Background: an optimization exercise with open tools, aiming at small area, a short achievable clock period and few clock cycles. Do not read the settings as production practice.
At most, simulation tests tie the RTL to the original design; equivalence was not proved.
Some runs may be left out. An edit can pass the tests and still lose a function that they never use.
For runs 2 to 11, only the layout was checked, not whether the RTL still works.
The clock port is modelled as an ideal driver, which makes a skipped or thinned clock tree look cheaper than it is; a real chip needs a root buffer or a tree.
Power figures rest on the tool's default switching activity, not on a simulated workload.

### run.sh
#!/bin/bash
# synth_recipe.tcl (not shown) runs the flow's synth.tcl, then flattens the netlist and writes it again
# the make line also repeats each setting of config.mk as NAME=value (left out here)
make -C /OpenROAD-flow-scripts/flow DESIGN_CONFIG=/design/flow/config.mk WORK_HOME=/design/flow/orfs CLKGATE_MAP_FILE= SYNTH_SCRIPT=/design/flow/synth_recipe.tcl finish
### constraint.sdc
create_clock -name core_clock -period 15.0 [get_ports {clk}]
set_input_delay 3.0000 -clock core_clock [delete_from_list [all_inputs] [get_ports {clk}]]
set_output_delay 3.0000 -clock core_clock [all_outputs]
set_load 0.01 [all_outputs]
### design.v
`timescale 1ns/1ps
module conv2d_3x3_lb #(
    parameter MAX_W = 16
)(
    input         clk,
    input         reset,
    input         start,
    input  [7:0]  base_a,
    input  [7:0]  base_b,
    input  [7:0]  base_c,
    input  [4:0]  tile_w,    
    input  [4:0]  tile_h,    
    output reg    busy,
    output reg    done,
    output            a_en,
    output            a_we,          
    output reg  [7:0] a_addr,
    output      [31:0] a_di,         
    input       [31:0] a_dout,
    output            b_en,
    output            b_we,          
    output reg  [7:0] b_addr,
    output      [31:0] b_di,         
    input       [31:0] b_dout,
    output            c_en,
    output            c_we,
    output reg  [7:0] c_addr,
    output reg [31:0] c_di,
    input       [31:0] c_dout        
);
    assign a_we = 1'b0;
    assign b_we = 1'b0;
    assign a_di = 32'd0;
    assign b_di = 32'd0;
    reg        rd_en;       
    reg        wr_en;       
    assign a_en = rd_en;
    assign b_en = rd_en;
    assign c_en = wr_en;
    assign c_we = wr_en;
    reg  [7:0] win;         
    reg  [1:0] kj, ki;      
    reg  [4:0] ox_left;     
    reg  [4:0] oy_left;     
    reg        f1, f2;
    reg        l1, l2, l3;
    reg [31:0] A_r, B_r;
    reg [31:0] acc_s, acc_c;
    wire [31:0] nxt_s, nxt_c;
  wire bneg0 = B_r[1];
  wire bone0 = B_r[0] ^ 1'b0;
  wire btwo0 = (B_r[1] & ~B_r[0] & ~1'b0) | (~B_r[1] & B_r[0] & 1'b0);
  wire pp0_0 = (bone0 & A_r[0]) ^ bneg0;
  wire pp0_1 = ((bone0 & A_r[1]) | (btwo0 & A_r[0])) ^ bneg0;
  wire pp0_2 = ((bone0 & A_r[2]) | (btwo0 & A_r[1])) ^ bneg0;
  wire pp0_3 = ((bone0 & A_r[3]) | (btwo0 & A_r[2])) ^ bneg0;
  wire pp0_4 = ((bone0 & A_r[4]) | (btwo0 & A_r[3])) ^ bneg0;
  wire pp0_5 = ((bone0 & A_r[5]) | (btwo0 & A_r[4])) ^ bneg0;
  wire pp0_6 = ((bone0 & A_r[6]) | (btwo0 & A_r[5])) ^ bneg0;
  wire pp0_7 = ((bone0 & A_r[7]) | (btwo0 & A_r[6])) ^ bneg0;
  wire pp0_8 = ((bone0 & A_r[8]) | (btwo0 & A_r[7])) ^ bneg0;
  wire pp0_9 = ((bone0 & A_r[9]) | (btwo0 & A_r[8])) ^ bneg0;
  wire pp0_10 = ((bone0 & A_r[10]) | (btwo0 & A_r[9])) ^ bneg0;
  wire pp0_11 = ((bone0 & A_r[11]) | (btwo0 & A_r[10])) ^ bneg0;
  wire pp0_12 = ((bone0 & A_r[12]) | (btwo0 & A_r[11])) ^ bneg0;
  wire pp0_13 = ((bone0 & A_r[13]) | (btwo0 & A_r[12])) ^ bneg0;
  wire pp0_14 = ((bone0 & A_r[14]) | (btwo0 & A_r[13])) ^ bneg0;
  wire pp0_15 = ((bone0 & A_r[15]) | (btwo0 & A_r[14])) ^ bneg0;
  wire pp0_16 = ((bone0 & A_r[16]) | (btwo0 & A_r[15])) ^ bneg0;
  wire pp0_17 = ((bone0 & A_r[17]) | (btwo0 & A_r[16])) ^ bneg0;
  wire pp0_18 = ((bone0 & A_r[18]) | (btwo0 & A_r[17])) ^ bneg0;
  wire pp0_19 = ((bone0 & A_r[19]) | (btwo0 & A_r[18])) ^ bneg0;
  wire pp0_20 = ((bone0 & A_r[20]) | (btwo0 & A_r[19])) ^ bneg0;
  wire pp0_21 = ((bone0 & A_r[21]) | (btwo0 & A_r[20])) ^ bneg0;
  wire pp0_22 = ((bone0 & A_r[22]) | (btwo0 & A_r[21])) ^ bneg0;
  wire pp0_23 = ((bone0 & A_r[23]) | (btwo0 & A_r[22])) ^ bneg0;
  wire pp0_24 = ((bone0 & A_r[24]) | (btwo0 & A_r[23])) ^ bneg0;
  wire pp0_25 = ((bone0 & A_r[25]) | (btwo0 & A_r[24])) ^ bneg0;
  wire pp0_26 = ((bone0 & A_r[26]) | (btwo0 & A_r[25])) ^ bneg0;
  wire pp0_27 = ((bone0 & A_r[27]) | (btwo0 & A_r[26])) ^ bneg0;
  wire pp0_28 = ((bone0 & A_r[28]) | (btwo0 & A_r[27])) ^ bneg0;
  wire pp0_29 = ((bone0 & A_r[29]) | (btwo0 & A_r[28])) ^ bneg0;
  wire pp0_30 = ((bone0 & A_r[30]) | (btwo0 & A_r[29])) ^ bneg0;
  wire pp0_31 = ((bone0 & A_r[31]) | (btwo0 & A_r[30])) ^ bneg0;
  wire bneg1 = B_r[3];
  wire bone1 = B_r[2] ^ B_r[1];
  wire btwo1 = (B_r[3] & ~B_r[2] & ~B_r[1]) | (~B_r[3] & B_r[2] & B_r[1]);
  wire pp1_0 = (bone1 & A_r[0]) ^ bneg1;
  wire pp1_1 = ((bone1 & A_r[1]) | (btwo1 & A_r[0])) ^ bneg1;
  wire pp1_2 = ((bone1 & A_r[2]) | (btwo1 & A_r[1])) ^ bneg1;
  wire pp1_3 = ((bone1 & A_r[3]) | (btwo1 & A_r[2])) ^ bneg1;
  wire pp1_4 = ((bone1 & A_r[4]) | (btwo1 & A_r[3])) ^ bneg1;
  wire pp1_5 = ((bone1 & A_r[5]) | (btwo1 & A_r[4])) ^ bneg1;
  wire pp1_6 = ((bone1 & A_r[6]) | (btwo1 & A_r[5])) ^ bneg1;
  wire pp1_7 = ((bone1 & A_r[7]) | (btwo1 & A_r[6])) ^ bneg1;
  wire pp1_8 = ((bone1 & A_r[8]) | (btwo1 & A_r[7])) ^ bneg1;
  wire pp1_9 = ((bone1 & A_r[9]) | (btwo1 & A_r[8])) ^ bneg1;
  wire pp1_10 = ((bone1 & A_r[10]) | (btwo1 & A_r[9])) ^ bneg1;
  wire pp1_11 = ((bone1 & A_r[11]) | (btwo1 & A_r[10])) ^ bneg1;
  wire pp1_12 = ((bone1 & A_r[12]) | (btwo1 & A_r[11])) ^ bneg1;
  wire pp1_13 = ((bone1 & A_r[13]) | (btwo1 & A_r[12])) ^ bneg1;
  wire pp1_14 = ((bone1 & A_r[14]) | (btwo1 & A_r[13])) ^ bneg1;
  wire pp1_15 = ((bone1 & A_r[15]) | (btwo1 & A_r[14])) ^ bneg1;
  wire pp1_16 = ((bone1 & A_r[16]) | (btwo1 & A_r[15])) ^ bneg1;
  wire pp1_17 = ((bone1 & A_r[17]) | (btwo1 & A_r[16])) ^ bneg1;
  wire pp1_18 = ((bone1 & A_r[18]) | (btwo1 & A_r[17])) ^ bneg1;
  wire pp1_19 = ((bone1 & A_r[19]) | (btwo1 & A_r[18])) ^ bneg1;
  wire pp1_20 = ((bone1 & A_r[20]) | (btwo1 & A_r[19])) ^ bneg1;
  wire pp1_21 = ((bone1 & A_r[21]) | (btwo1 & A_r[20])) ^ bneg1;
  wire pp1_22 = ((bone1 & A_r[22]) | (btwo1 & A_r[21])) ^ bneg1;
  wire pp1_23 = ((bone1 & A_r[23]) | (btwo1 & A_r[22])) ^ bneg1;
  wire pp1_24 = ((bone1 & A_r[24]) | (btwo1 & A_r[23])) ^ bneg1;
  wire pp1_25 = ((bone1 & A_r[25]) | (btwo1 & A_r[24])) ^ bneg1;
  wire pp1_26 = ((bone1 & A_r[26]) | (btwo1 & A_r[25])) ^ bneg1;
  wire pp1_27 = ((bone1 & A_r[27]) | (btwo1 & A_r[26])) ^ bneg1;
  wire pp1_28 = ((bone1 & A_r[28]) | (btwo1 & A_r[27])) ^ bneg1;
  wire pp1_29 = ((bone1 & A_r[29]) | (btwo1 & A_r[28])) ^ bneg1;
  wire bneg2 = B_r[5];
  wire bone2 = B_r[4] ^ B_r[3];
  wire btwo2 = (B_r[5] & ~B_r[4] & ~B_r[3]) | (~B_r[5] & B_r[4] & B_r[3]);
  wire pp2_0 = (bone2 & A_r[0]) ^ bneg2;
  wire pp2_1 = ((bone2 & A_r[1]) | (btwo2 & A_r[0])) ^ bneg2;
  wire pp2_2 = ((bone2 & A_r[2]) | (btwo2 & A_r[1])) ^ bneg2;
  wire pp2_3 = ((bone2 & A_r[3]) | (btwo2 & A_r[2])) ^ bneg2;
  wire pp2_4 = ((bone2 & A_r[4]) | (btwo2 & A_r[3])) ^ bneg2;
  wire pp2_5 = ((bone2 & A_r[5]) | (btwo2 & A_r[4])) ^ bneg2;
  wire pp2_6 = ((bone2 & A_r[6]) | (btwo2 & A_r[5])) ^ bneg2;
  wire pp2_7 = ((bone2 & A_r[7]) | (btwo2 & A_r[6])) ^ bneg2;
  wire pp2_8 = ((bone2 & A_r[8]) | (btwo2 & A_r[7])) ^ bneg2;
  wire pp2_9 = ((bone2 & A_r[9]) | (btwo2 & A_r[8])) ^ bneg2;
  wire pp2_10 = ((bone2 & A_r[10]) | (btwo2 & A_r[9])) ^ bneg2;
  wire pp2_11 = ((bone2 & A_r[11]) | (btwo2 & A_r[10])) ^ bneg2;
  wire pp2_12 = ((bone2 & A_r[12]) | (btwo2 & A_r[11])) ^ bneg2;
  wire pp2_13 = ((bone2 & A_r[13]) | (btwo2 & A_r[12])) ^ bneg2;
  wire pp2_14 = ((bone2 & A_r[14]) | (btwo2 & A_r[13])) ^ bneg2;
  wire pp2_15 = ((bone2 & A_r[15]) | (btwo2 & A_r[14])) ^ bneg2;
  wire pp2_16 = ((bone2 & A_r[16]) | (btwo2 & A_r[15])) ^ bneg2;
  wire pp2_17 = ((bone2 & A_r[17]) | (btwo2 & A_r[16])) ^ bneg2;
  wire pp2_18 = ((bone2 & A_r[18]) | (btwo2 & A_r[17])) ^ bneg2;
  wire pp2_19 = ((bone2 & A_r[19]) | (btwo2 & A_r[18])) ^ bneg2;
  wire pp2_20 = ((bone2 & A_r[20]) | (btwo2 & A_r[19])) ^ bneg2;
  wire pp2_21 = ((bone2 & A_r[21]) | (btwo2 & A_r[20])) ^ bneg2;
  wire pp2_22 = ((bone2 & A_r[22]) | (btwo2 & A_r[21])) ^ bneg2;
  wire pp2_23 = ((bone2 & A_r[23]) | (btwo2 & A_r[22])) ^ bneg2;
  wire pp2_24 = ((bone2 & A_r[24]) | (btwo2 & A_r[23])) ^ bneg2;
  wire pp2_25 = ((bone2 & A_r[25]) | (btwo2 & A_r[24])) ^ bneg2;
  wire pp2_26 = ((bone2 & A_r[26]) | (btwo2 & A_r[25])) ^ bneg2;
  wire pp2_27 = ((bone2 & A_r[27]) | (btwo2 & A_r[26])) ^ bneg2;
  wire bneg3 = B_r[7];
  wire bone3 = B_r[6] ^ B_r[5];
  wire btwo3 = (B_r[7] & ~B_r[6] & ~B_r[5]) | (~B_r[7] & B_r[6] & B_r[5]);
  wire pp3_0 = (bone3 & A_r[0]) ^ bneg3;
  wire pp3_1 = ((bone3 & A_r[1]) | (btwo3 & A_r[0])) ^ bneg3;
  wire pp3_2 = ((bone3 & A_r[2]) | (btwo3 & A_r[1])) ^ bneg3;
  wire pp3_3 = ((bone3 & A_r[3]) | (btwo3 & A_r[2])) ^ bneg3;
  wire pp3_4 = ((bone3 & A_r[4]) | (btwo3 & A_r[3])) ^ bneg3;
  wire pp3_5 = ((bone3 & A_r[5]) | (btwo3 & A_r[4])) ^ bneg3;
  wire pp3_6 = ((bone3 & A_r[6]) | (btwo3 & A_r[5])) ^ bneg3;
  wire pp3_7 = ((bone3 & A_r[7]) | (btwo3 & A_r[6])) ^ bneg3;
  wire pp3_8 = ((bone3 & A_r[8]) | (btwo3 & A_r[7])) ^ bneg3;
  wire pp3_9 = ((bone3 & A_r[9]) | (btwo3 & A_r[8])) ^ bneg3;
  wire pp3_10 = ((bone3 & A_r[10]) | (btwo3 & A_r[9])) ^ bneg3;
  wire pp3_11 = ((bone3 & A_r[11]) | (btwo3 & A_r[10])) ^ bneg3;
  wire pp3_12 = ((bone3 & A_r[12]) | (btwo3 & A_r[11])) ^ bneg3;
  wire pp3_13 = ((bone3 & A_r[13]) | (btwo3 & A_r[12])) ^ bneg3;
  wire pp3_14 = ((bone3 & A_r[14]) | (btwo3 & A_r[13])) ^ bneg3;
  wire pp3_15 = ((bone3 & A_r[15]) | (btwo3 & A_r[14])) ^ bneg3;
  wire pp3_16 = ((bone3 & A_r[16]) | (btwo3 & A_r[15])) ^ bneg3;
  wire pp3_17 = ((bone3 & A_r[17]) | (btwo3 & A_r[16])) ^ bneg3;
  wire pp3_18 = ((bone3 & A_r[18]) | (btwo3 & A_r[17])) ^ bneg3;
  wire pp3_19 = ((bone3 & A_r[19]) | (btwo3 & A_r[18])) ^ bneg3;
  wire pp3_20 = ((bone3 & A_r[20]) | (btwo3 & A_r[19])) ^ bneg3;
  wire pp3_21 = ((bone3 & A_r[21]) | (btwo3 & A_r[20])) ^ bneg3;
  wire pp3_22 = ((bone3 & A_r[22]) | (btwo3 & A_r[21])) ^ bneg3;
  wire pp3_23 = ((bone3 & A_r[23]) | (btwo3 & A_r[22])) ^ bneg3;
  wire pp3_24 = ((bone3 & A_r[24]) | (btwo3 & A_r[23])) ^ bneg3;
  wire pp3_25 = ((bone3 & A_r[25]) | (btwo3 & A_r[24])) ^ bneg3;
  wire bneg4 = B_r[9];
  wire bone4 = B_r[8] ^ B_r[7];
  wire btwo4 = (B_r[9] & ~B_r[8] & ~B_r[7]) | (~B_r[9] & B_r[8] & B_r[7]);
  wire pp4_0 = (bone4 & A_r[0]) ^ bneg4;
  wire pp4_1 = ((bone4 & A_r[1]) | (btwo4 & A_r[0])) ^ bneg4;
  wire pp4_2 = ((bone4 & A_r[2]) | (btwo4 & A_r[1])) ^ bneg4;
  wire pp4_3 = ((bone4 & A_r[3]) | (btwo4 & A_r[2])) ^ bneg4;
  wire pp4_4 = ((bone4 & A_r[4]) | (btwo4 & A_r[3])) ^ bneg4;
  wire pp4_5 = ((bone4 & A_r[5]) | (btwo4 & A_r[4])) ^ bneg4;
  wire pp4_6 = ((bone4 & A_r[6]) | (btwo4 & A_r[5])) ^ bneg4;
  wire pp4_7 = ((bone4 & A_r[7]) | (btwo4 & A_r[6])) ^ bneg4;
  wire pp4_8 = ((bone4 & A_r[8]) | (btwo4 & A_r[7])) ^ bneg4;
  wire pp4_9 = ((bone4 & A_r[9]) | (btwo4 & A_r[8])) ^ bneg4;
  wire pp4_10 = ((bone4 & A_r[10]) | (btwo4 & A_r[9])) ^ bneg4;
  wire pp4_11 = ((bone4 & A_r[11]) | (btwo4 & A_r[10])) ^ bneg4;
  wire pp4_12 = ((bone4 & A_r[12]) | (btwo4 & A_r[11])) ^ bneg4;
  wire pp4_13 = ((bone4 & A_r[13]) | (btwo4 & A_r[12])) ^ bneg4;
  wire pp4_14 = ((bone4 & A_r[14]) | (btwo4 & A_r[13])) ^ bneg4;
  wire pp4_15 = ((bone4 & A_r[15]) | (btwo4 & A_r[14])) ^ bneg4;
  wire pp4_16 = ((bone4 & A_r[16]) | (btwo4 & A_r[15])) ^ bneg4;
  wire pp4_17 = ((bone4 & A_r[17]) | (btwo4 & A_r[16])) ^ bneg4;
  wire pp4_18 = ((bone4 & A_r[18]) | (btwo4 & A_r[17])) ^ bneg4;
  wire pp4_19 = ((bone4 & A_r[19]) | (btwo4 & A_r[18])) ^ bneg4;
  wire pp4_20 = ((bone4 & A_r[20]) | (btwo4 & A_r[19])) ^ bneg4;
  wire pp4_21 = ((bone4 & A_r[21]) | (btwo4 & A_r[20])) ^ bneg4;
  wire pp4_22 = ((bone4 & A_r[22]) | (btwo4 & A_r[21])) ^ bneg4;
  wire pp4_23 = ((bone4 & A_r[23]) | (btwo4 & A_r[22])) ^ bneg4;
  wire bneg5 = B_r[11];
  wire bone5 = B_r[10] ^ B_r[9];
  wire btwo5 = (B_r[11] & ~B_r[10] & ~B_r[9]) | (~B_r[11] & B_r[10] & B_r[9]);
  wire pp5_0 = (bone5 & A_r[0]) ^ bneg5;
  wire pp5_1 = ((bone5 & A_r[1]) | (btwo5 & A_r[0])) ^ bneg5;
  wire pp5_2 = ((bone5 & A_r[2]) | (btwo5 & A_r[1])) ^ bneg5;
  wire pp5_3 = ((bone5 & A_r[3]) | (btwo5 & A_r[2])) ^ bneg5;
  wire pp5_4 = ((bone5 & A_r[4]) | (btwo5 & A_r[3])) ^ bneg5;
  wire pp5_5 = ((bone5 & A_r[5]) | (btwo5 & A_r[4])) ^ bneg5;
  wire pp5_6 = ((bone5 & A_r[6]) | (btwo5 & A_r[5])) ^ bneg5;
  wire pp5_7 = ((bone5 & A_r[7]) | (btwo5 & A_r[6])) ^ bneg5;
  wire pp5_8 = ((bone5 & A_r[8]) | (btwo5 & A_r[7])) ^ bneg5;
  wire pp5_9 = ((bone5 & A_r[9]) | (btwo5 & A_r[8])) ^ bneg5;
  wire pp5_10 = ((bone5 & A_r[10]) | (btwo5 & A_r[9])) ^ bneg5;
  wire pp5_11 = ((bone5 & A_r[11]) | (btwo5 & A_r[10])) ^ bneg5;
  wire pp5_12 = ((bone5 & A_r[12]) | (btwo5 & A_r[11])) ^ bneg5;
  wire pp5_13 = ((bone5 & A_r[13]) | (btwo5 & A_r[12])) ^ bneg5;
  wire pp5_14 = ((bone5 & A_r[14]) | (btwo5 & A_r[13])) ^ bneg5;
  wire pp5_15 = ((bone5 & A_r[15]) | (btwo5 & A_r[14])) ^ bneg5;
  wire pp5_16 = ((bone5 & A_r[16]) | (btwo5 & A_r[15])) ^ bneg5;
  wire pp5_17 = ((bone5 & A_r[17]) | (btwo5 & A_r[16])) ^ bneg5;
  wire pp5_18 = ((bone5 & A_r[18]) | (btwo5 & A_r[17])) ^ bneg5;
  wire pp5_19 = ((bone5 & A_r[19]) | (btwo5 & A_r[18])) ^ bneg5;
  wire pp5_20 = ((bone5 & A_r[20]) | (btwo5 & A_r[19])) ^ bneg5;
  wire pp5_21 = ((bone5 & A_r[21]) | (btwo5 & A_r[20])) ^ bneg5;
  wire bneg6 = B_r[13];
  wire bone6 = B_r[12] ^ B_r[11];
  wire btwo6 = (B_r[13] & ~B_r[12] & ~B_r[11]) | (~B_r[13] & B_r[12] & B_r[11]);
  wire pp6_0 = (bone6 & A_r[0]) ^ bneg6;
  wire pp6_1 = ((bone6 & A_r[1]) | (btwo6 & A_r[0])) ^ bneg6;
  wire pp6_2 = ((bone6 & A_r[2]) | (btwo6 & A_r[1])) ^ bneg6;
  wire pp6_3 = ((bone6 & A_r[3]) | (btwo6 & A_r[2])) ^ bneg6;
  wire pp6_4 = ((bone6 & A_r[4]) | (btwo6 & A_r[3])) ^ bneg6;
  wire pp6_5 = ((bone6 & A_r[5]) | (btwo6 & A_r[4])) ^ bneg6;
  wire pp6_6 = ((bone6 & A_r[6]) | (btwo6 & A_r[5])) ^ bneg6;
  wire pp6_7 = ((bone6 & A_r[7]) | (btwo6 & A_r[6])) ^ bneg6;
  wire pp6_8 = ((bone6 & A_r[8]) | (btwo6 & A_r[7])) ^ bneg6;
  wire pp6_9 = ((bone6 & A_r[9]) | (btwo6 & A_r[8])) ^ bneg6;
  wire pp6_10 = ((bone6 & A_r[10]) | (btwo6 & A_r[9])) ^ bneg6;
  wire pp6_11 = ((bone6 & A_r[11]) | (btwo6 & A_r[10])) ^ bneg6;
  wire pp6_12 = ((bone6 & A_r[12]) | (btwo6 & A_r[11])) ^ bneg6;
  wire pp6_13 = ((bone6 & A_r[13]) | (btwo6 & A_r[12])) ^ bneg6;
  wire pp6_14 = ((bone6 & A_r[14]) | (btwo6 & A_r[13])) ^ bneg6;
  wire pp6_15 = ((bone6 & A_r[15]) | (btwo6 & A_r[14])) ^ bneg6;
  wire pp6_16 = ((bone6 & A_r[16]) | (btwo6 & A_r[15])) ^ bneg6;
  wire pp6_17 = ((bone6 & A_r[17]) | (btwo6 & A_r[16])) ^ bneg6;
  wire pp6_18 = ((bone6 & A_r[18]) | (btwo6 & A_r[17])) ^ bneg6;
  wire pp6_19 = ((bone6 & A_r[19]) | (btwo6 & A_r[18])) ^ bneg6;
  wire bneg7 = B_r[15];
  wire bone7 = B_r[14] ^ B_r[13];
  wire btwo7 = (B_r[15] & ~B_r[14] & ~B_r[13]) | (~B_r[15] & B_r[14] & B_r[13]);
  wire pp7_0 = (bone7 & A_r[0]) ^ bneg7;
  wire pp7_1 = ((bone7 & A_r[1]) | (btwo7 & A_r[0])) ^ bneg7;
  wire pp7_2 = ((bone7 & A_r[2]) | (btwo7 & A_r[1])) ^ bneg7;
  wire pp7_3 = ((bone7 & A_r[3]) | (btwo7 & A_r[2])) ^ bneg7;
  wire pp7_4 = ((bone7 & A_r[4]) | (btwo7 & A_r[3])) ^ bneg7;
  wire pp7_5 = ((bone7 & A_r[5]) | (btwo7 & A_r[4])) ^ bneg7;
  wire pp7_6 = ((bone7 & A_r[6]) | (btwo7 & A_r[5])) ^ bneg7;
  wire pp7_7 = ((bone7 & A_r[7]) | (btwo7 & A_r[6])) ^ bneg7;
  wire pp7_8 = ((bone7 & A_r[8]) | (btwo7 & A_r[7])) ^ bneg7;
  wire pp7_9 = ((bone7 & A_r[9]) | (btwo7 & A_r[8])) ^ bneg7;
  wire pp7_10 = ((bone7 & A_r[10]) | (btwo7 & A_r[9])) ^ bneg7;
  wire pp7_11 = ((bone7 & A_r[11]) | (btwo7 & A_r[10])) ^ bneg7;
  wire pp7_12 = ((bone7 & A_r[12]) | (btwo7 & A_r[11])) ^ bneg7;
  wire pp7_13 = ((bone7 & A_r[13]) | (btwo7 & A_r[12])) ^ bneg7;
  wire pp7_14 = ((bone7 & A_r[14]) | (btwo7 & A_r[13])) ^ bneg7;
  wire pp7_15 = ((bone7 & A_r[15]) | (btwo7 & A_r[14])) ^ bneg7;
  wire pp7_16 = ((bone7 & A_r[16]) | (btwo7 & A_r[15])) ^ bneg7;
  wire pp7_17 = ((bone7 & A_r[17]) | (btwo7 & A_r[16])) ^ bneg7;
  wire bneg8 = B_r[17];
  wire bone8 = B_r[16] ^ B_r[15];
  wire btwo8 = (B_r[17] & ~B_r[16] & ~B_r[15]) | (~B_r[17] & B_r[16] & B_r[15]);
  wire pp8_0 = (bone8 & A_r[0]) ^ bneg8;
  wire pp8_1 = ((bone8 & A_r[1]) | (btwo8 & A_r[0])) ^ bneg8;
  wire pp8_2 = ((bone8 & A_r[2]) | (btwo8 & A_r[1])) ^ bneg8;
  wire pp8_3 = ((bone8 & A_r[3]) | (btwo8 & A_r[2])) ^ bneg8;
  wire pp8_4 = ((bone8 & A_r[4]) | (btwo8 & A_r[3])) ^ bneg8;
  wire pp8_5 = ((bone8 & A_r[5]) | (btwo8 & A_r[4])) ^ bneg8;
  wire pp8_6 = ((bone8 & A_r[6]) | (btwo8 & A_r[5])) ^ bneg8;
  wire pp8_7 = ((bone8 & A_r[7]) | (btwo8 & A_r[6])) ^ bneg8;
  wire pp8_8 = ((bone8 & A_r[8]) | (btwo8 & A_r[7])) ^ bneg8;
  wire pp8_9 = ((bone8 & A_r[9]) | (btwo8 & A_r[8])) ^ bneg8;
  wire pp8_10 = ((bone8 & A_r[10]) | (btwo8 & A_r[9])) ^ bneg8;
  wire pp8_11 = ((bone8 & A_r[11]) | (btwo8 & A_r[10])) ^ bneg8;
  wire pp8_12 = ((bone8 & A_r[12]) | (btwo8 & A_r[11])) ^ bneg8;
  wire pp8_13 = ((bone8 & A_r[13]) | (btwo8 & A_r[12])) ^ bneg8;
  wire pp8_14 = ((bone8 & A_r[14]) | (btwo8 & A_r[13])) ^ bneg8;
  wire pp8_15 = ((bone8 & A_r[15]) | (btwo8 & A_r[14])) ^ bneg8;
  wire bneg9 = B_r[19];
  wire bone9 = B_r[18] ^ B_r[17];
  wire btwo9 = (B_r[19] & ~B_r[18] & ~B_r[17]) | (~B_r[19] & B_r[18] & B_r[17]);
  wire pp9_0 = (bone9 & A_r[0]) ^ bneg9;
  wire pp9_1 = ((bone9 & A_r[1]) | (btwo9 & A_r[0])) ^ bneg9;
  wire pp9_2 = ((bone9 & A_r[2]) | (btwo9 & A_r[1])) ^ bneg9;
  wire pp9_3 = ((bone9 & A_r[3]) | (btwo9 & A_r[2])) ^ bneg9;
  wire pp9_4 = ((bone9 & A_r[4]) | (btwo9 & A_r[3])) ^ bneg9;
  wire pp9_5 = ((bone9 & A_r[5]) | (btwo9 & A_r[4])) ^ bneg9;
  wire pp9_6 = ((bone9 & A_r[6]) | (btwo9 & A_r[5])) ^ bneg9;
  wire pp9_7 = ((bone9 & A_r[7]) | (btwo9 & A_r[6])) ^ bneg9;
  wire pp9_8 = ((bone9 & A_r[8]) | (btwo9 & A_r[7])) ^ bneg9;
  wire pp9_9 = ((bone9 & A_r[9]) | (btwo9 & A_r[8])) ^ bneg9;
  wire pp9_10 = ((bone9 & A_r[10]) | (btwo9 & A_r[9])) ^ bneg9;
  wire pp9_11 = ((bone9 & A_r[11]) | (btwo9 & A_r[10])) ^ bneg9;
  wire pp9_12 = ((bone9 & A_r[12]) | (btwo9 & A_r[11])) ^ bneg9;
  wire pp9_13 = ((bone9 & A_r[13]) | (btwo9 & A_r[12])) ^ bneg9;
  wire bneg10 = B_r[21];
  wire bone10 = B_r[20] ^ B_r[19];
  wire btwo10 = (B_r[21] & ~B_r[20] & ~B_r[19]) | (~B_r[21] & B_r[20] & B_r[19]);
  wire pp10_0 = (bone10 & A_r[0]) ^ bneg10;
  wire pp10_1 = ((bone10 & A_r[1]) | (btwo10 & A_r[0])) ^ bneg10;
  wire pp10_2 = ((bone10 & A_r[2]) | (btwo10 & A_r[1])) ^ bneg10;
  wire pp10_3 = ((bone10 & A_r[3]) | (btwo10 & A_r[2])) ^ bneg10;
  wire pp10_4 = ((bone10 & A_r[4]) | (btwo10 & A_r[3])) ^ bneg10;
  wire pp10_5 = ((bone10 & A_r[5]) | (btwo10 & A_r[4])) ^ bneg10;
  wire pp10_6 = ((bone10 & A_r[6]) | (btwo10 & A_r[5])) ^ bneg10;
  wire pp10_7 = ((bone10 & A_r[7]) | (btwo10 & A_r[6])) ^ bneg10;
  wire pp10_8 = ((bone10 & A_r[8]) | (btwo10 & A_r[7])) ^ bneg10;
  wire pp10_9 = ((bone10 & A_r[9]) | (btwo10 & A_r[8])) ^ bneg10;
  wire pp10_10 = ((bone10 & A_r[10]) | (btwo10 & A_r[9])) ^ bneg10;
  wire pp10_11 = ((bone10 & A_r[11]) | (btwo10 & A_r[10])) ^ bneg10;
  wire bneg11 = B_r[23];
  wire bone11 = B_r[22] ^ B_r[21];
  wire btwo11 = (B_r[23] & ~B_r[22] & ~B_r[21]) | (~B_r[23] & B_r[22] & B_r[21]);
  wire pp11_0 = (bone11 & A_r[0]) ^ bneg11;
  wire pp11_1 = ((bone11 & A_r[1]) | (btwo11 & A_r[0])) ^ bneg11;
  wire pp11_2 = ((bone11 & A_r[2]) | (btwo11 & A_r[1])) ^ bneg11;
  wire pp11_3 = ((bone11 & A_r[3]) | (btwo11 & A_r[2])) ^ bneg11;
  wire pp11_4 = ((bone11 & A_r[4]) | (btwo11 & A_r[3])) ^ bneg11;
  wire pp11_5 = ((bone11 & A_r[5]) | (btwo11 & A_r[4])) ^ bneg11;
  wire pp11_6 = ((bone11 & A_r[6]) | (btwo11 & A_r[5])) ^ bneg11;
  wire pp11_7 = ((bone11 & A_r[7]) | (btwo11 & A_r[6])) ^ bneg11;
  wire pp11_8 = ((bone11 & A_r[8]) | (btwo11 & A_r[7])) ^ bneg11;
  wire pp11_9 = ((bone11 & A_r[9]) | (btwo11 & A_r[8])) ^ bneg11;
  wire bneg12 = B_r[25];
  wire bone12 = B_r[24] ^ B_r[23];
  wire btwo12 = (B_r[25] & ~B_r[24] & ~B_r[23]) | (~B_r[25] & B_r[24] & B_r[23]);
  wire pp12_0 = (bone12 & A_r[0]) ^ bneg12;
  wire pp12_1 = ((bone12 & A_r[1]) | (btwo12 & A_r[0])) ^ bneg12;
  wire pp12_2 = ((bone12 & A_r[2]) | (btwo12 & A_r[1])) ^ bneg12;
  wire pp12_3 = ((bone12 & A_r[3]) | (btwo12 & A_r[2])) ^ bneg12;
  wire pp12_4 = ((bone12 & A_r[4]) | (btwo12 & A_r[3])) ^ bneg12;
  wire pp12_5 = ((bone12 & A_r[5]) | (btwo12 & A_r[4])) ^ bneg12;
  wire pp12_6 = ((bone12 & A_r[6]) | (btwo12 & A_r[5])) ^ bneg12;
  wire pp12_7 = ((bone12 & A_r[7]) | (btwo12 & A_r[6])) ^ bneg12;
  wire bneg13 = B_r[27];
  wire bone13 = B_r[26] ^ B_r[25];
  wire btwo13 = (B_r[27] & ~B_r[26] & ~B_r[25]) | (~B_r[27] & B_r[26] & B_r[25]);
  wire pp13_0 = (bone13 & A_r[0]) ^ bneg13;
  wire pp13_1 = ((bone13 & A_r[1]) | (btwo13 & A_r[0])) ^ bneg13;
  wire pp13_2 = ((bone13 & A_r[2]) | (btwo13 & A_r[1])) ^ bneg13;
  wire pp13_3 = ((bone13 & A_r[3]) | (btwo13 & A_r[2])) ^ bneg13;
  wire pp13_4 = ((bone13 & A_r[4]) | (btwo13 & A_r[3])) ^ bneg13;
  wire pp13_5 = ((bone13 & A_r[5]) | (btwo13 & A_r[4])) ^ bneg13;
  wire bneg14 = B_r[29];
  wire bone14 = B_r[28] ^ B_r[27];
  wire btwo14 = (B_r[29] & ~B_r[28] & ~B_r[27]) | (~B_r[29] & B_r[28] & B_r[27]);
  wire pp14_0 = (bone14 & A_r[0]) ^ bneg14;
  wire pp14_1 = ((bone14 & A_r[1]) | (btwo14 & A_r[0])) ^ bneg14;
  wire pp14_2 = ((bone14 & A_r[2]) | (btwo14 & A_r[1])) ^ bneg14;
  wire pp14_3 = ((bone14 & A_r[3]) | (btwo14 & A_r[2])) ^ bneg14;
  wire bneg15 = B_r[31];
  wire bone15 = B_r[30] ^ B_r[29];
  wire btwo15 = (B_r[31] & ~B_r[30] & ~B_r[29]) | (~B_r[31] & B_r[30] & B_r[29]);
  wire pp15_0 = (bone15 & A_r[0]) ^ bneg15;
  wire pp15_1 = ((bone15 & A_r[1]) | (btwo15 & A_r[0])) ^ bneg15;
  wire as0 = acc_s[0] & ~f2;
  wire ac0 = acc_c[0] & ~f2;
  wire as1 = acc_s[1] & ~f2;
  wire ac1 = acc_c[1] & ~f2;
  wire as2 = acc_s[2] & ~f2;
  wire ac2 = acc_c[2] & ~f2;
  wire as3 = acc_s[3] & ~f2;
  wire ac3 = acc_c[3] & ~f2;
  wire as4 = acc_s[4] & ~f2;
  wire ac4 = acc_c[4] & ~f2;
  wire as5 = acc_s[5] & ~f2;
  wire ac5 = acc_c[5] & ~f2;
  wire as6 = acc_s[6] & ~f2;
  wire ac6 = acc_c[6] & ~f2;
  wire as7 = acc_s[7] & ~f2;
  wire ac7 = acc_c[7] & ~f2;
  wire as8 = acc_s[8] & ~f2;
  wire ac8 = acc_c[8] & ~f2;
  wire as9 = acc_s[9] & ~f2;
  wire ac9 = acc_c[9] & ~f2;
  wire as10 = acc_s[10] & ~f2;
  wire ac10 = acc_c[10] & ~f2;
  wire as11 = acc_s[11] & ~f2;
  wire ac11 = acc_c[11] & ~f2;
  wire as12 = acc_s[12] & ~f2;
  wire ac12 = acc_c[12] & ~f2;
  wire as13 = acc_s[13] & ~f2;
  wire ac13 = acc_c[13] & ~f2;
  wire as14 = acc_s[14] & ~f2;
  wire ac14 = acc_c[14] & ~f2;
  wire as15 = acc_s[15] & ~f2;
  wire ac15 = acc_c[15] & ~f2;
  wire as16 = acc_s[16] & ~f2;
  wire ac16 = acc_c[16] & ~f2;
  wire as17 = acc_s[17] & ~f2;
  wire ac17 = acc_c[17] & ~f2;
  wire as18 = acc_s[18] & ~f2;
  wire ac18 = acc_c[18] & ~f2;
  wire as19 = acc_s[19] & ~f2;
  wire ac19 = acc_c[19] & ~f2;
  wire as20 = acc_s[20] & ~f2;
  wire ac20 = acc_c[20] & ~f2;
  wire as21 = acc_s[21] & ~f2;
  wire ac21 = acc_c[21] & ~f2;
  wire as22 = acc_s[22] & ~f2;
  wire ac22 = acc_c[22] & ~f2;
  wire as23 = acc_s[23] & ~f2;
  wire ac23 = acc_c[23] & ~f2;
  wire as24 = acc_s[24] & ~f2;
  wire ac24 = acc_c[24] & ~f2;
  wire as25 = acc_s[25] & ~f2;
  wire ac25 = acc_c[25] & ~f2;
  wire as26 = acc_s[26] & ~f2;
  wire ac26 = acc_c[26] & ~f2;
  wire as27 = acc_s[27] & ~f2;
  wire ac27 = acc_c[27] & ~f2;
  wire as28 = acc_s[28] & ~f2;
  wire ac28 = acc_c[28] & ~f2;
  wire as29 = acc_s[29] & ~f2;
  wire ac29 = acc_c[29] & ~f2;
  wire as30 = acc_s[30] & ~f2;
  wire ac30 = acc_c[30] & ~f2;
  wire as31 = acc_s[31] & ~f2;
  wire ac31 = acc_c[31] & ~f2;
  wire s1 = bneg0 ^ ac0 ^ as0;
  wire c2 = (bneg0 & ac0) | (bneg0 & as0) | (ac0 & as0);
  assign nxt_s[0] = pp0_0;
  assign nxt_c[0] = s1;
  wire s3 = ac1 ^ as1 ^ pp0_1;
  wire c4 = (ac1 & as1) | (ac1 & pp0_1) | (as1 & pp0_1);
  assign nxt_s[1] = c2;
  assign nxt_c[1] = s3;
  wire s5 = bneg1 ^ ac2 ^ as2;
  wire c6 = (bneg1 & ac2) | (bneg1 & as2) | (ac2 & as2);
  wire s7 = pp0_2 ^ pp1_0 ^ s5;
  wire c8 = (pp0_2 & pp1_0) | (pp0_2 & s5) | (pp1_0 & s5);
  assign nxt_s[2] = c4;
  assign nxt_c[2] = s7;
  wire s9 = ac3 ^ as3 ^ pp0_3;
  wire c10 = (ac3 & as3) | (ac3 & pp0_3) | (as3 & pp0_3);
  wire s11 = pp1_1 ^ c6 ^ s9;
  wire c12 = (pp1_1 & c6) | (pp1_1 & s9) | (c6 & s9);
  assign nxt_s[3] = c8;
  assign nxt_c[3] = s11;
  wire s13 = bneg2 ^ ac4 ^ as4;
  wire c14 = (bneg2 & ac4) | (bneg2 & as4) | (ac4 & as4);
  wire s15 = pp0_4 ^ pp1_2 ^ pp2_0;
  wire c16 = (pp0_4 & pp1_2) | (pp0_4 & pp2_0) | (pp1_2 & pp2_0);
  wire s17 = s13 ^ c10 ^ s15;
  wire c18 = (s13 & c10) | (s13 & s15) | (c10 & s15);
  assign nxt_s[4] = c12;
  assign nxt_c[4] = s17;
  wire s19 = ac5 ^ as5 ^ pp0_5;
  wire c20 = (ac5 & as5) | (ac5 & pp0_5) | (as5 & pp0_5);
  wire s21 = pp1_3 ^ pp2_1 ^ c14;
  wire c22 = (pp1_3 & pp2_1) | (pp1_3 & c14) | (pp2_1 & c14);
  wire s23 = c16 ^ s19 ^ s21;
  wire c24 = (c16 & s19) | (c16 & s21) | (s19 & s21);
  assign nxt_s[5] = c18;
  assign nxt_c[5] = s23;
  wire s25 = bneg3 ^ ac6 ^ as6;
  wire c26 = (bneg3 & ac6) | (bneg3 & as6) | (ac6 & as6);
  wire s27 = pp0_6 ^ pp1_4 ^ pp2_2;
  wire c28 = (pp0_6 & pp1_4) | (pp0_6 & pp2_2) | (pp1_4 & pp2_2);
  wire s29 = pp3_0 ^ s25 ^ c20;
  wire c30 = (pp3_0 & s25) | (pp3_0 & c20) | (s25 & c20);
  wire s31 = s27 ^ c22 ^ s29;
  wire c32 = (s27 & c22) | (s27 & s29) | (c22 & s29);
  assign nxt_s[6] = c24;
  assign nxt_c[6] = s31;
  wire s33 = ac7 ^ as7 ^ pp0_7;
  wire c34 = (ac7 & as7) | (ac7 & pp0_7) | (as7 & pp0_7);
  wire s35 = pp1_5 ^ pp2_3 ^ pp3_1;
  wire c36 = (pp1_5 & pp2_3) | (pp1_5 & pp3_1) | (pp2_3 & pp3_1);
  wire s37 = c26 ^ c28 ^ s33;
  wire c38 = (c26 & c28) | (c26 & s33) | (c28 & s33);
  wire s39 = s35 ^ c30 ^ s37;
  wire c40 = (s35 & c30) | (s35 & s37) | (c30 & s37);
  assign nxt_s[7] = c32;
  assign nxt_c[7] = s39;
  wire s41 = bneg4 ^ ac8 ^ as8;
  wire c42 = (bneg4 & ac8) | (bneg4 & as8) | (ac8 & as8);
  wire s43 = pp0_8 ^ pp1_6 ^ pp2_4;
  wire c44 = (pp0_8 & pp1_6) | (pp0_8 & pp2_4) | (pp1_6 & pp2_4);
  wire s45 = pp3_2 ^ pp4_0 ^ s41;
  wire c46 = (pp3_2 & pp4_0) | (pp3_2 & s41) | (pp4_0 & s41);
  wire s47 = c34 ^ c36 ^ s43;
  wire c48 = (c34 & c36) | (c34 & s43) | (c36 & s43);
  wire s49 = s45 ^ c38 ^ s47;
  wire c50 = (s45 & c38) | (s45 & s47) | (c38 & s47);
  assign nxt_s[8] = c40;
  assign nxt_c[8] = s49;
  wire s51 = ac9 ^ as9 ^ pp0_9;
  wire c52 = (ac9 & as9) | (ac9 & pp0_9) | (as9 & pp0_9);
  wire s53 = pp1_7 ^ pp2_5 ^ pp3_3;
  wire c54 = (pp1_7 & pp2_5) | (pp1_7 & pp3_3) | (pp2_5 & pp3_3);
  wire s55 = pp4_1 ^ c42 ^ c44;
  wire c56 = (pp4_1 & c42) | (pp4_1 & c44) | (c42 & c44);
  wire s57 = s51 ^ s53 ^ c46;
  wire c58 = (s51 & s53) | (s51 & c46) | (s53 & c46);
  wire s59 = s55 ^ c48 ^ s57;
  wire c60 = (s55 & c48) | (s55 & s57) | (c48 & s57);
  assign nxt_s[9] = c50;
  assign nxt_c[9] = s59;
  wire s61 = bneg5 ^ ac10 ^ as10;
  wire c62 = (bneg5 & ac10) | (bneg5 & as10) | (ac10 & as10);
  wire s63 = pp0_10 ^ pp1_8 ^ pp2_6;
  wire c64 = (pp0_10 & pp1_8) | (pp0_10 & pp2_6) | (pp1_8 & pp2_6);
  wire s65 = pp3_4 ^ pp4_2 ^ pp5_0;
  wire c66 = (pp3_4 & pp4_2) | (pp3_4 & pp5_0) | (pp4_2 & pp5_0);
  wire s67 = s61 ^ c52 ^ c54;
  wire c68 = (s61 & c52) | (s61 & c54) | (c52 & c54);
  wire s69 = s63 ^ s65 ^ c56;
  wire c70 = (s63 & s65) | (s63 & c56) | (s65 & c56);
  wire s71 = s67 ^ c58 ^ s69;
  wire c72 = (s67 & c58) | (s67 & s69) | (c58 & s69);
  assign nxt_s[10] = c60;
  assign nxt_c[10] = s71;
  wire s73 = ac11 ^ as11 ^ pp0_11;
  wire c74 = (ac11 & as11) | (ac11 & pp0_11) | (as11 & pp0_11);
  wire s75 = pp1_9 ^ pp2_7 ^ pp3_5;
  wire c76 = (pp1_9 & pp2_7) | (pp1_9 & pp3_5) | (pp2_7 & pp3_5);
  wire s77 = pp4_3 ^ pp5_1 ^ c62;
  wire c78 = (pp4_3 & pp5_1) | (pp4_3 & c62) | (pp5_1 & c62);
  wire s79 = c64 ^ c66 ^ s73;
  wire c80 = (c64 & c66) | (c64 & s73) | (c66 & s73);
  wire s81 = s75 ^ s77 ^ c68;
  wire c82 = (s75 & s77) | (s75 & c68) | (s77 & c68);
  wire s83 = s79 ^ c70 ^ s81;
  wire c84 = (s79 & c70) | (s79 & s81) | (c70 & s81);
  assign nxt_s[11] = c72;
  assign nxt_c[11] = s83;
  wire s85 = bneg6 ^ ac12 ^ as12;
  wire c86 = (bneg6 & ac12) | (bneg6 & as12) | (ac12 & as12);
  wire s87 = pp0_12 ^ pp1_10 ^ pp2_8;
  wire c88 = (pp0_12 & pp1_10) | (pp0_12 & pp2_8) | (pp1_10 & pp2_8);
  wire s89 = pp3_6 ^ pp4_4 ^ pp5_2;
  wire c90 = (pp3_6 & pp4_4) | (pp3_6 & pp5_2) | (pp4_4 & pp5_2);
  wire s91 = pp6_0 ^ s85 ^ c74;
  wire c92 = (pp6_0 & s85) | (pp6_0 & c74) | (s85 & c74);
  wire s93 = c76 ^ s87 ^ s89;
  wire c94 = (c76 & s87) | (c76 & s89) | (s87 & s89);
  wire s95 = c78 ^ s91 ^ c80;
  wire c96 = (c78 & s91) | (c78 & c80) | (s91 & c80);
  wire s97 = s93 ^ c82 ^ s95;
  wire c98 = (s93 & c82) | (s93 & s95) | (c82 & s95);
  assign nxt_s[12] = c84;
  assign nxt_c[12] = s97;
  wire s99 = ac13 ^ as13 ^ pp0_13;
  wire c100 = (ac13 & as13) | (ac13 & pp0_13) | (as13 & pp0_13);
  wire s101 = pp1_11 ^ pp2_9 ^ pp3_7;
  wire c102 = (pp1_11 & pp2_9) | (pp1_11 & pp3_7) | (pp2_9 & pp3_7);
  wire s103 = pp4_5 ^ pp5_3 ^ pp6_1;
  wire c104 = (pp4_5 & pp5_3) | (pp4_5 & pp6_1) | (pp5_3 & pp6_1);
  wire s105 = c86 ^ c88 ^ c90;
  wire c106 = (c86 & c88) | (c86 & c90) | (c88 & c90);
  wire s107 = s101 ^ s103 ^ s99;
  wire c108 = (s101 & s103) | (s101 & s99) | (s103 & s99);
  wire s109 = c92 ^ s105 ^ c94;
  wire c110 = (c92 & s105) | (c92 & c94) | (s105 & c94);
  wire s111 = s107 ^ c96 ^ s109;
  wire c112 = (s107 & c96) | (s107 & s109) | (c96 & s109);
  assign nxt_s[13] = c98;
  assign nxt_c[13] = s111;
  wire s113 = bneg7 ^ ac14 ^ as14;
  wire c114 = (bneg7 & ac14) | (bneg7 & as14) | (ac14 & as14);
  wire s115 = pp0_14 ^ pp1_12 ^ pp2_10;
  wire c116 = (pp0_14 & pp1_12) | (pp0_14 & pp2_10) | (pp1_12 & pp2_10);
  wire s117 = pp3_8 ^ pp4_6 ^ pp5_4;
  wire c118 = (pp3_8 & pp4_6) | (pp3_8 & pp5_4) | (pp4_6 & pp5_4);
  wire s119 = pp6_2 ^ pp7_0 ^ s113;
  wire c120 = (pp6_2 & pp7_0) | (pp6_2 & s113) | (pp7_0 & s113);
  wire s121 = c100 ^ c102 ^ c104;
  wire c122 = (c100 & c102) | (c100 & c104) | (c102 & c104);
  wire s123 = s115 ^ s117 ^ s119;
  wire c124 = (s115 & s117) | (s115 & s119) | (s117 & s119);
  wire s125 = c106 ^ s121 ^ c108;
  wire c126 = (c106 & s121) | (c106 & c108) | (s121 & c108);
  wire s127 = s123 ^ c110 ^ s125;
  wire c128 = (s123 & c110) | (s123 & s125) | (c110 & s125);
  assign nxt_s[14] = c112;
  assign nxt_c[14] = s127;
  wire s129 = ac15 ^ as15 ^ pp0_15;
  wire c130 = (ac15 & as15) | (ac15 & pp0_15) | (as15 & pp0_15);
  wire s131 = pp1_13 ^ pp2_11 ^ pp3_9;
  wire c132 = (pp1_13 & pp2_11) | (pp1_13 & pp3_9) | (pp2_11 & pp3_9);
  wire s133 = pp4_7 ^ pp5_5 ^ pp6_3;
  wire c134 = (pp4_7 & pp5_5) | (pp4_7 & pp6_3) | (pp5_5 & pp6_3);
  wire s135 = pp7_1 ^ c114 ^ c116;
  wire c136 = (pp7_1 & c114) | (pp7_1 & c116) | (c114 & c116);
  wire s137 = c118 ^ s129 ^ s131;
  wire c138 = (c118 & s129) | (c118 & s131) | (s129 & s131);
  wire s139 = s133 ^ c120 ^ c122;
  wire c140 = (s133 & c120) | (s133 & c122) | (c120 & c122);
  wire s141 = s135 ^ s137 ^ c124;
  wire c142 = (s135 & s137) | (s135 & c124) | (s137 & c124);
  wire s143 = c126 ^ s139 ^ s141;
  wire c144 = (c126 & s139) | (c126 & s141) | (s139 & s141);
  assign nxt_s[15] = c128;
  assign nxt_c[15] = s143;
  wire s145 = bneg8 ^ ac16 ^ as16;
  wire c146 = (bneg8 & ac16) | (bneg8 & as16) | (ac16 & as16);
  wire s147 = pp0_16 ^ pp1_14 ^ pp2_12;
  wire c148 = (pp0_16 & pp1_14) | (pp0_16 & pp2_12) | (pp1_14 & pp2_12);
  wire s149 = pp3_10 ^ pp4_8 ^ pp5_6;
  wire c150 = (pp3_10 & pp4_8) | (pp3_10 & pp5_6) | (pp4_8 & pp5_6);
  wire s151 = pp6_4 ^ pp7_2 ^ pp8_0;
  wire c152 = (pp6_4 & pp7_2) | (pp6_4 & pp8_0) | (pp7_2 & pp8_0);
  wire s153 = s145 ^ c130 ^ c132;
  wire c154 = (s145 & c130) | (s145 & c132) | (c130 & c132);
  wire s155 = c134 ^ s147 ^ s149;
  wire c156 = (c134 & s147) | (c134 & s149) | (s147 & s149);
  wire s157 = s151 ^ c136 ^ s153;
  wire c158 = (s151 & c136) | (s151 & s153) | (c136 & s153);
  wire s159 = c138 ^ s155 ^ c140;
  wire c160 = (c138 & s155) | (c138 & c140) | (s155 & c140);
  wire s161 = s157 ^ c142 ^ s159;
  wire c162 = (s157 & c142) | (s157 & s159) | (c142 & s159);
  assign nxt_s[16] = c144;
  assign nxt_c[16] = s161;
  wire s163 = ac17 ^ as17 ^ pp0_17;
  wire c164 = (ac17 & as17) | (ac17 & pp0_17) | (as17 & pp0_17);
  wire s165 = pp1_15 ^ pp2_13 ^ pp3_11;
  wire c166 = (pp1_15 & pp2_13) | (pp1_15 & pp3_11) | (pp2_13 & pp3_11);
  wire s167 = pp4_9 ^ pp5_7 ^ pp6_5;
  wire c168 = (pp4_9 & pp5_7) | (pp4_9 & pp6_5) | (pp5_7 & pp6_5);
  wire s169 = pp7_3 ^ pp8_1 ^ c146;
  wire c170 = (pp7_3 & pp8_1) | (pp7_3 & c146) | (pp8_1 & c146);
  wire s171 = c148 ^ c150 ^ c152;
  wire c172 = (c148 & c150) | (c148 & c152) | (c150 & c152);
  wire s173 = s163 ^ s165 ^ s167;
  wire c174 = (s163 & s165) | (s163 & s167) | (s165 & s167);
  wire s175 = s169 ^ c154 ^ s171;
  wire c176 = (s169 & c154) | (s169 & s171) | (c154 & s171);
  wire s177 = c156 ^ s173 ^ c158;
  wire c178 = (c156 & s173) | (c156 & c158) | (s173 & c158);
  wire s179 = s175 ^ c160 ^ s177;
  wire c180 = (s175 & c160) | (s175 & s177) | (c160 & s177);
  assign nxt_s[17] = c162;
  assign nxt_c[17] = s179;
  wire s181 = bneg9 ^ ac18 ^ as18;
  wire c182 = (bneg9 & ac18) | (bneg9 & as18) | (ac18 & as18);
  wire s183 = pp0_18 ^ pp1_16 ^ pp2_14;
  wire c184 = (pp0_18 & pp1_16) | (pp0_18 & pp2_14) | (pp1_16 & pp2_14);
  wire s185 = pp3_12 ^ pp4_10 ^ pp5_8;
  wire c186 = (pp3_12 & pp4_10) | (pp3_12 & pp5_8) | (pp4_10 & pp5_8);
  wire s187 = pp6_6 ^ pp7_4 ^ pp8_2;
  wire c188 = (pp6_6 & pp7_4) | (pp6_6 & pp8_2) | (pp7_4 & pp8_2);
  wire s189 = pp9_0 ^ s181 ^ c164;
  wire c190 = (pp9_0 & s181) | (pp9_0 & c164) | (s181 & c164);
  wire s191 = c166 ^ c168 ^ s183;
  wire c192 = (c166 & c168) | (c166 & s183) | (c168 & s183);
  wire s193 = s185 ^ s187 ^ c170;
  wire c194 = (s185 & s187) | (s185 & c170) | (s187 & c170);
  wire s195 = c172 ^ s189 ^ c174;
  wire c196 = (c172 & s189) | (c172 & c174) | (s189 & c174);
  wire s197 = s191 ^ s193 ^ c176;
  wire c198 = (s191 & s193) | (s191 & c176) | (s193 & c176);
  wire s199 = s195 ^ c178 ^ s197;
  wire c200 = (s195 & c178) | (s195 & s197) | (c178 & s197);
  assign nxt_s[18] = c180;
  assign nxt_c[18] = s199;
  wire s201 = ac19 ^ as19 ^ pp0_19;
  wire c202 = (ac19 & as19) | (ac19 & pp0_19) | (as19 & pp0_19);
  wire s203 = pp1_17 ^ pp2_15 ^ pp3_13;
  wire c204 = (pp1_17 & pp2_15) | (pp1_17 & pp3_13) | (pp2_15 & pp3_13);
  wire s205 = pp4_11 ^ pp5_9 ^ pp6_7;
  wire c206 = (pp4_11 & pp5_9) | (pp4_11 & pp6_7) | (pp5_9 & pp6_7);
  wire s207 = pp7_5 ^ pp8_3 ^ pp9_1;
  wire c208 = (pp7_5 & pp8_3) | (pp7_5 & pp9_1) | (pp8_3 & pp9_1);
  wire s209 = c182 ^ c184 ^ c186;
  wire c210 = (c182 & c184) | (c182 & c186) | (c184 & c186);
  wire s211 = c188 ^ s201 ^ s203;
  wire c212 = (c188 & s201) | (c188 & s203) | (s201 & s203);
  wire s213 = s205 ^ s207 ^ c190;
  wire c214 = (s205 & s207) | (s205 & c190) | (s207 & c190);
  wire s215 = s209 ^ c192 ^ c194;
  wire c216 = (s209 & c192) | (s209 & c194) | (c192 & c194);
  wire s217 = s211 ^ c196 ^ s213;
  wire c218 = (s211 & c196) | (s211 & s213) | (c196 & s213);
  wire s219 = s215 ^ c198 ^ s217;
  wire c220 = (s215 & c198) | (s215 & s217) | (c198 & s217);
  assign nxt_s[19] = c200;
  assign nxt_c[19] = s219;
  wire s221 = bneg10 ^ ac20 ^ as20;
  wire c222 = (bneg10 & ac20) | (bneg10 & as20) | (ac20 & as20);
  wire s223 = pp0_20 ^ pp10_0 ^ pp1_18;
  wire c224 = (pp0_20 & pp10_0) | (pp0_20 & pp1_18) | (pp10_0 & pp1_18);
  wire s225 = pp2_16 ^ pp3_14 ^ pp4_12;
  wire c226 = (pp2_16 & pp3_14) | (pp2_16 & pp4_12) | (pp3_14 & pp4_12);
  wire s227 = pp5_10 ^ pp6_8 ^ pp7_6;
  wire c228 = (pp5_10 & pp6_8) | (pp5_10 & pp7_6) | (pp6_8 & pp7_6);
  wire s229 = pp8_4 ^ pp9_2 ^ s221;
  wire c230 = (pp8_4 & pp9_2) | (pp8_4 & s221) | (pp9_2 & s221);
  wire s231 = c202 ^ c204 ^ c206;
  wire c232 = (c202 & c204) | (c202 & c206) | (c204 & c206);
  wire s233 = c208 ^ s223 ^ s225;
  wire c234 = (c208 & s223) | (c208 & s225) | (s223 & s225);
  wire s235 = s227 ^ s229 ^ c210;
  wire c236 = (s227 & s229) | (s227 & c210) | (s229 & c210);
  wire s237 = s231 ^ c212 ^ s233;
  wire c238 = (s231 & c212) | (s231 & s233) | (c212 & s233);
  wire s239 = c214 ^ s235 ^ c216;
  wire c240 = (c214 & s235) | (c214 & c216) | (s235 & c216);
  wire s241 = s237 ^ c218 ^ s239;
  wire c242 = (s237 & c218) | (s237 & s239) | (c218 & s239);
  assign nxt_s[20] = c220;
  assign nxt_c[20] = s241;
  wire s243 = ac21 ^ as21 ^ pp0_21;
  wire c244 = (ac21 & as21) | (ac21 & pp0_21) | (as21 & pp0_21);
  wire s245 = pp10_1 ^ pp1_19 ^ pp2_17;
  wire c246 = (pp10_1 & pp1_19) | (pp10_1 & pp2_17) | (pp1_19 & pp2_17);
  wire s247 = pp3_15 ^ pp4_13 ^ pp5_11;
  wire c248 = (pp3_15 & pp4_13) | (pp3_15 & pp5_11) | (pp4_13 & pp5_11);
  wire s249 = pp6_9 ^ pp7_7 ^ pp8_5;
  wire c250 = (pp6_9 & pp7_7) | (pp6_9 & pp8_5) | (pp7_7 & pp8_5);
  wire s251 = pp9_3 ^ c222 ^ c224;
  wire c252 = (pp9_3 & c222) | (pp9_3 & c224) | (c222 & c224);
  wire s253 = c226 ^ c228 ^ s243;
  wire c254 = (c226 & c228) | (c226 & s243) | (c228 & s243);
  wire s255 = s245 ^ s247 ^ s249;
  wire c256 = (s245 & s247) | (s245 & s249) | (s247 & s249);
  wire s257 = c230 ^ c232 ^ s251;
  wire c258 = (c230 & c232) | (c230 & s251) | (c232 & s251);
  wire s259 = c234 ^ s253 ^ s255;
  wire c260 = (c234 & s253) | (c234 & s255) | (s253 & s255);
  wire s261 = c236 ^ c238 ^ s257;
  wire c262 = (c236 & c238) | (c236 & s257) | (c238 & s257);
  wire s263 = s259 ^ c240 ^ s261;
  wire c264 = (s259 & c240) | (s259 & s261) | (c240 & s261);
  assign nxt_s[21] = c242;
  assign nxt_c[21] = s263;
  wire s265 = bneg11 ^ ac22 ^ as22;
  wire c266 = (bneg11 & ac22) | (bneg11 & as22) | (ac22 & as22);
  wire s267 = pp0_22 ^ pp10_2 ^ pp11_0;
  wire c268 = (pp0_22 & pp10_2) | (pp0_22 & pp11_0) | (pp10_2 & pp11_0);
  wire s269 = pp1_20 ^ pp2_18 ^ pp3_16;
  wire c270 = (pp1_20 & pp2_18) | (pp1_20 & pp3_16) | (pp2_18 & pp3_16);
  wire s271 = pp4_14 ^ pp5_12 ^ pp6_10;
  wire c272 = (pp4_14 & pp5_12) | (pp4_14 & pp6_10) | (pp5_12 & pp6_10);
  wire s273 = pp7_8 ^ pp8_6 ^ pp9_4;
  wire c274 = (pp7_8 & pp8_6) | (pp7_8 & pp9_4) | (pp8_6 & pp9_4);
  wire s275 = s265 ^ c244 ^ c246;
  wire c276 = (s265 & c244) | (s265 & c246) | (c244 & c246);
  wire s277 = c248 ^ c250 ^ s267;
  wire c278 = (c248 & c250) | (c248 & s267) | (c250 & s267);
  wire s279 = s269 ^ s271 ^ s273;
  wire c280 = (s269 & s271) | (s269 & s273) | (s271 & s273);
  wire s281 = c252 ^ s275 ^ c254;
  wire c282 = (c252 & s275) | (c252 & c254) | (s275 & c254);
  wire s283 = c256 ^ s277 ^ s279;
  wire c284 = (c256 & s277) | (c256 & s279) | (s277 & s279);
  wire s285 = c258 ^ c260 ^ s281;
  wire c286 = (c258 & c260) | (c258 & s281) | (c260 & s281);
  wire s287 = s283 ^ c262 ^ s285;
  wire c288 = (s283 & c262) | (s283 & s285) | (c262 & s285);
  assign nxt_s[22] = c264;
  assign nxt_c[22] = s287;
  wire s289 = ac23 ^ as23 ^ pp0_23;
  wire c290 = (ac23 & as23) | (ac23 & pp0_23) | (as23 & pp0_23);
  wire s291 = pp10_3 ^ pp11_1 ^ pp1_21;
  wire c292 = (pp10_3 & pp11_1) | (pp10_3 & pp1_21) | (pp11_1 & pp1_21);
  wire s293 = pp2_19 ^ pp3_17 ^ pp4_15;
  wire c294 = (pp2_19 & pp3_17) | (pp2_19 & pp4_15) | (pp3_17 & pp4_15);
  wire s295 = pp5_13 ^ pp6_11 ^ pp7_9;
  wire c296 = (pp5_13 & pp6_11) | (pp5_13 & pp7_9) | (pp6_11 & pp7_9);
  wire s297 = pp8_7 ^ pp9_5 ^ c266;
  wire c298 = (pp8_7 & pp9_5) | (pp8_7 & c266) | (pp9_5 & c266);
  wire s299 = c268 ^ c270 ^ c272;
  wire c300 = (c268 & c270) | (c268 & c272) | (c270 & c272);
  wire s301 = c274 ^ s289 ^ s291;
  wire c302 = (c274 & s289) | (c274 & s291) | (s289 & s291);
  wire s303 = s293 ^ s295 ^ s297;
  wire c304 = (s293 & s295) | (s293 & s297) | (s295 & s297);
  wire s305 = c276 ^ s299 ^ c278;
  wire c306 = (c276 & s299) | (c276 & c278) | (s299 & c278);
  wire s307 = c280 ^ s301 ^ s303;
  wire c308 = (c280 & s301) | (c280 & s303) | (s301 & s303);
  wire s309 = c282 ^ c284 ^ s305;
  wire c310 = (c282 & c284) | (c282 & s305) | (c284 & s305);
  wire s311 = s307 ^ c286 ^ s309;
  wire c312 = (s307 & c286) | (s307 & s309) | (c286 & s309);
  assign nxt_s[23] = c288;
  assign nxt_c[23] = s311;
  wire s313 = bneg12 ^ ac24 ^ as24;
  wire c314 = (bneg12 & ac24) | (bneg12 & as24) | (ac24 & as24);
  wire s315 = pp0_24 ^ pp10_4 ^ pp11_2;
  wire c316 = (pp0_24 & pp10_4) | (pp0_24 & pp11_2) | (pp10_4 & pp11_2);
  wire s317 = pp12_0 ^ pp1_22 ^ pp2_20;
  wire c318 = (pp12_0 & pp1_22) | (pp12_0 & pp2_20) | (pp1_22 & pp2_20);
  wire s319 = pp3_18 ^ pp4_16 ^ pp5_14;
  wire c320 = (pp3_18 & pp4_16) | (pp3_18 & pp5_14) | (pp4_16 & pp5_14);
  wire s321 = pp6_12 ^ pp7_10 ^ pp8_8;
  wire c322 = (pp6_12 & pp7_10) | (pp6_12 & pp8_8) | (pp7_10 & pp8_8);
  wire s323 = pp9_6 ^ s313 ^ c290;
  wire c324 = (pp9_6 & s313) | (pp9_6 & c290) | (s313 & c290);
  wire s325 = c292 ^ c294 ^ c296;
  wire c326 = (c292 & c294) | (c292 & c296) | (c294 & c296);
  wire s327 = s315 ^ s317 ^ s319;
  wire c328 = (s315 & s317) | (s315 & s319) | (s317 & s319);
  wire s329 = s321 ^ c298 ^ c300;
  wire c330 = (s321 & c298) | (s321 & c300) | (c298 & c300);
  wire s331 = s323 ^ s325 ^ c302;
  wire c332 = (s323 & s325) | (s323 & c302) | (s325 & c302);
  wire s333 = s327 ^ c304 ^ c306;
  wire c334 = (s327 & c304) | (s327 & c306) | (c304 & c306);
  wire s335 = s329 ^ s331 ^ c308;
  wire c336 = (s329 & s331) | (s329 & c308) | (s331 & c308);
  wire s337 = c310 ^ s333 ^ s335;
  wire c338 = (c310 & s333) | (c310 & s335) | (s333 & s335);
  assign nxt_s[24] = c312;
  assign nxt_c[24] = s337;
  wire s339 = ac25 ^ as25 ^ pp0_25;
  wire c340 = (ac25 & as25) | (ac25 & pp0_25) | (as25 & pp0_25);
  wire s341 = pp10_5 ^ pp11_3 ^ pp12_1;
  wire c342 = (pp10_5 & pp11_3) | (pp10_5 & pp12_1) | (pp11_3 & pp12_1);
  wire s343 = pp1_23 ^ pp2_21 ^ pp3_19;
  wire c344 = (pp1_23 & pp2_21) | (pp1_23 & pp3_19) | (pp2_21 & pp3_19);
  wire s345 = pp4_17 ^ pp5_15 ^ pp6_13;
  wire c346 = (pp4_17 & pp5_15) | (pp4_17 & pp6_13) | (pp5_15 & pp6_13);
  wire s347 = pp7_11 ^ pp8_9 ^ pp9_7;
  wire c348 = (pp7_11 & pp8_9) | (pp7_11 & pp9_7) | (pp8_9 & pp9_7);
  wire s349 = c314 ^ c316 ^ c318;
  wire c350 = (c314 & c316) | (c314 & c318) | (c316 & c318);
  wire s351 = c320 ^ c322 ^ s339;
  wire c352 = (c320 & c322) | (c320 & s339) | (c322 & s339);
  wire s353 = s341 ^ s343 ^ s345;
  wire c354 = (s341 & s343) | (s341 & s345) | (s343 & s345);
  wire s355 = s347 ^ c324 ^ c326;
  wire c356 = (s347 & c324) | (s347 & c326) | (c324 & c326);
  wire s357 = s349 ^ c328 ^ s351;
  wire c358 = (s349 & c328) | (s349 & s351) | (c328 & s351);
  wire s359 = s353 ^ c330 ^ c332;
  wire c360 = (s353 & c330) | (s353 & c332) | (c330 & c332);
  wire s361 = s355 ^ s357 ^ c334;
  wire c362 = (s355 & s357) | (s355 & c334) | (s357 & c334);
  wire s363 = s359 ^ c336 ^ s361;
  wire c364 = (s359 & c336) | (s359 & s361) | (c336 & s361);
  assign nxt_s[25] = c338;
  assign nxt_c[25] = s363;
  wire s365 = bneg13 ^ ac26 ^ as26;
  wire c366 = (bneg13 & ac26) | (bneg13 & as26) | (ac26 & as26);
  wire s367 = pp0_26 ^ pp10_6 ^ pp11_4;
  wire c368 = (pp0_26 & pp10_6) | (pp0_26 & pp11_4) | (pp10_6 & pp11_4);
  wire s369 = pp12_2 ^ pp13_0 ^ pp1_24;
  wire c370 = (pp12_2 & pp13_0) | (pp12_2 & pp1_24) | (pp13_0 & pp1_24);
  wire s371 = pp2_22 ^ pp3_20 ^ pp4_18;
  wire c372 = (pp2_22 & pp3_20) | (pp2_22 & pp4_18) | (pp3_20 & pp4_18);
  wire s373 = pp5_16 ^ pp6_14 ^ pp7_12;
  wire c374 = (pp5_16 & pp6_14) | (pp5_16 & pp7_12) | (pp6_14 & pp7_12);
  wire s375 = pp8_10 ^ pp9_8 ^ s365;
  wire c376 = (pp8_10 & pp9_8) | (pp8_10 & s365) | (pp9_8 & s365);
  wire s377 = c340 ^ c342 ^ c344;
  wire c378 = (c340 & c342) | (c340 & c344) | (c342 & c344);
  wire s379 = c346 ^ c348 ^ s367;
  wire c380 = (c346 & c348) | (c346 & s367) | (c348 & s367);
  wire s381 = s369 ^ s371 ^ s373;
  wire c382 = (s369 & s371) | (s369 & s373) | (s371 & s373);
  wire s383 = s375 ^ c350 ^ s377;
  wire c384 = (s375 & c350) | (s375 & s377) | (c350 & s377);
  wire s385 = c352 ^ c354 ^ s379;
  wire c386 = (c352 & c354) | (c352 & s379) | (c354 & s379);
  wire s387 = s381 ^ c356 ^ c358;
  wire c388 = (s381 & c356) | (s381 & c358) | (c356 & c358);
  wire s389 = s383 ^ s385 ^ c360;
  wire c390 = (s383 & s385) | (s383 & c360) | (s385 & c360);
  wire s391 = s387 ^ c362 ^ s389;
  wire c392 = (s387 & c362) | (s387 & s389) | (c362 & s389);
  assign nxt_s[26] = c364;
  assign nxt_c[26] = s391;
  wire s393 = ac27 ^ as27 ^ pp0_27;
  wire c394 = (ac27 & as27) | (ac27 & pp0_27) | (as27 & pp0_27);
  wire s395 = pp10_7 ^ pp11_5 ^ pp12_3;
  wire c396 = (pp10_7 & pp11_5) | (pp10_7 & pp12_3) | (pp11_5 & pp12_3);
  wire s397 = pp13_1 ^ pp1_25 ^ pp2_23;
  wire c398 = (pp13_1 & pp1_25) | (pp13_1 & pp2_23) | (pp1_25 & pp2_23);
  wire s399 = pp3_21 ^ pp4_19 ^ pp5_17;
  wire c400 = (pp3_21 & pp4_19) | (pp3_21 & pp5_17) | (pp4_19 & pp5_17);
  wire s401 = pp6_15 ^ pp7_13 ^ pp8_11;
  wire c402 = (pp6_15 & pp7_13) | (pp6_15 & pp8_11) | (pp7_13 & pp8_11);
  wire s403 = pp9_9 ^ c366 ^ c368;
  wire c404 = (pp9_9 & c366) | (pp9_9 & c368) | (c366 & c368);
  wire s405 = c370 ^ c372 ^ c374;
  wire c406 = (c370 & c372) | (c370 & c374) | (c372 & c374);
  wire s407 = s393 ^ s395 ^ s397;
  wire c408 = (s393 & s395) | (s393 & s397) | (s395 & s397);
  wire s409 = s399 ^ s401 ^ c376;
  wire c410 = (s399 & s401) | (s399 & c376) | (s401 & c376);
  wire s411 = c378 ^ s403 ^ s405;
  wire c412 = (c378 & s403) | (c378 & s405) | (s403 & s405);
  wire s413 = c380 ^ c382 ^ s407;
  wire c414 = (c380 & c382) | (c380 & s407) | (c382 & s407);
  wire s415 = s409 ^ c384 ^ c386;
  wire c416 = (s409 & c384) | (s409 & c386) | (c384 & c386);
  wire s417 = s411 ^ s413 ^ c388;
  wire c418 = (s411 & s413) | (s411 & c388) | (s413 & c388);
  wire s419 = s415 ^ c390 ^ s417;
  wire c420 = (s415 & c390) | (s415 & s417) | (c390 & s417);
  assign nxt_s[27] = c392;
  assign nxt_c[27] = s419;
  wire s421 = bneg14 ^ ac28 ^ as28;
  wire c422 = (bneg14 & ac28) | (bneg14 & as28) | (ac28 & as28);
  wire s423 = pp0_28 ^ pp10_8 ^ pp11_6;
  wire c424 = (pp0_28 & pp10_8) | (pp0_28 & pp11_6) | (pp10_8 & pp11_6);
  wire s425 = pp12_4 ^ pp13_2 ^ pp14_0;
  wire c426 = (pp12_4 & pp13_2) | (pp12_4 & pp14_0) | (pp13_2 & pp14_0);
  wire s427 = pp1_26 ^ pp2_24 ^ pp3_22;
  wire c428 = (pp1_26 & pp2_24) | (pp1_26 & pp3_22) | (pp2_24 & pp3_22);
  wire s429 = pp4_20 ^ pp5_18 ^ pp6_16;
  wire c430 = (pp4_20 & pp5_18) | (pp4_20 & pp6_16) | (pp5_18 & pp6_16);
  wire s431 = pp7_14 ^ pp8_12 ^ pp9_10;
  wire c432 = (pp7_14 & pp8_12) | (pp7_14 & pp9_10) | (pp8_12 & pp9_10);
  wire s433 = s421 ^ c394 ^ c396;
  wire c434 = (s421 & c394) | (s421 & c396) | (c394 & c396);
  wire s435 = c398 ^ c400 ^ c402;
  wire c436 = (c398 & c400) | (c398 & c402) | (c400 & c402);
  wire s437 = s423 ^ s425 ^ s427;
  wire c438 = (s423 & s425) | (s423 & s427) | (s425 & s427);
  wire s439 = s429 ^ s431 ^ c404;
  wire c440 = (s429 & s431) | (s429 & c404) | (s431 & c404);
  wire s441 = c406 ^ s433 ^ s435;
  wire c442 = (c406 & s433) | (c406 & s435) | (s433 & s435);
  wire s443 = c408 ^ s437 ^ c410;
  wire c444 = (c408 & s437) | (c408 & c410) | (s437 & c410);
  wire s445 = c412 ^ s439 ^ c414;
  wire c446 = (c412 & s439) | (c412 & c414) | (s439 & c414);
  wire s447 = s441 ^ s443 ^ c416;
  wire c448 = (s441 & s443) | (s441 & c416) | (s443 & c416);
  wire s449 = s445 ^ c418 ^ s447;
  wire c450 = (s445 & c418) | (s445 & s447) | (c418 & s447);
  assign nxt_s[28] = c420;
  assign nxt_c[28] = s449;
  wire s451 = ac29 ^ as29 ^ pp0_29;
  wire c452 = (ac29 & as29) | (ac29 & pp0_29) | (as29 & pp0_29);
  wire s453 = pp10_9 ^ pp11_7 ^ pp12_5;
  wire c454 = (pp10_9 & pp11_7) | (pp10_9 & pp12_5) | (pp11_7 & pp12_5);
  wire s455 = pp13_3 ^ pp14_1 ^ pp1_27;
  wire c456 = (pp13_3 & pp14_1) | (pp13_3 & pp1_27) | (pp14_1 & pp1_27);
  wire s457 = pp2_25 ^ pp3_23 ^ pp4_21;
  wire c458 = (pp2_25 & pp3_23) | (pp2_25 & pp4_21) | (pp3_23 & pp4_21);
  wire s459 = pp5_19 ^ pp6_17 ^ pp7_15;
  wire c460 = (pp5_19 & pp6_17) | (pp5_19 & pp7_15) | (pp6_17 & pp7_15);
  wire s461 = pp8_13 ^ pp9_11 ^ c422;
  wire c462 = (pp8_13 & pp9_11) | (pp8_13 & c422) | (pp9_11 & c422);
  wire s463 = c424 ^ c426 ^ c428;
  wire c464 = (c424 & c426) | (c424 & c428) | (c426 & c428);
  wire s465 = c430 ^ c432 ^ s451;
  wire c466 = (c430 & c432) | (c430 & s451) | (c432 & s451);
  wire s467 = s453 ^ s455 ^ s457;
  wire c468 = (s453 & s455) | (s453 & s457) | (s455 & s457);
  wire s469 = s459 ^ s461 ^ c434;
  wire c470 = (s459 & s461) | (s459 & c434) | (s461 & c434);
  wire s471 = c436 ^ s463 ^ c438;
  wire c472 = (c436 & s463) | (c436 & c438) | (s463 & c438);
  wire s473 = s465 ^ s467 ^ c440;
  wire c474 = (s465 & s467) | (s465 & c440) | (s467 & c440);
  wire s475 = c442 ^ s469 ^ s471;
  wire c476 = (c442 & s469) | (c442 & s471) | (s469 & s471);
  wire s477 = c444 ^ s473 ^ c446;
  wire c478 = (c444 & s473) | (c444 & c446) | (s473 & c446);
  wire s479 = s475 ^ c448 ^ s477;
  wire c480 = (s475 & c448) | (s475 & s477) | (c448 & s477);
  assign nxt_s[29] = c450;
  assign nxt_c[29] = s479;
  wire s481 = bneg15 ^ ac30 ^ as30;
  wire c482 = (bneg15 & ac30) | (bneg15 & as30) | (ac30 & as30);
  wire s483 = pp0_30 ^ pp10_10 ^ pp11_8;
  wire c484 = (pp0_30 & pp10_10) | (pp0_30 & pp11_8) | (pp10_10 & pp11_8);
  wire s485 = pp12_6 ^ pp13_4 ^ pp14_2;
  wire c486 = (pp12_6 & pp13_4) | (pp12_6 & pp14_2) | (pp13_4 & pp14_2);
  wire s487 = pp15_0 ^ pp1_28 ^ pp2_26;
  wire c488 = (pp15_0 & pp1_28) | (pp15_0 & pp2_26) | (pp1_28 & pp2_26);
  wire s489 = pp3_24 ^ pp4_22 ^ pp5_20;
  wire c490 = (pp3_24 & pp4_22) | (pp3_24 & pp5_20) | (pp4_22 & pp5_20);
  wire s491 = pp6_18 ^ pp7_16 ^ pp8_14;
  wire c492 = (pp6_18 & pp7_16) | (pp6_18 & pp8_14) | (pp7_16 & pp8_14);
  wire s493 = pp9_12 ^ s481 ^ c452;
  wire c494 = (pp9_12 & s481) | (pp9_12 & c452) | (s481 & c452);
  wire s495 = c454 ^ c456 ^ c458;
  wire c496 = (c454 & c456) | (c454 & c458) | (c456 & c458);
  wire s497 = c460 ^ s483 ^ s485;
  wire c498 = (c460 & s483) | (c460 & s485) | (s483 & s485);
  wire s499 = s487 ^ s489 ^ s491;
  wire c500 = (s487 & s489) | (s487 & s491) | (s489 & s491);
  wire s501 = c462 ^ c464 ^ s493;
  wire c502 = (c462 & c464) | (c462 & s493) | (c464 & s493);
  wire s503 = s495 ^ c466 ^ c468;
  wire c504 = (s495 & c466) | (s495 & c468) | (c466 & c468);
  wire s505 = s497 ^ s499 ^ c470;
  wire c506 = (s497 & s499) | (s497 & c470) | (s499 & c470);
  wire s507 = c472 ^ s501 ^ s503;
  wire c508 = (c472 & s501) | (c472 & s503) | (s501 & s503);
  wire s509 = c474 ^ s505 ^ c476;
  wire c510 = (c474 & s505) | (c474 & c476) | (s505 & c476);
  wire s511 = s507 ^ c478 ^ s509;
  wire c512 = (s507 & c478) | (s507 & s509) | (c478 & s509);
  assign nxt_s[30] = c480;
  assign nxt_c[30] = s511;
  wire s513 = ac31 ^ as31 ^ pp0_31;
  wire s515 = pp10_11 ^ pp11_9 ^ pp12_7;
  wire s517 = pp13_5 ^ pp14_3 ^ pp15_1;
  wire s519 = pp1_29 ^ pp2_27 ^ pp3_25;
  wire s521 = pp4_23 ^ pp5_21 ^ pp6_19;
  wire s523 = pp7_17 ^ pp8_15 ^ pp9_13;
  wire s525 = c482 ^ c484 ^ c486;
  wire s527 = c488 ^ c490 ^ c492;
  wire s529 = s513 ^ s515 ^ s517;
  wire s531 = s519 ^ s521 ^ s523;
  wire s533 = c494 ^ c496 ^ s525;
  wire s535 = s527 ^ c498 ^ c500;
  wire s537 = s529 ^ s531 ^ c502;
  wire s539 = c504 ^ s533 ^ s535;
  wire s541 = c506 ^ c508 ^ s537;
  wire s543 = s539 ^ c510 ^ s541;
  assign nxt_s[31] = c512;
  assign nxt_c[31] = s543;
    always @(posedge clk) begin
        A_r   <= a_dout;
        B_r   <= b_dout;
        acc_s <= nxt_s;
        acc_c <= nxt_c;
        c_di  <= acc_s + acc_c;
        f1    <= (kj == 2'd0) && (ki == 2'd0);
        f2    <= f1;
    end
    always @(posedge clk) begin
        if (reset) begin
            busy  <= 1'b0;
            done  <= 1'b0;
            rd_en <= 1'b0;
            wr_en <= 1'b0;
            l1 <= 1'b0; l2 <= 1'b0; l3 <= 1'b0;
        end else begin
            done  <= 1'b0;
            l1    <= rd_en && (kj == 2'd2) && (ki == 2'd2);
            l2    <= l1;
            l3    <= l2;
            wr_en <= l3;
            if (!busy) begin
                if (start) begin
                    busy    <= 1'b1;
                    rd_en   <= 1'b1;
                    a_addr  <= base_a;
                    win     <= base_a;
                    b_addr  <= base_b;
                    c_addr  <= base_c;
                    kj      <= 2'd0;
                    ki      <= 2'd0;
                    ox_left <= tile_w - 5'd3;
                    oy_left <= tile_h - 5'd3;
                end
            end else begin
                if (wr_en) begin
                    c_addr <= c_addr + 8'd1;
                    if (!rd_en && !l3) begin
                        busy <= 1'b0;
                        done <= 1'b1;
                    end
                end
                if (rd_en) begin
                    if (kj != 2'd2) begin
                        kj     <= kj + 2'd1;
                        a_addr <= a_addr + 8'd1;
                        b_addr <= b_addr + 8'd1;
                    end else if (ki != 2'd2) begin
                        kj     <= 2'd0;
                        ki     <= ki + 2'd1;
                        a_addr <= a_addr + {3'd0, tile_w} - 8'd2;
                        b_addr <= b_addr + 8'd1;
                    end else begin
                        kj     <= 2'd0;
                        ki     <= 2'd0;
                        b_addr <= base_b;
                        if (ox_left != 5'd0) begin
                            ox_left <= ox_left - 5'd1;
                            a_addr  <= win + 8'd1;
                            win     <= win + 8'd1;
                        end else begin
                            ox_left <= tile_w - 5'd3;
                            a_addr  <= win + 8'd3;
                            win     <= win + 8'd3;
                            if (oy_left == 5'd0)
                                rd_en <= 1'b0;
                            else
                                oy_left <= oy_left - 5'd1;
                        end
                    end
                end
            end
        end
    end
endmodule
### config.mk
export PLATFORM = sky130hd
export DESIGN_NAME = conv2d_3x3_lb
export DESIGN_NICKNAME = conv2d_3x3_lb
export VERILOG_FILES = /design/flow/design.v
export SDC_FILE = /design/flow/constraint.sdc
export NUM_CORES = 4
export LEC_CHECK = 0
export CAP_MARGIN = 20
export CORE_MARGIN = 2
export CORE_UTILIZATION = 40
export SLEW_MARGIN = 20
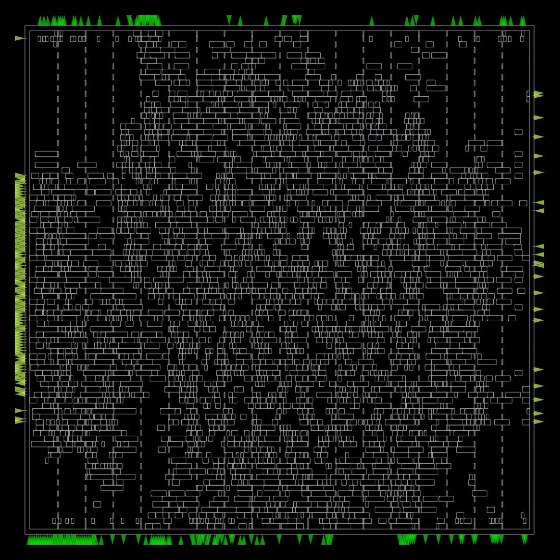
**Above:** run 1 (placement view).
Final Util: 0.446
row count: 91

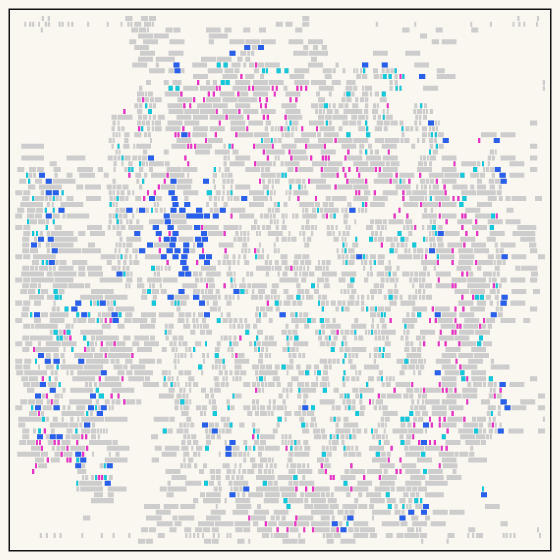
**Above:** run 1 (logic cells by family).
colour	family	cells
blue	XOR/XNOR gates	145
magenta	inverters	281
cyan	NOR gates	267
Post-Layout Cell Count: 3841
fraction of area in multi-input gates: 0.638
commonest non-fill, non-tap cell in the layout: nand2_1

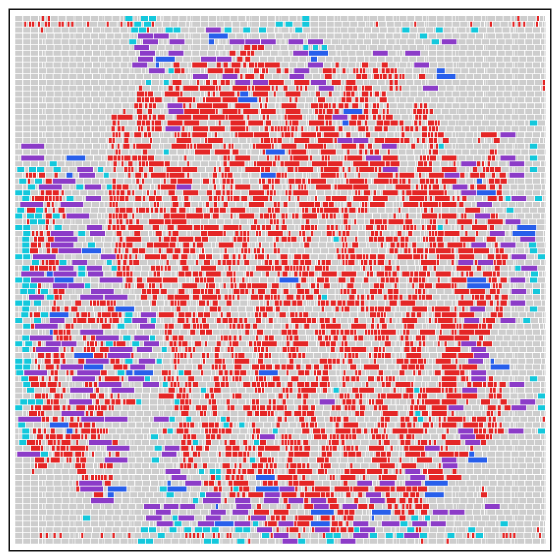
**Above:** run 1 (placement by cell class).
Fill, decap, tap and diode cells in grey.
colour	class	cells
purple	flops	215
blue	clock drivers and dummy loads	54
red	all other logic	2564
cyan	other buffers and delay cells	216
core area: 61500 µm²
post-route cell area: 27400 µm²

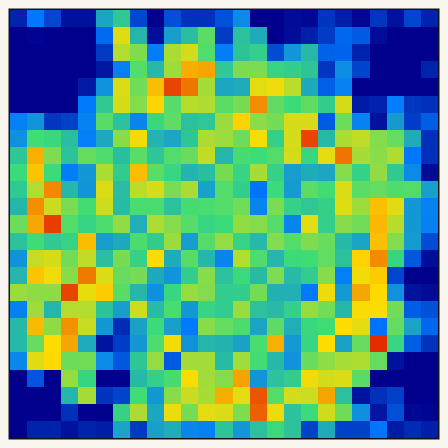
**Above:** run 1 (cell density map).
25 x 25 tiles, from dark blue (low) to red (high), 0 to 100% covered.
mean over tiles	41%
densest ninth of the die	middle left
tiles over 75% full	6.6%

[run 1: how the worst min path moves through the flow]
| stage | endpoint | slack [ns] | depth (start not counted) |
|---|---|---|---|
| 2_1_floorplan | f2 | 0.31 | 0 |
| 3_3_place_gp | f2 | 0.31 | 0 |
| 6_report | f2 | 0.33 | 0 |
| 3_5_place_dp | f2 | 0.32 | 0 |
| 4_1_cts | f2 | 0.33 | 0 |
| 5_1_grt | f2 | 0.34 | 0 |
[run 1: metal layers]
metal,share of wire,routed length (µm),GRT usage,vias up
li1,-,-,-,10200
met1,0.41,32100,0.329,10600
met2,0.47,36800,0.397,1099
met3,0.084,6650,0.0358,158
met4,0.044,3460,0.102,8
met5,0.00065,51,0,-
[run 1: flip-flops by register name, indices dropped and copies added, names as in the netlist, 2 cells and up]
signal,flops
c_addr,8
ox_left,5
a_addr,8
win,8
A_r,32
oy_left,5
c_di,32
kj,2
acc_s,32
acc_c,32
b_addr,8
B_r,32
ki,2
[run 1: area by class of cell]
class	count	area (µm²)	area share
multi-input cells	2283	17500	0.638
repair buffers	216	2030	0.0740
inverters	281	1050	0.0385
clock buffers	31	754	0.0275
flip-flops and latches	215	4790	0.175
diodes	2	5.00	0.000183
well taps	790	988	0.0361
clock inverters	23	300	0.0110
[run 1: cells by family (layout without fill, tap and decap cells)]
| family | after synthesis | in the layout | synth area share |
|---|---|---|---|
| compound gates | 898 | 898 | 0.230 |
| simple gates | 774 | 774 | 0.141 |
| buf+inv | 673 | 551 | 0.113 |
| fa+ha+maj | 390 | 390 | 0.268 |
| flops | 215 | 215 | 0.192 |
| xor+xnor | 145 | 145 | 0.0518 |
| mux | 10 | 10 | 0.00434 |
| other cells | 1 | 68 | 0.000151 |
[run 1: Yosys cell counts, types with 68 or more instances]
cell	n
inv_1	281
a21oi_1	270
maj3_1	75
xnor2_1	91
clkbuf_1	261
o21ai_0	168
nand2_1	353
a22oi_1	121
fa_1	259
nor2b_1	84
nor2_1	167
dfxtp_1	169
o22ai_1	101
buf_4	68
[run 1: power breakdown]
| part | internal [W] | switching, W |
|---|---|---|
| clock | 0.000458 | 0.000313 |
| combinational | 0.00158 | 0.00201 |
| sequential | 0.000848 | 0.0000965 |
| total | 0.00288 | 0.00242 |
==> impl_metrics.json, run 1 <==
{
  "whs_ns": 0.330,
  "setup_tns_ns": 0,
  "clkTransAtPathRegs_ns": 0.06,
  "skew_ns": 0.0277,
  "dieArea_um2": 63900,
  "netlist_top_cells_area": "fa_1, dfxtp_1, edfxtp_1, a21oi_1, nand2_1",
  "hold_buffers": 0,
  "finalMaxSlewViolations": 0,
  "slowest_delay_ns": 0.63,
  "rrSetupSlack_ns": 9.49,
  "worstMarginPinSlew_ns": 1.00,
  "insertion_delay_ns": 0.62,
  "fillCellCount": 6048,
  "path_delay_family": "adder cells",
  "startpoint": "B_r[3]",
  "numCtsBuffers": 29,
  "crit_type": "register to register",
  "cts_setup_buffers": 0,
  "synth_top_area_cell": "fa_1",
  "cpMaxStageDelayCell": "buf_4",
  "timing.fmax_mhz": 181,
  "grt-ovfl-total": 0,
  "startpoint_type": "register",
  "r2r_end": "acc_c[31]",
  "cpMostUsedCell": "xnor2_1",
  "postPlaceCellArea_um2": 26300,
  "drc_errors": 0,
  "drt_first_pass_iters": 6,
  "fin_ws_ns": 9.49,
  "cts.sinks": 215,
  "synth_top_area_share": 0.209,
  "max-cap-violations": 0,
  "grt_pass1_wl_um": 123000,
  "hold_class": "register to register",
  "wl_um": 79000,
  "grt_antenna_before_repair": 6,
  "cts.htree.levels": 1,
  "power_per_cell_area_nw_per_um2": 194,
  "crit_cells": 20,
  "post-dp-hpwl_um": 56700,
  "syn_avg_cell_area_um2": 7.98,
  "cts_buffer_depth": 3,
  "status": "finished clean",
  "max-vdd-ir-drop_mv": 0.113,
  "finalHoldViolations": 0,
  "synth_ff_type": "dfxtp_1",
  "dp_cells": 3785,
  "vias": 22100,
  "drive_above_1_share": 0.0476,
  "gp_congestion": 0.903,
  "synth_edf_count": 46,
  "worstSetupEndpointType": "register",
  "required_ns": 15.52,
  "crit_buf_inv": 4,
  "drt_iter0_drc": 2612,
  "die_w_um": 253,
  "power.total_w": 0.00530
}
Testbench counts for the RTL of run 1, summed over its fixed seeds: cycles 205,773.
**Run 1: wires at chosen ports, followed through buffers**

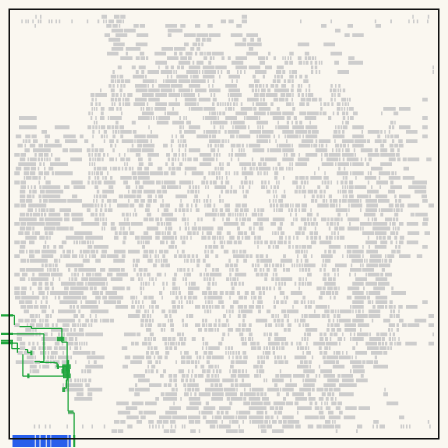

## Run 2: files that changed since run 1, shown whole
==> design.v <==
`timescale 1ns/1ps
module conv2d_3x3_lb #(
    parameter MAX_W = 16
)(
    input         clk,
    input         reset,
    input         start,
    input  [7:0]  base_a,
    input  [7:0]  base_b,
    input  [7:0]  base_c,
    input  [4:0]  tile_w,    
    input  [4:0]  tile_h,    
    output reg    busy,
    output reg    done,
    output            a_en,
    output            a_we,          
    output reg  [7:0] a_addr,
    output      [31:0] a_di,         
    input       [31:0] a_dout,
    output            b_en,
    output            b_we,          
    output reg  [7:0] b_addr,
    output      [31:0] b_di,         
    input       [31:0] b_dout,
    output            c_en,
    output            c_we,
    output reg  [7:0] c_addr,
    output reg [31:0] c_di,
    input       [31:0] c_dout        
);
    assign a_we = 1'b0;
    assign b_we = 1'b0;
    assign a_di = 32'd0;
    assign b_di = 32'd0;
    reg        rd_en;       
    reg        wr_en;       
    assign a_en = rd_en;
    assign b_en = rd_en;
    assign c_en = wr_en;
    assign c_we = wr_en;
    reg  [1:0] kj, ki;      
    reg  [4:0] ox_left;     
    reg  [4:0] oy_left;     
    reg        f1, f2;
    reg        l1, l2, l3;
    reg [31:0] A_r;                   
    reg [15:0] bneg, bone, btwo;      
    reg [31:0] acc_s, acc_c;          
    wire [31:0] nxt_s, nxt_c;
    wire [31:0] acc_sum;
    wire [32:0] bx = {b_dout, 1'b0};
    wire [15:0] enc_neg, enc_one, enc_two;
    genvar gi;
    generate for (gi = 0; gi < 16; gi = gi + 1) begin : benc
        assign enc_neg[gi] = bx[2*gi+2];
        assign enc_one[gi] = bx[2*gi+1] ^ bx[2*gi];
        assign enc_two[gi] = (bx[2*gi+2] & ~bx[2*gi+1] & ~bx[2*gi]) |
                             (~bx[2*gi+2] & bx[2*gi+1] & bx[2*gi]);
    end endgenerate
    wire       row_end = (ox_left == 5'd0);
    wire [7:0] a_step  = (kj != 2'd2) ? 8'd1 :
                         (ki != 2'd2) ? {3'd0, tile_w} - 8'd2 :
                         {2'b11, ~tile_w, 1'b1} + {6'd0, row_end, 1'b0};
  wire pp0_0 = (bone[0] & A_r[0]) ^ bneg[0];
  wire pp0_1 = ((bone[0] & A_r[1]) | (btwo[0] & A_r[0])) ^ bneg[0];
  wire pp0_2 = ((bone[0] & A_r[2]) | (btwo[0] & A_r[1])) ^ bneg[0];
  wire pp0_3 = ((bone[0] & A_r[3]) | (btwo[0] & A_r[2])) ^ bneg[0];
  wire pp0_4 = ((bone[0] & A_r[4]) | (btwo[0] & A_r[3])) ^ bneg[0];
  wire pp0_5 = ((bone[0] & A_r[5]) | (btwo[0] & A_r[4])) ^ bneg[0];
  wire pp0_6 = ((bone[0] & A_r[6]) | (btwo[0] & A_r[5])) ^ bneg[0];
  wire pp0_7 = ((bone[0] & A_r[7]) | (btwo[0] & A_r[6])) ^ bneg[0];
  wire pp0_8 = ((bone[0] & A_r[8]) | (btwo[0] & A_r[7])) ^ bneg[0];
  wire pp0_9 = ((bone[0] & A_r[9]) | (btwo[0] & A_r[8])) ^ bneg[0];
  wire pp0_10 = ((bone[0] & A_r[10]) | (btwo[0] & A_r[9])) ^ bneg[0];
  wire pp0_11 = ((bone[0] & A_r[11]) | (btwo[0] & A_r[10])) ^ bneg[0];
  wire pp0_12 = ((bone[0] & A_r[12]) | (btwo[0] & A_r[11])) ^ bneg[0];
  wire pp0_13 = ((bone[0] & A_r[13]) | (btwo[0] & A_r[12])) ^ bneg[0];
  wire pp0_14 = ((bone[0] & A_r[14]) | (btwo[0] & A_r[13])) ^ bneg[0];
  wire pp0_15 = ((bone[0] & A_r[15]) | (btwo[0] & A_r[14])) ^ bneg[0];
  wire pp0_16 = ((bone[0] & A_r[16]) | (btwo[0] & A_r[15])) ^ bneg[0];
  wire pp0_17 = ((bone[0] & A_r[17]) | (btwo[0] & A_r[16])) ^ bneg[0];
  wire pp0_18 = ((bone[0] & A_r[18]) | (btwo[0] & A_r[17])) ^ bneg[0];
  wire pp0_19 = ((bone[0] & A_r[19]) | (btwo[0] & A_r[18])) ^ bneg[0];
  wire pp0_20 = ((bone[0] & A_r[20]) | (btwo[0] & A_r[19])) ^ bneg[0];
  wire pp0_21 = ((bone[0] & A_r[21]) | (btwo[0] & A_r[20])) ^ bneg[0];
  wire pp0_22 = ((bone[0] & A_r[22]) | (btwo[0] & A_r[21])) ^ bneg[0];
  wire pp0_23 = ((bone[0] & A_r[23]) | (btwo[0] & A_r[22])) ^ bneg[0];
  wire pp0_24 = ((bone[0] & A_r[24]) | (btwo[0] & A_r[23])) ^ bneg[0];
  wire pp0_25 = ((bone[0] & A_r[25]) | (btwo[0] & A_r[24])) ^ bneg[0];
  wire pp0_26 = ((bone[0] & A_r[26]) | (btwo[0] & A_r[25])) ^ bneg[0];
  wire pp0_27 = ((bone[0] & A_r[27]) | (btwo[0] & A_r[26])) ^ bneg[0];
  wire pp0_28 = ((bone[0] & A_r[28]) | (btwo[0] & A_r[27])) ^ bneg[0];
  wire pp0_29 = ((bone[0] & A_r[29]) | (btwo[0] & A_r[28])) ^ bneg[0];
  wire pp0_30 = ((bone[0] & A_r[30]) | (btwo[0] & A_r[29])) ^ bneg[0];
  wire pp0_31 = ((bone[0] & A_r[31]) | (btwo[0] & A_r[30])) ^ bneg[0];
  wire pp1_0 = (bone[1] & A_r[0]) ^ bneg[1];
  wire pp1_1 = ((bone[1] & A_r[1]) | (btwo[1] & A_r[0])) ^ bneg[1];
  wire pp1_2 = ((bone[1] & A_r[2]) | (btwo[1] & A_r[1])) ^ bneg[1];
  wire pp1_3 = ((bone[1] & A_r[3]) | (btwo[1] & A_r[2])) ^ bneg[1];
  wire pp1_4 = ((bone[1] & A_r[4]) | (btwo[1] & A_r[3])) ^ bneg[1];
  wire pp1_5 = ((bone[1] & A_r[5]) | (btwo[1] & A_r[4])) ^ bneg[1];
  wire pp1_6 = ((bone[1] & A_r[6]) | (btwo[1] & A_r[5])) ^ bneg[1];
  wire pp1_7 = ((bone[1] & A_r[7]) | (btwo[1] & A_r[6])) ^ bneg[1];
  wire pp1_8 = ((bone[1] & A_r[8]) | (btwo[1] & A_r[7])) ^ bneg[1];
  wire pp1_9 = ((bone[1] & A_r[9]) | (btwo[1] & A_r[8])) ^ bneg[1];
  wire pp1_10 = ((bone[1] & A_r[10]) | (btwo[1] & A_r[9])) ^ bneg[1];
  wire pp1_11 = ((bone[1] & A_r[11]) | (btwo[1] & A_r[10])) ^ bneg[1];
  wire pp1_12 = ((bone[1] & A_r[12]) | (btwo[1] & A_r[11])) ^ bneg[1];
  wire pp1_13 = ((bone[1] & A_r[13]) | (btwo[1] & A_r[12])) ^ bneg[1];
  wire pp1_14 = ((bone[1] & A_r[14]) | (btwo[1] & A_r[13])) ^ bneg[1];
  wire pp1_15 = ((bone[1] & A_r[15]) | (btwo[1] & A_r[14])) ^ bneg[1];
  wire pp1_16 = ((bone[1] & A_r[16]) | (btwo[1] & A_r[15])) ^ bneg[1];
  wire pp1_17 = ((bone[1] & A_r[17]) | (btwo[1] & A_r[16])) ^ bneg[1];
  wire pp1_18 = ((bone[1] & A_r[18]) | (btwo[1] & A_r[17])) ^ bneg[1];
  wire pp1_19 = ((bone[1] & A_r[19]) | (btwo[1] & A_r[18])) ^ bneg[1];
  wire pp1_20 = ((bone[1] & A_r[20]) | (btwo[1] & A_r[19])) ^ bneg[1];
  wire pp1_21 = ((bone[1] & A_r[21]) | (btwo[1] & A_r[20])) ^ bneg[1];
  wire pp1_22 = ((bone[1] & A_r[22]) | (btwo[1] & A_r[21])) ^ bneg[1];
  wire pp1_23 = ((bone[1] & A_r[23]) | (btwo[1] & A_r[22])) ^ bneg[1];
  wire pp1_24 = ((bone[1] & A_r[24]) | (btwo[1] & A_r[23])) ^ bneg[1];
  wire pp1_25 = ((bone[1] & A_r[25]) | (btwo[1] & A_r[24])) ^ bneg[1];
  wire pp1_26 = ((bone[1] & A_r[26]) | (btwo[1] & A_r[25])) ^ bneg[1];
  wire pp1_27 = ((bone[1] & A_r[27]) | (btwo[1] & A_r[26])) ^ bneg[1];
  wire pp1_28 = ((bone[1] & A_r[28]) | (btwo[1] & A_r[27])) ^ bneg[1];
  wire pp1_29 = ((bone[1] & A_r[29]) | (btwo[1] & A_r[28])) ^ bneg[1];
  wire pp2_0 = (bone[2] & A_r[0]) ^ bneg[2];
  wire pp2_1 = ((bone[2] & A_r[1]) | (btwo[2] & A_r[0])) ^ bneg[2];
  wire pp2_2 = ((bone[2] & A_r[2]) | (btwo[2] & A_r[1])) ^ bneg[2];
  wire pp2_3 = ((bone[2] & A_r[3]) | (btwo[2] & A_r[2])) ^ bneg[2];
  wire pp2_4 = ((bone[2] & A_r[4]) | (btwo[2] & A_r[3])) ^ bneg[2];
  wire pp2_5 = ((bone[2] & A_r[5]) | (btwo[2] & A_r[4])) ^ bneg[2];
  wire pp2_6 = ((bone[2] & A_r[6]) | (btwo[2] & A_r[5])) ^ bneg[2];
  wire pp2_7 = ((bone[2] & A_r[7]) | (btwo[2] & A_r[6])) ^ bneg[2];
  wire pp2_8 = ((bone[2] & A_r[8]) | (btwo[2] & A_r[7])) ^ bneg[2];
  wire pp2_9 = ((bone[2] & A_r[9]) | (btwo[2] & A_r[8])) ^ bneg[2];
  wire pp2_10 = ((bone[2] & A_r[10]) | (btwo[2] & A_r[9])) ^ bneg[2];
  wire pp2_11 = ((bone[2] & A_r[11]) | (btwo[2] & A_r[10])) ^ bneg[2];
  wire pp2_12 = ((bone[2] & A_r[12]) | (btwo[2] & A_r[11])) ^ bneg[2];
  wire pp2_13 = ((bone[2] & A_r[13]) | (btwo[2] & A_r[12])) ^ bneg[2];
  wire pp2_14 = ((bone[2] & A_r[14]) | (btwo[2] & A_r[13])) ^ bneg[2];
  wire pp2_15 = ((bone[2] & A_r[15]) | (btwo[2] & A_r[14])) ^ bneg[2];
  wire pp2_16 = ((bone[2] & A_r[16]) | (btwo[2] & A_r[15])) ^ bneg[2];
  wire pp2_17 = ((bone[2] & A_r[17]) | (btwo[2] & A_r[16])) ^ bneg[2];
  wire pp2_18 = ((bone[2] & A_r[18]) | (btwo[2] & A_r[17])) ^ bneg[2];
  wire pp2_19 = ((bone[2] & A_r[19]) | (btwo[2] & A_r[18])) ^ bneg[2];
  wire pp2_20 = ((bone[2] & A_r[20]) | (btwo[2] & A_r[19])) ^ bneg[2];
  wire pp2_21 = ((bone[2] & A_r[21]) | (btwo[2] & A_r[20])) ^ bneg[2];
  wire pp2_22 = ((bone[2] & A_r[22]) | (btwo[2] & A_r[21])) ^ bneg[2];
  wire pp2_23 = ((bone[2] & A_r[23]) | (btwo[2] & A_r[22])) ^ bneg[2];
  wire pp2_24 = ((bone[2] & A_r[24]) | (btwo[2] & A_r[23])) ^ bneg[2];
  wire pp2_25 = ((bone[2] & A_r[25]) | (btwo[2] & A_r[24])) ^ bneg[2];
  wire pp2_26 = ((bone[2] & A_r[26]) | (btwo[2] & A_r[25])) ^ bneg[2];
  wire pp2_27 = ((bone[2] & A_r[27]) | (btwo[2] & A_r[26])) ^ bneg[2];
  wire pp3_0 = (bone[3] & A_r[0]) ^ bneg[3];
  wire pp3_1 = ((bone[3] & A_r[1]) | (btwo[3] & A_r[0])) ^ bneg[3];
  wire pp3_2 = ((bone[3] & A_r[2]) | (btwo[3] & A_r[1])) ^ bneg[3];
  wire pp3_3 = ((bone[3] & A_r[3]) | (btwo[3] & A_r[2])) ^ bneg[3];
  wire pp3_4 = ((bone[3] & A_r[4]) | (btwo[3] & A_r[3])) ^ bneg[3];
  wire pp3_5 = ((bone[3] & A_r[5]) | (btwo[3] & A_r[4])) ^ bneg[3];
  wire pp3_6 = ((bone[3] & A_r[6]) | (btwo[3] & A_r[5])) ^ bneg[3];
  wire pp3_7 = ((bone[3] & A_r[7]) | (btwo[3] & A_r[6])) ^ bneg[3];
  wire pp3_8 = ((bone[3] & A_r[8]) | (btwo[3] & A_r[7])) ^ bneg[3];
  wire pp3_9 = ((bone[3] & A_r[9]) | (btwo[3] & A_r[8])) ^ bneg[3];
  wire pp3_10 = ((bone[3] & A_r[10]) | (btwo[3] & A_r[9])) ^ bneg[3];
  wire pp3_11 = ((bone[3] & A_r[11]) | (btwo[3] & A_r[10])) ^ bneg[3];
  wire pp3_12 = ((bone[3] & A_r[12]) | (btwo[3] & A_r[11])) ^ bneg[3];
  wire pp3_13 = ((bone[3] & A_r[13]) | (btwo[3] & A_r[12])) ^ bneg[3];
  wire pp3_14 = ((bone[3] & A_r[14]) | (btwo[3] & A_r[13])) ^ bneg[3];
  wire pp3_15 = ((bone[3] & A_r[15]) | (btwo[3] & A_r[14])) ^ bneg[3];
  wire pp3_16 = ((bone[3] & A_r[16]) | (btwo[3] & A_r[15])) ^ bneg[3];
  wire pp3_17 = ((bone[3] & A_r[17]) | (btwo[3] & A_r[16])) ^ bneg[3];
  wire pp3_18 = ((bone[3] & A_r[18]) | (btwo[3] & A_r[17])) ^ bneg[3];
  wire pp3_19 = ((bone[3] & A_r[19]) | (btwo[3] & A_r[18])) ^ bneg[3];
  wire pp3_20 = ((bone[3] & A_r[20]) | (btwo[3] & A_r[19])) ^ bneg[3];
  wire pp3_21 = ((bone[3] & A_r[21]) | (btwo[3] & A_r[20])) ^ bneg[3];
  wire pp3_22 = ((bone[3] & A_r[22]) | (btwo[3] & A_r[21])) ^ bneg[3];
  wire pp3_23 = ((bone[3] & A_r[23]) | (btwo[3] & A_r[22])) ^ bneg[3];
  wire pp3_24 = ((bone[3] & A_r[24]) | (btwo[3] & A_r[23])) ^ bneg[3];
  wire pp3_25 = ((bone[3] & A_r[25]) | (btwo[3] & A_r[24])) ^ bneg[3];
  wire pp4_0 = (bone[4] & A_r[0]) ^ bneg[4];
  wire pp4_1 = ((bone[4] & A_r[1]) | (btwo[4] & A_r[0])) ^ bneg[4];
  wire pp4_2 = ((bone[4] & A_r[2]) | (btwo[4] & A_r[1])) ^ bneg[4];
  wire pp4_3 = ((bone[4] & A_r[3]) | (btwo[4] & A_r[2])) ^ bneg[4];
  wire pp4_4 = ((bone[4] & A_r[4]) | (btwo[4] & A_r[3])) ^ bneg[4];
  wire pp4_5 = ((bone[4] & A_r[5]) | (btwo[4] & A_r[4])) ^ bneg[4];
  wire pp4_6 = ((bone[4] & A_r[6]) | (btwo[4] & A_r[5])) ^ bneg[4];
  wire pp4_7 = ((bone[4] & A_r[7]) | (btwo[4] & A_r[6])) ^ bneg[4];
  wire pp4_8 = ((bone[4] & A_r[8]) | (btwo[4] & A_r[7])) ^ bneg[4];
  wire pp4_9 = ((bone[4] & A_r[9]) | (btwo[4] & A_r[8])) ^ bneg[4];
  wire pp4_10 = ((bone[4] & A_r[10]) | (btwo[4] & A_r[9])) ^ bneg[4];
  wire pp4_11 = ((bone[4] & A_r[11]) | (btwo[4] & A_r[10])) ^ bneg[4];
  wire pp4_12 = ((bone[4] & A_r[12]) | (btwo[4] & A_r[11])) ^ bneg[4];
  wire pp4_13 = ((bone[4] & A_r[13]) | (btwo[4] & A_r[12])) ^ bneg[4];
  wire pp4_14 = ((bone[4] & A_r[14]) | (btwo[4] & A_r[13])) ^ bneg[4];
  wire pp4_15 = ((bone[4] & A_r[15]) | (btwo[4] & A_r[14])) ^ bneg[4];
  wire pp4_16 = ((bone[4] & A_r[16]) | (btwo[4] & A_r[15])) ^ bneg[4];
  wire pp4_17 = ((bone[4] & A_r[17]) | (btwo[4] & A_r[16])) ^ bneg[4];
  wire pp4_18 = ((bone[4] & A_r[18]) | (btwo[4] & A_r[17])) ^ bneg[4];
  wire pp4_19 = ((bone[4] & A_r[19]) | (btwo[4] & A_r[18])) ^ bneg[4];
  wire pp4_20 = ((bone[4] & A_r[20]) | (btwo[4] & A_r[19])) ^ bneg[4];
  wire pp4_21 = ((bone[4] & A_r[21]) | (btwo[4] & A_r[20])) ^ bneg[4];
  wire pp4_22 = ((bone[4] & A_r[22]) | (btwo[4] & A_r[21])) ^ bneg[4];
  wire pp4_23 = ((bone[4] & A_r[23]) | (btwo[4] & A_r[22])) ^ bneg[4];
  wire pp5_0 = (bone[5] & A_r[0]) ^ bneg[5];
  wire pp5_1 = ((bone[5] & A_r[1]) | (btwo[5] & A_r[0])) ^ bneg[5];
  wire pp5_2 = ((bone[5] & A_r[2]) | (btwo[5] & A_r[1])) ^ bneg[5];
  wire pp5_3 = ((bone[5] & A_r[3]) | (btwo[5] & A_r[2])) ^ bneg[5];
  wire pp5_4 = ((bone[5] & A_r[4]) | (btwo[5] & A_r[3])) ^ bneg[5];
  wire pp5_5 = ((bone[5] & A_r[5]) | (btwo[5] & A_r[4])) ^ bneg[5];
  wire pp5_6 = ((bone[5] & A_r[6]) | (btwo[5] & A_r[5])) ^ bneg[5];
  wire pp5_7 = ((bone[5] & A_r[7]) | (btwo[5] & A_r[6])) ^ bneg[5];
  wire pp5_8 = ((bone[5] & A_r[8]) | (btwo[5] & A_r[7])) ^ bneg[5];
  wire pp5_9 = ((bone[5] & A_r[9]) | (btwo[5] & A_r[8])) ^ bneg[5];
  wire pp5_10 = ((bone[5] & A_r[10]) | (btwo[5] & A_r[9])) ^ bneg[5];
  wire pp5_11 = ((bone[5] & A_r[11]) | (btwo[5] & A_r[10])) ^ bneg[5];
  wire pp5_12 = ((bone[5] & A_r[12]) | (btwo[5] & A_r[11])) ^ bneg[5];
  wire pp5_13 = ((bone[5] & A_r[13]) | (btwo[5] & A_r[12])) ^ bneg[5];
  wire pp5_14 = ((bone[5] & A_r[14]) | (btwo[5] & A_r[13])) ^ bneg[5];
  wire pp5_15 = ((bone[5] & A_r[15]) | (btwo[5] & A_r[14])) ^ bneg[5];
  wire pp5_16 = ((bone[5] & A_r[16]) | (btwo[5] & A_r[15])) ^ bneg[5];
  wire pp5_17 = ((bone[5] & A_r[17]) | (btwo[5] & A_r[16])) ^ bneg[5];
  wire pp5_18 = ((bone[5] & A_r[18]) | (btwo[5] & A_r[17])) ^ bneg[5];
  wire pp5_19 = ((bone[5] & A_r[19]) | (btwo[5] & A_r[18])) ^ bneg[5];
  wire pp5_20 = ((bone[5] & A_r[20]) | (btwo[5] & A_r[19])) ^ bneg[5];
  wire pp5_21 = ((bone[5] & A_r[21]) | (btwo[5] & A_r[20])) ^ bneg[5];
  wire pp6_0 = (bone[6] & A_r[0]) ^ bneg[6];
  wire pp6_1 = ((bone[6] & A_r[1]) | (btwo[6] & A_r[0])) ^ bneg[6];
  wire pp6_2 = ((bone[6] & A_r[2]) | (btwo[6] & A_r[1])) ^ bneg[6];
  wire pp6_3 = ((bone[6] & A_r[3]) | (btwo[6] & A_r[2])) ^ bneg[6];
  wire pp6_4 = ((bone[6] & A_r[4]) | (btwo[6] & A_r[3])) ^ bneg[6];
  wire pp6_5 = ((bone[6] & A_r[5]) | (btwo[6] & A_r[4])) ^ bneg[6];
  wire pp6_6 = ((bone[6] & A_r[6]) | (btwo[6] & A_r[5])) ^ bneg[6];
  wire pp6_7 = ((bone[6] & A_r[7]) | (btwo[6] & A_r[6])) ^ bneg[6];
  wire pp6_8 = ((bone[6] & A_r[8]) | (btwo[6] & A_r[7])) ^ bneg[6];
  wire pp6_9 = ((bone[6] & A_r[9]) | (btwo[6] & A_r[8])) ^ bneg[6];
  wire pp6_10 = ((bone[6] & A_r[10]) | (btwo[6] & A_r[9])) ^ bneg[6];
  wire pp6_11 = ((bone[6] & A_r[11]) | (btwo[6] & A_r[10])) ^ bneg[6];
  wire pp6_12 = ((bone[6] & A_r[12]) | (btwo[6] & A_r[11])) ^ bneg[6];
  wire pp6_13 = ((bone[6] & A_r[13]) | (btwo[6] & A_r[12])) ^ bneg[6];
  wire pp6_14 = ((bone[6] & A_r[14]) | (btwo[6] & A_r[13])) ^ bneg[6];
  wire pp6_15 = ((bone[6] & A_r[15]) | (btwo[6] & A_r[14])) ^ bneg[6];
  wire pp6_16 = ((bone[6] & A_r[16]) | (btwo[6] & A_r[15])) ^ bneg[6];
  wire pp6_17 = ((bone[6] & A_r[17]) | (btwo[6] & A_r[16])) ^ bneg[6];
  wire pp6_18 = ((bone[6] & A_r[18]) | (btwo[6] & A_r[17])) ^ bneg[6];
  wire pp6_19 = ((bone[6] & A_r[19]) | (btwo[6] & A_r[18])) ^ bneg[6];
  wire pp7_0 = (bone[7] & A_r[0]) ^ bneg[7];
  wire pp7_1 = ((bone[7] & A_r[1]) | (btwo[7] & A_r[0])) ^ bneg[7];
  wire pp7_2 = ((bone[7] & A_r[2]) | (btwo[7] & A_r[1])) ^ bneg[7];
  wire pp7_3 = ((bone[7] & A_r[3]) | (btwo[7] & A_r[2])) ^ bneg[7];
  wire pp7_4 = ((bone[7] & A_r[4]) | (btwo[7] & A_r[3])) ^ bneg[7];
  wire pp7_5 = ((bone[7] & A_r[5]) | (btwo[7] & A_r[4])) ^ bneg[7];
  wire pp7_6 = ((bone[7] & A_r[6]) | (btwo[7] & A_r[5])) ^ bneg[7];
  wire pp7_7 = ((bone[7] & A_r[7]) | (btwo[7] & A_r[6])) ^ bneg[7];
  wire pp7_8 = ((bone[7] & A_r[8]) | (btwo[7] & A_r[7])) ^ bneg[7];
  wire pp7_9 = ((bone[7] & A_r[9]) | (btwo[7] & A_r[8])) ^ bneg[7];
  wire pp7_10 = ((bone[7] & A_r[10]) | (btwo[7] & A_r[9])) ^ bneg[7];
  wire pp7_11 = ((bone[7] & A_r[11]) | (btwo[7] & A_r[10])) ^ bneg[7];
  wire pp7_12 = ((bone[7] & A_r[12]) | (btwo[7] & A_r[11])) ^ bneg[7];
  wire pp7_13 = ((bone[7] & A_r[13]) | (btwo[7] & A_r[12])) ^ bneg[7];
  wire pp7_14 = ((bone[7] & A_r[14]) | (btwo[7] & A_r[13])) ^ bneg[7];
  wire pp7_15 = ((bone[7] & A_r[15]) | (btwo[7] & A_r[14])) ^ bneg[7];
  wire pp7_16 = ((bone[7] & A_r[16]) | (btwo[7] & A_r[15])) ^ bneg[7];
  wire pp7_17 = ((bone[7] & A_r[17]) | (btwo[7] & A_r[16])) ^ bneg[7];
  wire pp8_0 = (bone[8] & A_r[0]) ^ bneg[8];
  wire pp8_1 = ((bone[8] & A_r[1]) | (btwo[8] & A_r[0])) ^ bneg[8];
  wire pp8_2 = ((bone[8] & A_r[2]) | (btwo[8] & A_r[1])) ^ bneg[8];
  wire pp8_3 = ((bone[8] & A_r[3]) | (btwo[8] & A_r[2])) ^ bneg[8];
  wire pp8_4 = ((bone[8] & A_r[4]) | (btwo[8] & A_r[3])) ^ bneg[8];
  wire pp8_5 = ((bone[8] & A_r[5]) | (btwo[8] & A_r[4])) ^ bneg[8];
  wire pp8_6 = ((bone[8] & A_r[6]) | (btwo[8] & A_r[5])) ^ bneg[8];
  wire pp8_7 = ((bone[8] & A_r[7]) | (btwo[8] & A_r[6])) ^ bneg[8];
  wire pp8_8 = ((bone[8] & A_r[8]) | (btwo[8] & A_r[7])) ^ bneg[8];
  wire pp8_9 = ((bone[8] & A_r[9]) | (btwo[8] & A_r[8])) ^ bneg[8];
  wire pp8_10 = ((bone[8] & A_r[10]) | (btwo[8] & A_r[9])) ^ bneg[8];
  wire pp8_11 = ((bone[8] & A_r[11]) | (btwo[8] & A_r[10])) ^ bneg[8];
  wire pp8_12 = ((bone[8] & A_r[12]) | (btwo[8] & A_r[11])) ^ bneg[8];
  wire pp8_13 = ((bone[8] & A_r[13]) | (btwo[8] & A_r[12])) ^ bneg[8];
  wire pp8_14 = ((bone[8] & A_r[14]) | (btwo[8] & A_r[13])) ^ bneg[8];
  wire pp8_15 = ((bone[8] & A_r[15]) | (btwo[8] & A_r[14])) ^ bneg[8];
  wire pp9_0 = (bone[9] & A_r[0]) ^ bneg[9];
  wire pp9_1 = ((bone[9] & A_r[1]) | (btwo[9] & A_r[0])) ^ bneg[9];
  wire pp9_2 = ((bone[9] & A_r[2]) | (btwo[9] & A_r[1])) ^ bneg[9];
  wire pp9_3 = ((bone[9] & A_r[3]) | (btwo[9] & A_r[2])) ^ bneg[9];
  wire pp9_4 = ((bone[9] & A_r[4]) | (btwo[9] & A_r[3])) ^ bneg[9];
  wire pp9_5 = ((bone[9] & A_r[5]) | (btwo[9] & A_r[4])) ^ bneg[9];
  wire pp9_6 = ((bone[9] & A_r[6]) | (btwo[9] & A_r[5])) ^ bneg[9];
  wire pp9_7 = ((bone[9] & A_r[7]) | (btwo[9] & A_r[6])) ^ bneg[9];
  wire pp9_8 = ((bone[9] & A_r[8]) | (btwo[9] & A_r[7])) ^ bneg[9];
  wire pp9_9 = ((bone[9] & A_r[9]) | (btwo[9] & A_r[8])) ^ bneg[9];
  wire pp9_10 = ((bone[9] & A_r[10]) | (btwo[9] & A_r[9])) ^ bneg[9];
  wire pp9_11 = ((bone[9] & A_r[11]) | (btwo[9] & A_r[10])) ^ bneg[9];
  wire pp9_12 = ((bone[9] & A_r[12]) | (btwo[9] & A_r[11])) ^ bneg[9];
  wire pp9_13 = ((bone[9] & A_r[13]) | (btwo[9] & A_r[12])) ^ bneg[9];
  wire pp10_0 = (bone[10] & A_r[0]) ^ bneg[10];
  wire pp10_1 = ((bone[10] & A_r[1]) | (btwo[10] & A_r[0])) ^ bneg[10];
  wire pp10_2 = ((bone[10] & A_r[2]) | (btwo[10] & A_r[1])) ^ bneg[10];
  wire pp10_3 = ((bone[10] & A_r[3]) | (btwo[10] & A_r[2])) ^ bneg[10];
  wire pp10_4 = ((bone[10] & A_r[4]) | (btwo[10] & A_r[3])) ^ bneg[10];
  wire pp10_5 = ((bone[10] & A_r[5]) | (btwo[10] & A_r[4])) ^ bneg[10];
  wire pp10_6 = ((bone[10] & A_r[6]) | (btwo[10] & A_r[5])) ^ bneg[10];
  wire pp10_7 = ((bone[10] & A_r[7]) | (btwo[10] & A_r[6])) ^ bneg[10];
  wire pp10_8 = ((bone[10] & A_r[8]) | (btwo[10] & A_r[7])) ^ bneg[10];
  wire pp10_9 = ((bone[10] & A_r[9]) | (btwo[10] & A_r[8])) ^ bneg[10];
  wire pp10_10 = ((bone[10] & A_r[10]) | (btwo[10] & A_r[9])) ^ bneg[10];
  wire pp10_11 = ((bone[10] & A_r[11]) | (btwo[10] & A_r[10])) ^ bneg[10];
  wire pp11_0 = (bone[11] & A_r[0]) ^ bneg[11];
  wire pp11_1 = ((bone[11] & A_r[1]) | (btwo[11] & A_r[0])) ^ bneg[11];
  wire pp11_2 = ((bone[11] & A_r[2]) | (btwo[11] & A_r[1])) ^ bneg[11];
  wire pp11_3 = ((bone[11] & A_r[3]) | (btwo[11] & A_r[2])) ^ bneg[11];
  wire pp11_4 = ((bone[11] & A_r[4]) | (btwo[11] & A_r[3])) ^ bneg[11];
  wire pp11_5 = ((bone[11] & A_r[5]) | (btwo[11] & A_r[4])) ^ bneg[11];
  wire pp11_6 = ((bone[11] & A_r[6]) | (btwo[11] & A_r[5])) ^ bneg[11];
  wire pp11_7 = ((bone[11] & A_r[7]) | (btwo[11] & A_r[6])) ^ bneg[11];
  wire pp11_8 = ((bone[11] & A_r[8]) | (btwo[11] & A_r[7])) ^ bneg[11];
  wire pp11_9 = ((bone[11] & A_r[9]) | (btwo[11] & A_r[8])) ^ bneg[11];
  wire pp12_0 = (bone[12] & A_r[0]) ^ bneg[12];
  wire pp12_1 = ((bone[12] & A_r[1]) | (btwo[12] & A_r[0])) ^ bneg[12];
  wire pp12_2 = ((bone[12] & A_r[2]) | (btwo[12] & A_r[1])) ^ bneg[12];
  wire pp12_3 = ((bone[12] & A_r[3]) | (btwo[12] & A_r[2])) ^ bneg[12];
  wire pp12_4 = ((bone[12] & A_r[4]) | (btwo[12] & A_r[3])) ^ bneg[12];
  wire pp12_5 = ((bone[12] & A_r[5]) | (btwo[12] & A_r[4])) ^ bneg[12];
  wire pp12_6 = ((bone[12] & A_r[6]) | (btwo[12] & A_r[5])) ^ bneg[12];
  wire pp12_7 = ((bone[12] & A_r[7]) | (btwo[12] & A_r[6])) ^ bneg[12];
  wire pp13_0 = (bone[13] & A_r[0]) ^ bneg[13];
  wire pp13_1 = ((bone[13] & A_r[1]) | (btwo[13] & A_r[0])) ^ bneg[13];
  wire pp13_2 = ((bone[13] & A_r[2]) | (btwo[13] & A_r[1])) ^ bneg[13];
  wire pp13_3 = ((bone[13] & A_r[3]) | (btwo[13] & A_r[2])) ^ bneg[13];
  wire pp13_4 = ((bone[13] & A_r[4]) | (btwo[13] & A_r[3])) ^ bneg[13];
  wire pp13_5 = ((bone[13] & A_r[5]) | (btwo[13] & A_r[4])) ^ bneg[13];
  wire pp14_0 = (bone[14] & A_r[0]) ^ bneg[14];
  wire pp14_1 = ((bone[14] & A_r[1]) | (btwo[14] & A_r[0])) ^ bneg[14];
  wire pp14_2 = ((bone[14] & A_r[2]) | (btwo[14] & A_r[1])) ^ bneg[14];
  wire pp14_3 = ((bone[14] & A_r[3]) | (btwo[14] & A_r[2])) ^ bneg[14];
  wire pp15_0 = (bone[15] & A_r[0]) ^ bneg[15];
  wire pp15_1 = ((bone[15] & A_r[1]) | (btwo[15] & A_r[0])) ^ bneg[15];
  wire as0 = acc_s[0] & ~f2;
  wire ac0 = acc_c[0] & ~f2;
  wire as1 = acc_s[1] & ~f2;
  wire ac1 = acc_c[1] & ~f2;
  wire as2 = acc_s[2] & ~f2;
  wire ac2 = acc_c[2] & ~f2;
  wire as3 = acc_s[3] & ~f2;
  wire ac3 = acc_c[3] & ~f2;
  wire as4 = acc_s[4] & ~f2;
  wire ac4 = acc_c[4] & ~f2;
  wire as5 = acc_s[5] & ~f2;
  wire ac5 = acc_c[5] & ~f2;
  wire as6 = acc_s[6] & ~f2;
  wire ac6 = acc_c[6] & ~f2;
  wire as7 = acc_s[7] & ~f2;
  wire ac7 = acc_c[7] & ~f2;
  wire as8 = acc_s[8] & ~f2;
  wire ac8 = acc_c[8] & ~f2;
  wire as9 = acc_s[9] & ~f2;
  wire ac9 = acc_c[9] & ~f2;
  wire as10 = acc_s[10] & ~f2;
  wire ac10 = acc_c[10] & ~f2;
  wire as11 = acc_s[11] & ~f2;
  wire ac11 = acc_c[11] & ~f2;
  wire as12 = acc_s[12] & ~f2;
  wire ac12 = acc_c[12] & ~f2;
  wire as13 = acc_s[13] & ~f2;
  wire ac13 = acc_c[13] & ~f2;
  wire as14 = acc_s[14] & ~f2;
  wire ac14 = acc_c[14] & ~f2;
  wire as15 = acc_s[15] & ~f2;
  wire ac15 = acc_c[15] & ~f2;
  wire as16 = acc_s[16] & ~f2;
  wire ac16 = acc_c[16] & ~f2;
  wire as17 = acc_s[17] & ~f2;
  wire ac17 = acc_c[17] & ~f2;
  wire as18 = acc_s[18] & ~f2;
  wire ac18 = acc_c[18] & ~f2;
  wire as19 = acc_s[19] & ~f2;
  wire ac19 = acc_c[19] & ~f2;
  wire as20 = acc_s[20] & ~f2;
  wire ac20 = acc_c[20] & ~f2;
  wire as21 = acc_s[21] & ~f2;
  wire ac21 = acc_c[21] & ~f2;
  wire as22 = acc_s[22] & ~f2;
  wire ac22 = acc_c[22] & ~f2;
  wire as23 = acc_s[23] & ~f2;
  wire ac23 = acc_c[23] & ~f2;
  wire as24 = acc_s[24] & ~f2;
  wire ac24 = acc_c[24] & ~f2;
  wire as25 = acc_s[25] & ~f2;
  wire ac25 = acc_c[25] & ~f2;
  wire as26 = acc_s[26] & ~f2;
  wire ac26 = acc_c[26] & ~f2;
  wire as27 = acc_s[27] & ~f2;
  wire ac27 = acc_c[27] & ~f2;
  wire as28 = acc_s[28] & ~f2;
  wire ac28 = acc_c[28] & ~f2;
  wire as29 = acc_s[29] & ~f2;
  wire ac29 = acc_c[29] & ~f2;
  wire as30 = acc_s[30] & ~f2;
  wire ac30 = acc_c[30] & ~f2;
  wire as31 = acc_s[31] & ~f2;
  wire ac31 = acc_c[31] & ~f2;
  wire s1 = bneg[0] ^ ac0 ^ as0;
  wire c2 = (bneg[0] & ac0) | (bneg[0] & as0) | (ac0 & as0);
  assign nxt_s[0] = pp0_0;
  assign nxt_c[0] = s1;
  wire s3 = ac1 ^ as1 ^ pp0_1;
  wire c4 = (ac1 & as1) | (ac1 & pp0_1) | (as1 & pp0_1);
  assign nxt_s[1] = c2;
  assign nxt_c[1] = s3;
  wire s5 = bneg[1] ^ ac2 ^ as2;
  wire c6 = (bneg[1] & ac2) | (bneg[1] & as2) | (ac2 & as2);
  wire s7 = pp0_2 ^ pp1_0 ^ s5;
  wire c8 = (pp0_2 & pp1_0) | (pp0_2 & s5) | (pp1_0 & s5);
  assign nxt_s[2] = c4;
  assign nxt_c[2] = s7;
  wire s9 = ac3 ^ as3 ^ pp0_3;
  wire c10 = (ac3 & as3) | (ac3 & pp0_3) | (as3 & pp0_3);
  wire s11 = pp1_1 ^ c6 ^ s9;
  wire c12 = (pp1_1 & c6) | (pp1_1 & s9) | (c6 & s9);
  assign nxt_s[3] = c8;
  assign nxt_c[3] = s11;
  wire s13 = bneg[2] ^ ac4 ^ as4;
  wire c14 = (bneg[2] & ac4) | (bneg[2] & as4) | (ac4 & as4);
  wire s15 = pp0_4 ^ pp1_2 ^ pp2_0;
  wire c16 = (pp0_4 & pp1_2) | (pp0_4 & pp2_0) | (pp1_2 & pp2_0);
  wire s17 = s13 ^ c10 ^ s15;
  wire c18 = (s13 & c10) | (s13 & s15) | (c10 & s15);
  assign nxt_s[4] = c12;
  assign nxt_c[4] = s17;
  wire s19 = ac5 ^ as5 ^ pp0_5;
  wire c20 = (ac5 & as5) | (ac5 & pp0_5) | (as5 & pp0_5);
  wire s21 = pp1_3 ^ pp2_1 ^ c14;
  wire c22 = (pp1_3 & pp2_1) | (pp1_3 & c14) | (pp2_1 & c14);
  wire s23 = c16 ^ s19 ^ s21;
  wire c24 = (c16 & s19) | (c16 & s21) | (s19 & s21);
  assign nxt_s[5] = c18;
  assign nxt_c[5] = s23;
  wire s25 = bneg[3] ^ ac6 ^ as6;
  wire c26 = (bneg[3] & ac6) | (bneg[3] & as6) | (ac6 & as6);
  wire s27 = pp0_6 ^ pp1_4 ^ pp2_2;
  wire c28 = (pp0_6 & pp1_4) | (pp0_6 & pp2_2) | (pp1_4 & pp2_2);
  wire s29 = pp3_0 ^ s25 ^ c20;
  wire c30 = (pp3_0 & s25) | (pp3_0 & c20) | (s25 & c20);
  wire s31 = s27 ^ c22 ^ s29;
  wire c32 = (s27 & c22) | (s27 & s29) | (c22 & s29);
  assign nxt_s[6] = c24;
  assign nxt_c[6] = s31;
  wire s33 = ac7 ^ as7 ^ pp0_7;
  wire c34 = (ac7 & as7) | (ac7 & pp0_7) | (as7 & pp0_7);
  wire s35 = pp1_5 ^ pp2_3 ^ pp3_1;
  wire c36 = (pp1_5 & pp2_3) | (pp1_5 & pp3_1) | (pp2_3 & pp3_1);
  wire s37 = c26 ^ c28 ^ s33;
  wire c38 = (c26 & c28) | (c26 & s33) | (c28 & s33);
  wire s39 = s35 ^ c30 ^ s37;
  wire c40 = (s35 & c30) | (s35 & s37) | (c30 & s37);
  assign nxt_s[7] = c32;
  assign nxt_c[7] = s39;
  wire s41 = bneg[4] ^ ac8 ^ as8;
  wire c42 = (bneg[4] & ac8) | (bneg[4] & as8) | (ac8 & as8);
  wire s43 = pp0_8 ^ pp1_6 ^ pp2_4;
  wire c44 = (pp0_8 & pp1_6) | (pp0_8 & pp2_4) | (pp1_6 & pp2_4);
  wire s45 = pp3_2 ^ pp4_0 ^ s41;
  wire c46 = (pp3_2 & pp4_0) | (pp3_2 & s41) | (pp4_0 & s41);
  wire s47 = c34 ^ c36 ^ s43;
  wire c48 = (c34 & c36) | (c34 & s43) | (c36 & s43);
  wire s49 = s45 ^ c38 ^ s47;
  wire c50 = (s45 & c38) | (s45 & s47) | (c38 & s47);
  assign nxt_s[8] = c40;
  assign nxt_c[8] = s49;
  wire s51 = ac9 ^ as9 ^ pp0_9;
  wire c52 = (ac9 & as9) | (ac9 & pp0_9) | (as9 & pp0_9);
  wire s53 = pp1_7 ^ pp2_5 ^ pp3_3;
  wire c54 = (pp1_7 & pp2_5) | (pp1_7 & pp3_3) | (pp2_5 & pp3_3);
  wire s55 = pp4_1 ^ c42 ^ c44;
  wire c56 = (pp4_1 & c42) | (pp4_1 & c44) | (c42 & c44);
  wire s57 = s51 ^ s53 ^ c46;
  wire c58 = (s51 & s53) | (s51 & c46) | (s53 & c46);
  wire s59 = s55 ^ c48 ^ s57;
  wire c60 = (s55 & c48) | (s55 & s57) | (c48 & s57);
  assign nxt_s[9] = c50;
  assign nxt_c[9] = s59;
  wire s61 = bneg[5] ^ ac10 ^ as10;
  wire c62 = (bneg[5] & ac10) | (bneg[5] & as10) | (ac10 & as10);
  wire s63 = pp0_10 ^ pp1_8 ^ pp2_6;
  wire c64 = (pp0_10 & pp1_8) | (pp0_10 & pp2_6) | (pp1_8 & pp2_6);
  wire s65 = pp3_4 ^ pp4_2 ^ pp5_0;
  wire c66 = (pp3_4 & pp4_2) | (pp3_4 & pp5_0) | (pp4_2 & pp5_0);
  wire s67 = s61 ^ c52 ^ c54;
  wire c68 = (s61 & c52) | (s61 & c54) | (c52 & c54);
  wire s69 = s63 ^ s65 ^ c56;
  wire c70 = (s63 & s65) | (s63 & c56) | (s65 & c56);
  wire s71 = s67 ^ c58 ^ s69;
  wire c72 = (s67 & c58) | (s67 & s69) | (c58 & s69);
  assign nxt_s[10] = c60;
  assign nxt_c[10] = s71;
  wire s73 = ac11 ^ as11 ^ pp0_11;
  wire c74 = (ac11 & as11) | (ac11 & pp0_11) | (as11 & pp0_11);
  wire s75 = pp1_9 ^ pp2_7 ^ pp3_5;
  wire c76 = (pp1_9 & pp2_7) | (pp1_9 & pp3_5) | (pp2_7 & pp3_5);
  wire s77 = pp4_3 ^ pp5_1 ^ c62;
  wire c78 = (pp4_3 & pp5_1) | (pp4_3 & c62) | (pp5_1 & c62);
  wire s79 = c64 ^ c66 ^ s73;
  wire c80 = (c64 & c66) | (c64 & s73) | (c66 & s73);
  wire s81 = s75 ^ s77 ^ c68;
  wire c82 = (s75 & s77) | (s75 & c68) | (s77 & c68);
  wire s83 = s79 ^ c70 ^ s81;
  wire c84 = (s79 & c70) | (s79 & s81) | (c70 & s81);
  assign nxt_s[11] = c72;
  assign nxt_c[11] = s83;
  wire s85 = bneg[6] ^ ac12 ^ as12;
  wire c86 = (bneg[6] & ac12) | (bneg[6] & as12) | (ac12 & as12);
  wire s87 = pp0_12 ^ pp1_10 ^ pp2_8;
  wire c88 = (pp0_12 & pp1_10) | (pp0_12 & pp2_8) | (pp1_10 & pp2_8);
  wire s89 = pp3_6 ^ pp4_4 ^ pp5_2;
  wire c90 = (pp3_6 & pp4_4) | (pp3_6 & pp5_2) | (pp4_4 & pp5_2);
  wire s91 = pp6_0 ^ s85 ^ c74;
  wire c92 = (pp6_0 & s85) | (pp6_0 & c74) | (s85 & c74);
  wire s93 = c76 ^ s87 ^ s89;
  wire c94 = (c76 & s87) | (c76 & s89) | (s87 & s89);
  wire s95 = c78 ^ s91 ^ c80;
  wire c96 = (c78 & s91) | (c78 & c80) | (s91 & c80);
  wire s97 = s93 ^ c82 ^ s95;
  wire c98 = (s93 & c82) | (s93 & s95) | (c82 & s95);
  assign nxt_s[12] = c84;
  assign nxt_c[12] = s97;
  wire s99 = ac13 ^ as13 ^ pp0_13;
  wire c100 = (ac13 & as13) | (ac13 & pp0_13) | (as13 & pp0_13);
  wire s101 = pp1_11 ^ pp2_9 ^ pp3_7;
  wire c102 = (pp1_11 & pp2_9) | (pp1_11 & pp3_7) | (pp2_9 & pp3_7);
  wire s103 = pp4_5 ^ pp5_3 ^ pp6_1;
  wire c104 = (pp4_5 & pp5_3) | (pp4_5 & pp6_1) | (pp5_3 & pp6_1);
  wire s105 = c86 ^ c88 ^ c90;
  wire c106 = (c86 & c88) | (c86 & c90) | (c88 & c90);
  wire s107 = s101 ^ s103 ^ s99;
  wire c108 = (s101 & s103) | (s101 & s99) | (s103 & s99);
  wire s109 = c92 ^ s105 ^ c94;
  wire c110 = (c92 & s105) | (c92 & c94) | (s105 & c94);
  wire s111 = s107 ^ c96 ^ s109;
  wire c112 = (s107 & c96) | (s107 & s109) | (c96 & s109);
  assign nxt_s[13] = c98;
  assign nxt_c[13] = s111;
  wire s113 = bneg[7] ^ ac14 ^ as14;
  wire c114 = (bneg[7] & ac14) | (bneg[7] & as14) | (ac14 & as14);
  wire s115 = pp0_14 ^ pp1_12 ^ pp2_10;
  wire c116 = (pp0_14 & pp1_12) | (pp0_14 & pp2_10) | (pp1_12 & pp2_10);
  wire s117 = pp3_8 ^ pp4_6 ^ pp5_4;
  wire c118 = (pp3_8 & pp4_6) | (pp3_8 & pp5_4) | (pp4_6 & pp5_4);
  wire s119 = pp6_2 ^ pp7_0 ^ s113;
  wire c120 = (pp6_2 & pp7_0) | (pp6_2 & s113) | (pp7_0 & s113);
  wire s121 = c100 ^ c102 ^ c104;
  wire c122 = (c100 & c102) | (c100 & c104) | (c102 & c104);
  wire s123 = s115 ^ s117 ^ s119;
  wire c124 = (s115 & s117) | (s115 & s119) | (s117 & s119);
  wire s125 = c106 ^ s121 ^ c108;
  wire c126 = (c106 & s121) | (c106 & c108) | (s121 & c108);
  wire s127 = s123 ^ c110 ^ s125;
  wire c128 = (s123 & c110) | (s123 & s125) | (c110 & s125);
  assign nxt_s[14] = c112;
  assign nxt_c[14] = s127;
  wire s129 = ac15 ^ as15 ^ pp0_15;
  wire c130 = (ac15 & as15) | (ac15 & pp0_15) | (as15 & pp0_15);
  wire s131 = pp1_13 ^ pp2_11 ^ pp3_9;
  wire c132 = (pp1_13 & pp2_11) | (pp1_13 & pp3_9) | (pp2_11 & pp3_9);
  wire s133 = pp4_7 ^ pp5_5 ^ pp6_3;
  wire c134 = (pp4_7 & pp5_5) | (pp4_7 & pp6_3) | (pp5_5 & pp6_3);
  wire s135 = pp7_1 ^ c114 ^ c116;
  wire c136 = (pp7_1 & c114) | (pp7_1 & c116) | (c114 & c116);
  wire s137 = c118 ^ s129 ^ s131;
  wire c138 = (c118 & s129) | (c118 & s131) | (s129 & s131);
  wire s139 = s133 ^ c120 ^ c122;
  wire c140 = (s133 & c120) | (s133 & c122) | (c120 & c122);
  wire s141 = s135 ^ s137 ^ c124;
  wire c142 = (s135 & s137) | (s135 & c124) | (s137 & c124);
  wire s143 = c126 ^ s139 ^ s141;
  wire c144 = (c126 & s139) | (c126 & s141) | (s139 & s141);
  assign nxt_s[15] = c128;
  assign nxt_c[15] = s143;
  wire s145 = bneg[8] ^ ac16 ^ as16;
  wire c146 = (bneg[8] & ac16) | (bneg[8] & as16) | (ac16 & as16);
  wire s147 = pp0_16 ^ pp1_14 ^ pp2_12;
  wire c148 = (pp0_16 & pp1_14) | (pp0_16 & pp2_12) | (pp1_14 & pp2_12);
  wire s149 = pp3_10 ^ pp4_8 ^ pp5_6;
  wire c150 = (pp3_10 & pp4_8) | (pp3_10 & pp5_6) | (pp4_8 & pp5_6);
  wire s151 = pp6_4 ^ pp7_2 ^ pp8_0;
  wire c152 = (pp6_4 & pp7_2) | (pp6_4 & pp8_0) | (pp7_2 & pp8_0);
  wire s153 = s145 ^ c130 ^ c132;
  wire c154 = (s145 & c130) | (s145 & c132) | (c130 & c132);
  wire s155 = c134 ^ s147 ^ s149;
  wire c156 = (c134 & s147) | (c134 & s149) | (s147 & s149);
  wire s157 = s151 ^ c136 ^ s153;
  wire c158 = (s151 & c136) | (s151 & s153) | (c136 & s153);
  wire s159 = c138 ^ s155 ^ c140;
  wire c160 = (c138 & s155) | (c138 & c140) | (s155 & c140);
  wire s161 = s157 ^ c142 ^ s159;
  wire c162 = (s157 & c142) | (s157 & s159) | (c142 & s159);
  assign nxt_s[16] = c144;
  assign nxt_c[16] = s161;
  wire s163 = ac17 ^ as17 ^ pp0_17;
  wire c164 = (ac17 & as17) | (ac17 & pp0_17) | (as17 & pp0_17);
  wire s165 = pp1_15 ^ pp2_13 ^ pp3_11;
  wire c166 = (pp1_15 & pp2_13) | (pp1_15 & pp3_11) | (pp2_13 & pp3_11);
  wire s167 = pp4_9 ^ pp5_7 ^ pp6_5;
  wire c168 = (pp4_9 & pp5_7) | (pp4_9 & pp6_5) | (pp5_7 & pp6_5);
  wire s169 = pp7_3 ^ pp8_1 ^ c146;
  wire c170 = (pp7_3 & pp8_1) | (pp7_3 & c146) | (pp8_1 & c146);
  wire s171 = c148 ^ c150 ^ c152;
  wire c172 = (c148 & c150) | (c148 & c152) | (c150 & c152);
  wire s173 = s163 ^ s165 ^ s167;
  wire c174 = (s163 & s165) | (s163 & s167) | (s165 & s167);
  wire s175 = s169 ^ c154 ^ s171;
  wire c176 = (s169 & c154) | (s169 & s171) | (c154 & s171);
  wire s177 = c156 ^ s173 ^ c158;
  wire c178 = (c156 & s173) | (c156 & c158) | (s173 & c158);
  wire s179 = s175 ^ c160 ^ s177;
  wire c180 = (s175 & c160) | (s175 & s177) | (c160 & s177);
  assign nxt_s[17] = c162;
  assign nxt_c[17] = s179;
  wire s181 = bneg[9] ^ ac18 ^ as18;
  wire c182 = (bneg[9] & ac18) | (bneg[9] & as18) | (ac18 & as18);
  wire s183 = pp0_18 ^ pp1_16 ^ pp2_14;
  wire c184 = (pp0_18 & pp1_16) | (pp0_18 & pp2_14) | (pp1_16 & pp2_14);
  wire s185 = pp3_12 ^ pp4_10 ^ pp5_8;
  wire c186 = (pp3_12 & pp4_10) | (pp3_12 & pp5_8) | (pp4_10 & pp5_8);
  wire s187 = pp6_6 ^ pp7_4 ^ pp8_2;
  wire c188 = (pp6_6 & pp7_4) | (pp6_6 & pp8_2) | (pp7_4 & pp8_2);
  wire s189 = pp9_0 ^ s181 ^ c164;
  wire c190 = (pp9_0 & s181) | (pp9_0 & c164) | (s181 & c164);
  wire s191 = c166 ^ c168 ^ s183;
  wire c192 = (c166 & c168) | (c166 & s183) | (c168 & s183);
  wire s193 = s185 ^ s187 ^ c170;
  wire c194 = (s185 & s187) | (s185 & c170) | (s187 & c170);
  wire s195 = c172 ^ s189 ^ c174;
  wire c196 = (c172 & s189) | (c172 & c174) | (s189 & c174);
  wire s197 = s191 ^ s193 ^ c176;
  wire c198 = (s191 & s193) | (s191 & c176) | (s193 & c176);
  wire s199 = s195 ^ c178 ^ s197;
  wire c200 = (s195 & c178) | (s195 & s197) | (c178 & s197);
  assign nxt_s[18] = c180;
  assign nxt_c[18] = s199;
  wire s201 = ac19 ^ as19 ^ pp0_19;
  wire c202 = (ac19 & as19) | (ac19 & pp0_19) | (as19 & pp0_19);
  wire s203 = pp1_17 ^ pp2_15 ^ pp3_13;
  wire c204 = (pp1_17 & pp2_15) | (pp1_17 & pp3_13) | (pp2_15 & pp3_13);
  wire s205 = pp4_11 ^ pp5_9 ^ pp6_7;
  wire c206 = (pp4_11 & pp5_9) | (pp4_11 & pp6_7) | (pp5_9 & pp6_7);
  wire s207 = pp7_5 ^ pp8_3 ^ pp9_1;
  wire c208 = (pp7_5 & pp8_3) | (pp7_5 & pp9_1) | (pp8_3 & pp9_1);
  wire s209 = c182 ^ c184 ^ c186;
  wire c210 = (c182 & c184) | (c182 & c186) | (c184 & c186);
  wire s211 = c188 ^ s201 ^ s203;
  wire c212 = (c188 & s201) | (c188 & s203) | (s201 & s203);
  wire s213 = s205 ^ s207 ^ c190;
  wire c214 = (s205 & s207) | (s205 & c190) | (s207 & c190);
  wire s215 = s209 ^ c192 ^ c194;
  wire c216 = (s209 & c192) | (s209 & c194) | (c192 & c194);
  wire s217 = s211 ^ c196 ^ s213;
  wire c218 = (s211 & c196) | (s211 & s213) | (c196 & s213);
  wire s219 = s215 ^ c198 ^ s217;
  wire c220 = (s215 & c198) | (s215 & s217) | (c198 & s217);
  assign nxt_s[19] = c200;
  assign nxt_c[19] = s219;
  wire s221 = bneg[10] ^ ac20 ^ as20;
  wire c222 = (bneg[10] & ac20) | (bneg[10] & as20) | (ac20 & as20);
  wire s223 = pp0_20 ^ pp10_0 ^ pp1_18;
  wire c224 = (pp0_20 & pp10_0) | (pp0_20 & pp1_18) | (pp10_0 & pp1_18);
  wire s225 = pp2_16 ^ pp3_14 ^ pp4_12;
  wire c226 = (pp2_16 & pp3_14) | (pp2_16 & pp4_12) | (pp3_14 & pp4_12);
  wire s227 = pp5_10 ^ pp6_8 ^ pp7_6;
  wire c228 = (pp5_10 & pp6_8) | (pp5_10 & pp7_6) | (pp6_8 & pp7_6);
  wire s229 = pp8_4 ^ pp9_2 ^ s221;
  wire c230 = (pp8_4 & pp9_2) | (pp8_4 & s221) | (pp9_2 & s221);
  wire s231 = c202 ^ c204 ^ c206;
  wire c232 = (c202 & c204) | (c202 & c206) | (c204 & c206);
  wire s233 = c208 ^ s223 ^ s225;
  wire c234 = (c208 & s223) | (c208 & s225) | (s223 & s225);
  wire s235 = s227 ^ s229 ^ c210;
  wire c236 = (s227 & s229) | (s227 & c210) | (s229 & c210);
  wire s237 = s231 ^ c212 ^ s233;
  wire c238 = (s231 & c212) | (s231 & s233) | (c212 & s233);
  wire s239 = c214 ^ s235 ^ c216;
  wire c240 = (c214 & s235) | (c214 & c216) | (s235 & c216);
  wire s241 = s237 ^ c218 ^ s239;
  wire c242 = (s237 & c218) | (s237 & s239) | (c218 & s239);
  assign nxt_s[20] = c220;
  assign nxt_c[20] = s241;
  wire s243 = ac21 ^ as21 ^ pp0_21;
  wire c244 = (ac21 & as21) | (ac21 & pp0_21) | (as21 & pp0_21);
  wire s245 = pp10_1 ^ pp1_19 ^ pp2_17;
  wire c246 = (pp10_1 & pp1_19) | (pp10_1 & pp2_17) | (pp1_19 & pp2_17);
  wire s247 = pp3_15 ^ pp4_13 ^ pp5_11;
  wire c248 = (pp3_15 & pp4_13) | (pp3_15 & pp5_11) | (pp4_13 & pp5_11);
  wire s249 = pp6_9 ^ pp7_7 ^ pp8_5;
  wire c250 = (pp6_9 & pp7_7) | (pp6_9 & pp8_5) | (pp7_7 & pp8_5);
  wire s251 = pp9_3 ^ c222 ^ c224;
  wire c252 = (pp9_3 & c222) | (pp9_3 & c224) | (c222 & c224);
  wire s253 = c226 ^ c228 ^ s243;
  wire c254 = (c226 & c228) | (c226 & s243) | (c228 & s243);
  wire s255 = s245 ^ s247 ^ s249;
  wire c256 = (s245 & s247) | (s245 & s249) | (s247 & s249);
  wire s257 = c230 ^ c232 ^ s251;
  wire c258 = (c230 & c232) | (c230 & s251) | (c232 & s251);
  wire s259 = c234 ^ s253 ^ s255;
  wire c260 = (c234 & s253) | (c234 & s255) | (s253 & s255);
  wire s261 = c236 ^ c238 ^ s257;
  wire c262 = (c236 & c238) | (c236 & s257) | (c238 & s257);
  wire s263 = s259 ^ c240 ^ s261;
  wire c264 = (s259 & c240) | (s259 & s261) | (c240 & s261);
  assign nxt_s[21] = c242;
  assign nxt_c[21] = s263;
  wire s265 = bneg[11] ^ ac22 ^ as22;
  wire c266 = (bneg[11] & ac22) | (bneg[11] & as22) | (ac22 & as22);
  wire s267 = pp0_22 ^ pp10_2 ^ pp11_0;
  wire c268 = (pp0_22 & pp10_2) | (pp0_22 & pp11_0) | (pp10_2 & pp11_0);
  wire s269 = pp1_20 ^ pp2_18 ^ pp3_16;
  wire c270 = (pp1_20 & pp2_18) | (pp1_20 & pp3_16) | (pp2_18 & pp3_16);
  wire s271 = pp4_14 ^ pp5_12 ^ pp6_10;
  wire c272 = (pp4_14 & pp5_12) | (pp4_14 & pp6_10) | (pp5_12 & pp6_10);
  wire s273 = pp7_8 ^ pp8_6 ^ pp9_4;
  wire c274 = (pp7_8 & pp8_6) | (pp7_8 & pp9_4) | (pp8_6 & pp9_4);
  wire s275 = s265 ^ c244 ^ c246;
  wire c276 = (s265 & c244) | (s265 & c246) | (c244 & c246);
  wire s277 = c248 ^ c250 ^ s267;
  wire c278 = (c248 & c250) | (c248 & s267) | (c250 & s267);
  wire s279 = s269 ^ s271 ^ s273;
  wire c280 = (s269 & s271) | (s269 & s273) | (s271 & s273);
  wire s281 = c252 ^ s275 ^ c254;
  wire c282 = (c252 & s275) | (c252 & c254) | (s275 & c254);
  wire s283 = c256 ^ s277 ^ s279;
  wire c284 = (c256 & s277) | (c256 & s279) | (s277 & s279);
  wire s285 = c258 ^ c260 ^ s281;
  wire c286 = (c258 & c260) | (c258 & s281) | (c260 & s281);
  wire s287 = s283 ^ c262 ^ s285;
  wire c288 = (s283 & c262) | (s283 & s285) | (c262 & s285);
  assign nxt_s[22] = c264;
  assign nxt_c[22] = s287;
  wire s289 = ac23 ^ as23 ^ pp0_23;
  wire c290 = (ac23 & as23) | (ac23 & pp0_23) | (as23 & pp0_23);
  wire s291 = pp10_3 ^ pp11_1 ^ pp1_21;
  wire c292 = (pp10_3 & pp11_1) | (pp10_3 & pp1_21) | (pp11_1 & pp1_21);
  wire s293 = pp2_19 ^ pp3_17 ^ pp4_15;
  wire c294 = (pp2_19 & pp3_17) | (pp2_19 & pp4_15) | (pp3_17 & pp4_15);
  wire s295 = pp5_13 ^ pp6_11 ^ pp7_9;
  wire c296 = (pp5_13 & pp6_11) | (pp5_13 & pp7_9) | (pp6_11 & pp7_9);
  wire s297 = pp8_7 ^ pp9_5 ^ c266;
  wire c298 = (pp8_7 & pp9_5) | (pp8_7 & c266) | (pp9_5 & c266);
  wire s299 = c268 ^ c270 ^ c272;
  wire c300 = (c268 & c270) | (c268 & c272) | (c270 & c272);
  wire s301 = c274 ^ s289 ^ s291;
  wire c302 = (c274 & s289) | (c274 & s291) | (s289 & s291);
  wire s303 = s293 ^ s295 ^ s297;
  wire c304 = (s293 & s295) | (s293 & s297) | (s295 & s297);
  wire s305 = c276 ^ s299 ^ c278;
  wire c306 = (c276 & s299) | (c276 & c278) | (s299 & c278);
  wire s307 = c280 ^ s301 ^ s303;
  wire c308 = (c280 & s301) | (c280 & s303) | (s301 & s303);
  wire s309 = c282 ^ c284 ^ s305;
  wire c310 = (c282 & c284) | (c282 & s305) | (c284 & s305);
  wire s311 = s307 ^ c286 ^ s309;
  wire c312 = (s307 & c286) | (s307 & s309) | (c286 & s309);
  assign nxt_s[23] = c288;
  assign nxt_c[23] = s311;
  wire s313 = bneg[12] ^ ac24 ^ as24;
  wire c314 = (bneg[12] & ac24) | (bneg[12] & as24) | (ac24 & as24);
  wire s315 = pp0_24 ^ pp10_4 ^ pp11_2;
  wire c316 = (pp0_24 & pp10_4) | (pp0_24 & pp11_2) | (pp10_4 & pp11_2);
  wire s317 = pp12_0 ^ pp1_22 ^ pp2_20;
  wire c318 = (pp12_0 & pp1_22) | (pp12_0 & pp2_20) | (pp1_22 & pp2_20);
  wire s319 = pp3_18 ^ pp4_16 ^ pp5_14;
  wire c320 = (pp3_18 & pp4_16) | (pp3_18 & pp5_14) | (pp4_16 & pp5_14);
  wire s321 = pp6_12 ^ pp7_10 ^ pp8_8;
  wire c322 = (pp6_12 & pp7_10) | (pp6_12 & pp8_8) | (pp7_10 & pp8_8);
  wire s323 = pp9_6 ^ s313 ^ c290;
  wire c324 = (pp9_6 & s313) | (pp9_6 & c290) | (s313 & c290);
  wire s325 = c292 ^ c294 ^ c296;
  wire c326 = (c292 & c294) | (c292 & c296) | (c294 & c296);
  wire s327 = s315 ^ s317 ^ s319;
  wire c328 = (s315 & s317) | (s315 & s319) | (s317 & s319);
  wire s329 = s321 ^ c298 ^ c300;
  wire c330 = (s321 & c298) | (s321 & c300) | (c298 & c300);
  wire s331 = s323 ^ s325 ^ c302;
  wire c332 = (s323 & s325) | (s323 & c302) | (s325 & c302);
  wire s333 = s327 ^ c304 ^ c306;
  wire c334 = (s327 & c304) | (s327 & c306) | (c304 & c306);
  wire s335 = s329 ^ s331 ^ c308;
  wire c336 = (s329 & s331) | (s329 & c308) | (s331 & c308);
  wire s337 = c310 ^ s333 ^ s335;
  wire c338 = (c310 & s333) | (c310 & s335) | (s333 & s335);
  assign nxt_s[24] = c312;
  assign nxt_c[24] = s337;
  wire s339 = ac25 ^ as25 ^ pp0_25;
  wire c340 = (ac25 & as25) | (ac25 & pp0_25) | (as25 & pp0_25);
  wire s341 = pp10_5 ^ pp11_3 ^ pp12_1;
  wire c342 = (pp10_5 & pp11_3) | (pp10_5 & pp12_1) | (pp11_3 & pp12_1);
  wire s343 = pp1_23 ^ pp2_21 ^ pp3_19;
  wire c344 = (pp1_23 & pp2_21) | (pp1_23 & pp3_19) | (pp2_21 & pp3_19);
  wire s345 = pp4_17 ^ pp5_15 ^ pp6_13;
  wire c346 = (pp4_17 & pp5_15) | (pp4_17 & pp6_13) | (pp5_15 & pp6_13);
  wire s347 = pp7_11 ^ pp8_9 ^ pp9_7;
  wire c348 = (pp7_11 & pp8_9) | (pp7_11 & pp9_7) | (pp8_9 & pp9_7);
  wire s349 = c314 ^ c316 ^ c318;
  wire c350 = (c314 & c316) | (c314 & c318) | (c316 & c318);
  wire s351 = c320 ^ c322 ^ s339;
  wire c352 = (c320 & c322) | (c320 & s339) | (c322 & s339);
  wire s353 = s341 ^ s343 ^ s345;
  wire c354 = (s341 & s343) | (s341 & s345) | (s343 & s345);
  wire s355 = s347 ^ c324 ^ c326;
  wire c356 = (s347 & c324) | (s347 & c326) | (c324 & c326);
  wire s357 = s349 ^ c328 ^ s351;
  wire c358 = (s349 & c328) | (s349 & s351) | (c328 & s351);
  wire s359 = s353 ^ c330 ^ c332;
  wire c360 = (s353 & c330) | (s353 & c332) | (c330 & c332);
  wire s361 = s355 ^ s357 ^ c334;
  wire c362 = (s355 & s357) | (s355 & c334) | (s357 & c334);
  wire s363 = s359 ^ c336 ^ s361;
  wire c364 = (s359 & c336) | (s359 & s361) | (c336 & s361);
  assign nxt_s[25] = c338;
  assign nxt_c[25] = s363;
  wire s365 = bneg[13] ^ ac26 ^ as26;
  wire c366 = (bneg[13] & ac26) | (bneg[13] & as26) | (ac26 & as26);
  wire s367 = pp0_26 ^ pp10_6 ^ pp11_4;
  wire c368 = (pp0_26 & pp10_6) | (pp0_26 & pp11_4) | (pp10_6 & pp11_4);
  wire s369 = pp12_2 ^ pp13_0 ^ pp1_24;
  wire c370 = (pp12_2 & pp13_0) | (pp12_2 & pp1_24) | (pp13_0 & pp1_24);
  wire s371 = pp2_22 ^ pp3_20 ^ pp4_18;
  wire c372 = (pp2_22 & pp3_20) | (pp2_22 & pp4_18) | (pp3_20 & pp4_18);
  wire s373 = pp5_16 ^ pp6_14 ^ pp7_12;
  wire c374 = (pp5_16 & pp6_14) | (pp5_16 & pp7_12) | (pp6_14 & pp7_12);
  wire s375 = pp8_10 ^ pp9_8 ^ s365;
  wire c376 = (pp8_10 & pp9_8) | (pp8_10 & s365) | (pp9_8 & s365);
  wire s377 = c340 ^ c342 ^ c344;
  wire c378 = (c340 & c342) | (c340 & c344) | (c342 & c344);
  wire s379 = c346 ^ c348 ^ s367;
  wire c380 = (c346 & c348) | (c346 & s367) | (c348 & s367);
  wire s381 = s369 ^ s371 ^ s373;
  wire c382 = (s369 & s371) | (s369 & s373) | (s371 & s373);
  wire s383 = s375 ^ c350 ^ s377;
  wire c384 = (s375 & c350) | (s375 & s377) | (c350 & s377);
  wire s385 = c352 ^ c354 ^ s379;
  wire c386 = (c352 & c354) | (c352 & s379) | (c354 & s379);
  wire s387 = s381 ^ c356 ^ c358;
  wire c388 = (s381 & c356) | (s381 & c358) | (c356 & c358);
  wire s389 = s383 ^ s385 ^ c360;
  wire c390 = (s383 & s385) | (s383 & c360) | (s385 & c360);
  wire s391 = s387 ^ c362 ^ s389;
  wire c392 = (s387 & c362) | (s387 & s389) | (c362 & s389);
  assign nxt_s[26] = c364;
  assign nxt_c[26] = s391;
  wire s393 = ac27 ^ as27 ^ pp0_27;
  wire c394 = (ac27 & as27) | (ac27 & pp0_27) | (as27 & pp0_27);
  wire s395 = pp10_7 ^ pp11_5 ^ pp12_3;
  wire c396 = (pp10_7 & pp11_5) | (pp10_7 & pp12_3) | (pp11_5 & pp12_3);
  wire s397 = pp13_1 ^ pp1_25 ^ pp2_23;
  wire c398 = (pp13_1 & pp1_25) | (pp13_1 & pp2_23) | (pp1_25 & pp2_23);
  wire s399 = pp3_21 ^ pp4_19 ^ pp5_17;
  wire c400 = (pp3_21 & pp4_19) | (pp3_21 & pp5_17) | (pp4_19 & pp5_17);
  wire s401 = pp6_15 ^ pp7_13 ^ pp8_11;
  wire c402 = (pp6_15 & pp7_13) | (pp6_15 & pp8_11) | (pp7_13 & pp8_11);
  wire s403 = pp9_9 ^ c366 ^ c368;
  wire c404 = (pp9_9 & c366) | (pp9_9 & c368) | (c366 & c368);
  wire s405 = c370 ^ c372 ^ c374;
  wire c406 = (c370 & c372) | (c370 & c374) | (c372 & c374);
  wire s407 = s393 ^ s395 ^ s397;
  wire c408 = (s393 & s395) | (s393 & s397) | (s395 & s397);
  wire s409 = s399 ^ s401 ^ c376;
  wire c410 = (s399 & s401) | (s399 & c376) | (s401 & c376);
  wire s411 = c378 ^ s403 ^ s405;
  wire c412 = (c378 & s403) | (c378 & s405) | (s403 & s405);
  wire s413 = c380 ^ c382 ^ s407;
  wire c414 = (c380 & c382) | (c380 & s407) | (c382 & s407);
  wire s415 = s409 ^ c384 ^ c386;
  wire c416 = (s409 & c384) | (s409 & c386) | (c384 & c386);
  wire s417 = s411 ^ s413 ^ c388;
  wire c418 = (s411 & s413) | (s411 & c388) | (s413 & c388);
  wire s419 = s415 ^ c390 ^ s417;
  wire c420 = (s415 & c390) | (s415 & s417) | (c390 & s417);
  assign nxt_s[27] = c392;
  assign nxt_c[27] = s419;
  wire s421 = bneg[14] ^ ac28 ^ as28;
  wire c422 = (bneg[14] & ac28) | (bneg[14] & as28) | (ac28 & as28);
  wire s423 = pp0_28 ^ pp10_8 ^ pp11_6;
  wire c424 = (pp0_28 & pp10_8) | (pp0_28 & pp11_6) | (pp10_8 & pp11_6);
  wire s425 = pp12_4 ^ pp13_2 ^ pp14_0;
  wire c426 = (pp12_4 & pp13_2) | (pp12_4 & pp14_0) | (pp13_2 & pp14_0);
  wire s427 = pp1_26 ^ pp2_24 ^ pp3_22;
  wire c428 = (pp1_26 & pp2_24) | (pp1_26 & pp3_22) | (pp2_24 & pp3_22);
  wire s429 = pp4_20 ^ pp5_18 ^ pp6_16;
  wire c430 = (pp4_20 & pp5_18) | (pp4_20 & pp6_16) | (pp5_18 & pp6_16);
  wire s431 = pp7_14 ^ pp8_12 ^ pp9_10;
  wire c432 = (pp7_14 & pp8_12) | (pp7_14 & pp9_10) | (pp8_12 & pp9_10);
  wire s433 = s421 ^ c394 ^ c396;
  wire c434 = (s421 & c394) | (s421 & c396) | (c394 & c396);
  wire s435 = c398 ^ c400 ^ c402;
  wire c436 = (c398 & c400) | (c398 & c402) | (c400 & c402);
  wire s437 = s423 ^ s425 ^ s427;
  wire c438 = (s423 & s425) | (s423 & s427) | (s425 & s427);
  wire s439 = s429 ^ s431 ^ c404;
  wire c440 = (s429 & s431) | (s429 & c404) | (s431 & c404);
  wire s441 = c406 ^ s433 ^ s435;
  wire c442 = (c406 & s433) | (c406 & s435) | (s433 & s435);
  wire s443 = c408 ^ s437 ^ c410;
  wire c444 = (c408 & s437) | (c408 & c410) | (s437 & c410);
  wire s445 = c412 ^ s439 ^ c414;
  wire c446 = (c412 & s439) | (c412 & c414) | (s439 & c414);
  wire s447 = s441 ^ s443 ^ c416;
  wire c448 = (s441 & s443) | (s441 & c416) | (s443 & c416);
  wire s449 = s445 ^ c418 ^ s447;
  wire c450 = (s445 & c418) | (s445 & s447) | (c418 & s447);
  assign nxt_s[28] = c420;
  assign nxt_c[28] = s449;
  wire s451 = ac29 ^ as29 ^ pp0_29;
  wire c452 = (ac29 & as29) | (ac29 & pp0_29) | (as29 & pp0_29);
  wire s453 = pp10_9 ^ pp11_7 ^ pp12_5;
  wire c454 = (pp10_9 & pp11_7) | (pp10_9 & pp12_5) | (pp11_7 & pp12_5);
  wire s455 = pp13_3 ^ pp14_1 ^ pp1_27;
  wire c456 = (pp13_3 & pp14_1) | (pp13_3 & pp1_27) | (pp14_1 & pp1_27);
  wire s457 = pp2_25 ^ pp3_23 ^ pp4_21;
  wire c458 = (pp2_25 & pp3_23) | (pp2_25 & pp4_21) | (pp3_23 & pp4_21);
  wire s459 = pp5_19 ^ pp6_17 ^ pp7_15;
  wire c460 = (pp5_19 & pp6_17) | (pp5_19 & pp7_15) | (pp6_17 & pp7_15);
  wire s461 = pp8_13 ^ pp9_11 ^ c422;
  wire c462 = (pp8_13 & pp9_11) | (pp8_13 & c422) | (pp9_11 & c422);
  wire s463 = c424 ^ c426 ^ c428;
  wire c464 = (c424 & c426) | (c424 & c428) | (c426 & c428);
  wire s465 = c430 ^ c432 ^ s451;
  wire c466 = (c430 & c432) | (c430 & s451) | (c432 & s451);
  wire s467 = s453 ^ s455 ^ s457;
  wire c468 = (s453 & s455) | (s453 & s457) | (s455 & s457);
  wire s469 = s459 ^ s461 ^ c434;
  wire c470 = (s459 & s461) | (s459 & c434) | (s461 & c434);
  wire s471 = c436 ^ s463 ^ c438;
  wire c472 = (c436 & s463) | (c436 & c438) | (s463 & c438);
  wire s473 = s465 ^ s467 ^ c440;
  wire c474 = (s465 & s467) | (s465 & c440) | (s467 & c440);
  wire s475 = c442 ^ s469 ^ s471;
  wire c476 = (c442 & s469) | (c442 & s471) | (s469 & s471);
  wire s477 = c444 ^ s473 ^ c446;
  wire c478 = (c444 & s473) | (c444 & c446) | (s473 & c446);
  wire s479 = s475 ^ c448 ^ s477;
  wire c480 = (s475 & c448) | (s475 & s477) | (c448 & s477);
  assign nxt_s[29] = c450;
  assign nxt_c[29] = s479;
  wire s481 = bneg[15] ^ ac30 ^ as30;
  wire c482 = (bneg[15] & ac30) | (bneg[15] & as30) | (ac30 & as30);
  wire s483 = pp0_30 ^ pp10_10 ^ pp11_8;
  wire c484 = (pp0_30 & pp10_10) | (pp0_30 & pp11_8) | (pp10_10 & pp11_8);
  wire s485 = pp12_6 ^ pp13_4 ^ pp14_2;
  wire c486 = (pp12_6 & pp13_4) | (pp12_6 & pp14_2) | (pp13_4 & pp14_2);
  wire s487 = pp15_0 ^ pp1_28 ^ pp2_26;
  wire c488 = (pp15_0 & pp1_28) | (pp15_0 & pp2_26) | (pp1_28 & pp2_26);
  wire s489 = pp3_24 ^ pp4_22 ^ pp5_20;
  wire c490 = (pp3_24 & pp4_22) | (pp3_24 & pp5_20) | (pp4_22 & pp5_20);
  wire s491 = pp6_18 ^ pp7_16 ^ pp8_14;
  wire c492 = (pp6_18 & pp7_16) | (pp6_18 & pp8_14) | (pp7_16 & pp8_14);
  wire s493 = pp9_12 ^ s481 ^ c452;
  wire c494 = (pp9_12 & s481) | (pp9_12 & c452) | (s481 & c452);
  wire s495 = c454 ^ c456 ^ c458;
  wire c496 = (c454 & c456) | (c454 & c458) | (c456 & c458);
  wire s497 = c460 ^ s483 ^ s485;
  wire c498 = (c460 & s483) | (c460 & s485) | (s483 & s485);
  wire s499 = s487 ^ s489 ^ s491;
  wire c500 = (s487 & s489) | (s487 & s491) | (s489 & s491);
  wire s501 = c462 ^ c464 ^ s493;
  wire c502 = (c462 & c464) | (c462 & s493) | (c464 & s493);
  wire s503 = s495 ^ c466 ^ c468;
  wire c504 = (s495 & c466) | (s495 & c468) | (c466 & c468);
  wire s505 = s497 ^ s499 ^ c470;
  wire c506 = (s497 & s499) | (s497 & c470) | (s499 & c470);
  wire s507 = c472 ^ s501 ^ s503;
  wire c508 = (c472 & s501) | (c472 & s503) | (s501 & s503);
  wire s509 = c474 ^ s505 ^ c476;
  wire c510 = (c474 & s505) | (c474 & c476) | (s505 & c476);
  wire s511 = s507 ^ c478 ^ s509;
  wire c512 = (s507 & c478) | (s507 & s509) | (c478 & s509);
  assign nxt_s[30] = c480;
  assign nxt_c[30] = s511;
  wire s513 = ac31 ^ as31 ^ pp0_31;
  wire s515 = pp10_11 ^ pp11_9 ^ pp12_7;
  wire s517 = pp13_5 ^ pp14_3 ^ pp15_1;
  wire s519 = pp1_29 ^ pp2_27 ^ pp3_25;
  wire s521 = pp4_23 ^ pp5_21 ^ pp6_19;
  wire s523 = pp7_17 ^ pp8_15 ^ pp9_13;
  wire s525 = c482 ^ c484 ^ c486;
  wire s527 = c488 ^ c490 ^ c492;
  wire s529 = s513 ^ s515 ^ s517;
  wire s531 = s519 ^ s521 ^ s523;
  wire s533 = c494 ^ c496 ^ s525;
  wire s535 = s527 ^ c498 ^ c500;
  wire s537 = s529 ^ s531 ^ c502;
  wire s539 = c504 ^ s533 ^ s535;
  wire s541 = c506 ^ c508 ^ s537;
  wire s543 = s539 ^ c510 ^ s541;
  assign nxt_s[31] = c512;
  assign nxt_c[31] = s543;
  wire [31:0] ad_p = acc_s ^ acc_c;
  wire [31:0] ad_g = acc_s & acc_c;
  wire adG1 = ad_g[1] | (ad_p[1] & ad_g[0]);
  wire adG2 = ad_g[3] | (ad_p[3] & ad_g[2]);
  wire adP2 = ad_p[3] & ad_p[2];
  wire adG3 = ad_g[5] | (ad_p[5] & ad_g[4]);
  wire adP3 = ad_p[5] & ad_p[4];
  wire adG4 = ad_g[7] | (ad_p[7] & ad_g[6]);
  wire adP4 = ad_p[7] & ad_p[6];
  wire adG5 = ad_g[9] | (ad_p[9] & ad_g[8]);
  wire adP5 = ad_p[9] & ad_p[8];
  wire adG6 = ad_g[11] | (ad_p[11] & ad_g[10]);
  wire adP6 = ad_p[11] & ad_p[10];
  wire adG7 = ad_g[13] | (ad_p[13] & ad_g[12]);
  wire adP7 = ad_p[13] & ad_p[12];
  wire adG8 = ad_g[15] | (ad_p[15] & ad_g[14]);
  wire adP8 = ad_p[15] & ad_p[14];
  wire adG9 = ad_g[17] | (ad_p[17] & ad_g[16]);
  wire adP9 = ad_p[17] & ad_p[16];
  wire adG10 = ad_g[19] | (ad_p[19] & ad_g[18]);
  wire adP10 = ad_p[19] & ad_p[18];
  wire adG11 = ad_g[21] | (ad_p[21] & ad_g[20]);
  wire adP11 = ad_p[21] & ad_p[20];
  wire adG12 = ad_g[23] | (ad_p[23] & ad_g[22]);
  wire adP12 = ad_p[23] & ad_p[22];
  wire adG13 = ad_g[25] | (ad_p[25] & ad_g[24]);
  wire adP13 = ad_p[25] & ad_p[24];
  wire adG14 = ad_g[27] | (ad_p[27] & ad_g[26]);
  wire adP14 = ad_p[27] & ad_p[26];
  wire adG15 = ad_g[29] | (ad_p[29] & ad_g[28]);
  wire adP15 = ad_p[29] & ad_p[28];
  wire adG16 = ad_g[31] | (ad_p[31] & ad_g[30]);
  wire adP16 = ad_p[31] & ad_p[30];
  wire adG17 = adG2 | (adP2 & adG1);
  wire adG18 = adG4 | (adP4 & adG3);
  wire adP18 = adP4 & adP3;
  wire adG19 = adG6 | (adP6 & adG5);
  wire adP19 = adP6 & adP5;
  wire adG20 = adG8 | (adP8 & adG7);
  wire adP20 = adP8 & adP7;
  wire adG21 = adG10 | (adP10 & adG9);
  wire adP21 = adP10 & adP9;
  wire adG22 = adG12 | (adP12 & adG11);
  wire adP22 = adP12 & adP11;
  wire adG23 = adG14 | (adP14 & adG13);
  wire adP23 = adP14 & adP13;
  wire adG24 = adG16 | (adP16 & adG15);
  wire adP24 = adP16 & adP15;
  wire adG25 = adG18 | (adP18 & adG17);
  wire adG26 = adG20 | (adP20 & adG19);
  wire adP26 = adP20 & adP19;
  wire adG27 = adG22 | (adP22 & adG21);
  wire adP27 = adP22 & adP21;
  wire adG28 = adG24 | (adP24 & adG23);
  wire adP28 = adP24 & adP23;
  wire adG29 = adG26 | (adP26 & adG25);
  wire adG30 = adG28 | (adP28 & adG27);
  wire adP30 = adP28 & adP27;
  wire adG31 = adG30 | (adP30 & adG29);
  wire adG32 = adG27 | (adP27 & adG29);
  wire adG33 = adG19 | (adP19 & adG25);
  wire adG34 = adG21 | (adP21 & adG29);
  wire adG35 = adG23 | (adP23 & adG32);
  wire adG36 = adG3 | (adP3 & adG17);
  wire adG37 = adG5 | (adP5 & adG25);
  wire adG38 = adG7 | (adP7 & adG33);
  wire adG39 = adG9 | (adP9 & adG29);
  wire adG40 = adG11 | (adP11 & adG34);
  wire adG41 = adG13 | (adP13 & adG32);
  wire adG42 = adG15 | (adP15 & adG35);
  wire adG43 = ad_g[2] | (ad_p[2] & adG1);
  wire adG44 = ad_g[4] | (ad_p[4] & adG17);
  wire adG45 = ad_g[6] | (ad_p[6] & adG36);
  wire adG46 = ad_g[8] | (ad_p[8] & adG25);
  wire adG47 = ad_g[10] | (ad_p[10] & adG37);
  wire adG48 = ad_g[12] | (ad_p[12] & adG33);
  wire adG49 = ad_g[14] | (ad_p[14] & adG38);
  wire adG50 = ad_g[16] | (ad_p[16] & adG29);
  wire adG51 = ad_g[18] | (ad_p[18] & adG39);
  wire adG52 = ad_g[20] | (ad_p[20] & adG34);
  wire adG53 = ad_g[22] | (ad_p[22] & adG40);
  wire adG54 = ad_g[24] | (ad_p[24] & adG32);
  wire adG55 = ad_g[26] | (ad_p[26] & adG41);
  wire adG56 = ad_g[28] | (ad_p[28] & adG35);
  wire adG57 = ad_g[30] | (ad_p[30] & adG42);
  assign acc_sum = ad_p ^ {adG57, adG42, adG56, adG35, adG55, adG41, adG54, adG32, adG53, adG40, adG52, adG34, adG51, adG39, adG50, adG29, adG49, adG38, adG48, adG33, adG47, adG37, adG46, adG25, adG45, adG36, adG44, adG17, adG43, adG1, ad_g[0], 1'b0};
    always @(posedge clk) begin
        A_r   <= a_dout;
        bneg  <= enc_neg;
        bone  <= enc_one;
        btwo  <= enc_two;
        acc_s <= nxt_s;
        acc_c <= nxt_c;
        c_di  <= acc_sum;
        f1    <= (kj == 2'd0) && (ki == 2'd0);
        f2    <= f1;
    end
    always @(posedge clk) begin
        if (reset) begin
            busy  <= 1'b0;
            done  <= 1'b0;
            rd_en <= 1'b0;
            wr_en <= 1'b0;
            l1 <= 1'b0; l2 <= 1'b0; l3 <= 1'b0;
        end else begin
            done  <= 1'b0;
            l1    <= rd_en && (kj == 2'd2) && (ki == 2'd2);
            l2    <= l1;
            l3    <= l2;
            wr_en <= l3;
            if (!busy) begin
                if (start) begin
                    busy    <= 1'b1;
                    rd_en   <= 1'b1;
                    a_addr  <= base_a;
                    b_addr  <= base_b;
                    c_addr  <= base_c;
                    kj      <= 2'd0;
                    ki      <= 2'd0;
                    ox_left <= tile_w - 5'd3;
                    oy_left <= tile_h - 5'd3;
                end
            end else begin
                if (wr_en) begin
                    c_addr <= c_addr + 8'd1;
                    if (!rd_en && !l3) begin
                        busy <= 1'b0;
                        done <= 1'b1;
                    end
                end
                if (rd_en) begin
                    a_addr <= a_addr + a_step;
                    if (kj != 2'd2) begin
                        kj     <= kj + 2'd1;
                        b_addr <= b_addr + 8'd1;
                    end else if (ki != 2'd2) begin
                        kj     <= 2'd0;
                        ki     <= ki + 2'd1;
                        b_addr <= b_addr + 8'd1;
                    end else begin
                        kj     <= 2'd0;
                        ki     <= 2'd0;
                        b_addr <= base_b;
                        if (!row_end) begin
                            ox_left <= ox_left - 5'd1;
                        end else begin
                            ox_left <= tile_w - 5'd3;
                            if (oy_left == 5'd0)
                                rd_en <= 1'b0;
                            else
                                oy_left <= oy_left - 5'd1;
                        end
                    end
                end
            end
        end
    end
endmodule
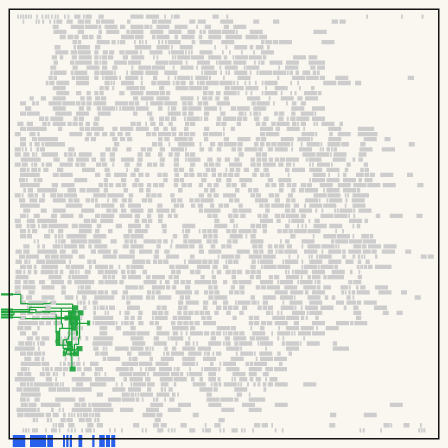
**Above:** run 2 (wires at chosen ports, followed through buffers).
colour	port	bits	direction	edge	end cells	buffers
blue	c_dout	32	input	bottom	0	0
green	tile_w	5	input	left	22	5
I/O pin count: 261
# port buffers: 162

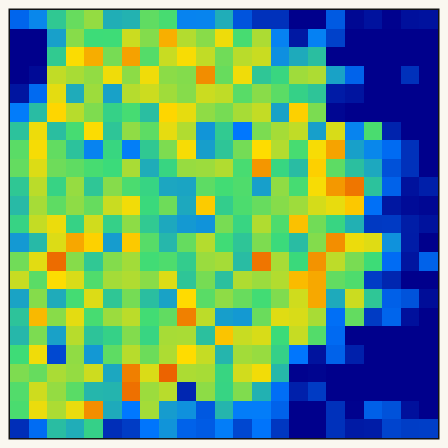
**Above:** run 2 (cell density map).
23 x 23 tiles, from dark blue (low) to red (high), 0 to 100% covered.
emptiest ninth of the die	lower right
tiles over 75% full	6.2%
fullest tile	89%
mean over tiles	42%
core area: 49900 µm²
Final Util: 0.458

==> run 2 against run 1 <==
  * Die area shrank 19%
  * Synthesized cell count down 36%
  * Sequential power grew 7%
  * First-iteration DRC count decreased by 61%
  * Largest cell class unchanged
  * Via count decreased by 36%
  * Clock-buffer cell count grew 8
  * Non-clock buffer count fell by 16
  * Utilization grew 1.3 points
  * Synthesized area down 19%
==> impl_metrics.json, run 2 <==
{
  "yosys.area_share.adder": 0.304,
  "fillCellCount": 4796,
  "whs_ns": 0.332,
  "holdPathEnd": "f2",
  "drt_first_pass_iters": 8,
  "stdcell_count": 2749,
  "cpMostUsedCell": "a21oi_1",
  "finalMaxSlewViolations": 0,
  "dp_cells": 2697,
  "post-dp-hpwl_um": 39700,
  "switchingPower_w": 0.00237,
  "grt_antenna_before_repair": 4,
  "power.internal_w": 0.00286,
  "post-synth-top-count-cell": "fa_1",
  "layout_commonest_cell": "fa_1",
  "clockPowerShare": 0.125,
  "r2r_end": "acc_c[31]",
  "status": "finished clean",
  "die_w_um": 228,
  "cts_setup_buffers": 0,
  "timing.fmax_mhz": 184,
  "cts_buffer_depth": 3,
  "path_delay_family": "compound AO/OA/AOI/OAI gates",
  "synth_top_area_cell": "fa_1",
  "numCtsBuffers": 27,
  "power_per_cell_area_nw_per_um2": 229,
  "startpoint_type": "input pin",
  "finalHoldViolations": 0,
  "clkTransAtPathRegs_ns": 0.06,
  "synth_compound_area_frac": 0.126,
  "max-cap-violations": 0,
  "skew_ns": 0.0114,
  "grt-ovfl-total": 0,
  "drt_iter0_drc": 1006,
  "synth_top_family_by_area": "adder cells",
  "crit_type": "input pin to register",
  "dieArea_um2": 51900,
  "wl_um": 54000,
  "hold_class": "register to register",
  "cts.htree.levels": 1,
  "grt_pass1_wl_um": 85200,
  "vias": 14000,
  "netlist_top_cells_area": "fa_1, dfxtp_1, a22oi_1, xnor2_1, xor2_1",
  "synth_top_area_share": 0.273,
  "crit_buf_inv": 3,
  "syn_avg_cell_area_um2": 10.1,
  "rrSetupSlack_ns": 9.69
}
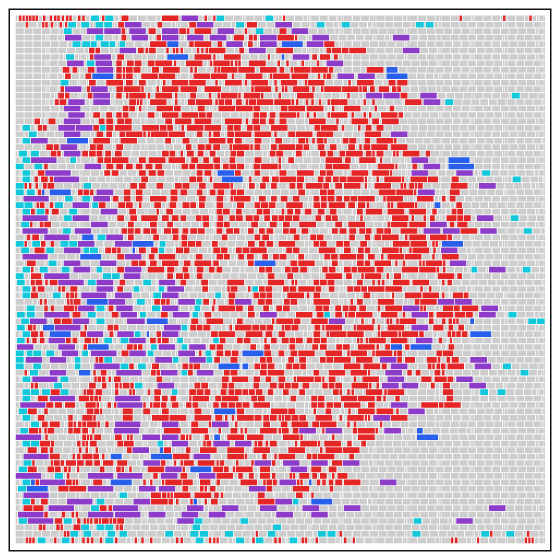
**Above:** run 2 (placement by cell class).
Fill, decap, tap and diode cells in grey.
colour	class	cells
red	all other logic	1602
blue	clock drivers and dummy loads	49
purple	flops	223
cyan	other buffers and delay cells	200
row count: 82
post-route cell area: 22800 µm²
sequential share of cell area: 0.212

## run 2: changes by cell type after synthesis, moves of 60 or more
cell	change
nand2_1	-318
maj3_1	-75
nor2_1	-124
o22ai_1	-101
xor2_1	+107
xnor2_1	+117
a221oi_1	-60
o21ai_0	-145
a21oi_1	-227
a22oi_1	+135
clkbuf_1	-163
## run 2: routing by layer
layer	track usage	vias up	part of all wire
met3	0.0474	107	0.091
li1	-	6387	-
met5	0	-	0.00048
met1	0.276	6941	0.41
met4	0.0588	4	0.028
met2	0.341	607	0.47
## run 2: power by group through the flow
| stage | combinational (W) | sequential, W | clock [W] |
|---|---|---|---|
| floorplan | 0.00266 | 0.00100 | 0 |
| global placement | 0.00353 | 0.00102 | 0 |
| detailed placement | 0.00366 | 0.00103 | 0 |
| CTS | 0.00367 | 0.00102 | 0.000678 |
| global route | 0.00420 | 0.00104 | 0.000700 |
| finish | 0.00356 | 0.00101 | 0.000657 |
## run 2: layout make-up
type | count | area, µm² | area share
timing repair buffer | 200 | 1910 | 0.0835
antenna | 3 | 7.51 | 0.000329
inverter | 261 | 980 | 0.0429
clock buffer | 39 | 791 | 0.0346
multi-input combinational | 1341 | 13400 | 0.585
clock inverter | 10 | 100 | 0.00438
tap | 672 | 841 | 0.0368
sequential | 223 | 4850 | 0.212
## run 2: through the flow
step / utilization / worst slack (ns) / instance area, µm²
floorplan: - / 9.74 / 20300
global placement: 0.440 / 8.99 / 21900
detailed placement: 0.440 / 8.99 / 21900
CTS: 0.458 / 9.58 / 22800
global route: 0.458 / 9.37 / 22800
finish: 0.458 / 9.57 / 22800
## run 2: logic make-up after synthesis
family / Yosys count
AOI/OAI and AO/OA: 356
other: 1
muxes: 9
adders and majority gates: 324
xor gates and xnor gates: 368
buffers and inverters: 477
DFF: 223
and+or+nand+nor: 218
## run 2: worst max path at each step
stage	depth (start not counted)	startpoint	slack, ns	end
after floorplan	14	tile_w[2]	9.74	a_addr[7]
after global placement	16	tile_w[0]	8.99	a_addr[7]
after detailed placement	16	tile_w[0]	8.99	a_addr[7]
after CTS	16	tile_w[0]	9.58	a_addr[7]
after global routing	16	tile_w[0]	9.37	a_addr[7]
final	16	tile_w[0]	9.57	a_addr[7]
**Run 2: logic cells by family**

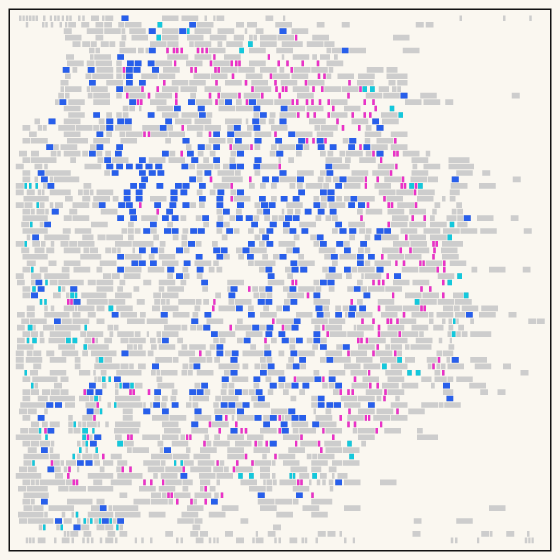

==> run 2 -> run 3 <==
==> flow/run.sh (new file) <==
#!/bin/bash
# Standard ORFS layout (standard.sh, unchanged synthesis), with
# timing repair aimed well below the clock period, and plain buffers on the
# ports instead of delay buffers.
set -euo pipefail
bash standard.sh \
  SETUP_SLACK_MARGIN=11 \
  BUFFER_PORTS_ARGS="-buffer_cell sky130_fd_sc_hd__buf_2" \
  finish > standard.log 2>&1
==> standard.sh (new file) <==
#!/bin/bash
# synth_recipe.tcl (not shown) runs the flow's synth.tcl, then flattens the netlist and writes it again
# the make line also repeats each setting of config.mk as NAME=value (left out here)
make -C /OpenROAD-flow-scripts/flow DESIGN_CONFIG=/design/flow/config.mk WORK_HOME=/design/flow/orfs CLKGATE_MAP_FILE= SYNTH_SCRIPT=/design/flow/synth_recipe.tcl "${@:-finish}"
removed: run.sh
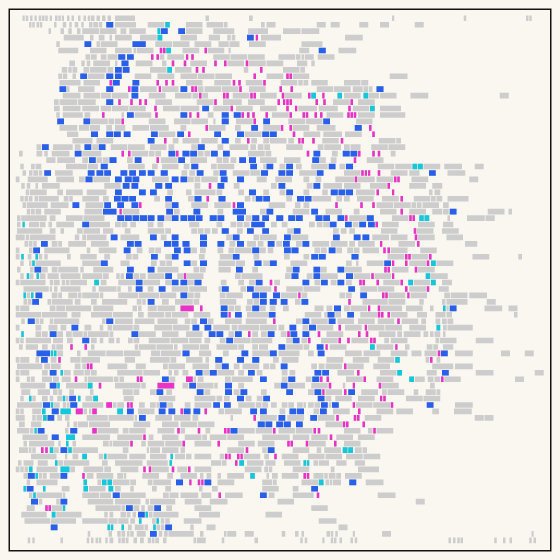
**Above:** run 3 (logic cells by family).
colour	family	cells
cyan	NOR gates	84
magenta	inverters	261
blue	XOR/XNOR gates	368

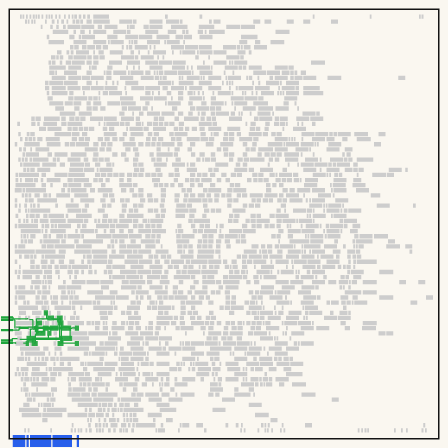
**Above:** run 3 (wires at chosen ports, followed through buffers).
colour	port	bits	direction	edge	end cells	buffers
green	tile_w	5	input	left	22	5
blue	c_dout	32	input	bottom	0	0

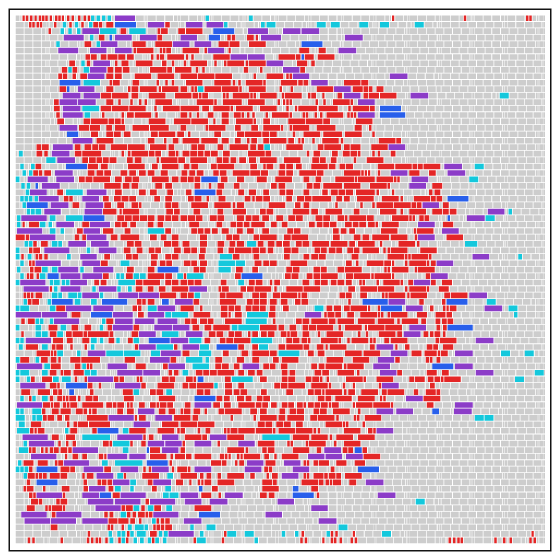
**Above:** run 3 (placement by cell class).
Fill, decap, tap and diode cells in grey.
colour	class	cells
red	all other logic	1602
cyan	other buffers and delay cells	260
blue	clock drivers and dummy loads	50
purple	flops	223
Final Util: 0.476
sequential share of cell area: 0.212
post-route cell area: 23700 µm²

==> run 3 against run 2 <==
  * Cell count increased by 2.2%
  * Critical path depth unchanged
  * Sequential share of layout area decreased by 0.052 points
  * Via count increased by 4.3%
  * Largest cell class unchanged
  * Highest routed layer unchanged
==> impl_metrics.json, run 3 <==
{
  "status": "finished clean",
  "grt-ovfl-total": 0,
  "synth_top_area_cell": "fa_1",
  "drt_iter0_drc": 1208,
  "dieArea_um2": 51900,
  "finalMaxSlewViolations": 0,
  "syn_avg_cell_area_um2": 10.1,
  "netlist_top_cells_area": "fa_1, dfxtp_1, a22oi_1, xnor2_1, xor2_1",
  "grt_pass1_wl_um": 87200,
  "hold_class": "register to register",
  "rows": 82,
  "io_buffers": 162,
  "holdPathEnd": "f2",
  "clkTransAtPathRegs_ns": 0.06,
  "wl_met3_um": 5420,
  "r2r_end": "acc_c[31]",
  "num_io_pins": 261,
  "vias": 14600,
  "wl_met2_um": 26300,
  "post-synth-top-count-cell": "fa_1",
  "finalHoldViolations": 0,
  "cts_setup_buffers": 27,
  "fin_ws_ns": 10.33,
  "pre_cts_ws_ns": 9.60,
  "drt_first_pass_iters": 6,
  "numCtsBuffers": 27,
  "synth_top_area_share": 0.273,
  "wl_um": 57600,
  "regArea_um2": 5020,
  "timing.fmax_mhz": 214
}
==> run 3: cell counts after synthesis <==
No cell type changed its count.
==> run 3: metrics by stage <==
step | instances | instance area, µm² | hold WS [ns] | power, W | utilization
global route | 2809 | 23700 | 0.345 | 0.00611 | 0.476
CTS | 2773 | 22900 | 0.334 | 0.00542 | 0.459
floorplan | 2041 | 20500 | 0.310 | 0.00366 | -
global placement | 2693 | 21200 | 0.316 | 0.00449 | 0.425
finish | 2810 | 23700 | 0.329 | 0.00540 | 0.476
detailed placement | 2693 | 21200 | 0.322 | 0.00463 | 0.425
==> run 3: how the worst max path moves through the flow <==
stage	from	to	slack, ns	cells after the start
6_report	tile_w[0]	a_addr[6]	10.33	16
5_1_grt	tile_w[0]	a_addr[6]	10.20	16
4_1_cts	tile_w[0]	a_addr[7]	10.30	16
3_5_place_dp	tile_w[0]	a_addr[7]	9.60	14
3_3_place_gp	tile_w[0]	a_addr[6]	9.62	14
2_1_floorplan	tile_w[2]	a_addr[7]	9.99	14
==> run 3: cell families after synthesis <==
| kind of cell | after synthesis | synth area share |
|---|---|---|
| multiplexers | 9 | 0.00499 |
| AND/OR/NAND/NOR | 218 | 0.0585 |
| adder cells (fa/ha/maj) | 324 | 0.304 |
| AO/OA/AOI/OAI | 356 | 0.126 |
| other | 1 | 0.000187 |
| XOR/XNOR | 368 | 0.161 |
| buffers and inverters | 477 | 0.104 |
| flip-flops | 223 | 0.242 |
==> run 3: per-layer routing <==
metal,vias to the layer above,GRT usage
met5,-,0.00276
met4,6,0.0676
met3,136,0.0481
met2,698,0.349
met1,7287,0.278
li1,6521,-
==> run 3: critical path, delay by kind of cell <==
family,cells,cell delay [ns]
fa+ha+maj,2,0.59
mux,1,0.26
xor+xnor,1,0.12
compound gates,4,0.45
simple gates,4,0.28
buf+inv,4,0.32
==> run 3: cell type report <==
cell class	count	area share
timing repair buffer	260	0.0949
inverter	261	0.0433
multi-input combinational	1341	0.573
tap	672	0.0354
sequential	223	0.212
antenna	3	0.000316
clock buffer	38	0.0328
clock inverter	12	0.00812
==> run 3: where the power goes <==
| part | switching [W] | internal [W] |
|---|---|---|
| Combinational | 0.00201 | 0.00163 |
| Sequential | 0.000143 | 0.000895 |
| Clock | 0.000281 | 0.000433 |
**Run 3: cell density map**

23 x 23 tiles, from dark blue (low) to red (high), 0 to 100% covered.
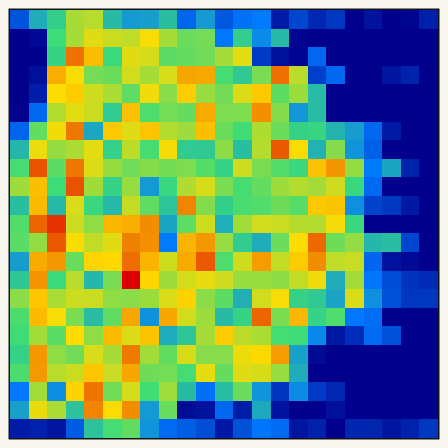

==> run 3 -> run 4 <==
--- a/design.v
+++ b/design.v
@@ -41,6 +41,7 @@
     reg  [1:0] kj, ki;      
     reg  [4:0] ox_left;     
     reg  [4:0] oy_left;     
+    reg  [4:0] wr;          
     reg        f1, f2;
     reg        l1, l2, l3;
     reg [31:0] A_r;                   
@@ -59,8 +60,8 @@
     end endgenerate
     wire       row_end = (ox_left == 5'd0);
     wire [7:0] a_step  = (kj != 2'd2) ? 8'd1 :
-                         (ki != 2'd2) ? {3'd0, tile_w} - 8'd2 :
-                         {2'b11, ~tile_w, 1'b1} + {6'd0, row_end, 1'b0};
+                         (ki != 2'd2) ? {3'd0, wr} - 8'd2 :
+                         {2'b11, ~wr, 1'b1} + {6'd0, row_end, 1'b0};
   wire pp0_0 = (bone[0] & A_r[0]) ^ bneg[0];
   wire pp0_1 = ((bone[0] & A_r[1]) | (btwo[0] & A_r[0])) ^ bneg[0];
   wire pp0_2 = ((bone[0] & A_r[2]) | (btwo[0] & A_r[1])) ^ bneg[0];
@@ -971,24 +972,40 @@
   wire c512 = (s507 & c478) | (s507 & s509) | (c478 & s509);
   assign nxt_s[30] = c480;
   assign nxt_c[30] = s511;
-  wire s513 = ac31 ^ as31 ^ pp0_31;
-  wire s515 = pp10_11 ^ pp11_9 ^ pp12_7;
-  wire s517 = pp13_5 ^ pp14_3 ^ pp15_1;
-  wire s519 = pp1_29 ^ pp2_27 ^ pp3_25;
-  wire s521 = pp4_23 ^ pp5_21 ^ pp6_19;
-  wire s523 = pp7_17 ^ pp8_15 ^ pp9_13;
-  wire s525 = c482 ^ c484 ^ c486;
-  wire s527 = c488 ^ c490 ^ c492;
-  wire s529 = s513 ^ s515 ^ s517;
-  wire s531 = s519 ^ s521 ^ s523;
-  wire s533 = c494 ^ c496 ^ s525;
-  wire s535 = s527 ^ c498 ^ c500;
-  wire s537 = s529 ^ s531 ^ c502;
-  wire s539 = c504 ^ s533 ^ s535;
-  wire s541 = c506 ^ c508 ^ s537;
-  wire s543 = s539 ^ c510 ^ s541;
-  assign nxt_s[31] = c512;
-  assign nxt_c[31] = s543;
+  wire x513 = ac31 ^ as31;
+  wire x514 = x513 ^ pp0_31;
+  wire x515 = pp10_11 ^ pp11_9;
+  wire x516 = pp12_7 ^ pp13_5;
+  wire x517 = pp14_3 ^ pp15_1;
+  wire x518 = pp1_29 ^ pp2_27;
+  wire x519 = pp3_25 ^ pp4_23;
+  wire x520 = pp5_21 ^ pp6_19;
+  wire x521 = pp7_17 ^ pp8_15;
+  wire x522 = pp9_13 ^ c482;
+  wire x523 = x514 ^ x515;
+  wire x524 = x516 ^ x517;
+  wire x525 = x518 ^ x519;
+  wire x526 = x520 ^ x521;
+  wire x527 = x522 ^ c484;
+  wire x528 = c486 ^ c488;
+  wire x529 = c490 ^ c492;
+  wire x530 = x523 ^ x524;
+  wire x531 = x525 ^ x526;
+  wire x532 = x527 ^ x528;
+  wire x533 = x529 ^ x530;
+  wire x534 = x531 ^ c494;
+  wire x535 = c496 ^ c498;
+  wire x536 = c500 ^ x532;
+  wire x537 = x533 ^ x534;
+  wire x538 = x535 ^ x536;
+  wire x539 = c502 ^ c504;
+  wire x540 = x537 ^ x538;
+  wire x541 = x539 ^ c506;
+  wire x542 = x540 ^ c508;
+  wire x543 = x541 ^ x542;
+  wire x544 = c510 ^ x543;
+  assign nxt_s[31] = x544;
+  assign nxt_c[31] = c512;
   wire [31:0] ad_p = acc_s ^ acc_c;
   wire [31:0] ad_g = acc_s & acc_c;
   wire adG1 = ad_g[1] | (ad_p[1] & ad_g[0]);
@@ -1110,6 +1127,7 @@
                     ki      <= 2'd0;
                     ox_left <= tile_w - 5'd3;
                     oy_left <= tile_h - 5'd3;
+                    wr      <= tile_w;
                 end
             end else begin
                 if (wr_en) begin
@@ -1135,7 +1153,7 @@
                         if (!row_end) begin
                             ox_left <= ox_left - 5'd1;
                         end else begin
-                            ox_left <= tile_w - 5'd3;
+                            ox_left <= wr - 5'd3;
                             if (oy_left == 5'd0)
                                 rd_en <= 1'b0;
                             else
--- a/flow/run.sh
+++ b/flow/run.sh
@@ -6,4 +6,5 @@
 bash standard.sh \
   SETUP_SLACK_MARGIN=11 \
   BUFFER_PORTS_ARGS="-buffer_cell sky130_fd_sc_hd__buf_2" \
+  CTS_CLUSTER_SIZE=40 CTS_CLUSTER_DIAMETER=80 \
   finish > standard.log 2>&1
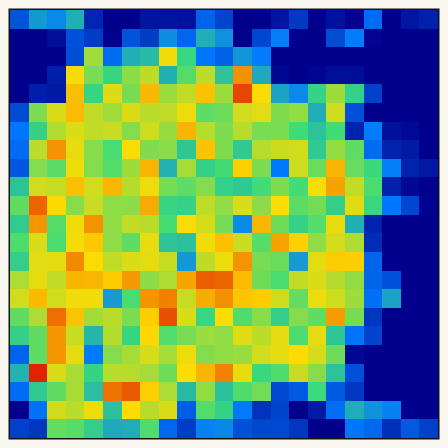
**Above:** run 4 (cell density map).
23 x 23 tiles, from dark blue (low) to red (high), 0 to 100% covered.
mean over tiles	44%
tiles over 75% full	11%
nearly empty tiles	17%
fullest tile	96%
emptiest ninth of the die	upper right

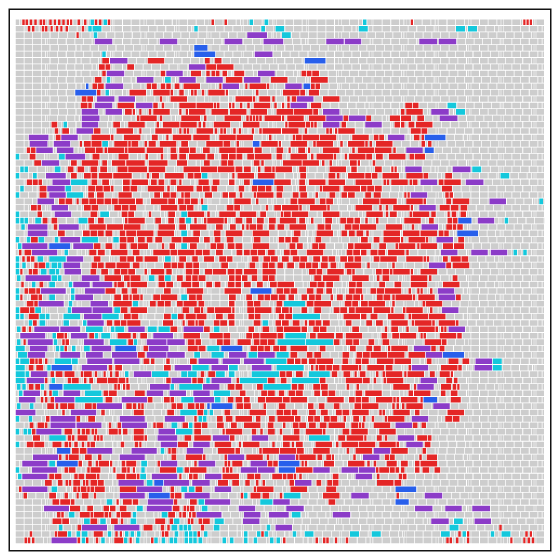
**Above:** run 4 (placement by cell class).
Fill, decap, tap and diode cells in grey.
colour	class	cells
purple	flops	228
red	all other logic	1620
cyan	other buffers and delay cells	275
blue	clock drivers and dummy loads	30
core area: 50200 µm²
sequential share of cell area: 0.218
post-route cell area: 23800 µm²

==> run 4 against run 3 <==
  * Register-to-register slack got worse by 0.02 ns
  * First-iteration DRC count increased by 2.7%
  * Clock skew up 0.016 ns
  * Fmax up 12%
  * Wire length grew 1.2%
  * Sequential share of layout area is 0.59 points higher
  * Combinational power barely moved
  * Global-route usage up 0.30 points
  * Flip-flop and latch count is 5 higher
  * Via count grew 1.4%
  * Critical path depth did not move
  * Cell count is 0.60% higher
  * Highest routed layer unchanged
==> impl_metrics.json, run 4 <==
{
  "rows": 82,
  "synth_ff_type": "dfxtp_1",
  "synth_top_area_cell": "fa_1",
  "drt_first_pass_iters": 7,
  "finalHoldViolations": 0,
  "utilization": 0.474,
  "drt_iter0_drc": 1241,
  "dieArea_um2": 52700,
  "power.total_w": 0.00521,
  "numCtsBuffers": 17,
  "num_io_pins": 261,
  "synthTopCellsByCount": "fa_1, inv_1, a22oi_1",
  "finalMaxSlewViolations": 0,
  "vias": 14800,
  "status": "finished clean",
  "wl_um": 58300,
  "hold_class": "register to register",
  "synth.distinct_cells": 53,
  "wl_met2_um": 28000,
  "period_needed_ns": 4.17,
  "grt_util_met3": 0.0426,
  "ys_ff_latch": 228,
  "whs_ns": 0.327,
  "grt-ovfl-total": 0,
  "io_buffers": 162,
  "cts.htree.levels": 1,
  "power_per_cell_area_nw_per_um2": 219,
  "wl_met3_um": 4890,
  "grt_pass1_wl_um": 88700,
  "synth_cells": 1997,
  "post-synth-top-count-cell": "fa_1",
  "netlist_top_cells_area": "fa_1, dfxtp_1, a22oi_1, xnor2_1, xor2_1",
  "first_global_vias": 15400
}
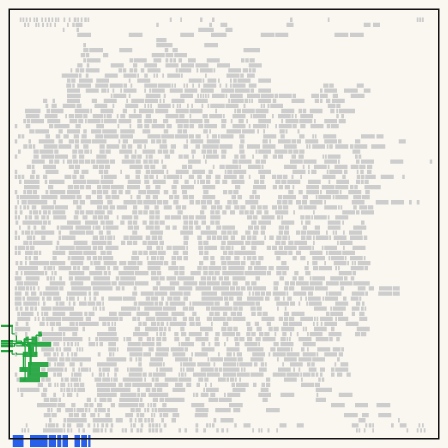
**Above:** run 4 (wires at chosen ports, followed through buffers).
colour	port	bits	direction	edge	end cells	buffers
blue	c_dout	32	input	bottom	0	0
green	tile_w	5	input	left	12	5

-- run 4: cell types whose count changed after synthesis, sizes merged, moves of 3 or more --
cell and change:
nor2 +3, a21oi +10, nand2 +5, inv -3, edfxtp +5, nand2b -4, xor2 -5, nand3 -4
clkbuf -3, xnor2 +8
-- run 4: worst max-delay path, cell delays in order, from the launching register on --
cell,delay [ns]
dfxtp_4,0.39
buf_12,0.16
a22oi_2,0.17
xor2_2,0.12
fa_2,0.54
inv_2,0.06
fa_2,0.36
fa_1,0.48
inv_1,0.05
fa_2,0.33
fa_2,0.36
xnor2_2,0.14
xnor2_1,0.21
xnor2_1,0.16
xnor2_1,0.16
xnor2_1,0.11
xnor2_1,0.24
-- run 4: through the flow --
stage | instances | area, µm² | worst slack, ns
2_1_floorplan | 2062 | 20800 | 10.98
3_3_place_gp | 2716 | 21400 | 9.76
3_5_place_dp | 2716 | 21400 | 9.69
4_1_cts | 2791 | 23200 | 10.82
5_1_grt | 2825 | 23800 | 10.70
6_report | 2827 | 23800 | 10.83
-- run 4: cell families (layout without fill, tap and decap cells) --
group,after synthesis,count (layout),synth area share
AOI/OAI and AO/OA,366,366,0.126
xor gates and xnor gates,371,371,0.160
adders and majority gates,325,325,0.300
buffers and inverters,474,565,0.104
DFF,228,228,0.245
muxes,11,11,0.00596
other,1,68,0.000184
and+or+nand+nor,221,221,0.0578
-- run 4: report_power, final --
part | switching, W | leakage, nW | internal (W)
registers | 0.000137 | 1.97 | 0.000907
logic | 0.00201 | 8.03 | 0.00165
clock network | 0.000270 | 0.286 | 0.000229
total | 0.00242 | 10.3 | 0.00279
-- run 4: what timing repair did --
action	CTS	global route
gates cloned	10	5
endpoints found under the setup margin	83	72
pin swaps	12	20
setup buffers	35	29
resized for setup	178	81
-- run 4: worst paths after layout --
kind                start   endpoint  slack (ns)
setup reg to reg  bone[3]  acc_s[31]       10.83
hold / removal         f1         f2        0.33
setup / recovery  bone[3]  acc_s[31]       10.83
hold reg to reg        f1         f2        0.33
-- run 4: final cells by class --
type / count / area, µm²
timing repair buffer: 275 / 2470
sequential: 228 / 5180
tap: 672 / 841
clock buffer: 17 / 425
clock inverter: 13 / 165
inverter: 260 / 1010
multi-input combinational: 1360 / 13700
antenna: 2 / 5.00
fill: 4648 / 26400
**Run 4: placement view**

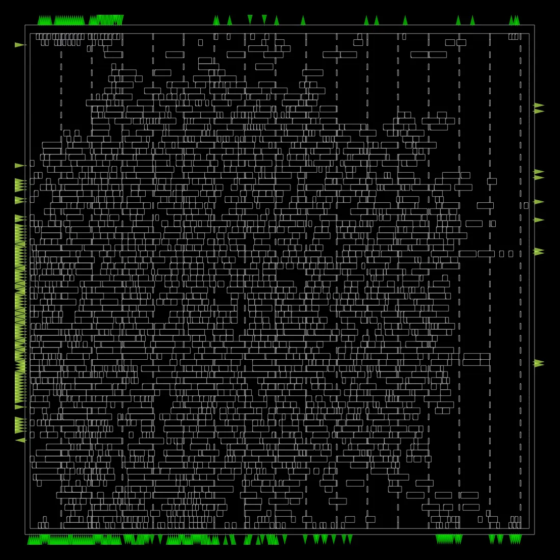

==> run 4 -> run 5 <==
--- a/flow/run.sh
+++ b/flow/run.sh
@@ -6,5 +6,4 @@
 bash standard.sh \
   SETUP_SLACK_MARGIN=11 \
   BUFFER_PORTS_ARGS="-buffer_cell sky130_fd_sc_hd__buf_2" \
-  CTS_CLUSTER_SIZE=40 CTS_CLUSTER_DIAMETER=80 \
   finish > standard.log 2>&1
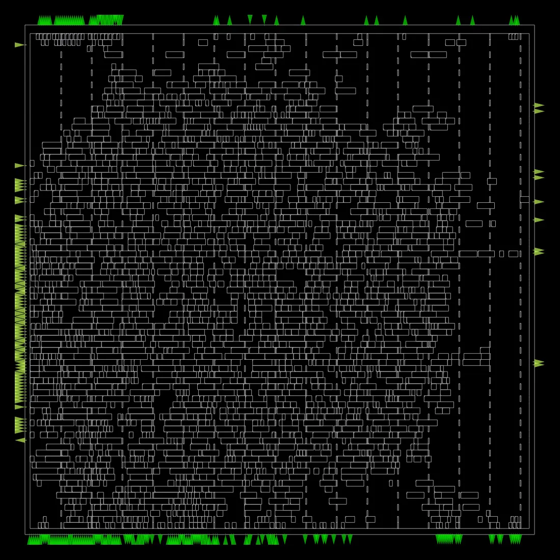
**Above:** run 5 (placement view).
Final Util: 0.478
Post-Layout Cell Count: 2831
# Taps: 672
sequential share of cell area: 0.216
FFs & Latches: 228

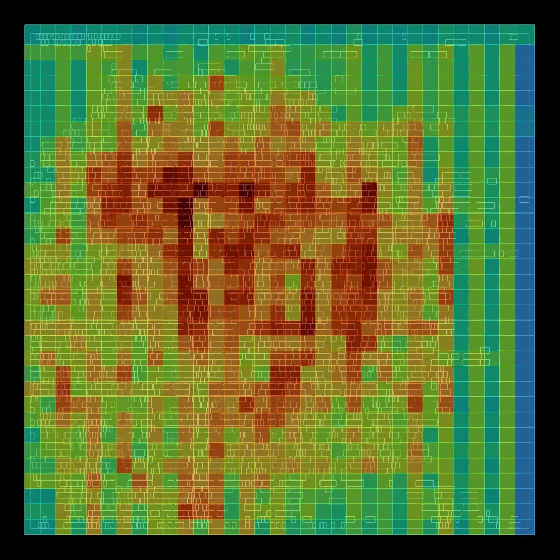
**Above:** run 5 (track usage over the die).
GR peak layer: met2
M2 GR Usage: 0.358
Total GRT Usage: 0.214
met1 usage: 0.273
met3 Use GR: 0.0406

==> run 5 against run 4 <==
  * Still clean
  * Clock skew decreased by 0.018 ns
  * Die area unchanged
  * Synthesized area unchanged
  * Total power increased by 3.4%
  * Via count decreased by 0.29%
  * Combinational power about the same
  * Largest power group unchanged
  * Highest routed layer unchanged
==> impl_metrics.json, run 5 <==
{
  "crit_type": "register to register",
  "required_ns": 15.48,
  "die_w_um": 230,
  "grt-ovfl-total": 0,
  "fin_ws_ns": 10.81,
  "hold_class": "register to register",
  "hold_start": "f1",
  "wl_met3_um": 4140,
  "first_global_vias": 15500,
  "status": "finished clean",
  "num_io_pins": 261,
  "numCtsBuffers": 27,
  "finalHoldViolations": 0,
  "synthArstFlopShare": 0,
  "synth_ff_type": "dfxtp_1",
  "drc_errors": 0,
  "power.total_w": 0.00538,
  "cts_root_buf": "clkbuf_16",
  "io_buffers": 162,
  "core_um2": 50200,
  "rows": 82,
  "period_needed_ns": 4.19,
  "post-synth-top-count-cell": "fa_1",
  "startpoint": "bone[1]",
  "rrSetupSlack_ns": 10.81,
  "synth.distinct_cells": 53,
  "drt_iter0_drc": 1208,
  "drt_first_pass_iters": 6,
  "crit_end": "acc_s[31]",
  "cts.htree.levels": 1,
  "cts.sinks": 228,
  "synthTopCellsByCount": "fa_1, inv_1, a22oi_1",
  "vias": 14800,
  "initial_core_util": 0.406,
  "dieArea_um2": 52700,
  "r2r_end": "acc_s[31]",
  "ys_ff_latch": 228,
  "power_per_cell_area_nw_per_um2": 225,
  "synth_cells": 1997,
  "reg2reg_depth": 16,
  "timing.rr.start": "bone[1]",
  "wl_um": 58300,
  "finalMaxSlewViolations": 0,
  "netlist_top_cells_area": "fa_1, dfxtp_1, a22oi_1, xnor2_1, xor2_1",
  "wl_met2_um": 28100,
  "dp_cells": 2716,
  "pre_cts_ws_ns": 9.69,
  "synth_top_area_cell": "fa_1",
  "grt_pass1_wl_um": 88300,
  "fin_nets": 2595
}
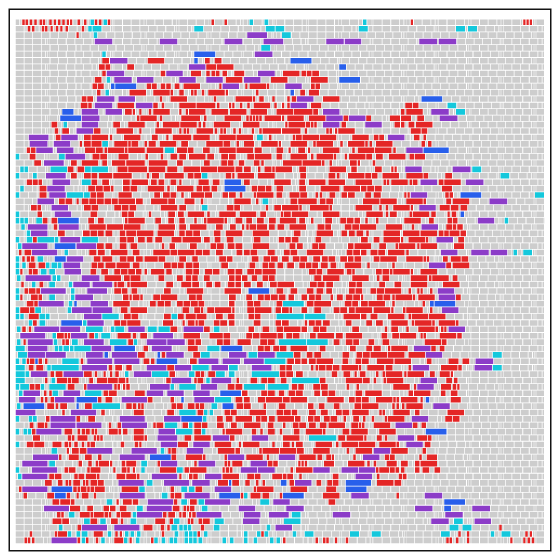
**Above:** run 5 (placement by cell class).
Fill, decap, tap and diode cells in grey.
colour	class	cells
cyan	other buffers and delay cells	260
purple	flops	228
blue	clock drivers and dummy loads	50
red	all other logic	1620

## run 5: stage by stage
| step | hold WS [ns] | area (µm²) |
|---|---|---|
| after floorplan | 0.310 | 20800 |
| after global placement | 0.318 | 21400 |
| after detailed placement | 0.314 | 21400 |
| after CTS | 0.327 | 23300 |
| after global routing | 0.341 | 24000 |
| final | 0.328 | 24000 |
## run 5: cell families (layout without fill, tap and decap cells)
group	count (synthesis)	count (layout)	synth area share
buffers and inverters	474	570	0.104
adders and majority gates	325	325	0.300
DFF	228	228	0.245
AOI/OAI and AO/OA	366	366	0.126
and+or+nand+nor	221	221	0.0578
other	1	67	0.000184
muxes	11	11	0.00596
xor gates and xnor gates	371	371	0.160
## run 5: cell type report
type,instances,area [µm²]
tap,672,841
multi-input combinational,1360,13700
sequential,228,5180
timing repair buffer,260,2330
clock buffer,36,749
inverter,260,1010
fill,4621,26200
clock inverter,14,144
antenna,1,2.50
## run 5: worst min-delay path by stage
stage	end	slack, ns	cells past startpoint
after global placement	f2	0.32	0
after CTS	f2	0.33	0
after detailed placement	f2	0.31	0
after floorplan	f2	0.31	0
after global routing	f2	0.34	0
final	f2	0.33	0
## run 5: repair_timing
action | in CTS | in global routing
resized for setup | 162 | 105
setup buffers | 34 | 17
gates cloned | 7 | 6
hold buffers | 0 | 0
setup endpoints to repair | 97 | 76
pin swaps | 6 | 18
## run 5: critical path: stages, from the launching register on
cell and delay [ns]:
dfxtp_4 0.37, buf_12 0.16, a22oi_2 0.17, xor2_1 0.12, fa_1 0.45, inv_2 0.11
fa_1 0.42, fa_1 0.51, inv_1 0.05, fa_2 0.34, fa_2 0.39, xnor2_2 0.15
xnor2_1 0.21, xnor2_1 0.16, xnor2_1 0.16, xnor2_1 0.11, xnor2_1 0.23
## run 5: metal layers
metal  track usage  up-vias
met4        0.0842        8
met1         0.273     7452
met2         0.358      605
met5             0        -
li1              -     6595
met3        0.0406      143
## run 5: power breakdown
group | switching (W) | total, W | internal, W | leakage (nW)
clock | 0.000273 | 0.000660 | 0.000387 | 0.443
combinational | 0.00201 | 0.00367 | 0.00166 | 7.91
sequential | 0.000143 | 0.00105 | 0.000910 | 1.97
**Run 5: logic cells by family**

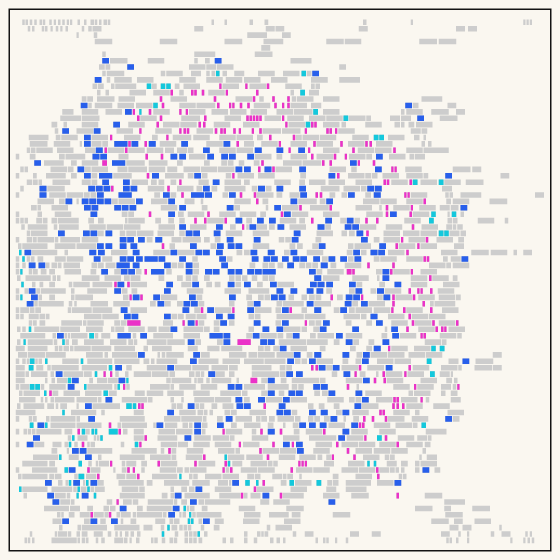

## Run 6: large edit since run 5, in outline
design.v: 1167 -> 1177 lines; modules unchanged: 0
  conv2d_3x3_lb: edited, 1166 -> 1166 lines
  fa3: new, 10 lines
==> module fa3 as of run 6 <==
module fa3 (
    input  a,
    input  b,
    input  c,
    output s,
    output co
);
    assign s  = a ^ b ^ c;
    assign co = (a & b) | (a & c) | (b & c);
endmodule
--- a/flow/run.sh
+++ b/flow/run.sh
@@ -7,3 +7,4 @@
   SETUP_SLACK_MARGIN=11 \
   BUFFER_PORTS_ARGS="-buffer_cell sky130_fd_sc_hd__buf_2" \
+  CTS_CLUSTER_SIZE=40 CTS_CLUSTER_DIAMETER=80 \
   finish > standard.log 2>&1
--- a/config.mk
+++ b/config.mk
@@ -10,2 +10,4 @@
 export CORE_UTILIZATION = 40
 export SLEW_MARGIN = 20
+export SYNTH_HIERARCHICAL = 1
+export SYNTH_MINIMUM_KEEP_SIZE = 0
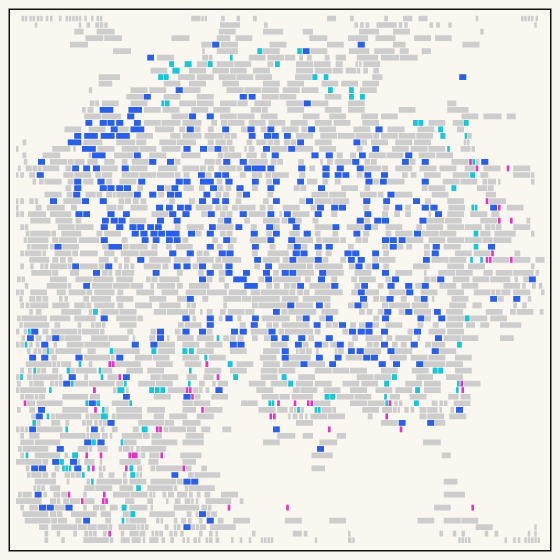
**Above:** run 6 (logic cells by family).
colour	family	cells
blue	XOR/XNOR gates	371
cyan	NOR gates	108
magenta	inverters	54
fraction of area in multi-input gates: 0.592
Post-Layout Cell Count: 2586
commonest non-fill, non-tap cell in the layout: xnor2_1

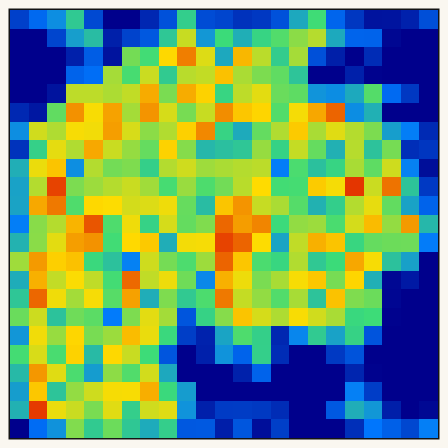
**Above:** run 6 (cell density map).
23 x 23 tiles, from dark blue (low) to red (high), 0 to 100% covered.
mean over tiles	44%
emptiest ninth of the die	lower right
nearly empty tiles	15%
tiles over 75% full	13%

==> run 6 against run 5 <==
  * First-iteration DRC count rose by 29%
  * Critical path depth fell by 4
  * Sequential share of layout area rose by 0.65 points
  * Hold slack barely moved
  * Cell count fell by 8.7%
  * Clock-buffer cell count fell by 13
==> impl_metrics.json, run 6 <==
{
  "vias": 14500,
  "required_ns": 15.45,
  "r2r_end": "acc_s[31]",
  "drt_iter0_drc": 1564,
  "path_cells": "buf_8, xnor2_1, fa_1, fa_1, fa_1, fa_2, xnor2_2, xnor2_1, xnor2_1, xnor2_1, xnor2_1, xnor2_1",
  "final_cell_area_um2": 23200,
  "hold_depth": 0,
  "ys_ff_latch": 228,
  "fin_ws_ns": 10.75,
  "die_w_um": 225,
  "num_io_pins": 261,
  "grt-ovfl-total": 0,
  "cts_root_buf": "clkbuf_16",
  "dp_cells": 2462,
  "core_um2": 48600,
  "drt_first_pass_iters": 8,
  "cpMaxStageDelayCell": "dfxtp_2",
  "holdPathEnd": "f2",
  "dieArea_um2": 50700,
  "numCtsBuffers": 22,
  "globalRouteTotalUtil": 0.228,
  "status": "finished clean",
  "drc_errors": 0,
  "hold_class": "register to register",
  "crit_type": "register to register",
  "timing.rr.start": "bneg[2]",
  "power_per_cell_area_nw_per_um2": 226,
  "synth_cells": 1794,
  "cts.sinks": 228,
  "wl_um": 58000,
  "slowest_delay_ns": 0.59,
  "crit_buf_inv": 1,
  "synth_ff_type": "dfxtp_1",
  "finalMaxSlewViolations": 0,
  "finalHoldViolations": 0,
  "synth.distinct_cells": 53,
  "grt_pass1_wl_um": 88300,
  "crit_cells": 12,
  "first_global_vias": 15100,
  "synthTopCellsByCount": "xnor2_1, fa_1, a22oi_1"
}
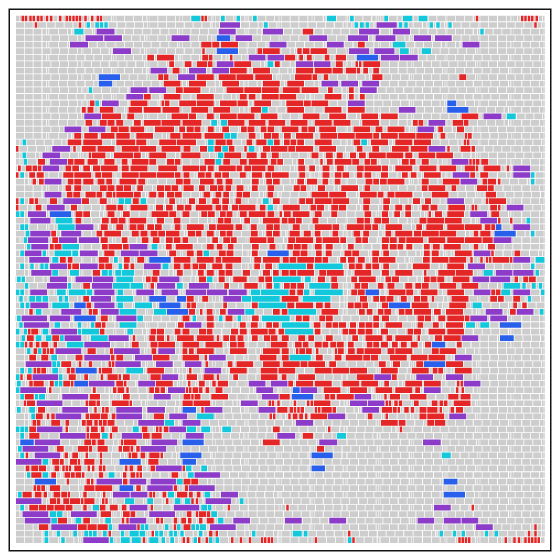
**Above:** run 6 (placement by cell class).
Fill, decap, tap and diode cells in grey.
colour	class	cells
cyan	other buffers and delay cells	284
blue	clock drivers and dummy loads	40
purple	flops	228
red	all other logic	1410

==> run 6: changes by cell type after synthesis, moves of 8 or more <==
cell,previous run,this run
a21oi_1,53,36
inv_1,255,54
nand2_1,40,50
nor2b_1,31,49
xnor2_1,215,321
nand2b_1,51,17
xor2_1,154,47
o21ai_0,26,34
==> run 6: kinds of logic after synthesis <==
logic type,count (synthesis),synth area share
buffers and inverters,275,0.0691
xor gates and xnor gates,371,0.167
adders and majority gates,326,0.313
and+or+nand+nor,221,0.0585
other,1,0.000192
muxes,11,0.00614
DFF,228,0.255
AOI/OAI and AO/OA,361,0.131
==> run 6: worst max-delay path by stage <==
stage / from / end / slack [ns]
after CTS: bone[2] / acc_s[31] / 10.73
final: bneg[2] / acc_s[31] / 10.75
after detailed placement: A_r[12] / acc_s[31] / 10.20
after global placement: A_r[12] / acc_s[31] / 10.21
after global routing: A_r[2] / acc_s[31] / 10.73
after floorplan: bone[2] / acc_s[31] / 10.97
==> run 6: timing repair <==
item / in CTS / in global routing
endpoints found under the setup margin: 78 / 68
buffers inserted: 46 / 22
resized for setup: 201 / 41
cloned: 12 / 2
pin swaps: 26 / 25
==> run 6: cell type report <==
type | count | area (µm²)
diodes | 2 | 5.00
clock buffers | 23 | 564
clock inverters | 17 | 254
fillers | 4445 | 25500
inverters | 54 | 206
multi-input cells | 1356 | 13700
flip-flops and latches | 228 | 5160
well taps | 622 | 778
repair buffers | 284 | 2480
==> run 6: modules after synthesis (local to each module, per instance) <==
module,area (µm²),cells inside
conv2d_3x3_lb,14500,1538
fa3,20.0,1
==> run 6: power by group <==
part | leakage [nW] | internal (W) | switching [W]
registers | 1.97 | 0.000906 | 0.000124
logic | 6.72 | 0.00174 | 0.00185
clock network | 0.390 | 0.000306 | 0.000313
total | 9.08 | 0.00295 | 0.00229
==> run 6: routing by layer <==
layer / wire (µm) / GRT usage / vias to the layer above
met5: 24 / 0 / -
met4: 2450 / 0.0848 / 4
met3: 5710 / 0.0533 / 194
met2: 26900 / 0.367 / 816
met1: 22900 / 0.300 / 7236
li1: - / - / 6208
**Run 6: placement view**

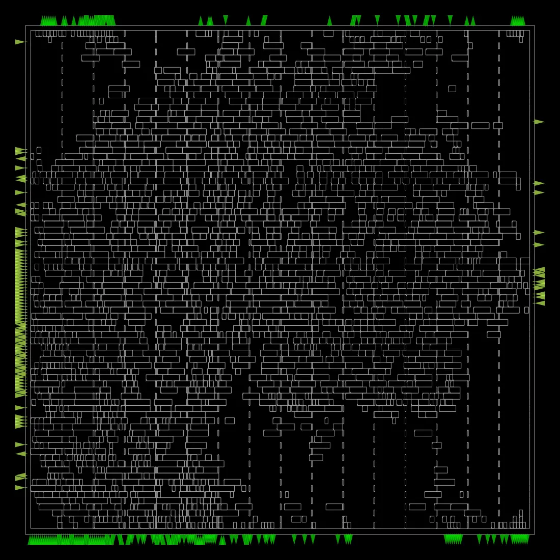

## Run 7: large edit since run 6, in outline
design.v: 1177 -> 1093 lines; modules unchanged: 1
  conv2d_3x3_lb: edited, 1166 -> 1073 lines
  ha2: new, 9 lines
==> module ha2 as of run 7 <==
module ha2 (
    input  a,
    input  b,
    output s,
    output co
);
    assign s  = a ^ b;
    assign co = a & b;
endmodule
==> flow/run.sh (replaced) <==
#!/bin/bash
# Standard ORFS layout (standard.sh, unchanged synthesis), with
# timing repair aimed well below the clock period, plain buffers on the ports
# instead of delay buffers, and a two-level clock tree (see post_cts.tcl).
set -euo pipefail
here=$(pwd)
bash standard.sh \
  SETUP_SLACK_MARGIN=11 \
  BUFFER_PORTS_ARGS="-buffer_cell sky130_fd_sc_hd__buf_2" \
  CTS_ARGS="-sink_clustering_enable -repair_clock_nets -sink_clustering_size 30 -sink_clustering_max_diameter 150 -dont_use_dummy_load" \
  POST_CTS_TCL="$here/flow/post_cts.tcl" \
  finish > standard.log 2>&1
==> flow/post_cts.tcl (new file) <==
# Runs at the end of ORFS's CTS step (POST_CTS_TCL hook).
# TritonCTS builds a root buffer, H-tree buffers and leaf (sink cluster)
# buffers. This design has few registers, so the H-tree level is removed: the
# root buffer drives every leaf buffer directly. Every register's clock still
# comes through two clkbuf_16, with nearly the same latency for all of them.
set block [ord::get_db_block]
set clk_net [[$block findBTerm clk] getNet]
proc is_clkbuf {inst} {
  return [string match "sky130_fd_sc_hd__clkbuf_*" [[$inst getMaster] getName]]
}
set root ""
set leaves {}
set middles {}
foreach inst [$block getInsts] {
  if {![is_clkbuf $inst]} { continue }
  set out [[$inst findITerm X] getNet]
  set in [[$inst findITerm A] getNet]
  if {$out == "NULL" || $in == "NULL"} { continue }
  if {[$out getSigType] != "CLOCK"} { continue }
  if {[$in getName] == [$clk_net getName]} { set root $inst; continue }
  set drives_buf 0
  foreach it [$out getITerms] {
    if {[$it isInputSignal] && [is_clkbuf [$it getInst]]} { set drives_buf 1 }
  }
  if {$drives_buf} { lappend middles $inst } else { lappend leaves $inst }
}
puts "post_cts: root [expr {$root == "" ? "none" : [$root getName]}], [llength $middles] middle buffers, [llength $leaves] leaf buffers"
if {$root != "" && [llength $middles] >= 1 && [llength $leaves] <= 12} {
  set root_net [[$root findITerm X] getNet]
  foreach inst $leaves {
    set a [$inst findITerm A]
    $a disconnect
    $a connect $root_net
  }
  foreach inst $middles {
    set out [[$inst findITerm X] getNet]
    odb::dbInst_destroy $inst
    if {[llength [$out getITerms]] == 0} { odb::dbNet_destroy $out }
  }
  puts "post_cts: the root buffer now drives the leaf buffers directly"
  estimate_parasitics -placement
  repair_timing_helper
  detailed_placement
  check_placement -verbose
  report_clock_latency
}
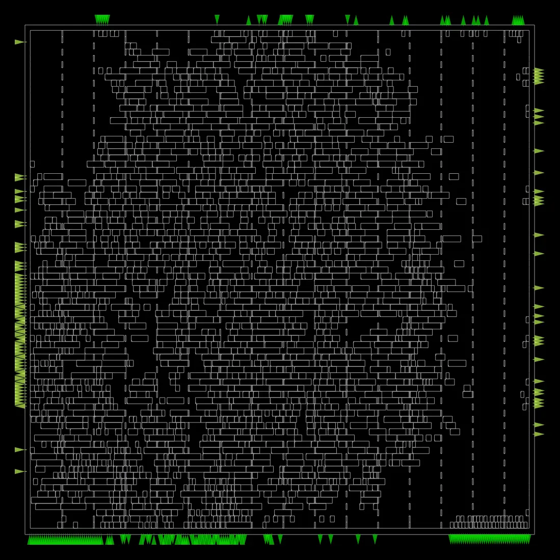
**Above:** run 7 (placement view).
row count: 80
sequential share of cell area: 0.220
# Taps: 615
core area: 47400 µm²
FFs & Latches: 215

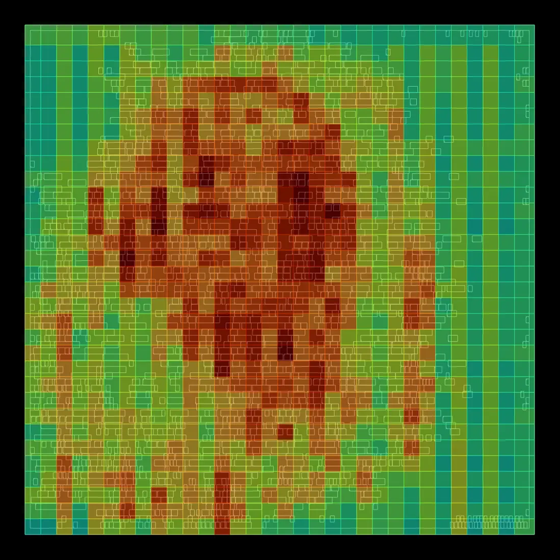
**Above:** run 7 (track usage over the die).
M2 GR Usage: 0.376
met3 Use GR: 0.0569

==> run 7 against run 6 <==
  * Utilization shrank 0.58 points
  * Flip-flop and latch count decreased by 13
  * Worst setup slack got worse by 0.29 ns
  * Hold slack better by 0.0050 ns
  * Largest cell class unchanged
  * Critical endpoint is now p_s[31]
  * Fmax is 6.4% lower
  * First-iteration DRC count decreased by 25%
==> impl_metrics.json, run 7 <==
{
  "pg_clk_w": 0.000288,
  "synth_cells": 1752,
  "die_w_um": 223,
  "finalMaxSlewViolations": 0,
  "finalHoldViolations": 0,
  "grt_pass1_wl_um": 85700,
  "first_global_vias": 14600,
  "pwr-share-seq": 0.189,
  "switchingPower_w": 0.00222,
  "synth.distinct_cells": 56,
  "fin_ws_ns": 10.46,
  "gr-usage-met1": 0.278,
  "crit_type": "register to register",
  "drt_first_pass_iters": 5,
  "maxPowerGroup": "combinational logic",
  "hold_class": "register to register",
  "r2r_end": "p_s[31]",
  "synthTopCellsByCount": "xnor2_1, fa_1, a22oi_1",
  "clockPowerShare": 0.058,
  "power_per_cell_area_nw_per_um2": 223,
  "startpoint": "A_r[8]",
  "cts.sinks": 215,
  "dieArea_um2": 49600,
  "status": "finished clean",
  "p_seq_w": 0.000943,
  "power.internal_w": 0.00276,
  "p_comb_frac": 0.753,
  "synth_ff_type": "dfxtp_1",
  "num_io_pins": 261,
  "ys_ff_latch": 215,
  "wl_um": 57000,
  "drc_errors": 0,
  "fillCellCount": 4411,
  "crit_end": "p_s[31]"
}
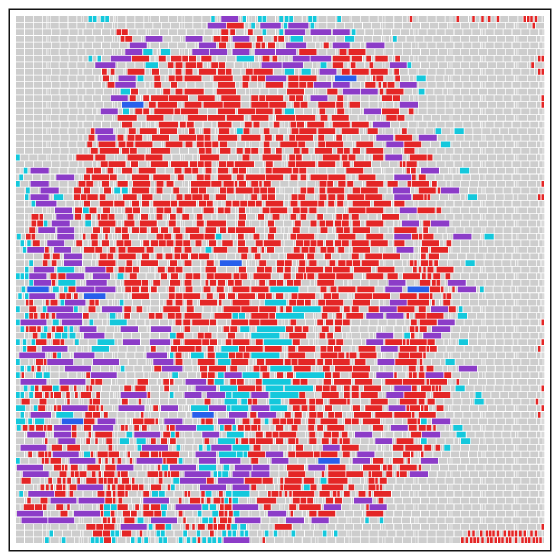
**Above:** run 7 (placement by cell class).
Fill, decap, tap and diode cells in grey.
colour	class	cells
purple	flops	215
red	all other logic	1400
cyan	other buffers and delay cells	274
blue	cells driving clock nets	9
Final Util: 0.471
post-route cell area: 22300 µm²

run 7: cell count changes in the layout (fill, tap and decap cells not counted), sizes merged, moves of 6 or more:
| cell | change |
|---|---|
| buf | -11 |
| clkbuf | -12 |
| clkinv | -7 |
| conb | +14 |
| dfxtp | -13 |
| fa | -17 |
| ha | +17 |
| inv | -12 |
| nor2 | -18 |
| nor2b | -12 |
| nor3 | +6 |
run 7: area by class of cell:
type,instances,area [µm²],area share
Antenna cell,4,10.0,0.000448
Tap cell,615,769,0.0345
Timing Repair Buffer,274,2460,0.110
Clock buffer,9,225,0.0101
Multi-Input combinational cell,1349,13800,0.616
Sequential cell,215,4920,0.220
Inverter,51,195,0.00874
run 7: cell families after synthesis:
logic type / share of synthesized area
other: 0.000196
xor gates and xnor gates: 0.170
adders and majority gates: 0.314
muxes: 0.00628
DFF: 0.248
buffers and inverters: 0.0705
and+or+nand+nor: 0.0540
AOI/OAI and AO/OA: 0.138
run 7: worst min-delay path by stage:
| stage | startpoint | end | slack (ns) | cells after the start |
|---|---|---|---|---|
| 6_report | f2 | f3 | 0.33 | 0 |
| 3_3_place_gp | f2 | f3 | 0.31 | 0 |
| 5_1_grt | f2 | f3 | 0.34 | 0 |
| 3_5_place_dp | f2 | f3 | 0.31 | 0 |
| 2_1_floorplan | f1 | f2 | 0.31 | 0 |
run 7: critical path, cell delays in order, from the launching register on:
cell     delay [ns]
dfxtp_4        0.37
buf_12         0.16
a22oi_2        0.17
xnor2_1        0.16
fa_1           0.49
fa_1           0.48
fa_2           0.36
fa_2           0.35
fa_1           0.47
fa_2           0.35
xor2_1         0.16
xnor2_1        0.14
xnor2_1        0.23
xnor2_1        0.19
xnor2_1        0.19
xnor2_2        0.18
run 7: Yosys stat by module (local to each module, per instance):
module / cell area, µm² / cells inside / flops+latches / times used
ha2: 12.5 / 1 / 0 / 16
conv2d_3x3_lb: 14100 / 1496 / 215 / 1
fa3: 20.0 / 1 / 0 / 240
run 7: per-layer routing:
| metal | vias to the layer above | share of wire |
|---|---|---|
| li1 | 6087 | - |
| met2 | 725 | 0.47 |
| met4 | 0 | 0.048 |
| met1 | 6943 | 0.39 |
| met3 | 171 | 0.089 |
| met5 | - | 0 |
**Run 7: cell density map**

22 x 22 tiles, from dark blue (low) to red (high), 0 to 100% covered.
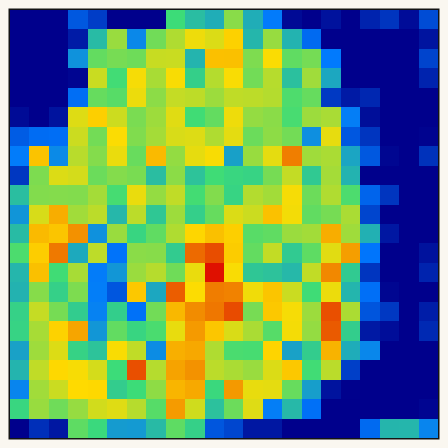

==> run 7 -> run 8 <==
==> flow/run.sh (replaced) <==
#!/bin/bash
# Standard ORFS layout (standard.sh, unchanged synthesis), with
# timing repair aimed well below the clock period, and plain buffers on the
# ports instead of delay buffers.
set -euo pipefail
bash standard.sh \
  SETUP_SLACK_MARGIN=11 \
  BUFFER_PORTS_ARGS="-buffer_cell sky130_fd_sc_hd__buf_2" \
  CTS_CLUSTER_SIZE=40 CTS_CLUSTER_DIAMETER=80 \
  finish > standard.log 2>&1
removed: flow/post_cts.tcl
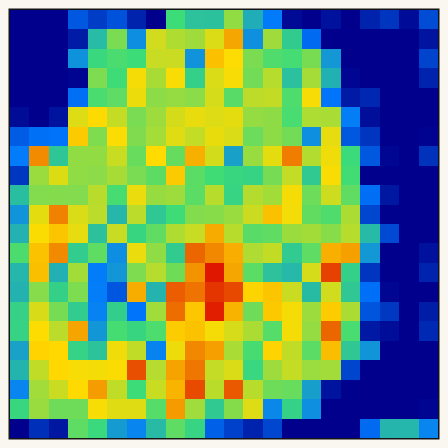
**Above:** run 8 (cell density map).
22 x 22 tiles, from dark blue (low) to red (high), 0 to 100% covered.
emptiest ninth of the die	upper right
nearly empty tiles	18%
fullest tile	98%
mean over tiles	44%
tiles over 75% full	12%

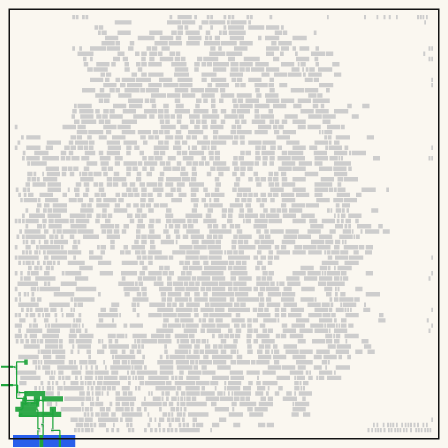
**Above:** run 8 (wires at chosen ports, followed through buffers).
colour	port	bits	direction	edge	end cells	buffers
blue	c_dout	32	input	bottom	0	0
green	tile_w	5	input	3 bottom, 2 left	12	5

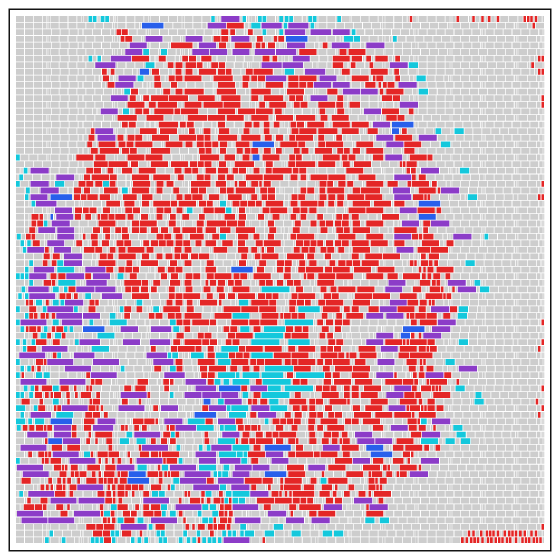
**Above:** run 8 (placement by cell class).
Fill, decap, tap and diode cells in grey.
colour	class	cells
purple	flops	215
cyan	other buffers and delay cells	277
blue	clock drivers and dummy loads	26
red	all other logic	1400

==> run 8 against run 7 <==
  * Design area rose by 1.9%
  * Non-clock buffer count grew 3
  * Combinational power up 1%
  * First-iteration DRC count down 10%
  * Largest power group unchanged
  * Highest routed layer unchanged
==> impl_metrics.json, run 8 <==
{
  "path_cells": "a22oi_1, xnor2_1, fa_1, fa_1, fa_2, fa_2, fa_1, fa_2, xor2_1, xnor2_1, xnor2_1, xnor2_1, xnor2_1, xnor2_2",
  "wl_um": 56900,
  "layout_common_cells": "xnor2_1, a22oi_1, fa_1, buf_2, dfxtp_1",
  "ys_ff_latch": 215,
  "finalMaxSlewViolations": 0,
  "cpMaxStageDelayCell": "dfxtp_4",
  "slowest_delay_ns": 0.56,
  "die_w_um": 223,
  "status": "finished clean",
  "insertion_delay_ns": 0.55,
  "crit_type": "register to register",
  "r2r_end": "p_s[31]",
  "p_sw_frac": 0.447,
  "finalHoldViolations": 0,
  "cpMostUsedCell": "xnor2_1",
  "first_global_vias": 14700,
  "grt-ovfl-total": 0,
  "critPathArrivalTime_ns": 5.02,
  "clockPowerShare": 0.089,
  "rows": 80,
  "drc_errors": 0,
  "io_buffers": 162,
  "hold_start": "f2",
  "crit_buf_inv": 0,
  "syn2layout_area_growth_pct": 18.9,
  "path_delay_family": "adder cells",
  "synth.distinct_cells": 56,
  "synth_ff_type": "dfxtp_1",
  "grt_pass1_wl_um": 84800,
  "synthTopCellsByCount": "xnor2_1, fa_1, a22oi_1",
  "startpoint": "bone[6]",
  "hold_class": "register to register",
  "crit_end": "p_s[31]",
  "dieArea_um2": 49600,
  "pwr-share-seq": 0.183,
  "crit_cells": 14,
  "synth_cells": 1752,
  "power.internal_w": 0.00288,
  "p_comb_frac": 0.728,
  "switchingPower_w": 0.00233,
  "num_io_pins": 261,
  "core_um2": 47400,
  "drt_first_pass_iters": 7
}
[run 8: cell counts after synthesis]
No cell type changed its count.
[run 8: power by group through the flow]
| stage | logic (W) | clock network (W) | registers, W |
|---|---|---|---|
| after floorplan | 0.00253 | 0 | 0.000925 |
| after global placement | 0.00339 | 0 | 0.000944 |
| after detailed placement | 0.00347 | 0 | 0.000949 |
| after CTS | 0.00362 | 0.000479 | 0.000952 |
| after global routing | 0.00430 | 0.000498 | 0.000969 |
| final | 0.00379 | 0.000463 | 0.000953 |
[run 8: modules after synthesis (local to each module, per instance)]
module	copies in the design	flip-flops and latches
fa3	240	0
conv2d_3x3_lb	1	215
ha2	16	0
[run 8: routing by layer]
layer | vias to the layer above | GRT usage | part of all wire
met5 | - | 0 | 0
met4 | 0 | 0.121 | 0.053
met2 | 738 | 0.366 | 0.47
met1 | 6983 | 0.271 | 0.39
met3 | 206 | 0.0485 | 0.092
li1 | 6124 | - | -
[run 8: metrics by stage]
step	utilization	total power, W	cells	setup WS, ns
5_1_grt	0.479	0.00577	2535	10.32
4_1_cts	0.463	0.00506	2497	10.38
3_3_place_gp	0.426	0.00434	2429	9.73
2_1_floorplan	-	0.00345	1831	10.79
6_report	0.480	0.00520	2537	10.40
3_5_place_dp	0.426	0.00442	2429	9.71
[run 8: cells by family (layout without fill, tap and decap cells)]
logic type                 count (synthesis)  in the layout  share of synthesized area
AOI/OAI and AO/OA                        363            363                      0.138
other                                      1             84                   0.000196
buffers and inverters                    267            354                     0.0705
xor gates and xnor gates                 372            372                      0.170
muxes                                     11             11                    0.00628
adders and majority gates                326            326                      0.314
DFF                                      215            215                      0.248
and+or+nand+nor                          197            197                     0.0540
[run 8: cell type report]
type,count,area [µm²]
Multi-Input combinational cell,1349,13800
Sequential cell,215,4940
Tap cell,615,769
Clock buffer,16,379
Antenna cell,4,10.0
Inverter,51,195
Fill cell,4379,24700
Timing Repair Buffer,277,2540
Clock inverter,10,155
[run 8: worst min-delay path by stage]
stage	endpoint	slack, ns	cells past startpoint
after floorplan	f2	0.31	0
after detailed placement	f3	0.31	0
after global routing	f3	0.34	0
after CTS	f3	0.33	0
final	f3	0.33	0
after global placement	f3	0.31	0
[run 8: timing repair]
action	CTS	global route
setup buffers	33	31
gates cloned	9	5
gates resized for setup	218	100
endpoints found under the setup margin	101	70
pin swaps	13	36
**Run 8: logic cells by family**

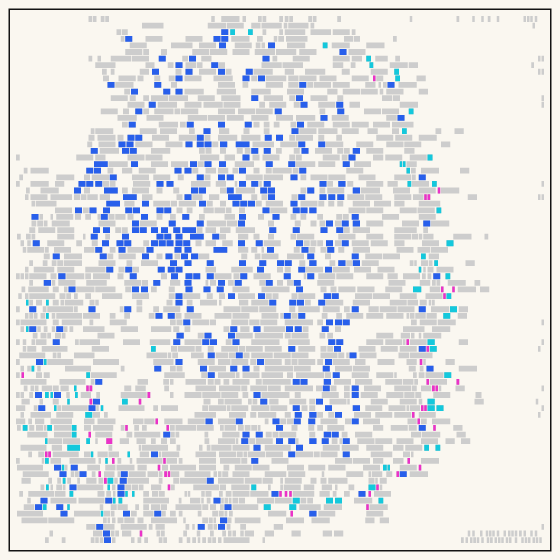

==> run 8 -> run 9 <==
--- a/design.v
+++ b/design.v
@@ -389,9 +389,9 @@
   wire s35, c36;
   fa3 u_s35 (pp3_3, pp4_1, c26, s35, c36);
   wire s37, c38;
-  fa3 u_s37 (c28, s33, s35, s37, c38);
+  fa3 u_s37 (c28, s33, c30, s37, c38);
   wire s39, c40;
-  fa3 u_s39 (c30, hc32, s37, s39, c40);
+  fa3 u_s39 (s35, hc32, s37, s39, c40);
   assign nxt_s[9] = s39;
   assign nxt_c[9] = 1'b0;
   wire s41, c42;
@@ -414,10 +414,10 @@
   fa3 u_s55 (c42, c44, s51, s55, c56);
   wire s57, c58;
   fa3 u_s57 (s53, c46, s55, s57, c58);
-  wire s59, c60;
-  fa3 u_s59 (c48, s57, c50, s59, c60);
-  assign nxt_s[11] = s59;
-  assign nxt_c[11] = 1'b0;
+  wire h59, hc60;
+  ha2 u_h59 (c48, s57, h59, hc60);
+  assign nxt_s[11] = h59;
+  assign nxt_c[11] = c50;
   wire s61, c62;
   fa3 u_s61 (bneg[6], pp0_12, pp1_10, s61, c62);
   wire s63, c64;
@@ -427,11 +427,11 @@
   wire s67, c68;
   fa3 u_s67 (c54, s61, s63, s67, c68);
   wire s69, c70;
-  fa3 u_s69 (s65, c56, s67, s69, c70);
-  wire h71, hc72;
-  ha2 u_h71 (c58, s69, h71, hc72);
-  assign nxt_s[12] = h71;
-  assign nxt_c[12] = c60;
+  fa3 u_s69 (c56, s65, s67, s69, c70);
+  wire s71, c72;
+  fa3 u_s71 (c58, s69, hc60, s71, c72);
+  assign nxt_s[12] = s71;
+  assign nxt_c[12] = 1'b0;
   wire s73, c74;
   fa3 u_s73 (pp0_13, pp1_11, pp2_9, s73, c74);
   wire s75, c76;
@@ -441,11 +441,11 @@
   wire s79, c80;
   fa3 u_s79 (s73, s75, c66, s79, c80);
   wire s81, c82;
-  fa3 u_s81 (s77, c68, s79, s81, c82);
-  wire s83, c84;
-  fa3 u_s83 (c70, hc72, s81, s83, c84);
-  assign nxt_s[13] = s83;
-  assign nxt_c[13] = 1'b0;
+  fa3 u_s81 (c68, s77, s79, s81, c82);
+  wire h83, hc84;
+  ha2 u_h83 (c70, s81, h83, hc84);
+  assign nxt_s[13] = h83;
+  assign nxt_c[13] = c72;
   wire s85, c86;
   fa3 u_s85 (bneg[7], pp0_14, pp1_12, s85, c86);
   wire s87, c88;
@@ -459,7 +459,7 @@
   wire s95, c96;
   fa3 u_s95 (s91, c80, s93, s95, c96);
   wire s97, c98;
-  fa3 u_s97 (c82, s95, c84, s97, c98);
+  fa3 u_s97 (c82, s95, hc84, s97, c98);
   assign nxt_s[14] = s97;
   assign nxt_c[14] = 1'b0;
   wire s99, c100;
@@ -471,7 +471,7 @@
   wire s105, c106;
   fa3 u_s105 (c88, c90, s101, s105, c106);
   wire s107, c108;
-  fa3 u_s107 (s99, s103, c92, s107, c108);
+  fa3 u_s107 (s99, c92, s103, s107, c108);
   wire s109, c110;
   fa3 u_s109 (s105, c94, s107, s109, c110);
   wire h111, hc112;
@@ -489,13 +489,13 @@
   wire s121, c122;
   fa3 u_s121 (s113, s115, s117, s121, c122);
   wire s123, c124;
-  fa3 u_s123 (c104, s119, c106, s123, c124);
+  fa3 u_s123 (c104, c106, s119, s123, c124);
   wire s125, c126;
   fa3 u_s125 (s121, c108, s123, s125, c126);
-  wire s127, c128;
-  fa3 u_s127 (c110, s125, hc112, s127, c128);
-  assign nxt_s[16] = s127;
-  assign nxt_c[16] = 1'b0;
+  wire h127, hc128;
+  ha2 u_h127 (c110, s125, h127, hc128);
+  assign nxt_s[16] = hc112;
+  assign nxt_c[16] = h127;
   wire s129, c130;
   fa3 u_s129 (pp0_17, pp1_15, pp2_13, s129, c130);
   wire s131, c132;
@@ -507,13 +507,13 @@
   wire s137, c138;
   fa3 u_s137 (s129, s131, s133, s137, c138);
   wire s139, c140;
-  fa3 u_s139 (c120, s135, c122, s139, c140);
+  fa3 u_s139 (c120, c122, s135, s139, c140);
   wire s141, c142;
   fa3 u_s141 (s137, c124, s139, s141, c142);
   wire h143, hc144;
   ha2 u_h143 (c126, s141, h143, hc144);
-  assign nxt_s[17] = h143;
-  assign nxt_c[17] = c128;
+  assign nxt_s[17] = hc128;
+  assign nxt_c[17] = h143;
   wire s145, c146;
   fa3 u_s145 (bneg[9], pp0_18, pp1_16, s145, c146);
   wire s147, c148;
@@ -527,13 +527,13 @@
   wire s155, c156;
   fa3 u_s155 (s147, s149, c136, s155, c156);
   wire s157, c158;
-  fa3 u_s157 (s151, c138, s153, s157, c158);
+  fa3 u_s157 (c138, s151, s153, s157, c158);
   wire s159, c160;
   fa3 u_s159 (c140, s155, s157, s159, c160);
-  wire s161, c162;
-  fa3 u_s161 (c142, s159, hc144, s161, c162);
-  assign nxt_s[18] = s161;
-  assign nxt_c[18] = 1'b0;
+  wire h161, hc162;
+  ha2 u_h161 (c142, s159, h161, hc162);
+  assign nxt_s[18] = hc144;
+  assign nxt_c[18] = h161;
   wire s163, c164;
   fa3 u_s163 (pp0_19, pp1_17, pp2_15, s163, c164);
   wire s165, c166;
@@ -545,15 +545,15 @@
   wire s171, c172;
   fa3 u_s171 (c150, s163, s165, s171, c172);
   wire s173, c174;
-  fa3 u_s173 (s167, c152, s169, s173, c174);
+  fa3 u_s173 (s167, c152, c154, s173, c174);
   wire s175, c176;
-  fa3 u_s175 (c154, s171, c156, s175, c176);
+  fa3 u_s175 (s169, s171, c156, s175, c176);
   wire s177, c178;
   fa3 u_s177 (c158, s173, s175, s177, c178);
   wire h179, hc180;
   ha2 u_h179 (c160, s177, h179, hc180);
-  assign nxt_s[19] = h179;
-  assign nxt_c[19] = c162;
+  assign nxt_s[19] = hc162;
+  assign nxt_c[19] = h179;
   wire s181, c182;
   fa3 u_s181 (bneg[10], pp0_20, pp10_0, s181, c182);
   wire s183, c184;
@@ -567,9 +567,9 @@
   wire s191, c192;
   fa3 u_s191 (s181, s183, s185, s191, c192);
   wire s193, c194;
-  fa3 u_s193 (s187, c170, s189, s193, c194);
+  fa3 u_s193 (s187, c170, c172, s193, c194);
   wire s195, c196;
-  fa3 u_s195 (c172, s191, c174, s195, c196);
+  fa3 u_s195 (s189, s191, c174, s195, c196);
   wire s197, c198;
   fa3 u_s197 (s193, c176, s195, s197, c198);
   wire h199, hc200;
@@ -589,9 +589,9 @@
   wire s211, c212;
   fa3 u_s211 (s201, s203, s205, s211, c212);
   wire s213, c214;
-  fa3 u_s213 (c190, s207, s209, s213, c214);
+  fa3 u_s213 (c190, c192, s207, s213, c214);
   wire s215, c216;
-  fa3 u_s215 (c192, s211, c194, s215, c216);
+  fa3 u_s215 (s209, s211, c194, s215, c216);
   wire s217, c218;
   fa3 u_s217 (s213, c196, s215, s217, c218);
   wire h219, hc220;
@@ -613,7 +613,7 @@
   wire s233, c234;
   fa3 u_s233 (s225, s227, c208, s233, c234);
   wire s235, c236;
-  fa3 u_s235 (c210, s229, c212, s235, c236);
+  fa3 u_s235 (c210, c212, s229, s235, c236);
   wire s237, c238;
   fa3 u_s237 (s231, c214, s233, s237, c238);
   wire s239, c240;
@@ -637,7 +637,7 @@
   wire s255, c256;
   fa3 u_s255 (s247, s249, c230, s255, c256);
   wire s257, c258;
-  fa3 u_s257 (s251, c232, s253, s257, c258);
+  fa3 u_s257 (c232, s251, s253, s257, c258);
   wire s259, c260;
   fa3 u_s259 (c234, c236, s255, s259, c260);
   wire s261, c262;
@@ -661,9 +661,9 @@
   wire s277, c278;
   fa3 u_s277 (s265, s267, s269, s277, c278);
   wire s279, c280;
-  fa3 u_s279 (s271, c252, s273, s279, c280);
+  fa3 u_s279 (s271, c252, c254, s279, c280);
   wire s281, c282;
-  fa3 u_s281 (s275, c254, s277, s281, c282);
+  fa3 u_s281 (s273, s275, s277, s281, c282);
   wire s283, c284;
   fa3 u_s283 (c256, c258, s279, s283, c284);
   wire s285, c286;
@@ -687,9 +687,9 @@
   wire s301, c302;
   fa3 u_s301 (s291, s293, s295, s301, c302);
   wire s303, c304;
-  fa3 u_s303 (c274, c276, s297, s303, c304);
+  fa3 u_s303 (c274, c276, c278, s303, c304);
   wire s305, c306;
-  fa3 u_s305 (c278, s299, s301, s305, c306);
+  fa3 u_s305 (s297, s299, s301, s305, c306);
   wire s307, c308;
   fa3 u_s307 (c280, c282, s303, s307, c308);
   wire s309, c310;
@@ -715,9 +715,9 @@
   wire s327, c328;
   fa3 u_s327 (s317, s319, s321, s327, c328);
   wire s329, c330;
-  fa3 u_s329 (c298, s323, c300, s329, c330);
+  fa3 u_s329 (c298, c300, c302, s329, c330);
   wire s331, c332;
-  fa3 u_s331 (c302, s325, s327, s331, c332);
+  fa3 u_s331 (s323, s325, s327, s331, c332);
   wire s333, c334;
   fa3 u_s333 (c304, c306, s329, s333, c334);
   wire s335, c336;
@@ -743,9 +743,9 @@
   wire s353, c354;
   fa3 u_s353 (s343, s345, c324, s353, c354);
   wire s355, c356;
-  fa3 u_s355 (s347, s349, c326, s355, c356);
+  fa3 u_s355 (c326, c328, s347, s355, c356);
   wire s357, c358;
-  fa3 u_s357 (c328, s351, c330, s357, c358);
+  fa3 u_s357 (s349, s351, c330, s357, c358);
   wire s359, c360;
   fa3 u_s359 (s353, c332, s355, s359, c360);
   wire s361, c362;
@@ -773,7 +773,7 @@
   wire s381, c382;
   fa3 u_s381 (s373, c348, c350, s381, c382);
   wire s383, c384;
-  fa3 u_s383 (s375, c352, s377, s383, c384);
+  fa3 u_s383 (c352, s375, s377, s383, c384);
   wire s385, c386;
   fa3 u_s385 (s379, c354, c356, s385, c386);
   wire s387, c388;
@@ -781,8 +781,8 @@
   wire s389, c390;
   fa3 u_s389 (c360, s385, s387, s389, c390);
   wire h391, hc392;
-  ha2 u_h391 (c362, hc364, h391, hc392);
-  assign nxt_s[28] = s389;
+  ha2 u_h391 (c362, s389, h391, hc392);
+  assign nxt_s[28] = hc364;
   assign nxt_c[28] = h391;
   wire s393, c394;
   fa3 u_s393 (pp0_29, pp10_9, pp11_7, s393, c394);
@@ -801,9 +801,9 @@
   wire s407, c408;
   fa3 u_s407 (s395, s397, s399, s407, c408);
   wire s409, c410;
-  fa3 u_s409 (s401, c376, s403, s409, c410);
+  fa3 u_s409 (s401, c376, c378, s409, c410);
   wire s411, c412;
-  fa3 u_s411 (c378, c380, s405, s411, c412);
+  fa3 u_s411 (c380, s403, s405, s411, c412);
   wire s413, c414;
   fa3 u_s413 (s407, c382, c384, s413, c414);
   wire s415, c416;
@@ -833,9 +833,9 @@
   wire s437, c438;
   fa3 u_s437 (s425, s427, s429, s437, c438);
   wire s439, c440;
-  fa3 u_s439 (c404, s431, s433, s439, c440);
+  fa3 u_s439 (c404, c406, c408, s439, c440);
   wire s441, c442;
-  fa3 u_s441 (c406, c408, s435, s441, c442);
+  fa3 u_s441 (s431, s433, s435, s441, c442);
   wire s443, c444;
   fa3 u_s443 (s437, c410, c412, s443, c444);
   wire s445, c446;
@@ -846,35 +846,64 @@
   ha2 u_h449 (c418, s447, h449, hc450);
   assign nxt_s[30] = hc420;
   assign nxt_c[30] = h449;
-  wire x451 = pp0_31 ^ pp10_11;
-  wire x452 = pp11_9 ^ pp12_7;
-  wire x453 = pp13_5 ^ pp14_3;
-  wire x454 = pp15_1 ^ pp1_29;
-  wire x455 = pp2_27 ^ pp3_25;
-  wire x456 = pp4_23 ^ pp5_21;
-  wire x457 = pp6_19 ^ pp7_17;
-  wire x458 = pp8_15 ^ pp9_13;
-  wire x459 = x451 ^ x452;
-  wire x460 = x453 ^ x454;
-  wire x461 = x455 ^ x456;
-  wire x462 = x457 ^ x458;
-  wire x463 = c422 ^ c424;
-  wire x464 = c426 ^ c428;
-  wire x465 = c430 ^ x459;
-  wire x466 = x460 ^ x461;
-  wire x467 = x462 ^ x463;
-  wire x468 = x464 ^ x465;
-  wire x469 = x466 ^ c432;
-  wire x470 = c434 ^ c436;
-  wire x471 = c438 ^ x467;
-  wire x472 = x468 ^ x469;
-  wire x473 = x470 ^ x471;
-  wire x474 = c440 ^ c442;
-  wire x475 = x472 ^ x473;
-  wire x476 = x474 ^ x475;
-  wire x477 = c444 ^ x476;
-  wire x478 = c446 ^ x477;
-  wire x479 = x478 ^ c448;
+  wire x451;
+  xo2 u_x451 (pp0_31, pp10_11, x451);
+  wire x452;
+  xo2 u_x452 (pp11_9, pp12_7, x452);
+  wire x453;
+  xo2 u_x453 (pp13_5, pp14_3, x453);
+  wire x454;
+  xo2 u_x454 (pp15_1, pp1_29, x454);
+  wire x455;
+  xo2 u_x455 (pp2_27, pp3_25, x455);
+  wire x456;
+  xo2 u_x456 (pp4_23, pp5_21, x456);
+  wire x457;
+  xo2 u_x457 (pp6_19, pp7_17, x457);
+  wire x458;
+  xo2 u_x458 (pp8_15, pp9_13, x458);
+  wire x459;
+  xo2 u_x459 (x451, x452, x459);
+  wire x460;
+  xo2 u_x460 (x453, x454, x460);
+  wire x461;
+  xo2 u_x461 (x455, x456, x461);
+  wire x462;
+  xo2 u_x462 (x457, x458, x462);
+  wire x463;
+  xo2 u_x463 (c422, c424, x463);
+  wire x464;
+  xo2 u_x464 (c426, c428, x464);
+  wire x465;
+  xo2 u_x465 (c430, x459, x465);
+  wire x466;
+  xo2 u_x466 (x460, x461, x466);
+  wire x467;
+  xo2 u_x467 (x462, x463, x467);
+  wire x468;
+  xo2 u_x468 (x464, x465, x468);
+  wire x469;
+  xo2 u_x469 (x466, c432, x469);
+  wire x470;
+  xo2 u_x470 (c434, x467, x470);
+  wire x471;
+  xo2 u_x471 (x468, c436, x471);
+  wire x472;
+  xo2 u_x472 (c438, x469, x472);
+  wire x473;
+  xo2 u_x473 (x470, x471, x473);
+  wire x474;
+  xo2 u_x474 (x472, c440, x474);
+  wire x475;
+  xo2 u_x475 (x473, c442, x475);
+  wire x476;
+  xo2 u_x476 (x474, x475, x476);
+  wire x477;
+  xo2 u_x477 (c444, x476, x477);
+  wire x478;
+  xo2 u_x478 (x477, c446, x478);
+  wire x479;
+  xo2 u_x479 (x478, c448, x479);
   assign nxt_s[31] = x479;
   assign nxt_c[31] = hc450;
   wire [31:0] accm = c_di & {32{~f3}};
@@ -1091,3 +1120,10 @@
     assign s  = a ^ b;
     assign co = a & b;
 endmodule
+module xo2 (
+    input  a,
+    input  b,
+    output y
+);
+    assign y = a ^ b;
+endmodule
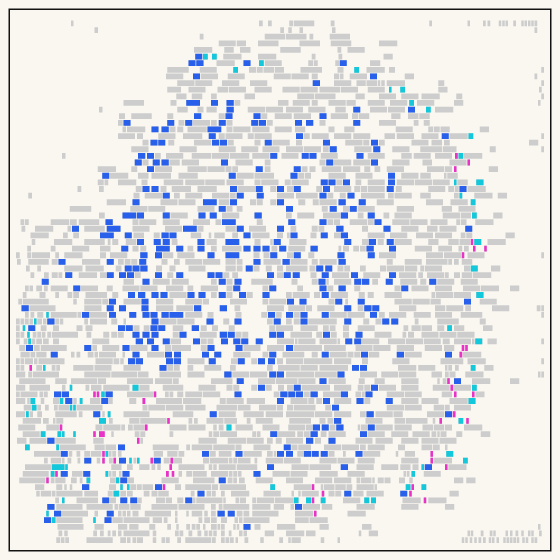
**Above:** run 9 (logic cells by family).
colour	family	cells
magenta	inverters	49
blue	XOR/XNOR gates	372
cyan	NOR gates	78
fraction of area in multi-input gates: 0.596
Post-Layout Cell Count: 2520

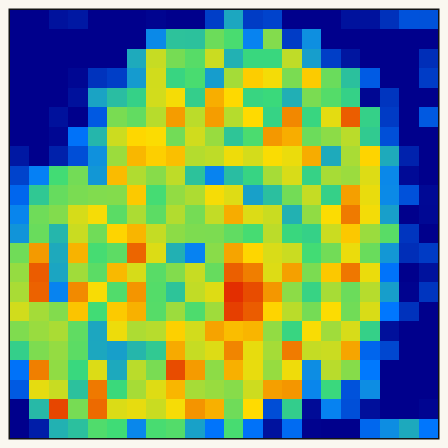
**Above:** run 9 (cell density map).
22 x 22 tiles, from dark blue (low) to red (high), 0 to 100% covered.
nearly empty tiles	17%
fullest tile	95%
emptiest ninth of the die	upper left
mean over tiles	45%
tiles over 75% full	14%
Final Util: 0.487
initial core utilization: 0.407
core area: 46700 µm²

==> run 9 against run 8 <==
  * Hold slack gained 0.0047 ns
  * Fmax grew 11%
  * Cell count shrank 0.67%
  * Critical path depth shrank 13
  * Synthesized area shrank 0.83%
  * Sequential power is essentially flat
  * Worst setup slack gained 0.47 ns
  * Sequential share of layout area grew 0.13 points
  * Via count shrank 0.75%
==> impl_metrics.json, run 9 <==
{
  "multi_input_area_um2": 13600,
  "finalHoldViolations": 0,
  "synth_top_family_by_area": "adder cells",
  "switchingPower_w": 0.00220,
  "synthTopCellsByCount": "xnor2_1, a22oi_1, fa_1",
  "synth_ff_type": "dfxtp_1",
  "clock_buffers": 18,
  "power.internal_w": 0.00276,
  "layout_commonest_cell": "xnor2_1",
  "status": "finished clean",
  "slowest_delay_ns": 0.44,
  "power.total_w": 0.00496,
  "synth.distinct_cells": 49,
  "reg.largest.list": "A_r (32), c_di (32), p_s (32)",
  "required_ns": 12.00,
  "antenna_cells": 3,
  "p_sw_frac": 0.444,
  "fin_ws_ns": 10.87,
  "drc_errors": 0,
  "clkCellAreaFrac": 0.0266,
  "sh_seq_area": 0.218,
  "path_cells": "buf_2",
  "finalMaxSlewViolations": 0,
  "hold_class": "register to register",
  "nNonClkBuffers": 277,
  "critPathArrivalTime_ns": 1.13,
  "multi_input_cells": 1336,
  "clockPowerShare": 0.101,
  "muxShareOfSynthArea": 0.00633,
  "pwr-share-seq": 0.192,
  "layout_common_cells": "xnor2_1, a22oi_1, fa_1, buf_2, dfxtp_1",
  "rows": 79,
  "drt_first_pass_iters": 17,
  "crit_buf_inv": 1,
  "biggestCellCategory": "multi-input gates",
  "ys_ff_latch": 218,
  "max-vdd-ir-drop_mv": 0.160,
  "wl_um": 55200,
  "tapCellCount": 607,
  "yosys.area_share.adder": 0.315,
  "p_comb_frac": 0.707,
  "regArea_um2": 4960,
  "insertion_delay_ns": 0.53,
  "cpMaxStageDelayCell": "edfxtp_1",
  "first_global_vias": 14700,
  "crit_type": "register to output pin",
  "dieArea_um2": 49200,
  "synth_compound_area_frac": 0.136,
  "pre_cts_ws_ns": 10.39,
  "dp_cells": 2411,
  "synth_xor_area_frac": 0.172,
  "num_io_pins": 261,
  "cp_max_fo": 3,
  "path_delay_family": "flip-flops",
  "inverters_excl_clock": 49,
  "die_w_um": 222
}
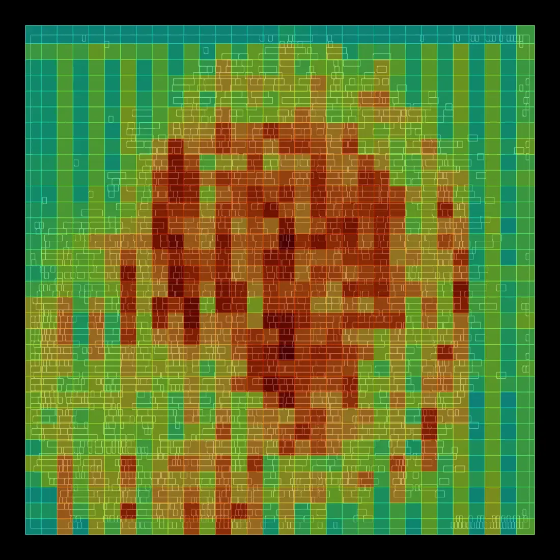
**Above:** run 9 (track usage over the die).
met3 Use GR: 0.0462
Total GRT Usage: 0.216
M2 GR Usage: 0.367
met1 usage: 0.263

## run 9: cell count changes in the layout (fill, tap and decap cells not counted), moves of 7 or more
cell	before	now
dfxtp_1	83	91
a22oi_2	29	20
fa_2	32	17
a22oi_1	227	236
xnor2_1	314	289
nor2b_1	22	29
dfxtp_4	36	26
xor2_1	49	71
fa_1	224	236
nor2b_2	15	7
## run 9: path summary, 6_finish.rpt
| path | from | endpoint | cells past startpoint |
|---|---|---|---|
| min | f2 | f3 | 0 |
| max | c_addr[4] | c_addr[4] | 1 |
| min reg2reg | f2 | f3 | 0 |
| max reg2reg | bneg[0] | p_c[30] | 9 |
## run 9: timing repair
| item | CTS | global route |
|---|---|---|
| resized for setup | 207 | 100 |
| gates cloned | 8 | 9 |
| buffers inserted | 31 | 28 |
| endpoints found under the setup margin | 91 | 71 |
| pin swaps | 15 | 27 |
## run 9: modules after synthesis (local to each module, per instance)
| module | cell area, µm² | copies in the design | cells |
|---|---|---|---|
| conv2d_3x3_lb | 13700 | 1 | 1459 |
| fa3 | 20.0 | 237 | 1 |
| ha2 | 12.5 | 19 | 1 |
| xo2 | 8.76 | 29 | 1 |
## run 9: worst reg2reg max path: cells and delay by family (launching register included)
kind	cells	cell delay (ns)
flip-flops	1	0.35
XOR/XNOR	1	0.22
adder cells (fa/ha/maj)	7	3.02
buffers and inverters	1	0.32
## run 9: cell families (layout without fill, tap and decap cells)
family                     Yosys count  after routing
AOI/OAI and AO/OA                  364            364
xor gates and xnor gates           372            372
adders and majority gates          326            326
buffers and inverters              266            356
DFF                                218            218
muxes                               11             11
other                                1             80
and+or+nand+nor                    186            186
## run 9: per-layer routing
layer / track usage / wire length (µm) / up-vias
li1: - / - / 6084
met1: 0.263 / 21200 / 6973
met5: 0 / 13 / -
met4: 0.0957 / 2150 / 2
met2: 0.367 / 26600 / 734
met3: 0.0462 / 5200 / 153
## run 9: power groups by stage
stage	Combinational, W	Clock (W)	Sequential, W
floorplan	0.00234	0	0.000937
global placement	0.00317	0	0.000945
detailed placement	0.00328	0	0.000946
CTS	0.00346	0.000514	0.000953
global route	0.00403	0.000537	0.000972
finish	0.00351	0.000500	0.000955
**Run 9: placement view**

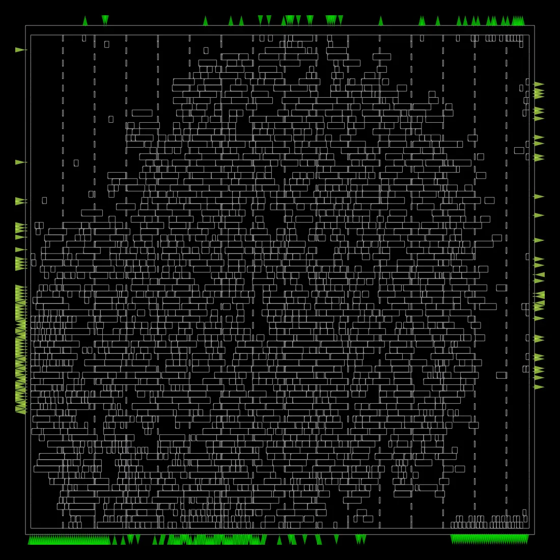

==> run 9 -> run 10 <==
==> flow/run.sh (replaced) <==
#!/bin/bash
# Standard ORFS layout (standard.sh, unchanged synthesis), with
# timing repair aimed well below the clock period, plain buffers on the ports
# instead of delay buffers, and a two-level clock tree (see post_cts.tcl).
set -euo pipefail
here=$(pwd)
bash standard.sh \
  SETUP_SLACK_MARGIN=11 \
  BUFFER_PORTS_ARGS="-buffer_cell sky130_fd_sc_hd__buf_2" \
  CTS_ARGS="-sink_clustering_enable -repair_clock_nets -sink_clustering_size 30 -sink_clustering_max_diameter 150 -dont_use_dummy_load" \
  POST_CTS_TCL="$here/flow/post_cts.tcl" \
  finish > standard.log 2>&1
==> flow/post_cts.tcl (new file) <==
# Runs at the end of ORFS's CTS step (POST_CTS_TCL hook).
# TritonCTS builds a root buffer, H-tree buffers and leaf (sink cluster)
# buffers. This design has few registers, so the H-tree level is removed: the
# root buffer drives every leaf buffer directly. Every register's clock still
# comes through two clkbuf_16, with nearly the same latency for all of them.
set block [ord::get_db_block]
set clk_net [[$block findBTerm clk] getNet]
proc is_clkbuf {inst} {
  return [string match "sky130_fd_sc_hd__clkbuf_*" [[$inst getMaster] getName]]
}
set root ""
set leaves {}
set middles {}
foreach inst [$block getInsts] {
  if {![is_clkbuf $inst]} { continue }
  set out [[$inst findITerm X] getNet]
  set in [[$inst findITerm A] getNet]
  if {$out == "NULL" || $in == "NULL"} { continue }
  if {[$out getSigType] != "CLOCK"} { continue }
  if {[$in getName] == [$clk_net getName]} { set root $inst; continue }
  set drives_buf 0
  foreach it [$out getITerms] {
    if {[$it isInputSignal] && [is_clkbuf [$it getInst]]} { set drives_buf 1 }
  }
  if {$drives_buf} { lappend middles $inst } else { lappend leaves $inst }
}
puts "post_cts: root [expr {$root == "" ? "none" : [$root getName]}], [llength $middles] middle buffers, [llength $leaves] leaf buffers"
if {$root != "" && [llength $middles] >= 1 && [llength $leaves] <= 12} {
  set root_net [[$root findITerm X] getNet]
  foreach inst $leaves {
    set a [$inst findITerm A]
    $a disconnect
    $a connect $root_net
  }
  foreach inst $middles {
    set out [[$inst findITerm X] getNet]
    odb::dbInst_destroy $inst
    if {[llength [$out getITerms]] == 0} { odb::dbNet_destroy $out }
  }
  puts "post_cts: the root buffer now drives the leaf buffers directly"
  estimate_parasitics -placement
  repair_timing_helper
  detailed_placement
  check_placement -verbose
  report_clock_latency
}
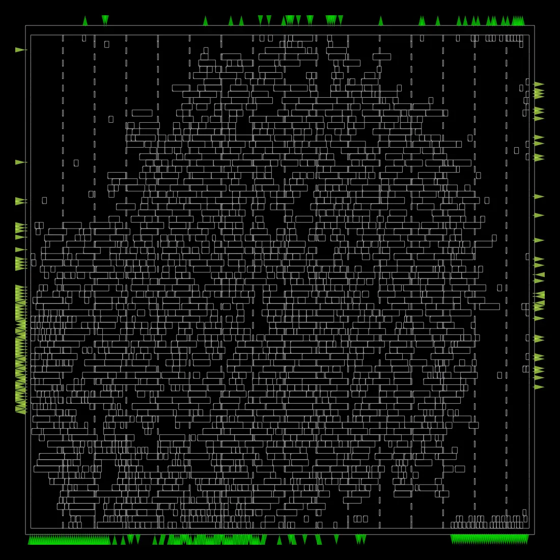
**Above:** run 10 (placement view).
# Taps: 607
row count: 79
Post-Layout Cell Count: 2498

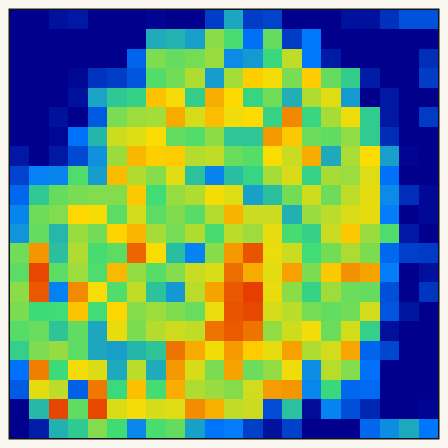
**Above:** run 10 (cell density map).
22 x 22 tiles, from dark blue (low) to red (high), 0 to 100% covered.
mean over tiles	44%
fullest tile	93%
tiles over 75% full	13%
nearly empty tiles	18%

==> run 10 against run 9 <==
  * Global-route usage is 0.45 points higher
  * Highest routed layer unchanged
  * Die area unchanged
  * Combinational power is essentially flat
  * Synthesized cell count did not move
  * Sequential power fell by 2%
  * Synthesized area unchanged
  * Clock-buffer cell count fell by 9
==> impl_metrics.json, run 10 <==
{
  "status": "finished clean",
  "critPathArrivalTime_ns": 1.05,
  "required_ns": 12.00,
  "power.total_w": 0.00471,
  "synth.distinct_cells": 49,
  "regArea_um2": 4950,
  "layout_commonest_cell": "xnor2_1",
  "max-vdd-ir-drop_mv": 0.157,
  "cp_max_fo": 2,
  "cpMaxStageDelayCell": "edfxtp_1",
  "reg2reg_depth": 10,
  "synth_compound_area_frac": 0.136,
  "wl_um": 54600,
  "path_cells": "buf_2",
  "first_global_vias": 14700,
  "synth_top_family_by_area": "adder cells",
  "layout_common_cells": "xnor2_1, fa_1, a22oi_1, buf_2, dfxtp_1",
  "ys_ff_latch": 218,
  "slowest_delay_ns": 0.44,
  "dp_cells": 2411,
  "die_w_um": 222,
  "crit_type": "register to output pin",
  "finalMaxSlewViolations": 0,
  "reg.largest.list": "A_r (32), c_di (32), p_s (32)",
  "hold_class": "register to register",
  "yosys.area_share.adder": 0.315,
  "initial_core_util": 0.407,
  "synth_ff_type": "dfxtp_1"
}
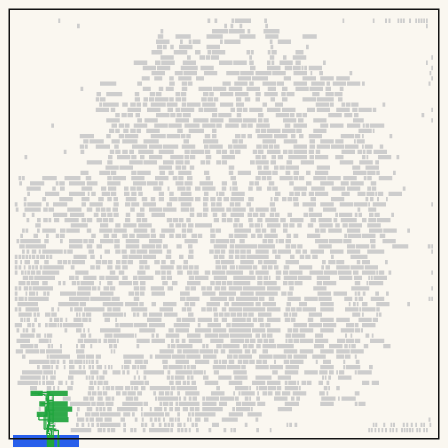
**Above:** run 10 (wires at chosen ports, followed through buffers).
colour	port	bits	direction	edge	end cells	buffers
green	tile_w	5	input	bottom	12	5
blue	c_dout	32	input	bottom	0	0

==> run 10: cell counts after synthesis <==
No cell type changed its count.
==> run 10: per-stage QoR <==
stage	util	worst slack, ns
global route	0.476	10.90
floorplan	-	11.00
global placement	0.430	10.45
detailed placement	0.430	10.39
finish	0.476	10.95
==> run 10: Yosys stat by module (local to each module, per instance) <==
module | times used | flops+latches
fa3 | 237 | 0
xo2 | 29 | 0
conv2d_3x3_lb | 1 | 218
ha2 | 19 | 0
==> run 10: worst paths after layout <==
check / start / endpoint / slack, ns
max: a_addr[2] / a_addr[2] / 10.95
min: f2 / f3 / 0.34
max reg2reg: bone[0] / p_c[30] / 11.01
min reg2reg: f2 / f3 / 0.34
==> run 10: cell families after synthesis <==
logic type      count (synthesis)
xor+xnor                      372
compound gates                364
fa+ha+maj                     326
buf+inv                       266
flops                         218
simple gates                  186
mux                            11
other cells                     1
==> run 10: report_power, final <==
part | switching (W) | total [W] | internal, W
sequential | 0.0000966 | 0.000940 | 0.000844
combinational | 0.00184 | 0.00348 | 0.00164
clock | 0.000181 | 0.000290 | 0.000109
==> run 10: metal layers <==
layer	up-vias	GRT usage	part of all wire
met1	6834	0.264	0.39
met3	154	0.0584	0.085
met2	622	0.370	0.48
met4	2	0.102	0.041
li1	6054	-	-
met5	-	0	0.00024
==> run 10: layout make-up <==
type                    instances  area share
inverters                      49     0.00845
clock buffers                   9      0.0101
multi-input cells            1336       0.610
repair buffers                276       0.114
well taps                     607      0.0342
diodes                          3    0.000338
flip-flops and latches        218       0.223
**Run 10: logic cells by family**

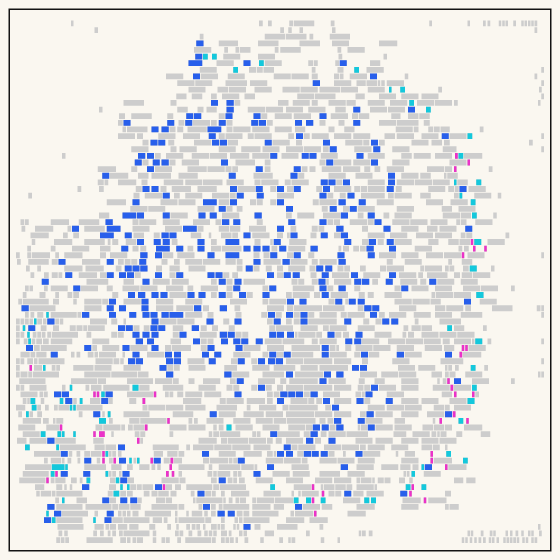

==> run 10 -> run 11 <==
--- a/design.v
+++ b/design.v
@@ -1027,6 +1027,13 @@
   wire adG56 = ad_g[28] | (ad_p[28] & adG35);
   wire adG57 = ad_g[30] | (ad_p[30] & adG42);
   assign acc_next = ad_p ^ {adG57, adG42, adG56, adG35, adG55, adG41, adG54, adG32, adG53, adG40, adG52, adG34, adG51, adG39, adG50, adG29, adG49, adG38, adG48, adG33, adG47, adG37, adG46, adG25, adG45, adG36, adG44, adG17, adG43, adG1, ad_g[0], 1'b0};
+    wire go      = !busy && start;
+    wire win_end = (kj == 2'd2) && (ki == 2'd2);
+    always @(posedge clk) begin
+        a_addr <= go ? base_a : a_addr + a_step;
+        b_addr <= (go || win_end) ? base_b : b_addr + 8'd1;
+        c_addr <= go ? base_c : c_addr + {7'd0, wr_en};
+    end
     always @(posedge clk) begin
         A_r   <= a_dout;
         bneg  <= enc_neg;
@@ -1048,7 +1055,7 @@
             l1 <= 1'b0; l2 <= 1'b0; l3 <= 1'b0;
         end else begin
             done  <= 1'b0;
-            l1    <= rd_en && (kj == 2'd2) && (ki == 2'd2);
+            l1    <= rd_en && win_end;
             l2    <= l1;
             l3    <= l2;
             wr_en <= l3;
@@ -1056,9 +1063,6 @@
                 if (start) begin
                     busy    <= 1'b1;
                     rd_en   <= 1'b1;
-                    a_addr  <= base_a;
-                    b_addr  <= base_b;
-                    c_addr  <= base_c;
                     kj      <= 2'd0;
                     ki      <= 2'd0;
                     ox_left <= tile_w - 5'd3;
@@ -1066,26 +1070,19 @@
                     wr      <= tile_w;
                 end
             end else begin
-                if (wr_en) begin
-                    c_addr <= c_addr + 8'd1;
-                    if (!rd_en && !l3) begin
-                        busy <= 1'b0;
-                        done <= 1'b1;
-                    end
+                if (wr_en && !rd_en && !l3) begin
+                    busy <= 1'b0;
+                    done <= 1'b1;
                 end
                 if (rd_en) begin
-                    a_addr <= a_addr + a_step;
                     if (kj != 2'd2) begin
                         kj     <= kj + 2'd1;
-                        b_addr <= b_addr + 8'd1;
                     end else if (ki != 2'd2) begin
                         kj     <= 2'd0;
                         ki     <= ki + 2'd1;
-                        b_addr <= b_addr + 8'd1;
                     end else begin
                         kj     <= 2'd0;
                         ki     <= 2'd0;
-                        b_addr <= base_b;
                         if (!row_end) begin
                             ox_left <= ox_left - 5'd1;
                         end else begin
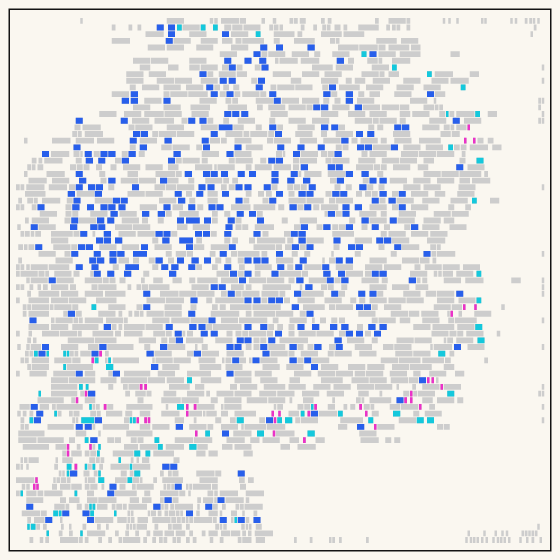
**Above:** run 11 (logic cells by family).
colour	family	cells
cyan	NOR gates	83
blue	XOR/XNOR gates	369
magenta	inverters	44

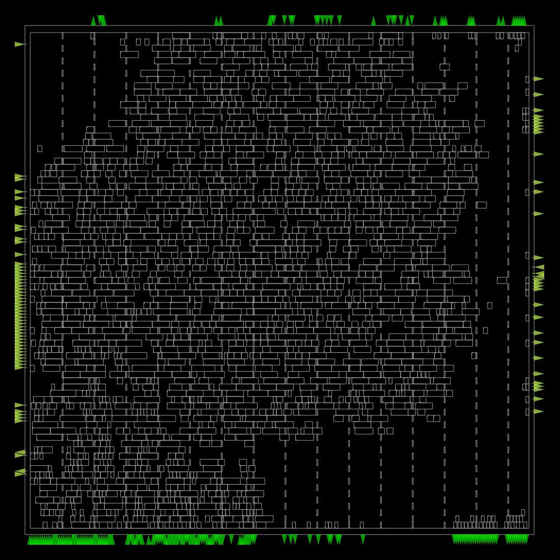
**Above:** run 11 (placement view).
core area: 46500 µm²
Post-Layout Cell Count: 2504
Filler cells: 4278
FFs & Latches: 218

==> run 11 against run 10 <==
  * Largest cell class unchanged
  * Critical endpoint is now p_c[29]
  * Utilization barely moved
  * Global-route usage rose by 0.25 points
  * Non-clock buffer count fell by 11
  * Flip-flop and latch count did not move
  * Synthesized cell count rose by 1.1%
==> impl_metrics.json, run 11 <==
{
  "rrSetupSlack_ns": 11.01,
  "ys_ff_latch": 218,
  "cp_max_fo": 32,
  "max-vdd-ir-drop_mv": 0.131,
  "met2_usage": 0.355,
  "initial_core_util": 0.404,
  "reg2reg_depth": 10,
  "critPathArrivalTime_ns": 4.33,
  "reg.largest.list": "A_r (32), c_di (32), p_s (32)",
  "hold_class": "register to register",
  "required_ns": 15.33,
  "wl_um": 54000,
  "first_global_vias": 14300,
  "synth_ff_type": "dfxtp_1",
  "die_w_um": 221,
  "worstSetupEndpointType": "register",
  "finalMaxSlewViolations": 0,
  "grt.busiest_layer": "met2",
  "crit_type": "register to register",
  "synth.distinct_cells": 53,
  "regArea_um2": 4750,
  "path_cells": "buf_12, nand2_1, xnor2_1, fa_1, fa_2, fa_1, fa_1, fa_1, fa_1, ha_1",
  "grt_util_met3": 0.0564,
  "slowest_delay_ns": 0.52,
  "cpMaxStageDelayCell": "fa_1",
  "status": "finished clean",
  "layout_common_cells": "xnor2_1, fa_1, a22oi_1, buf_2, dfxtp_1"
}
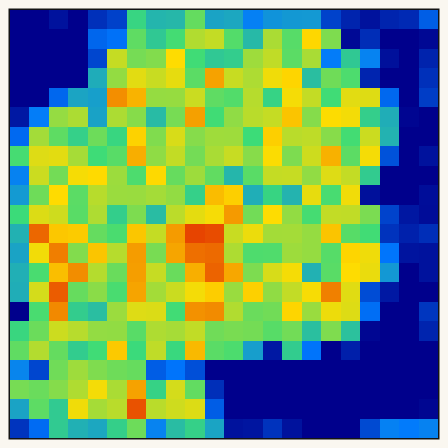
**Above:** run 11 (cell density map).
22 x 22 tiles, from dark blue (low) to red (high), 0 to 100% covered.
nearly empty tiles	18%
tiles over 75% full	11%
emptiest ninth of the die	lower right

[run 11: layout make-up]
cell class,instances,area share
diodes,2,0.000226
clock buffers,9,0.0102
inverters,44,0.00747
multi-input cells,1359,0.618
flip-flops and latches,218,0.215
well taps,607,0.0344
repair buffers,265,0.115
[run 11: metrics by stage]
stage                     utilization  total power (W)  worst slack (ns)  instances  hold slack [ns]
after floorplan                     -          0.00333             10.70       1840            0.310
after global placement          0.428          0.00412             10.37       2429            0.312
after detailed placement        0.428          0.00423             10.35       2429            0.316
after global routing            0.476          0.00537             10.88       2504            0.326
final                           0.476          0.00481             11.01       2504            0.323
[run 11: per-layer routing]
metal,up-vias,routed length (µm)
met3,104,5140
met2,716,25000
met1,6880,22100
met4,4,1710
met5,-,21
li1,6046,-
[run 11: critical path: cells and delay by family, from the launching register on]
| family | cells | cell delay, ns |
|---|---|---|
| XOR/XNOR | 1 | 0.32 |
| adder cells (fa/ha/maj) | 7 | 2.92 |
| buffers and inverters | 1 | 0.23 |
| flip-flops | 1 | 0.35 |
| AND/OR/NAND/NOR | 1 | 0.09 |
[run 11: where the power goes]
part / leakage [nW] / total (W) / internal, W / switching [W]
Sequential: 1.86 / 0.000967 / 0.000852 / 0.000115
Combinational: 6.71 / 0.00355 / 0.00174 / 0.00181
Clock: 0.111 / 0.000292 / 0.000109 / 0.000184
[run 11: final timing paths]
path / startpoint / end
max: A_r[0] / p_c[29]
min: f2 / f3
max reg2reg: A_r[0] / p_c[29]
min reg2reg: f2 / f3
[run 11: cells by family after synthesis]
logic type	count (synthesis)	synth area share
DFF	218	0.243
muxes	2	0.00113
and+or+nand+nor	213	0.0588
AOI/OAI and AO/OA	371	0.140
adders and majority gates	327	0.319
xor gates and xnor gates	369	0.172
buffers and inverters	263	0.0662
other	1	0.000200
[run 11: per-module statistics from Yosys, one instance, submodules excluded]
module,cell area (µm²),flip-flops and latches
conv2d_3x3_lb,13500,218
fa3,20.0,0
ha2,12.5,0
xo2,8.76,0

==> separate check: timing with driven ports <==
Ports are ideal in the flow. The routed layouts listed here were re-timed in OpenROAD.
Step 1 (the two cells are an assumption about what drives the block):
set clk [get_ports {clk}]
set_driving_cell -lib_cell sky130_fd_sc_hd__clkbuf_16 $clk
set_driving_cell -lib_cell sky130_fd_sc_hd__buf_2 [delete_from_list [all_inputs] $clk]
Step 2 adds t to the input delays and takes it off the output delays; t is the mean of the earliest and latest rising clock arrival at the registers after step 1. Input paths then give back, and output paths get back, about the clock's delay inside the block.
Three values: ideal, step 1, step 2; two values: the first two.
run	t (ns)	slack for setup (ns)	worst data-port slew with drivers (ns)
run 1	0.669	9.489 / 9.489 / 9.074	0.08
run 2	0.626	9.571 / 9.591 / 8.965	0.10
run 3	0.637	10.332 / 10.342 / 9.705	0.08
run 4	0.591	10.834 / 10.797 / 10.633	0.08
run 5	0.630	10.812 / 10.784 / 10.603	0.07
run 6	0.611	10.749 / 10.749 / 10.599	0.09
run 7	0.456	10.460 / 10.460 / 10.460	0.08
run 8	0.583	10.396 / 10.396 / 10.396	0.08
run 9	0.581	10.870 / 10.813 / 10.769	0.07
run 10	0.475	10.953 / 10.896 / 10.722	0.06
run 11	0.465	11.006 / 11.006 / 10.674	0.07
After both steps every run listed still meets setup and hold. For run 3, which loses most, drivers alone change the setup slack by +0.010 ns; drivers and shift together by -0.627 ns.
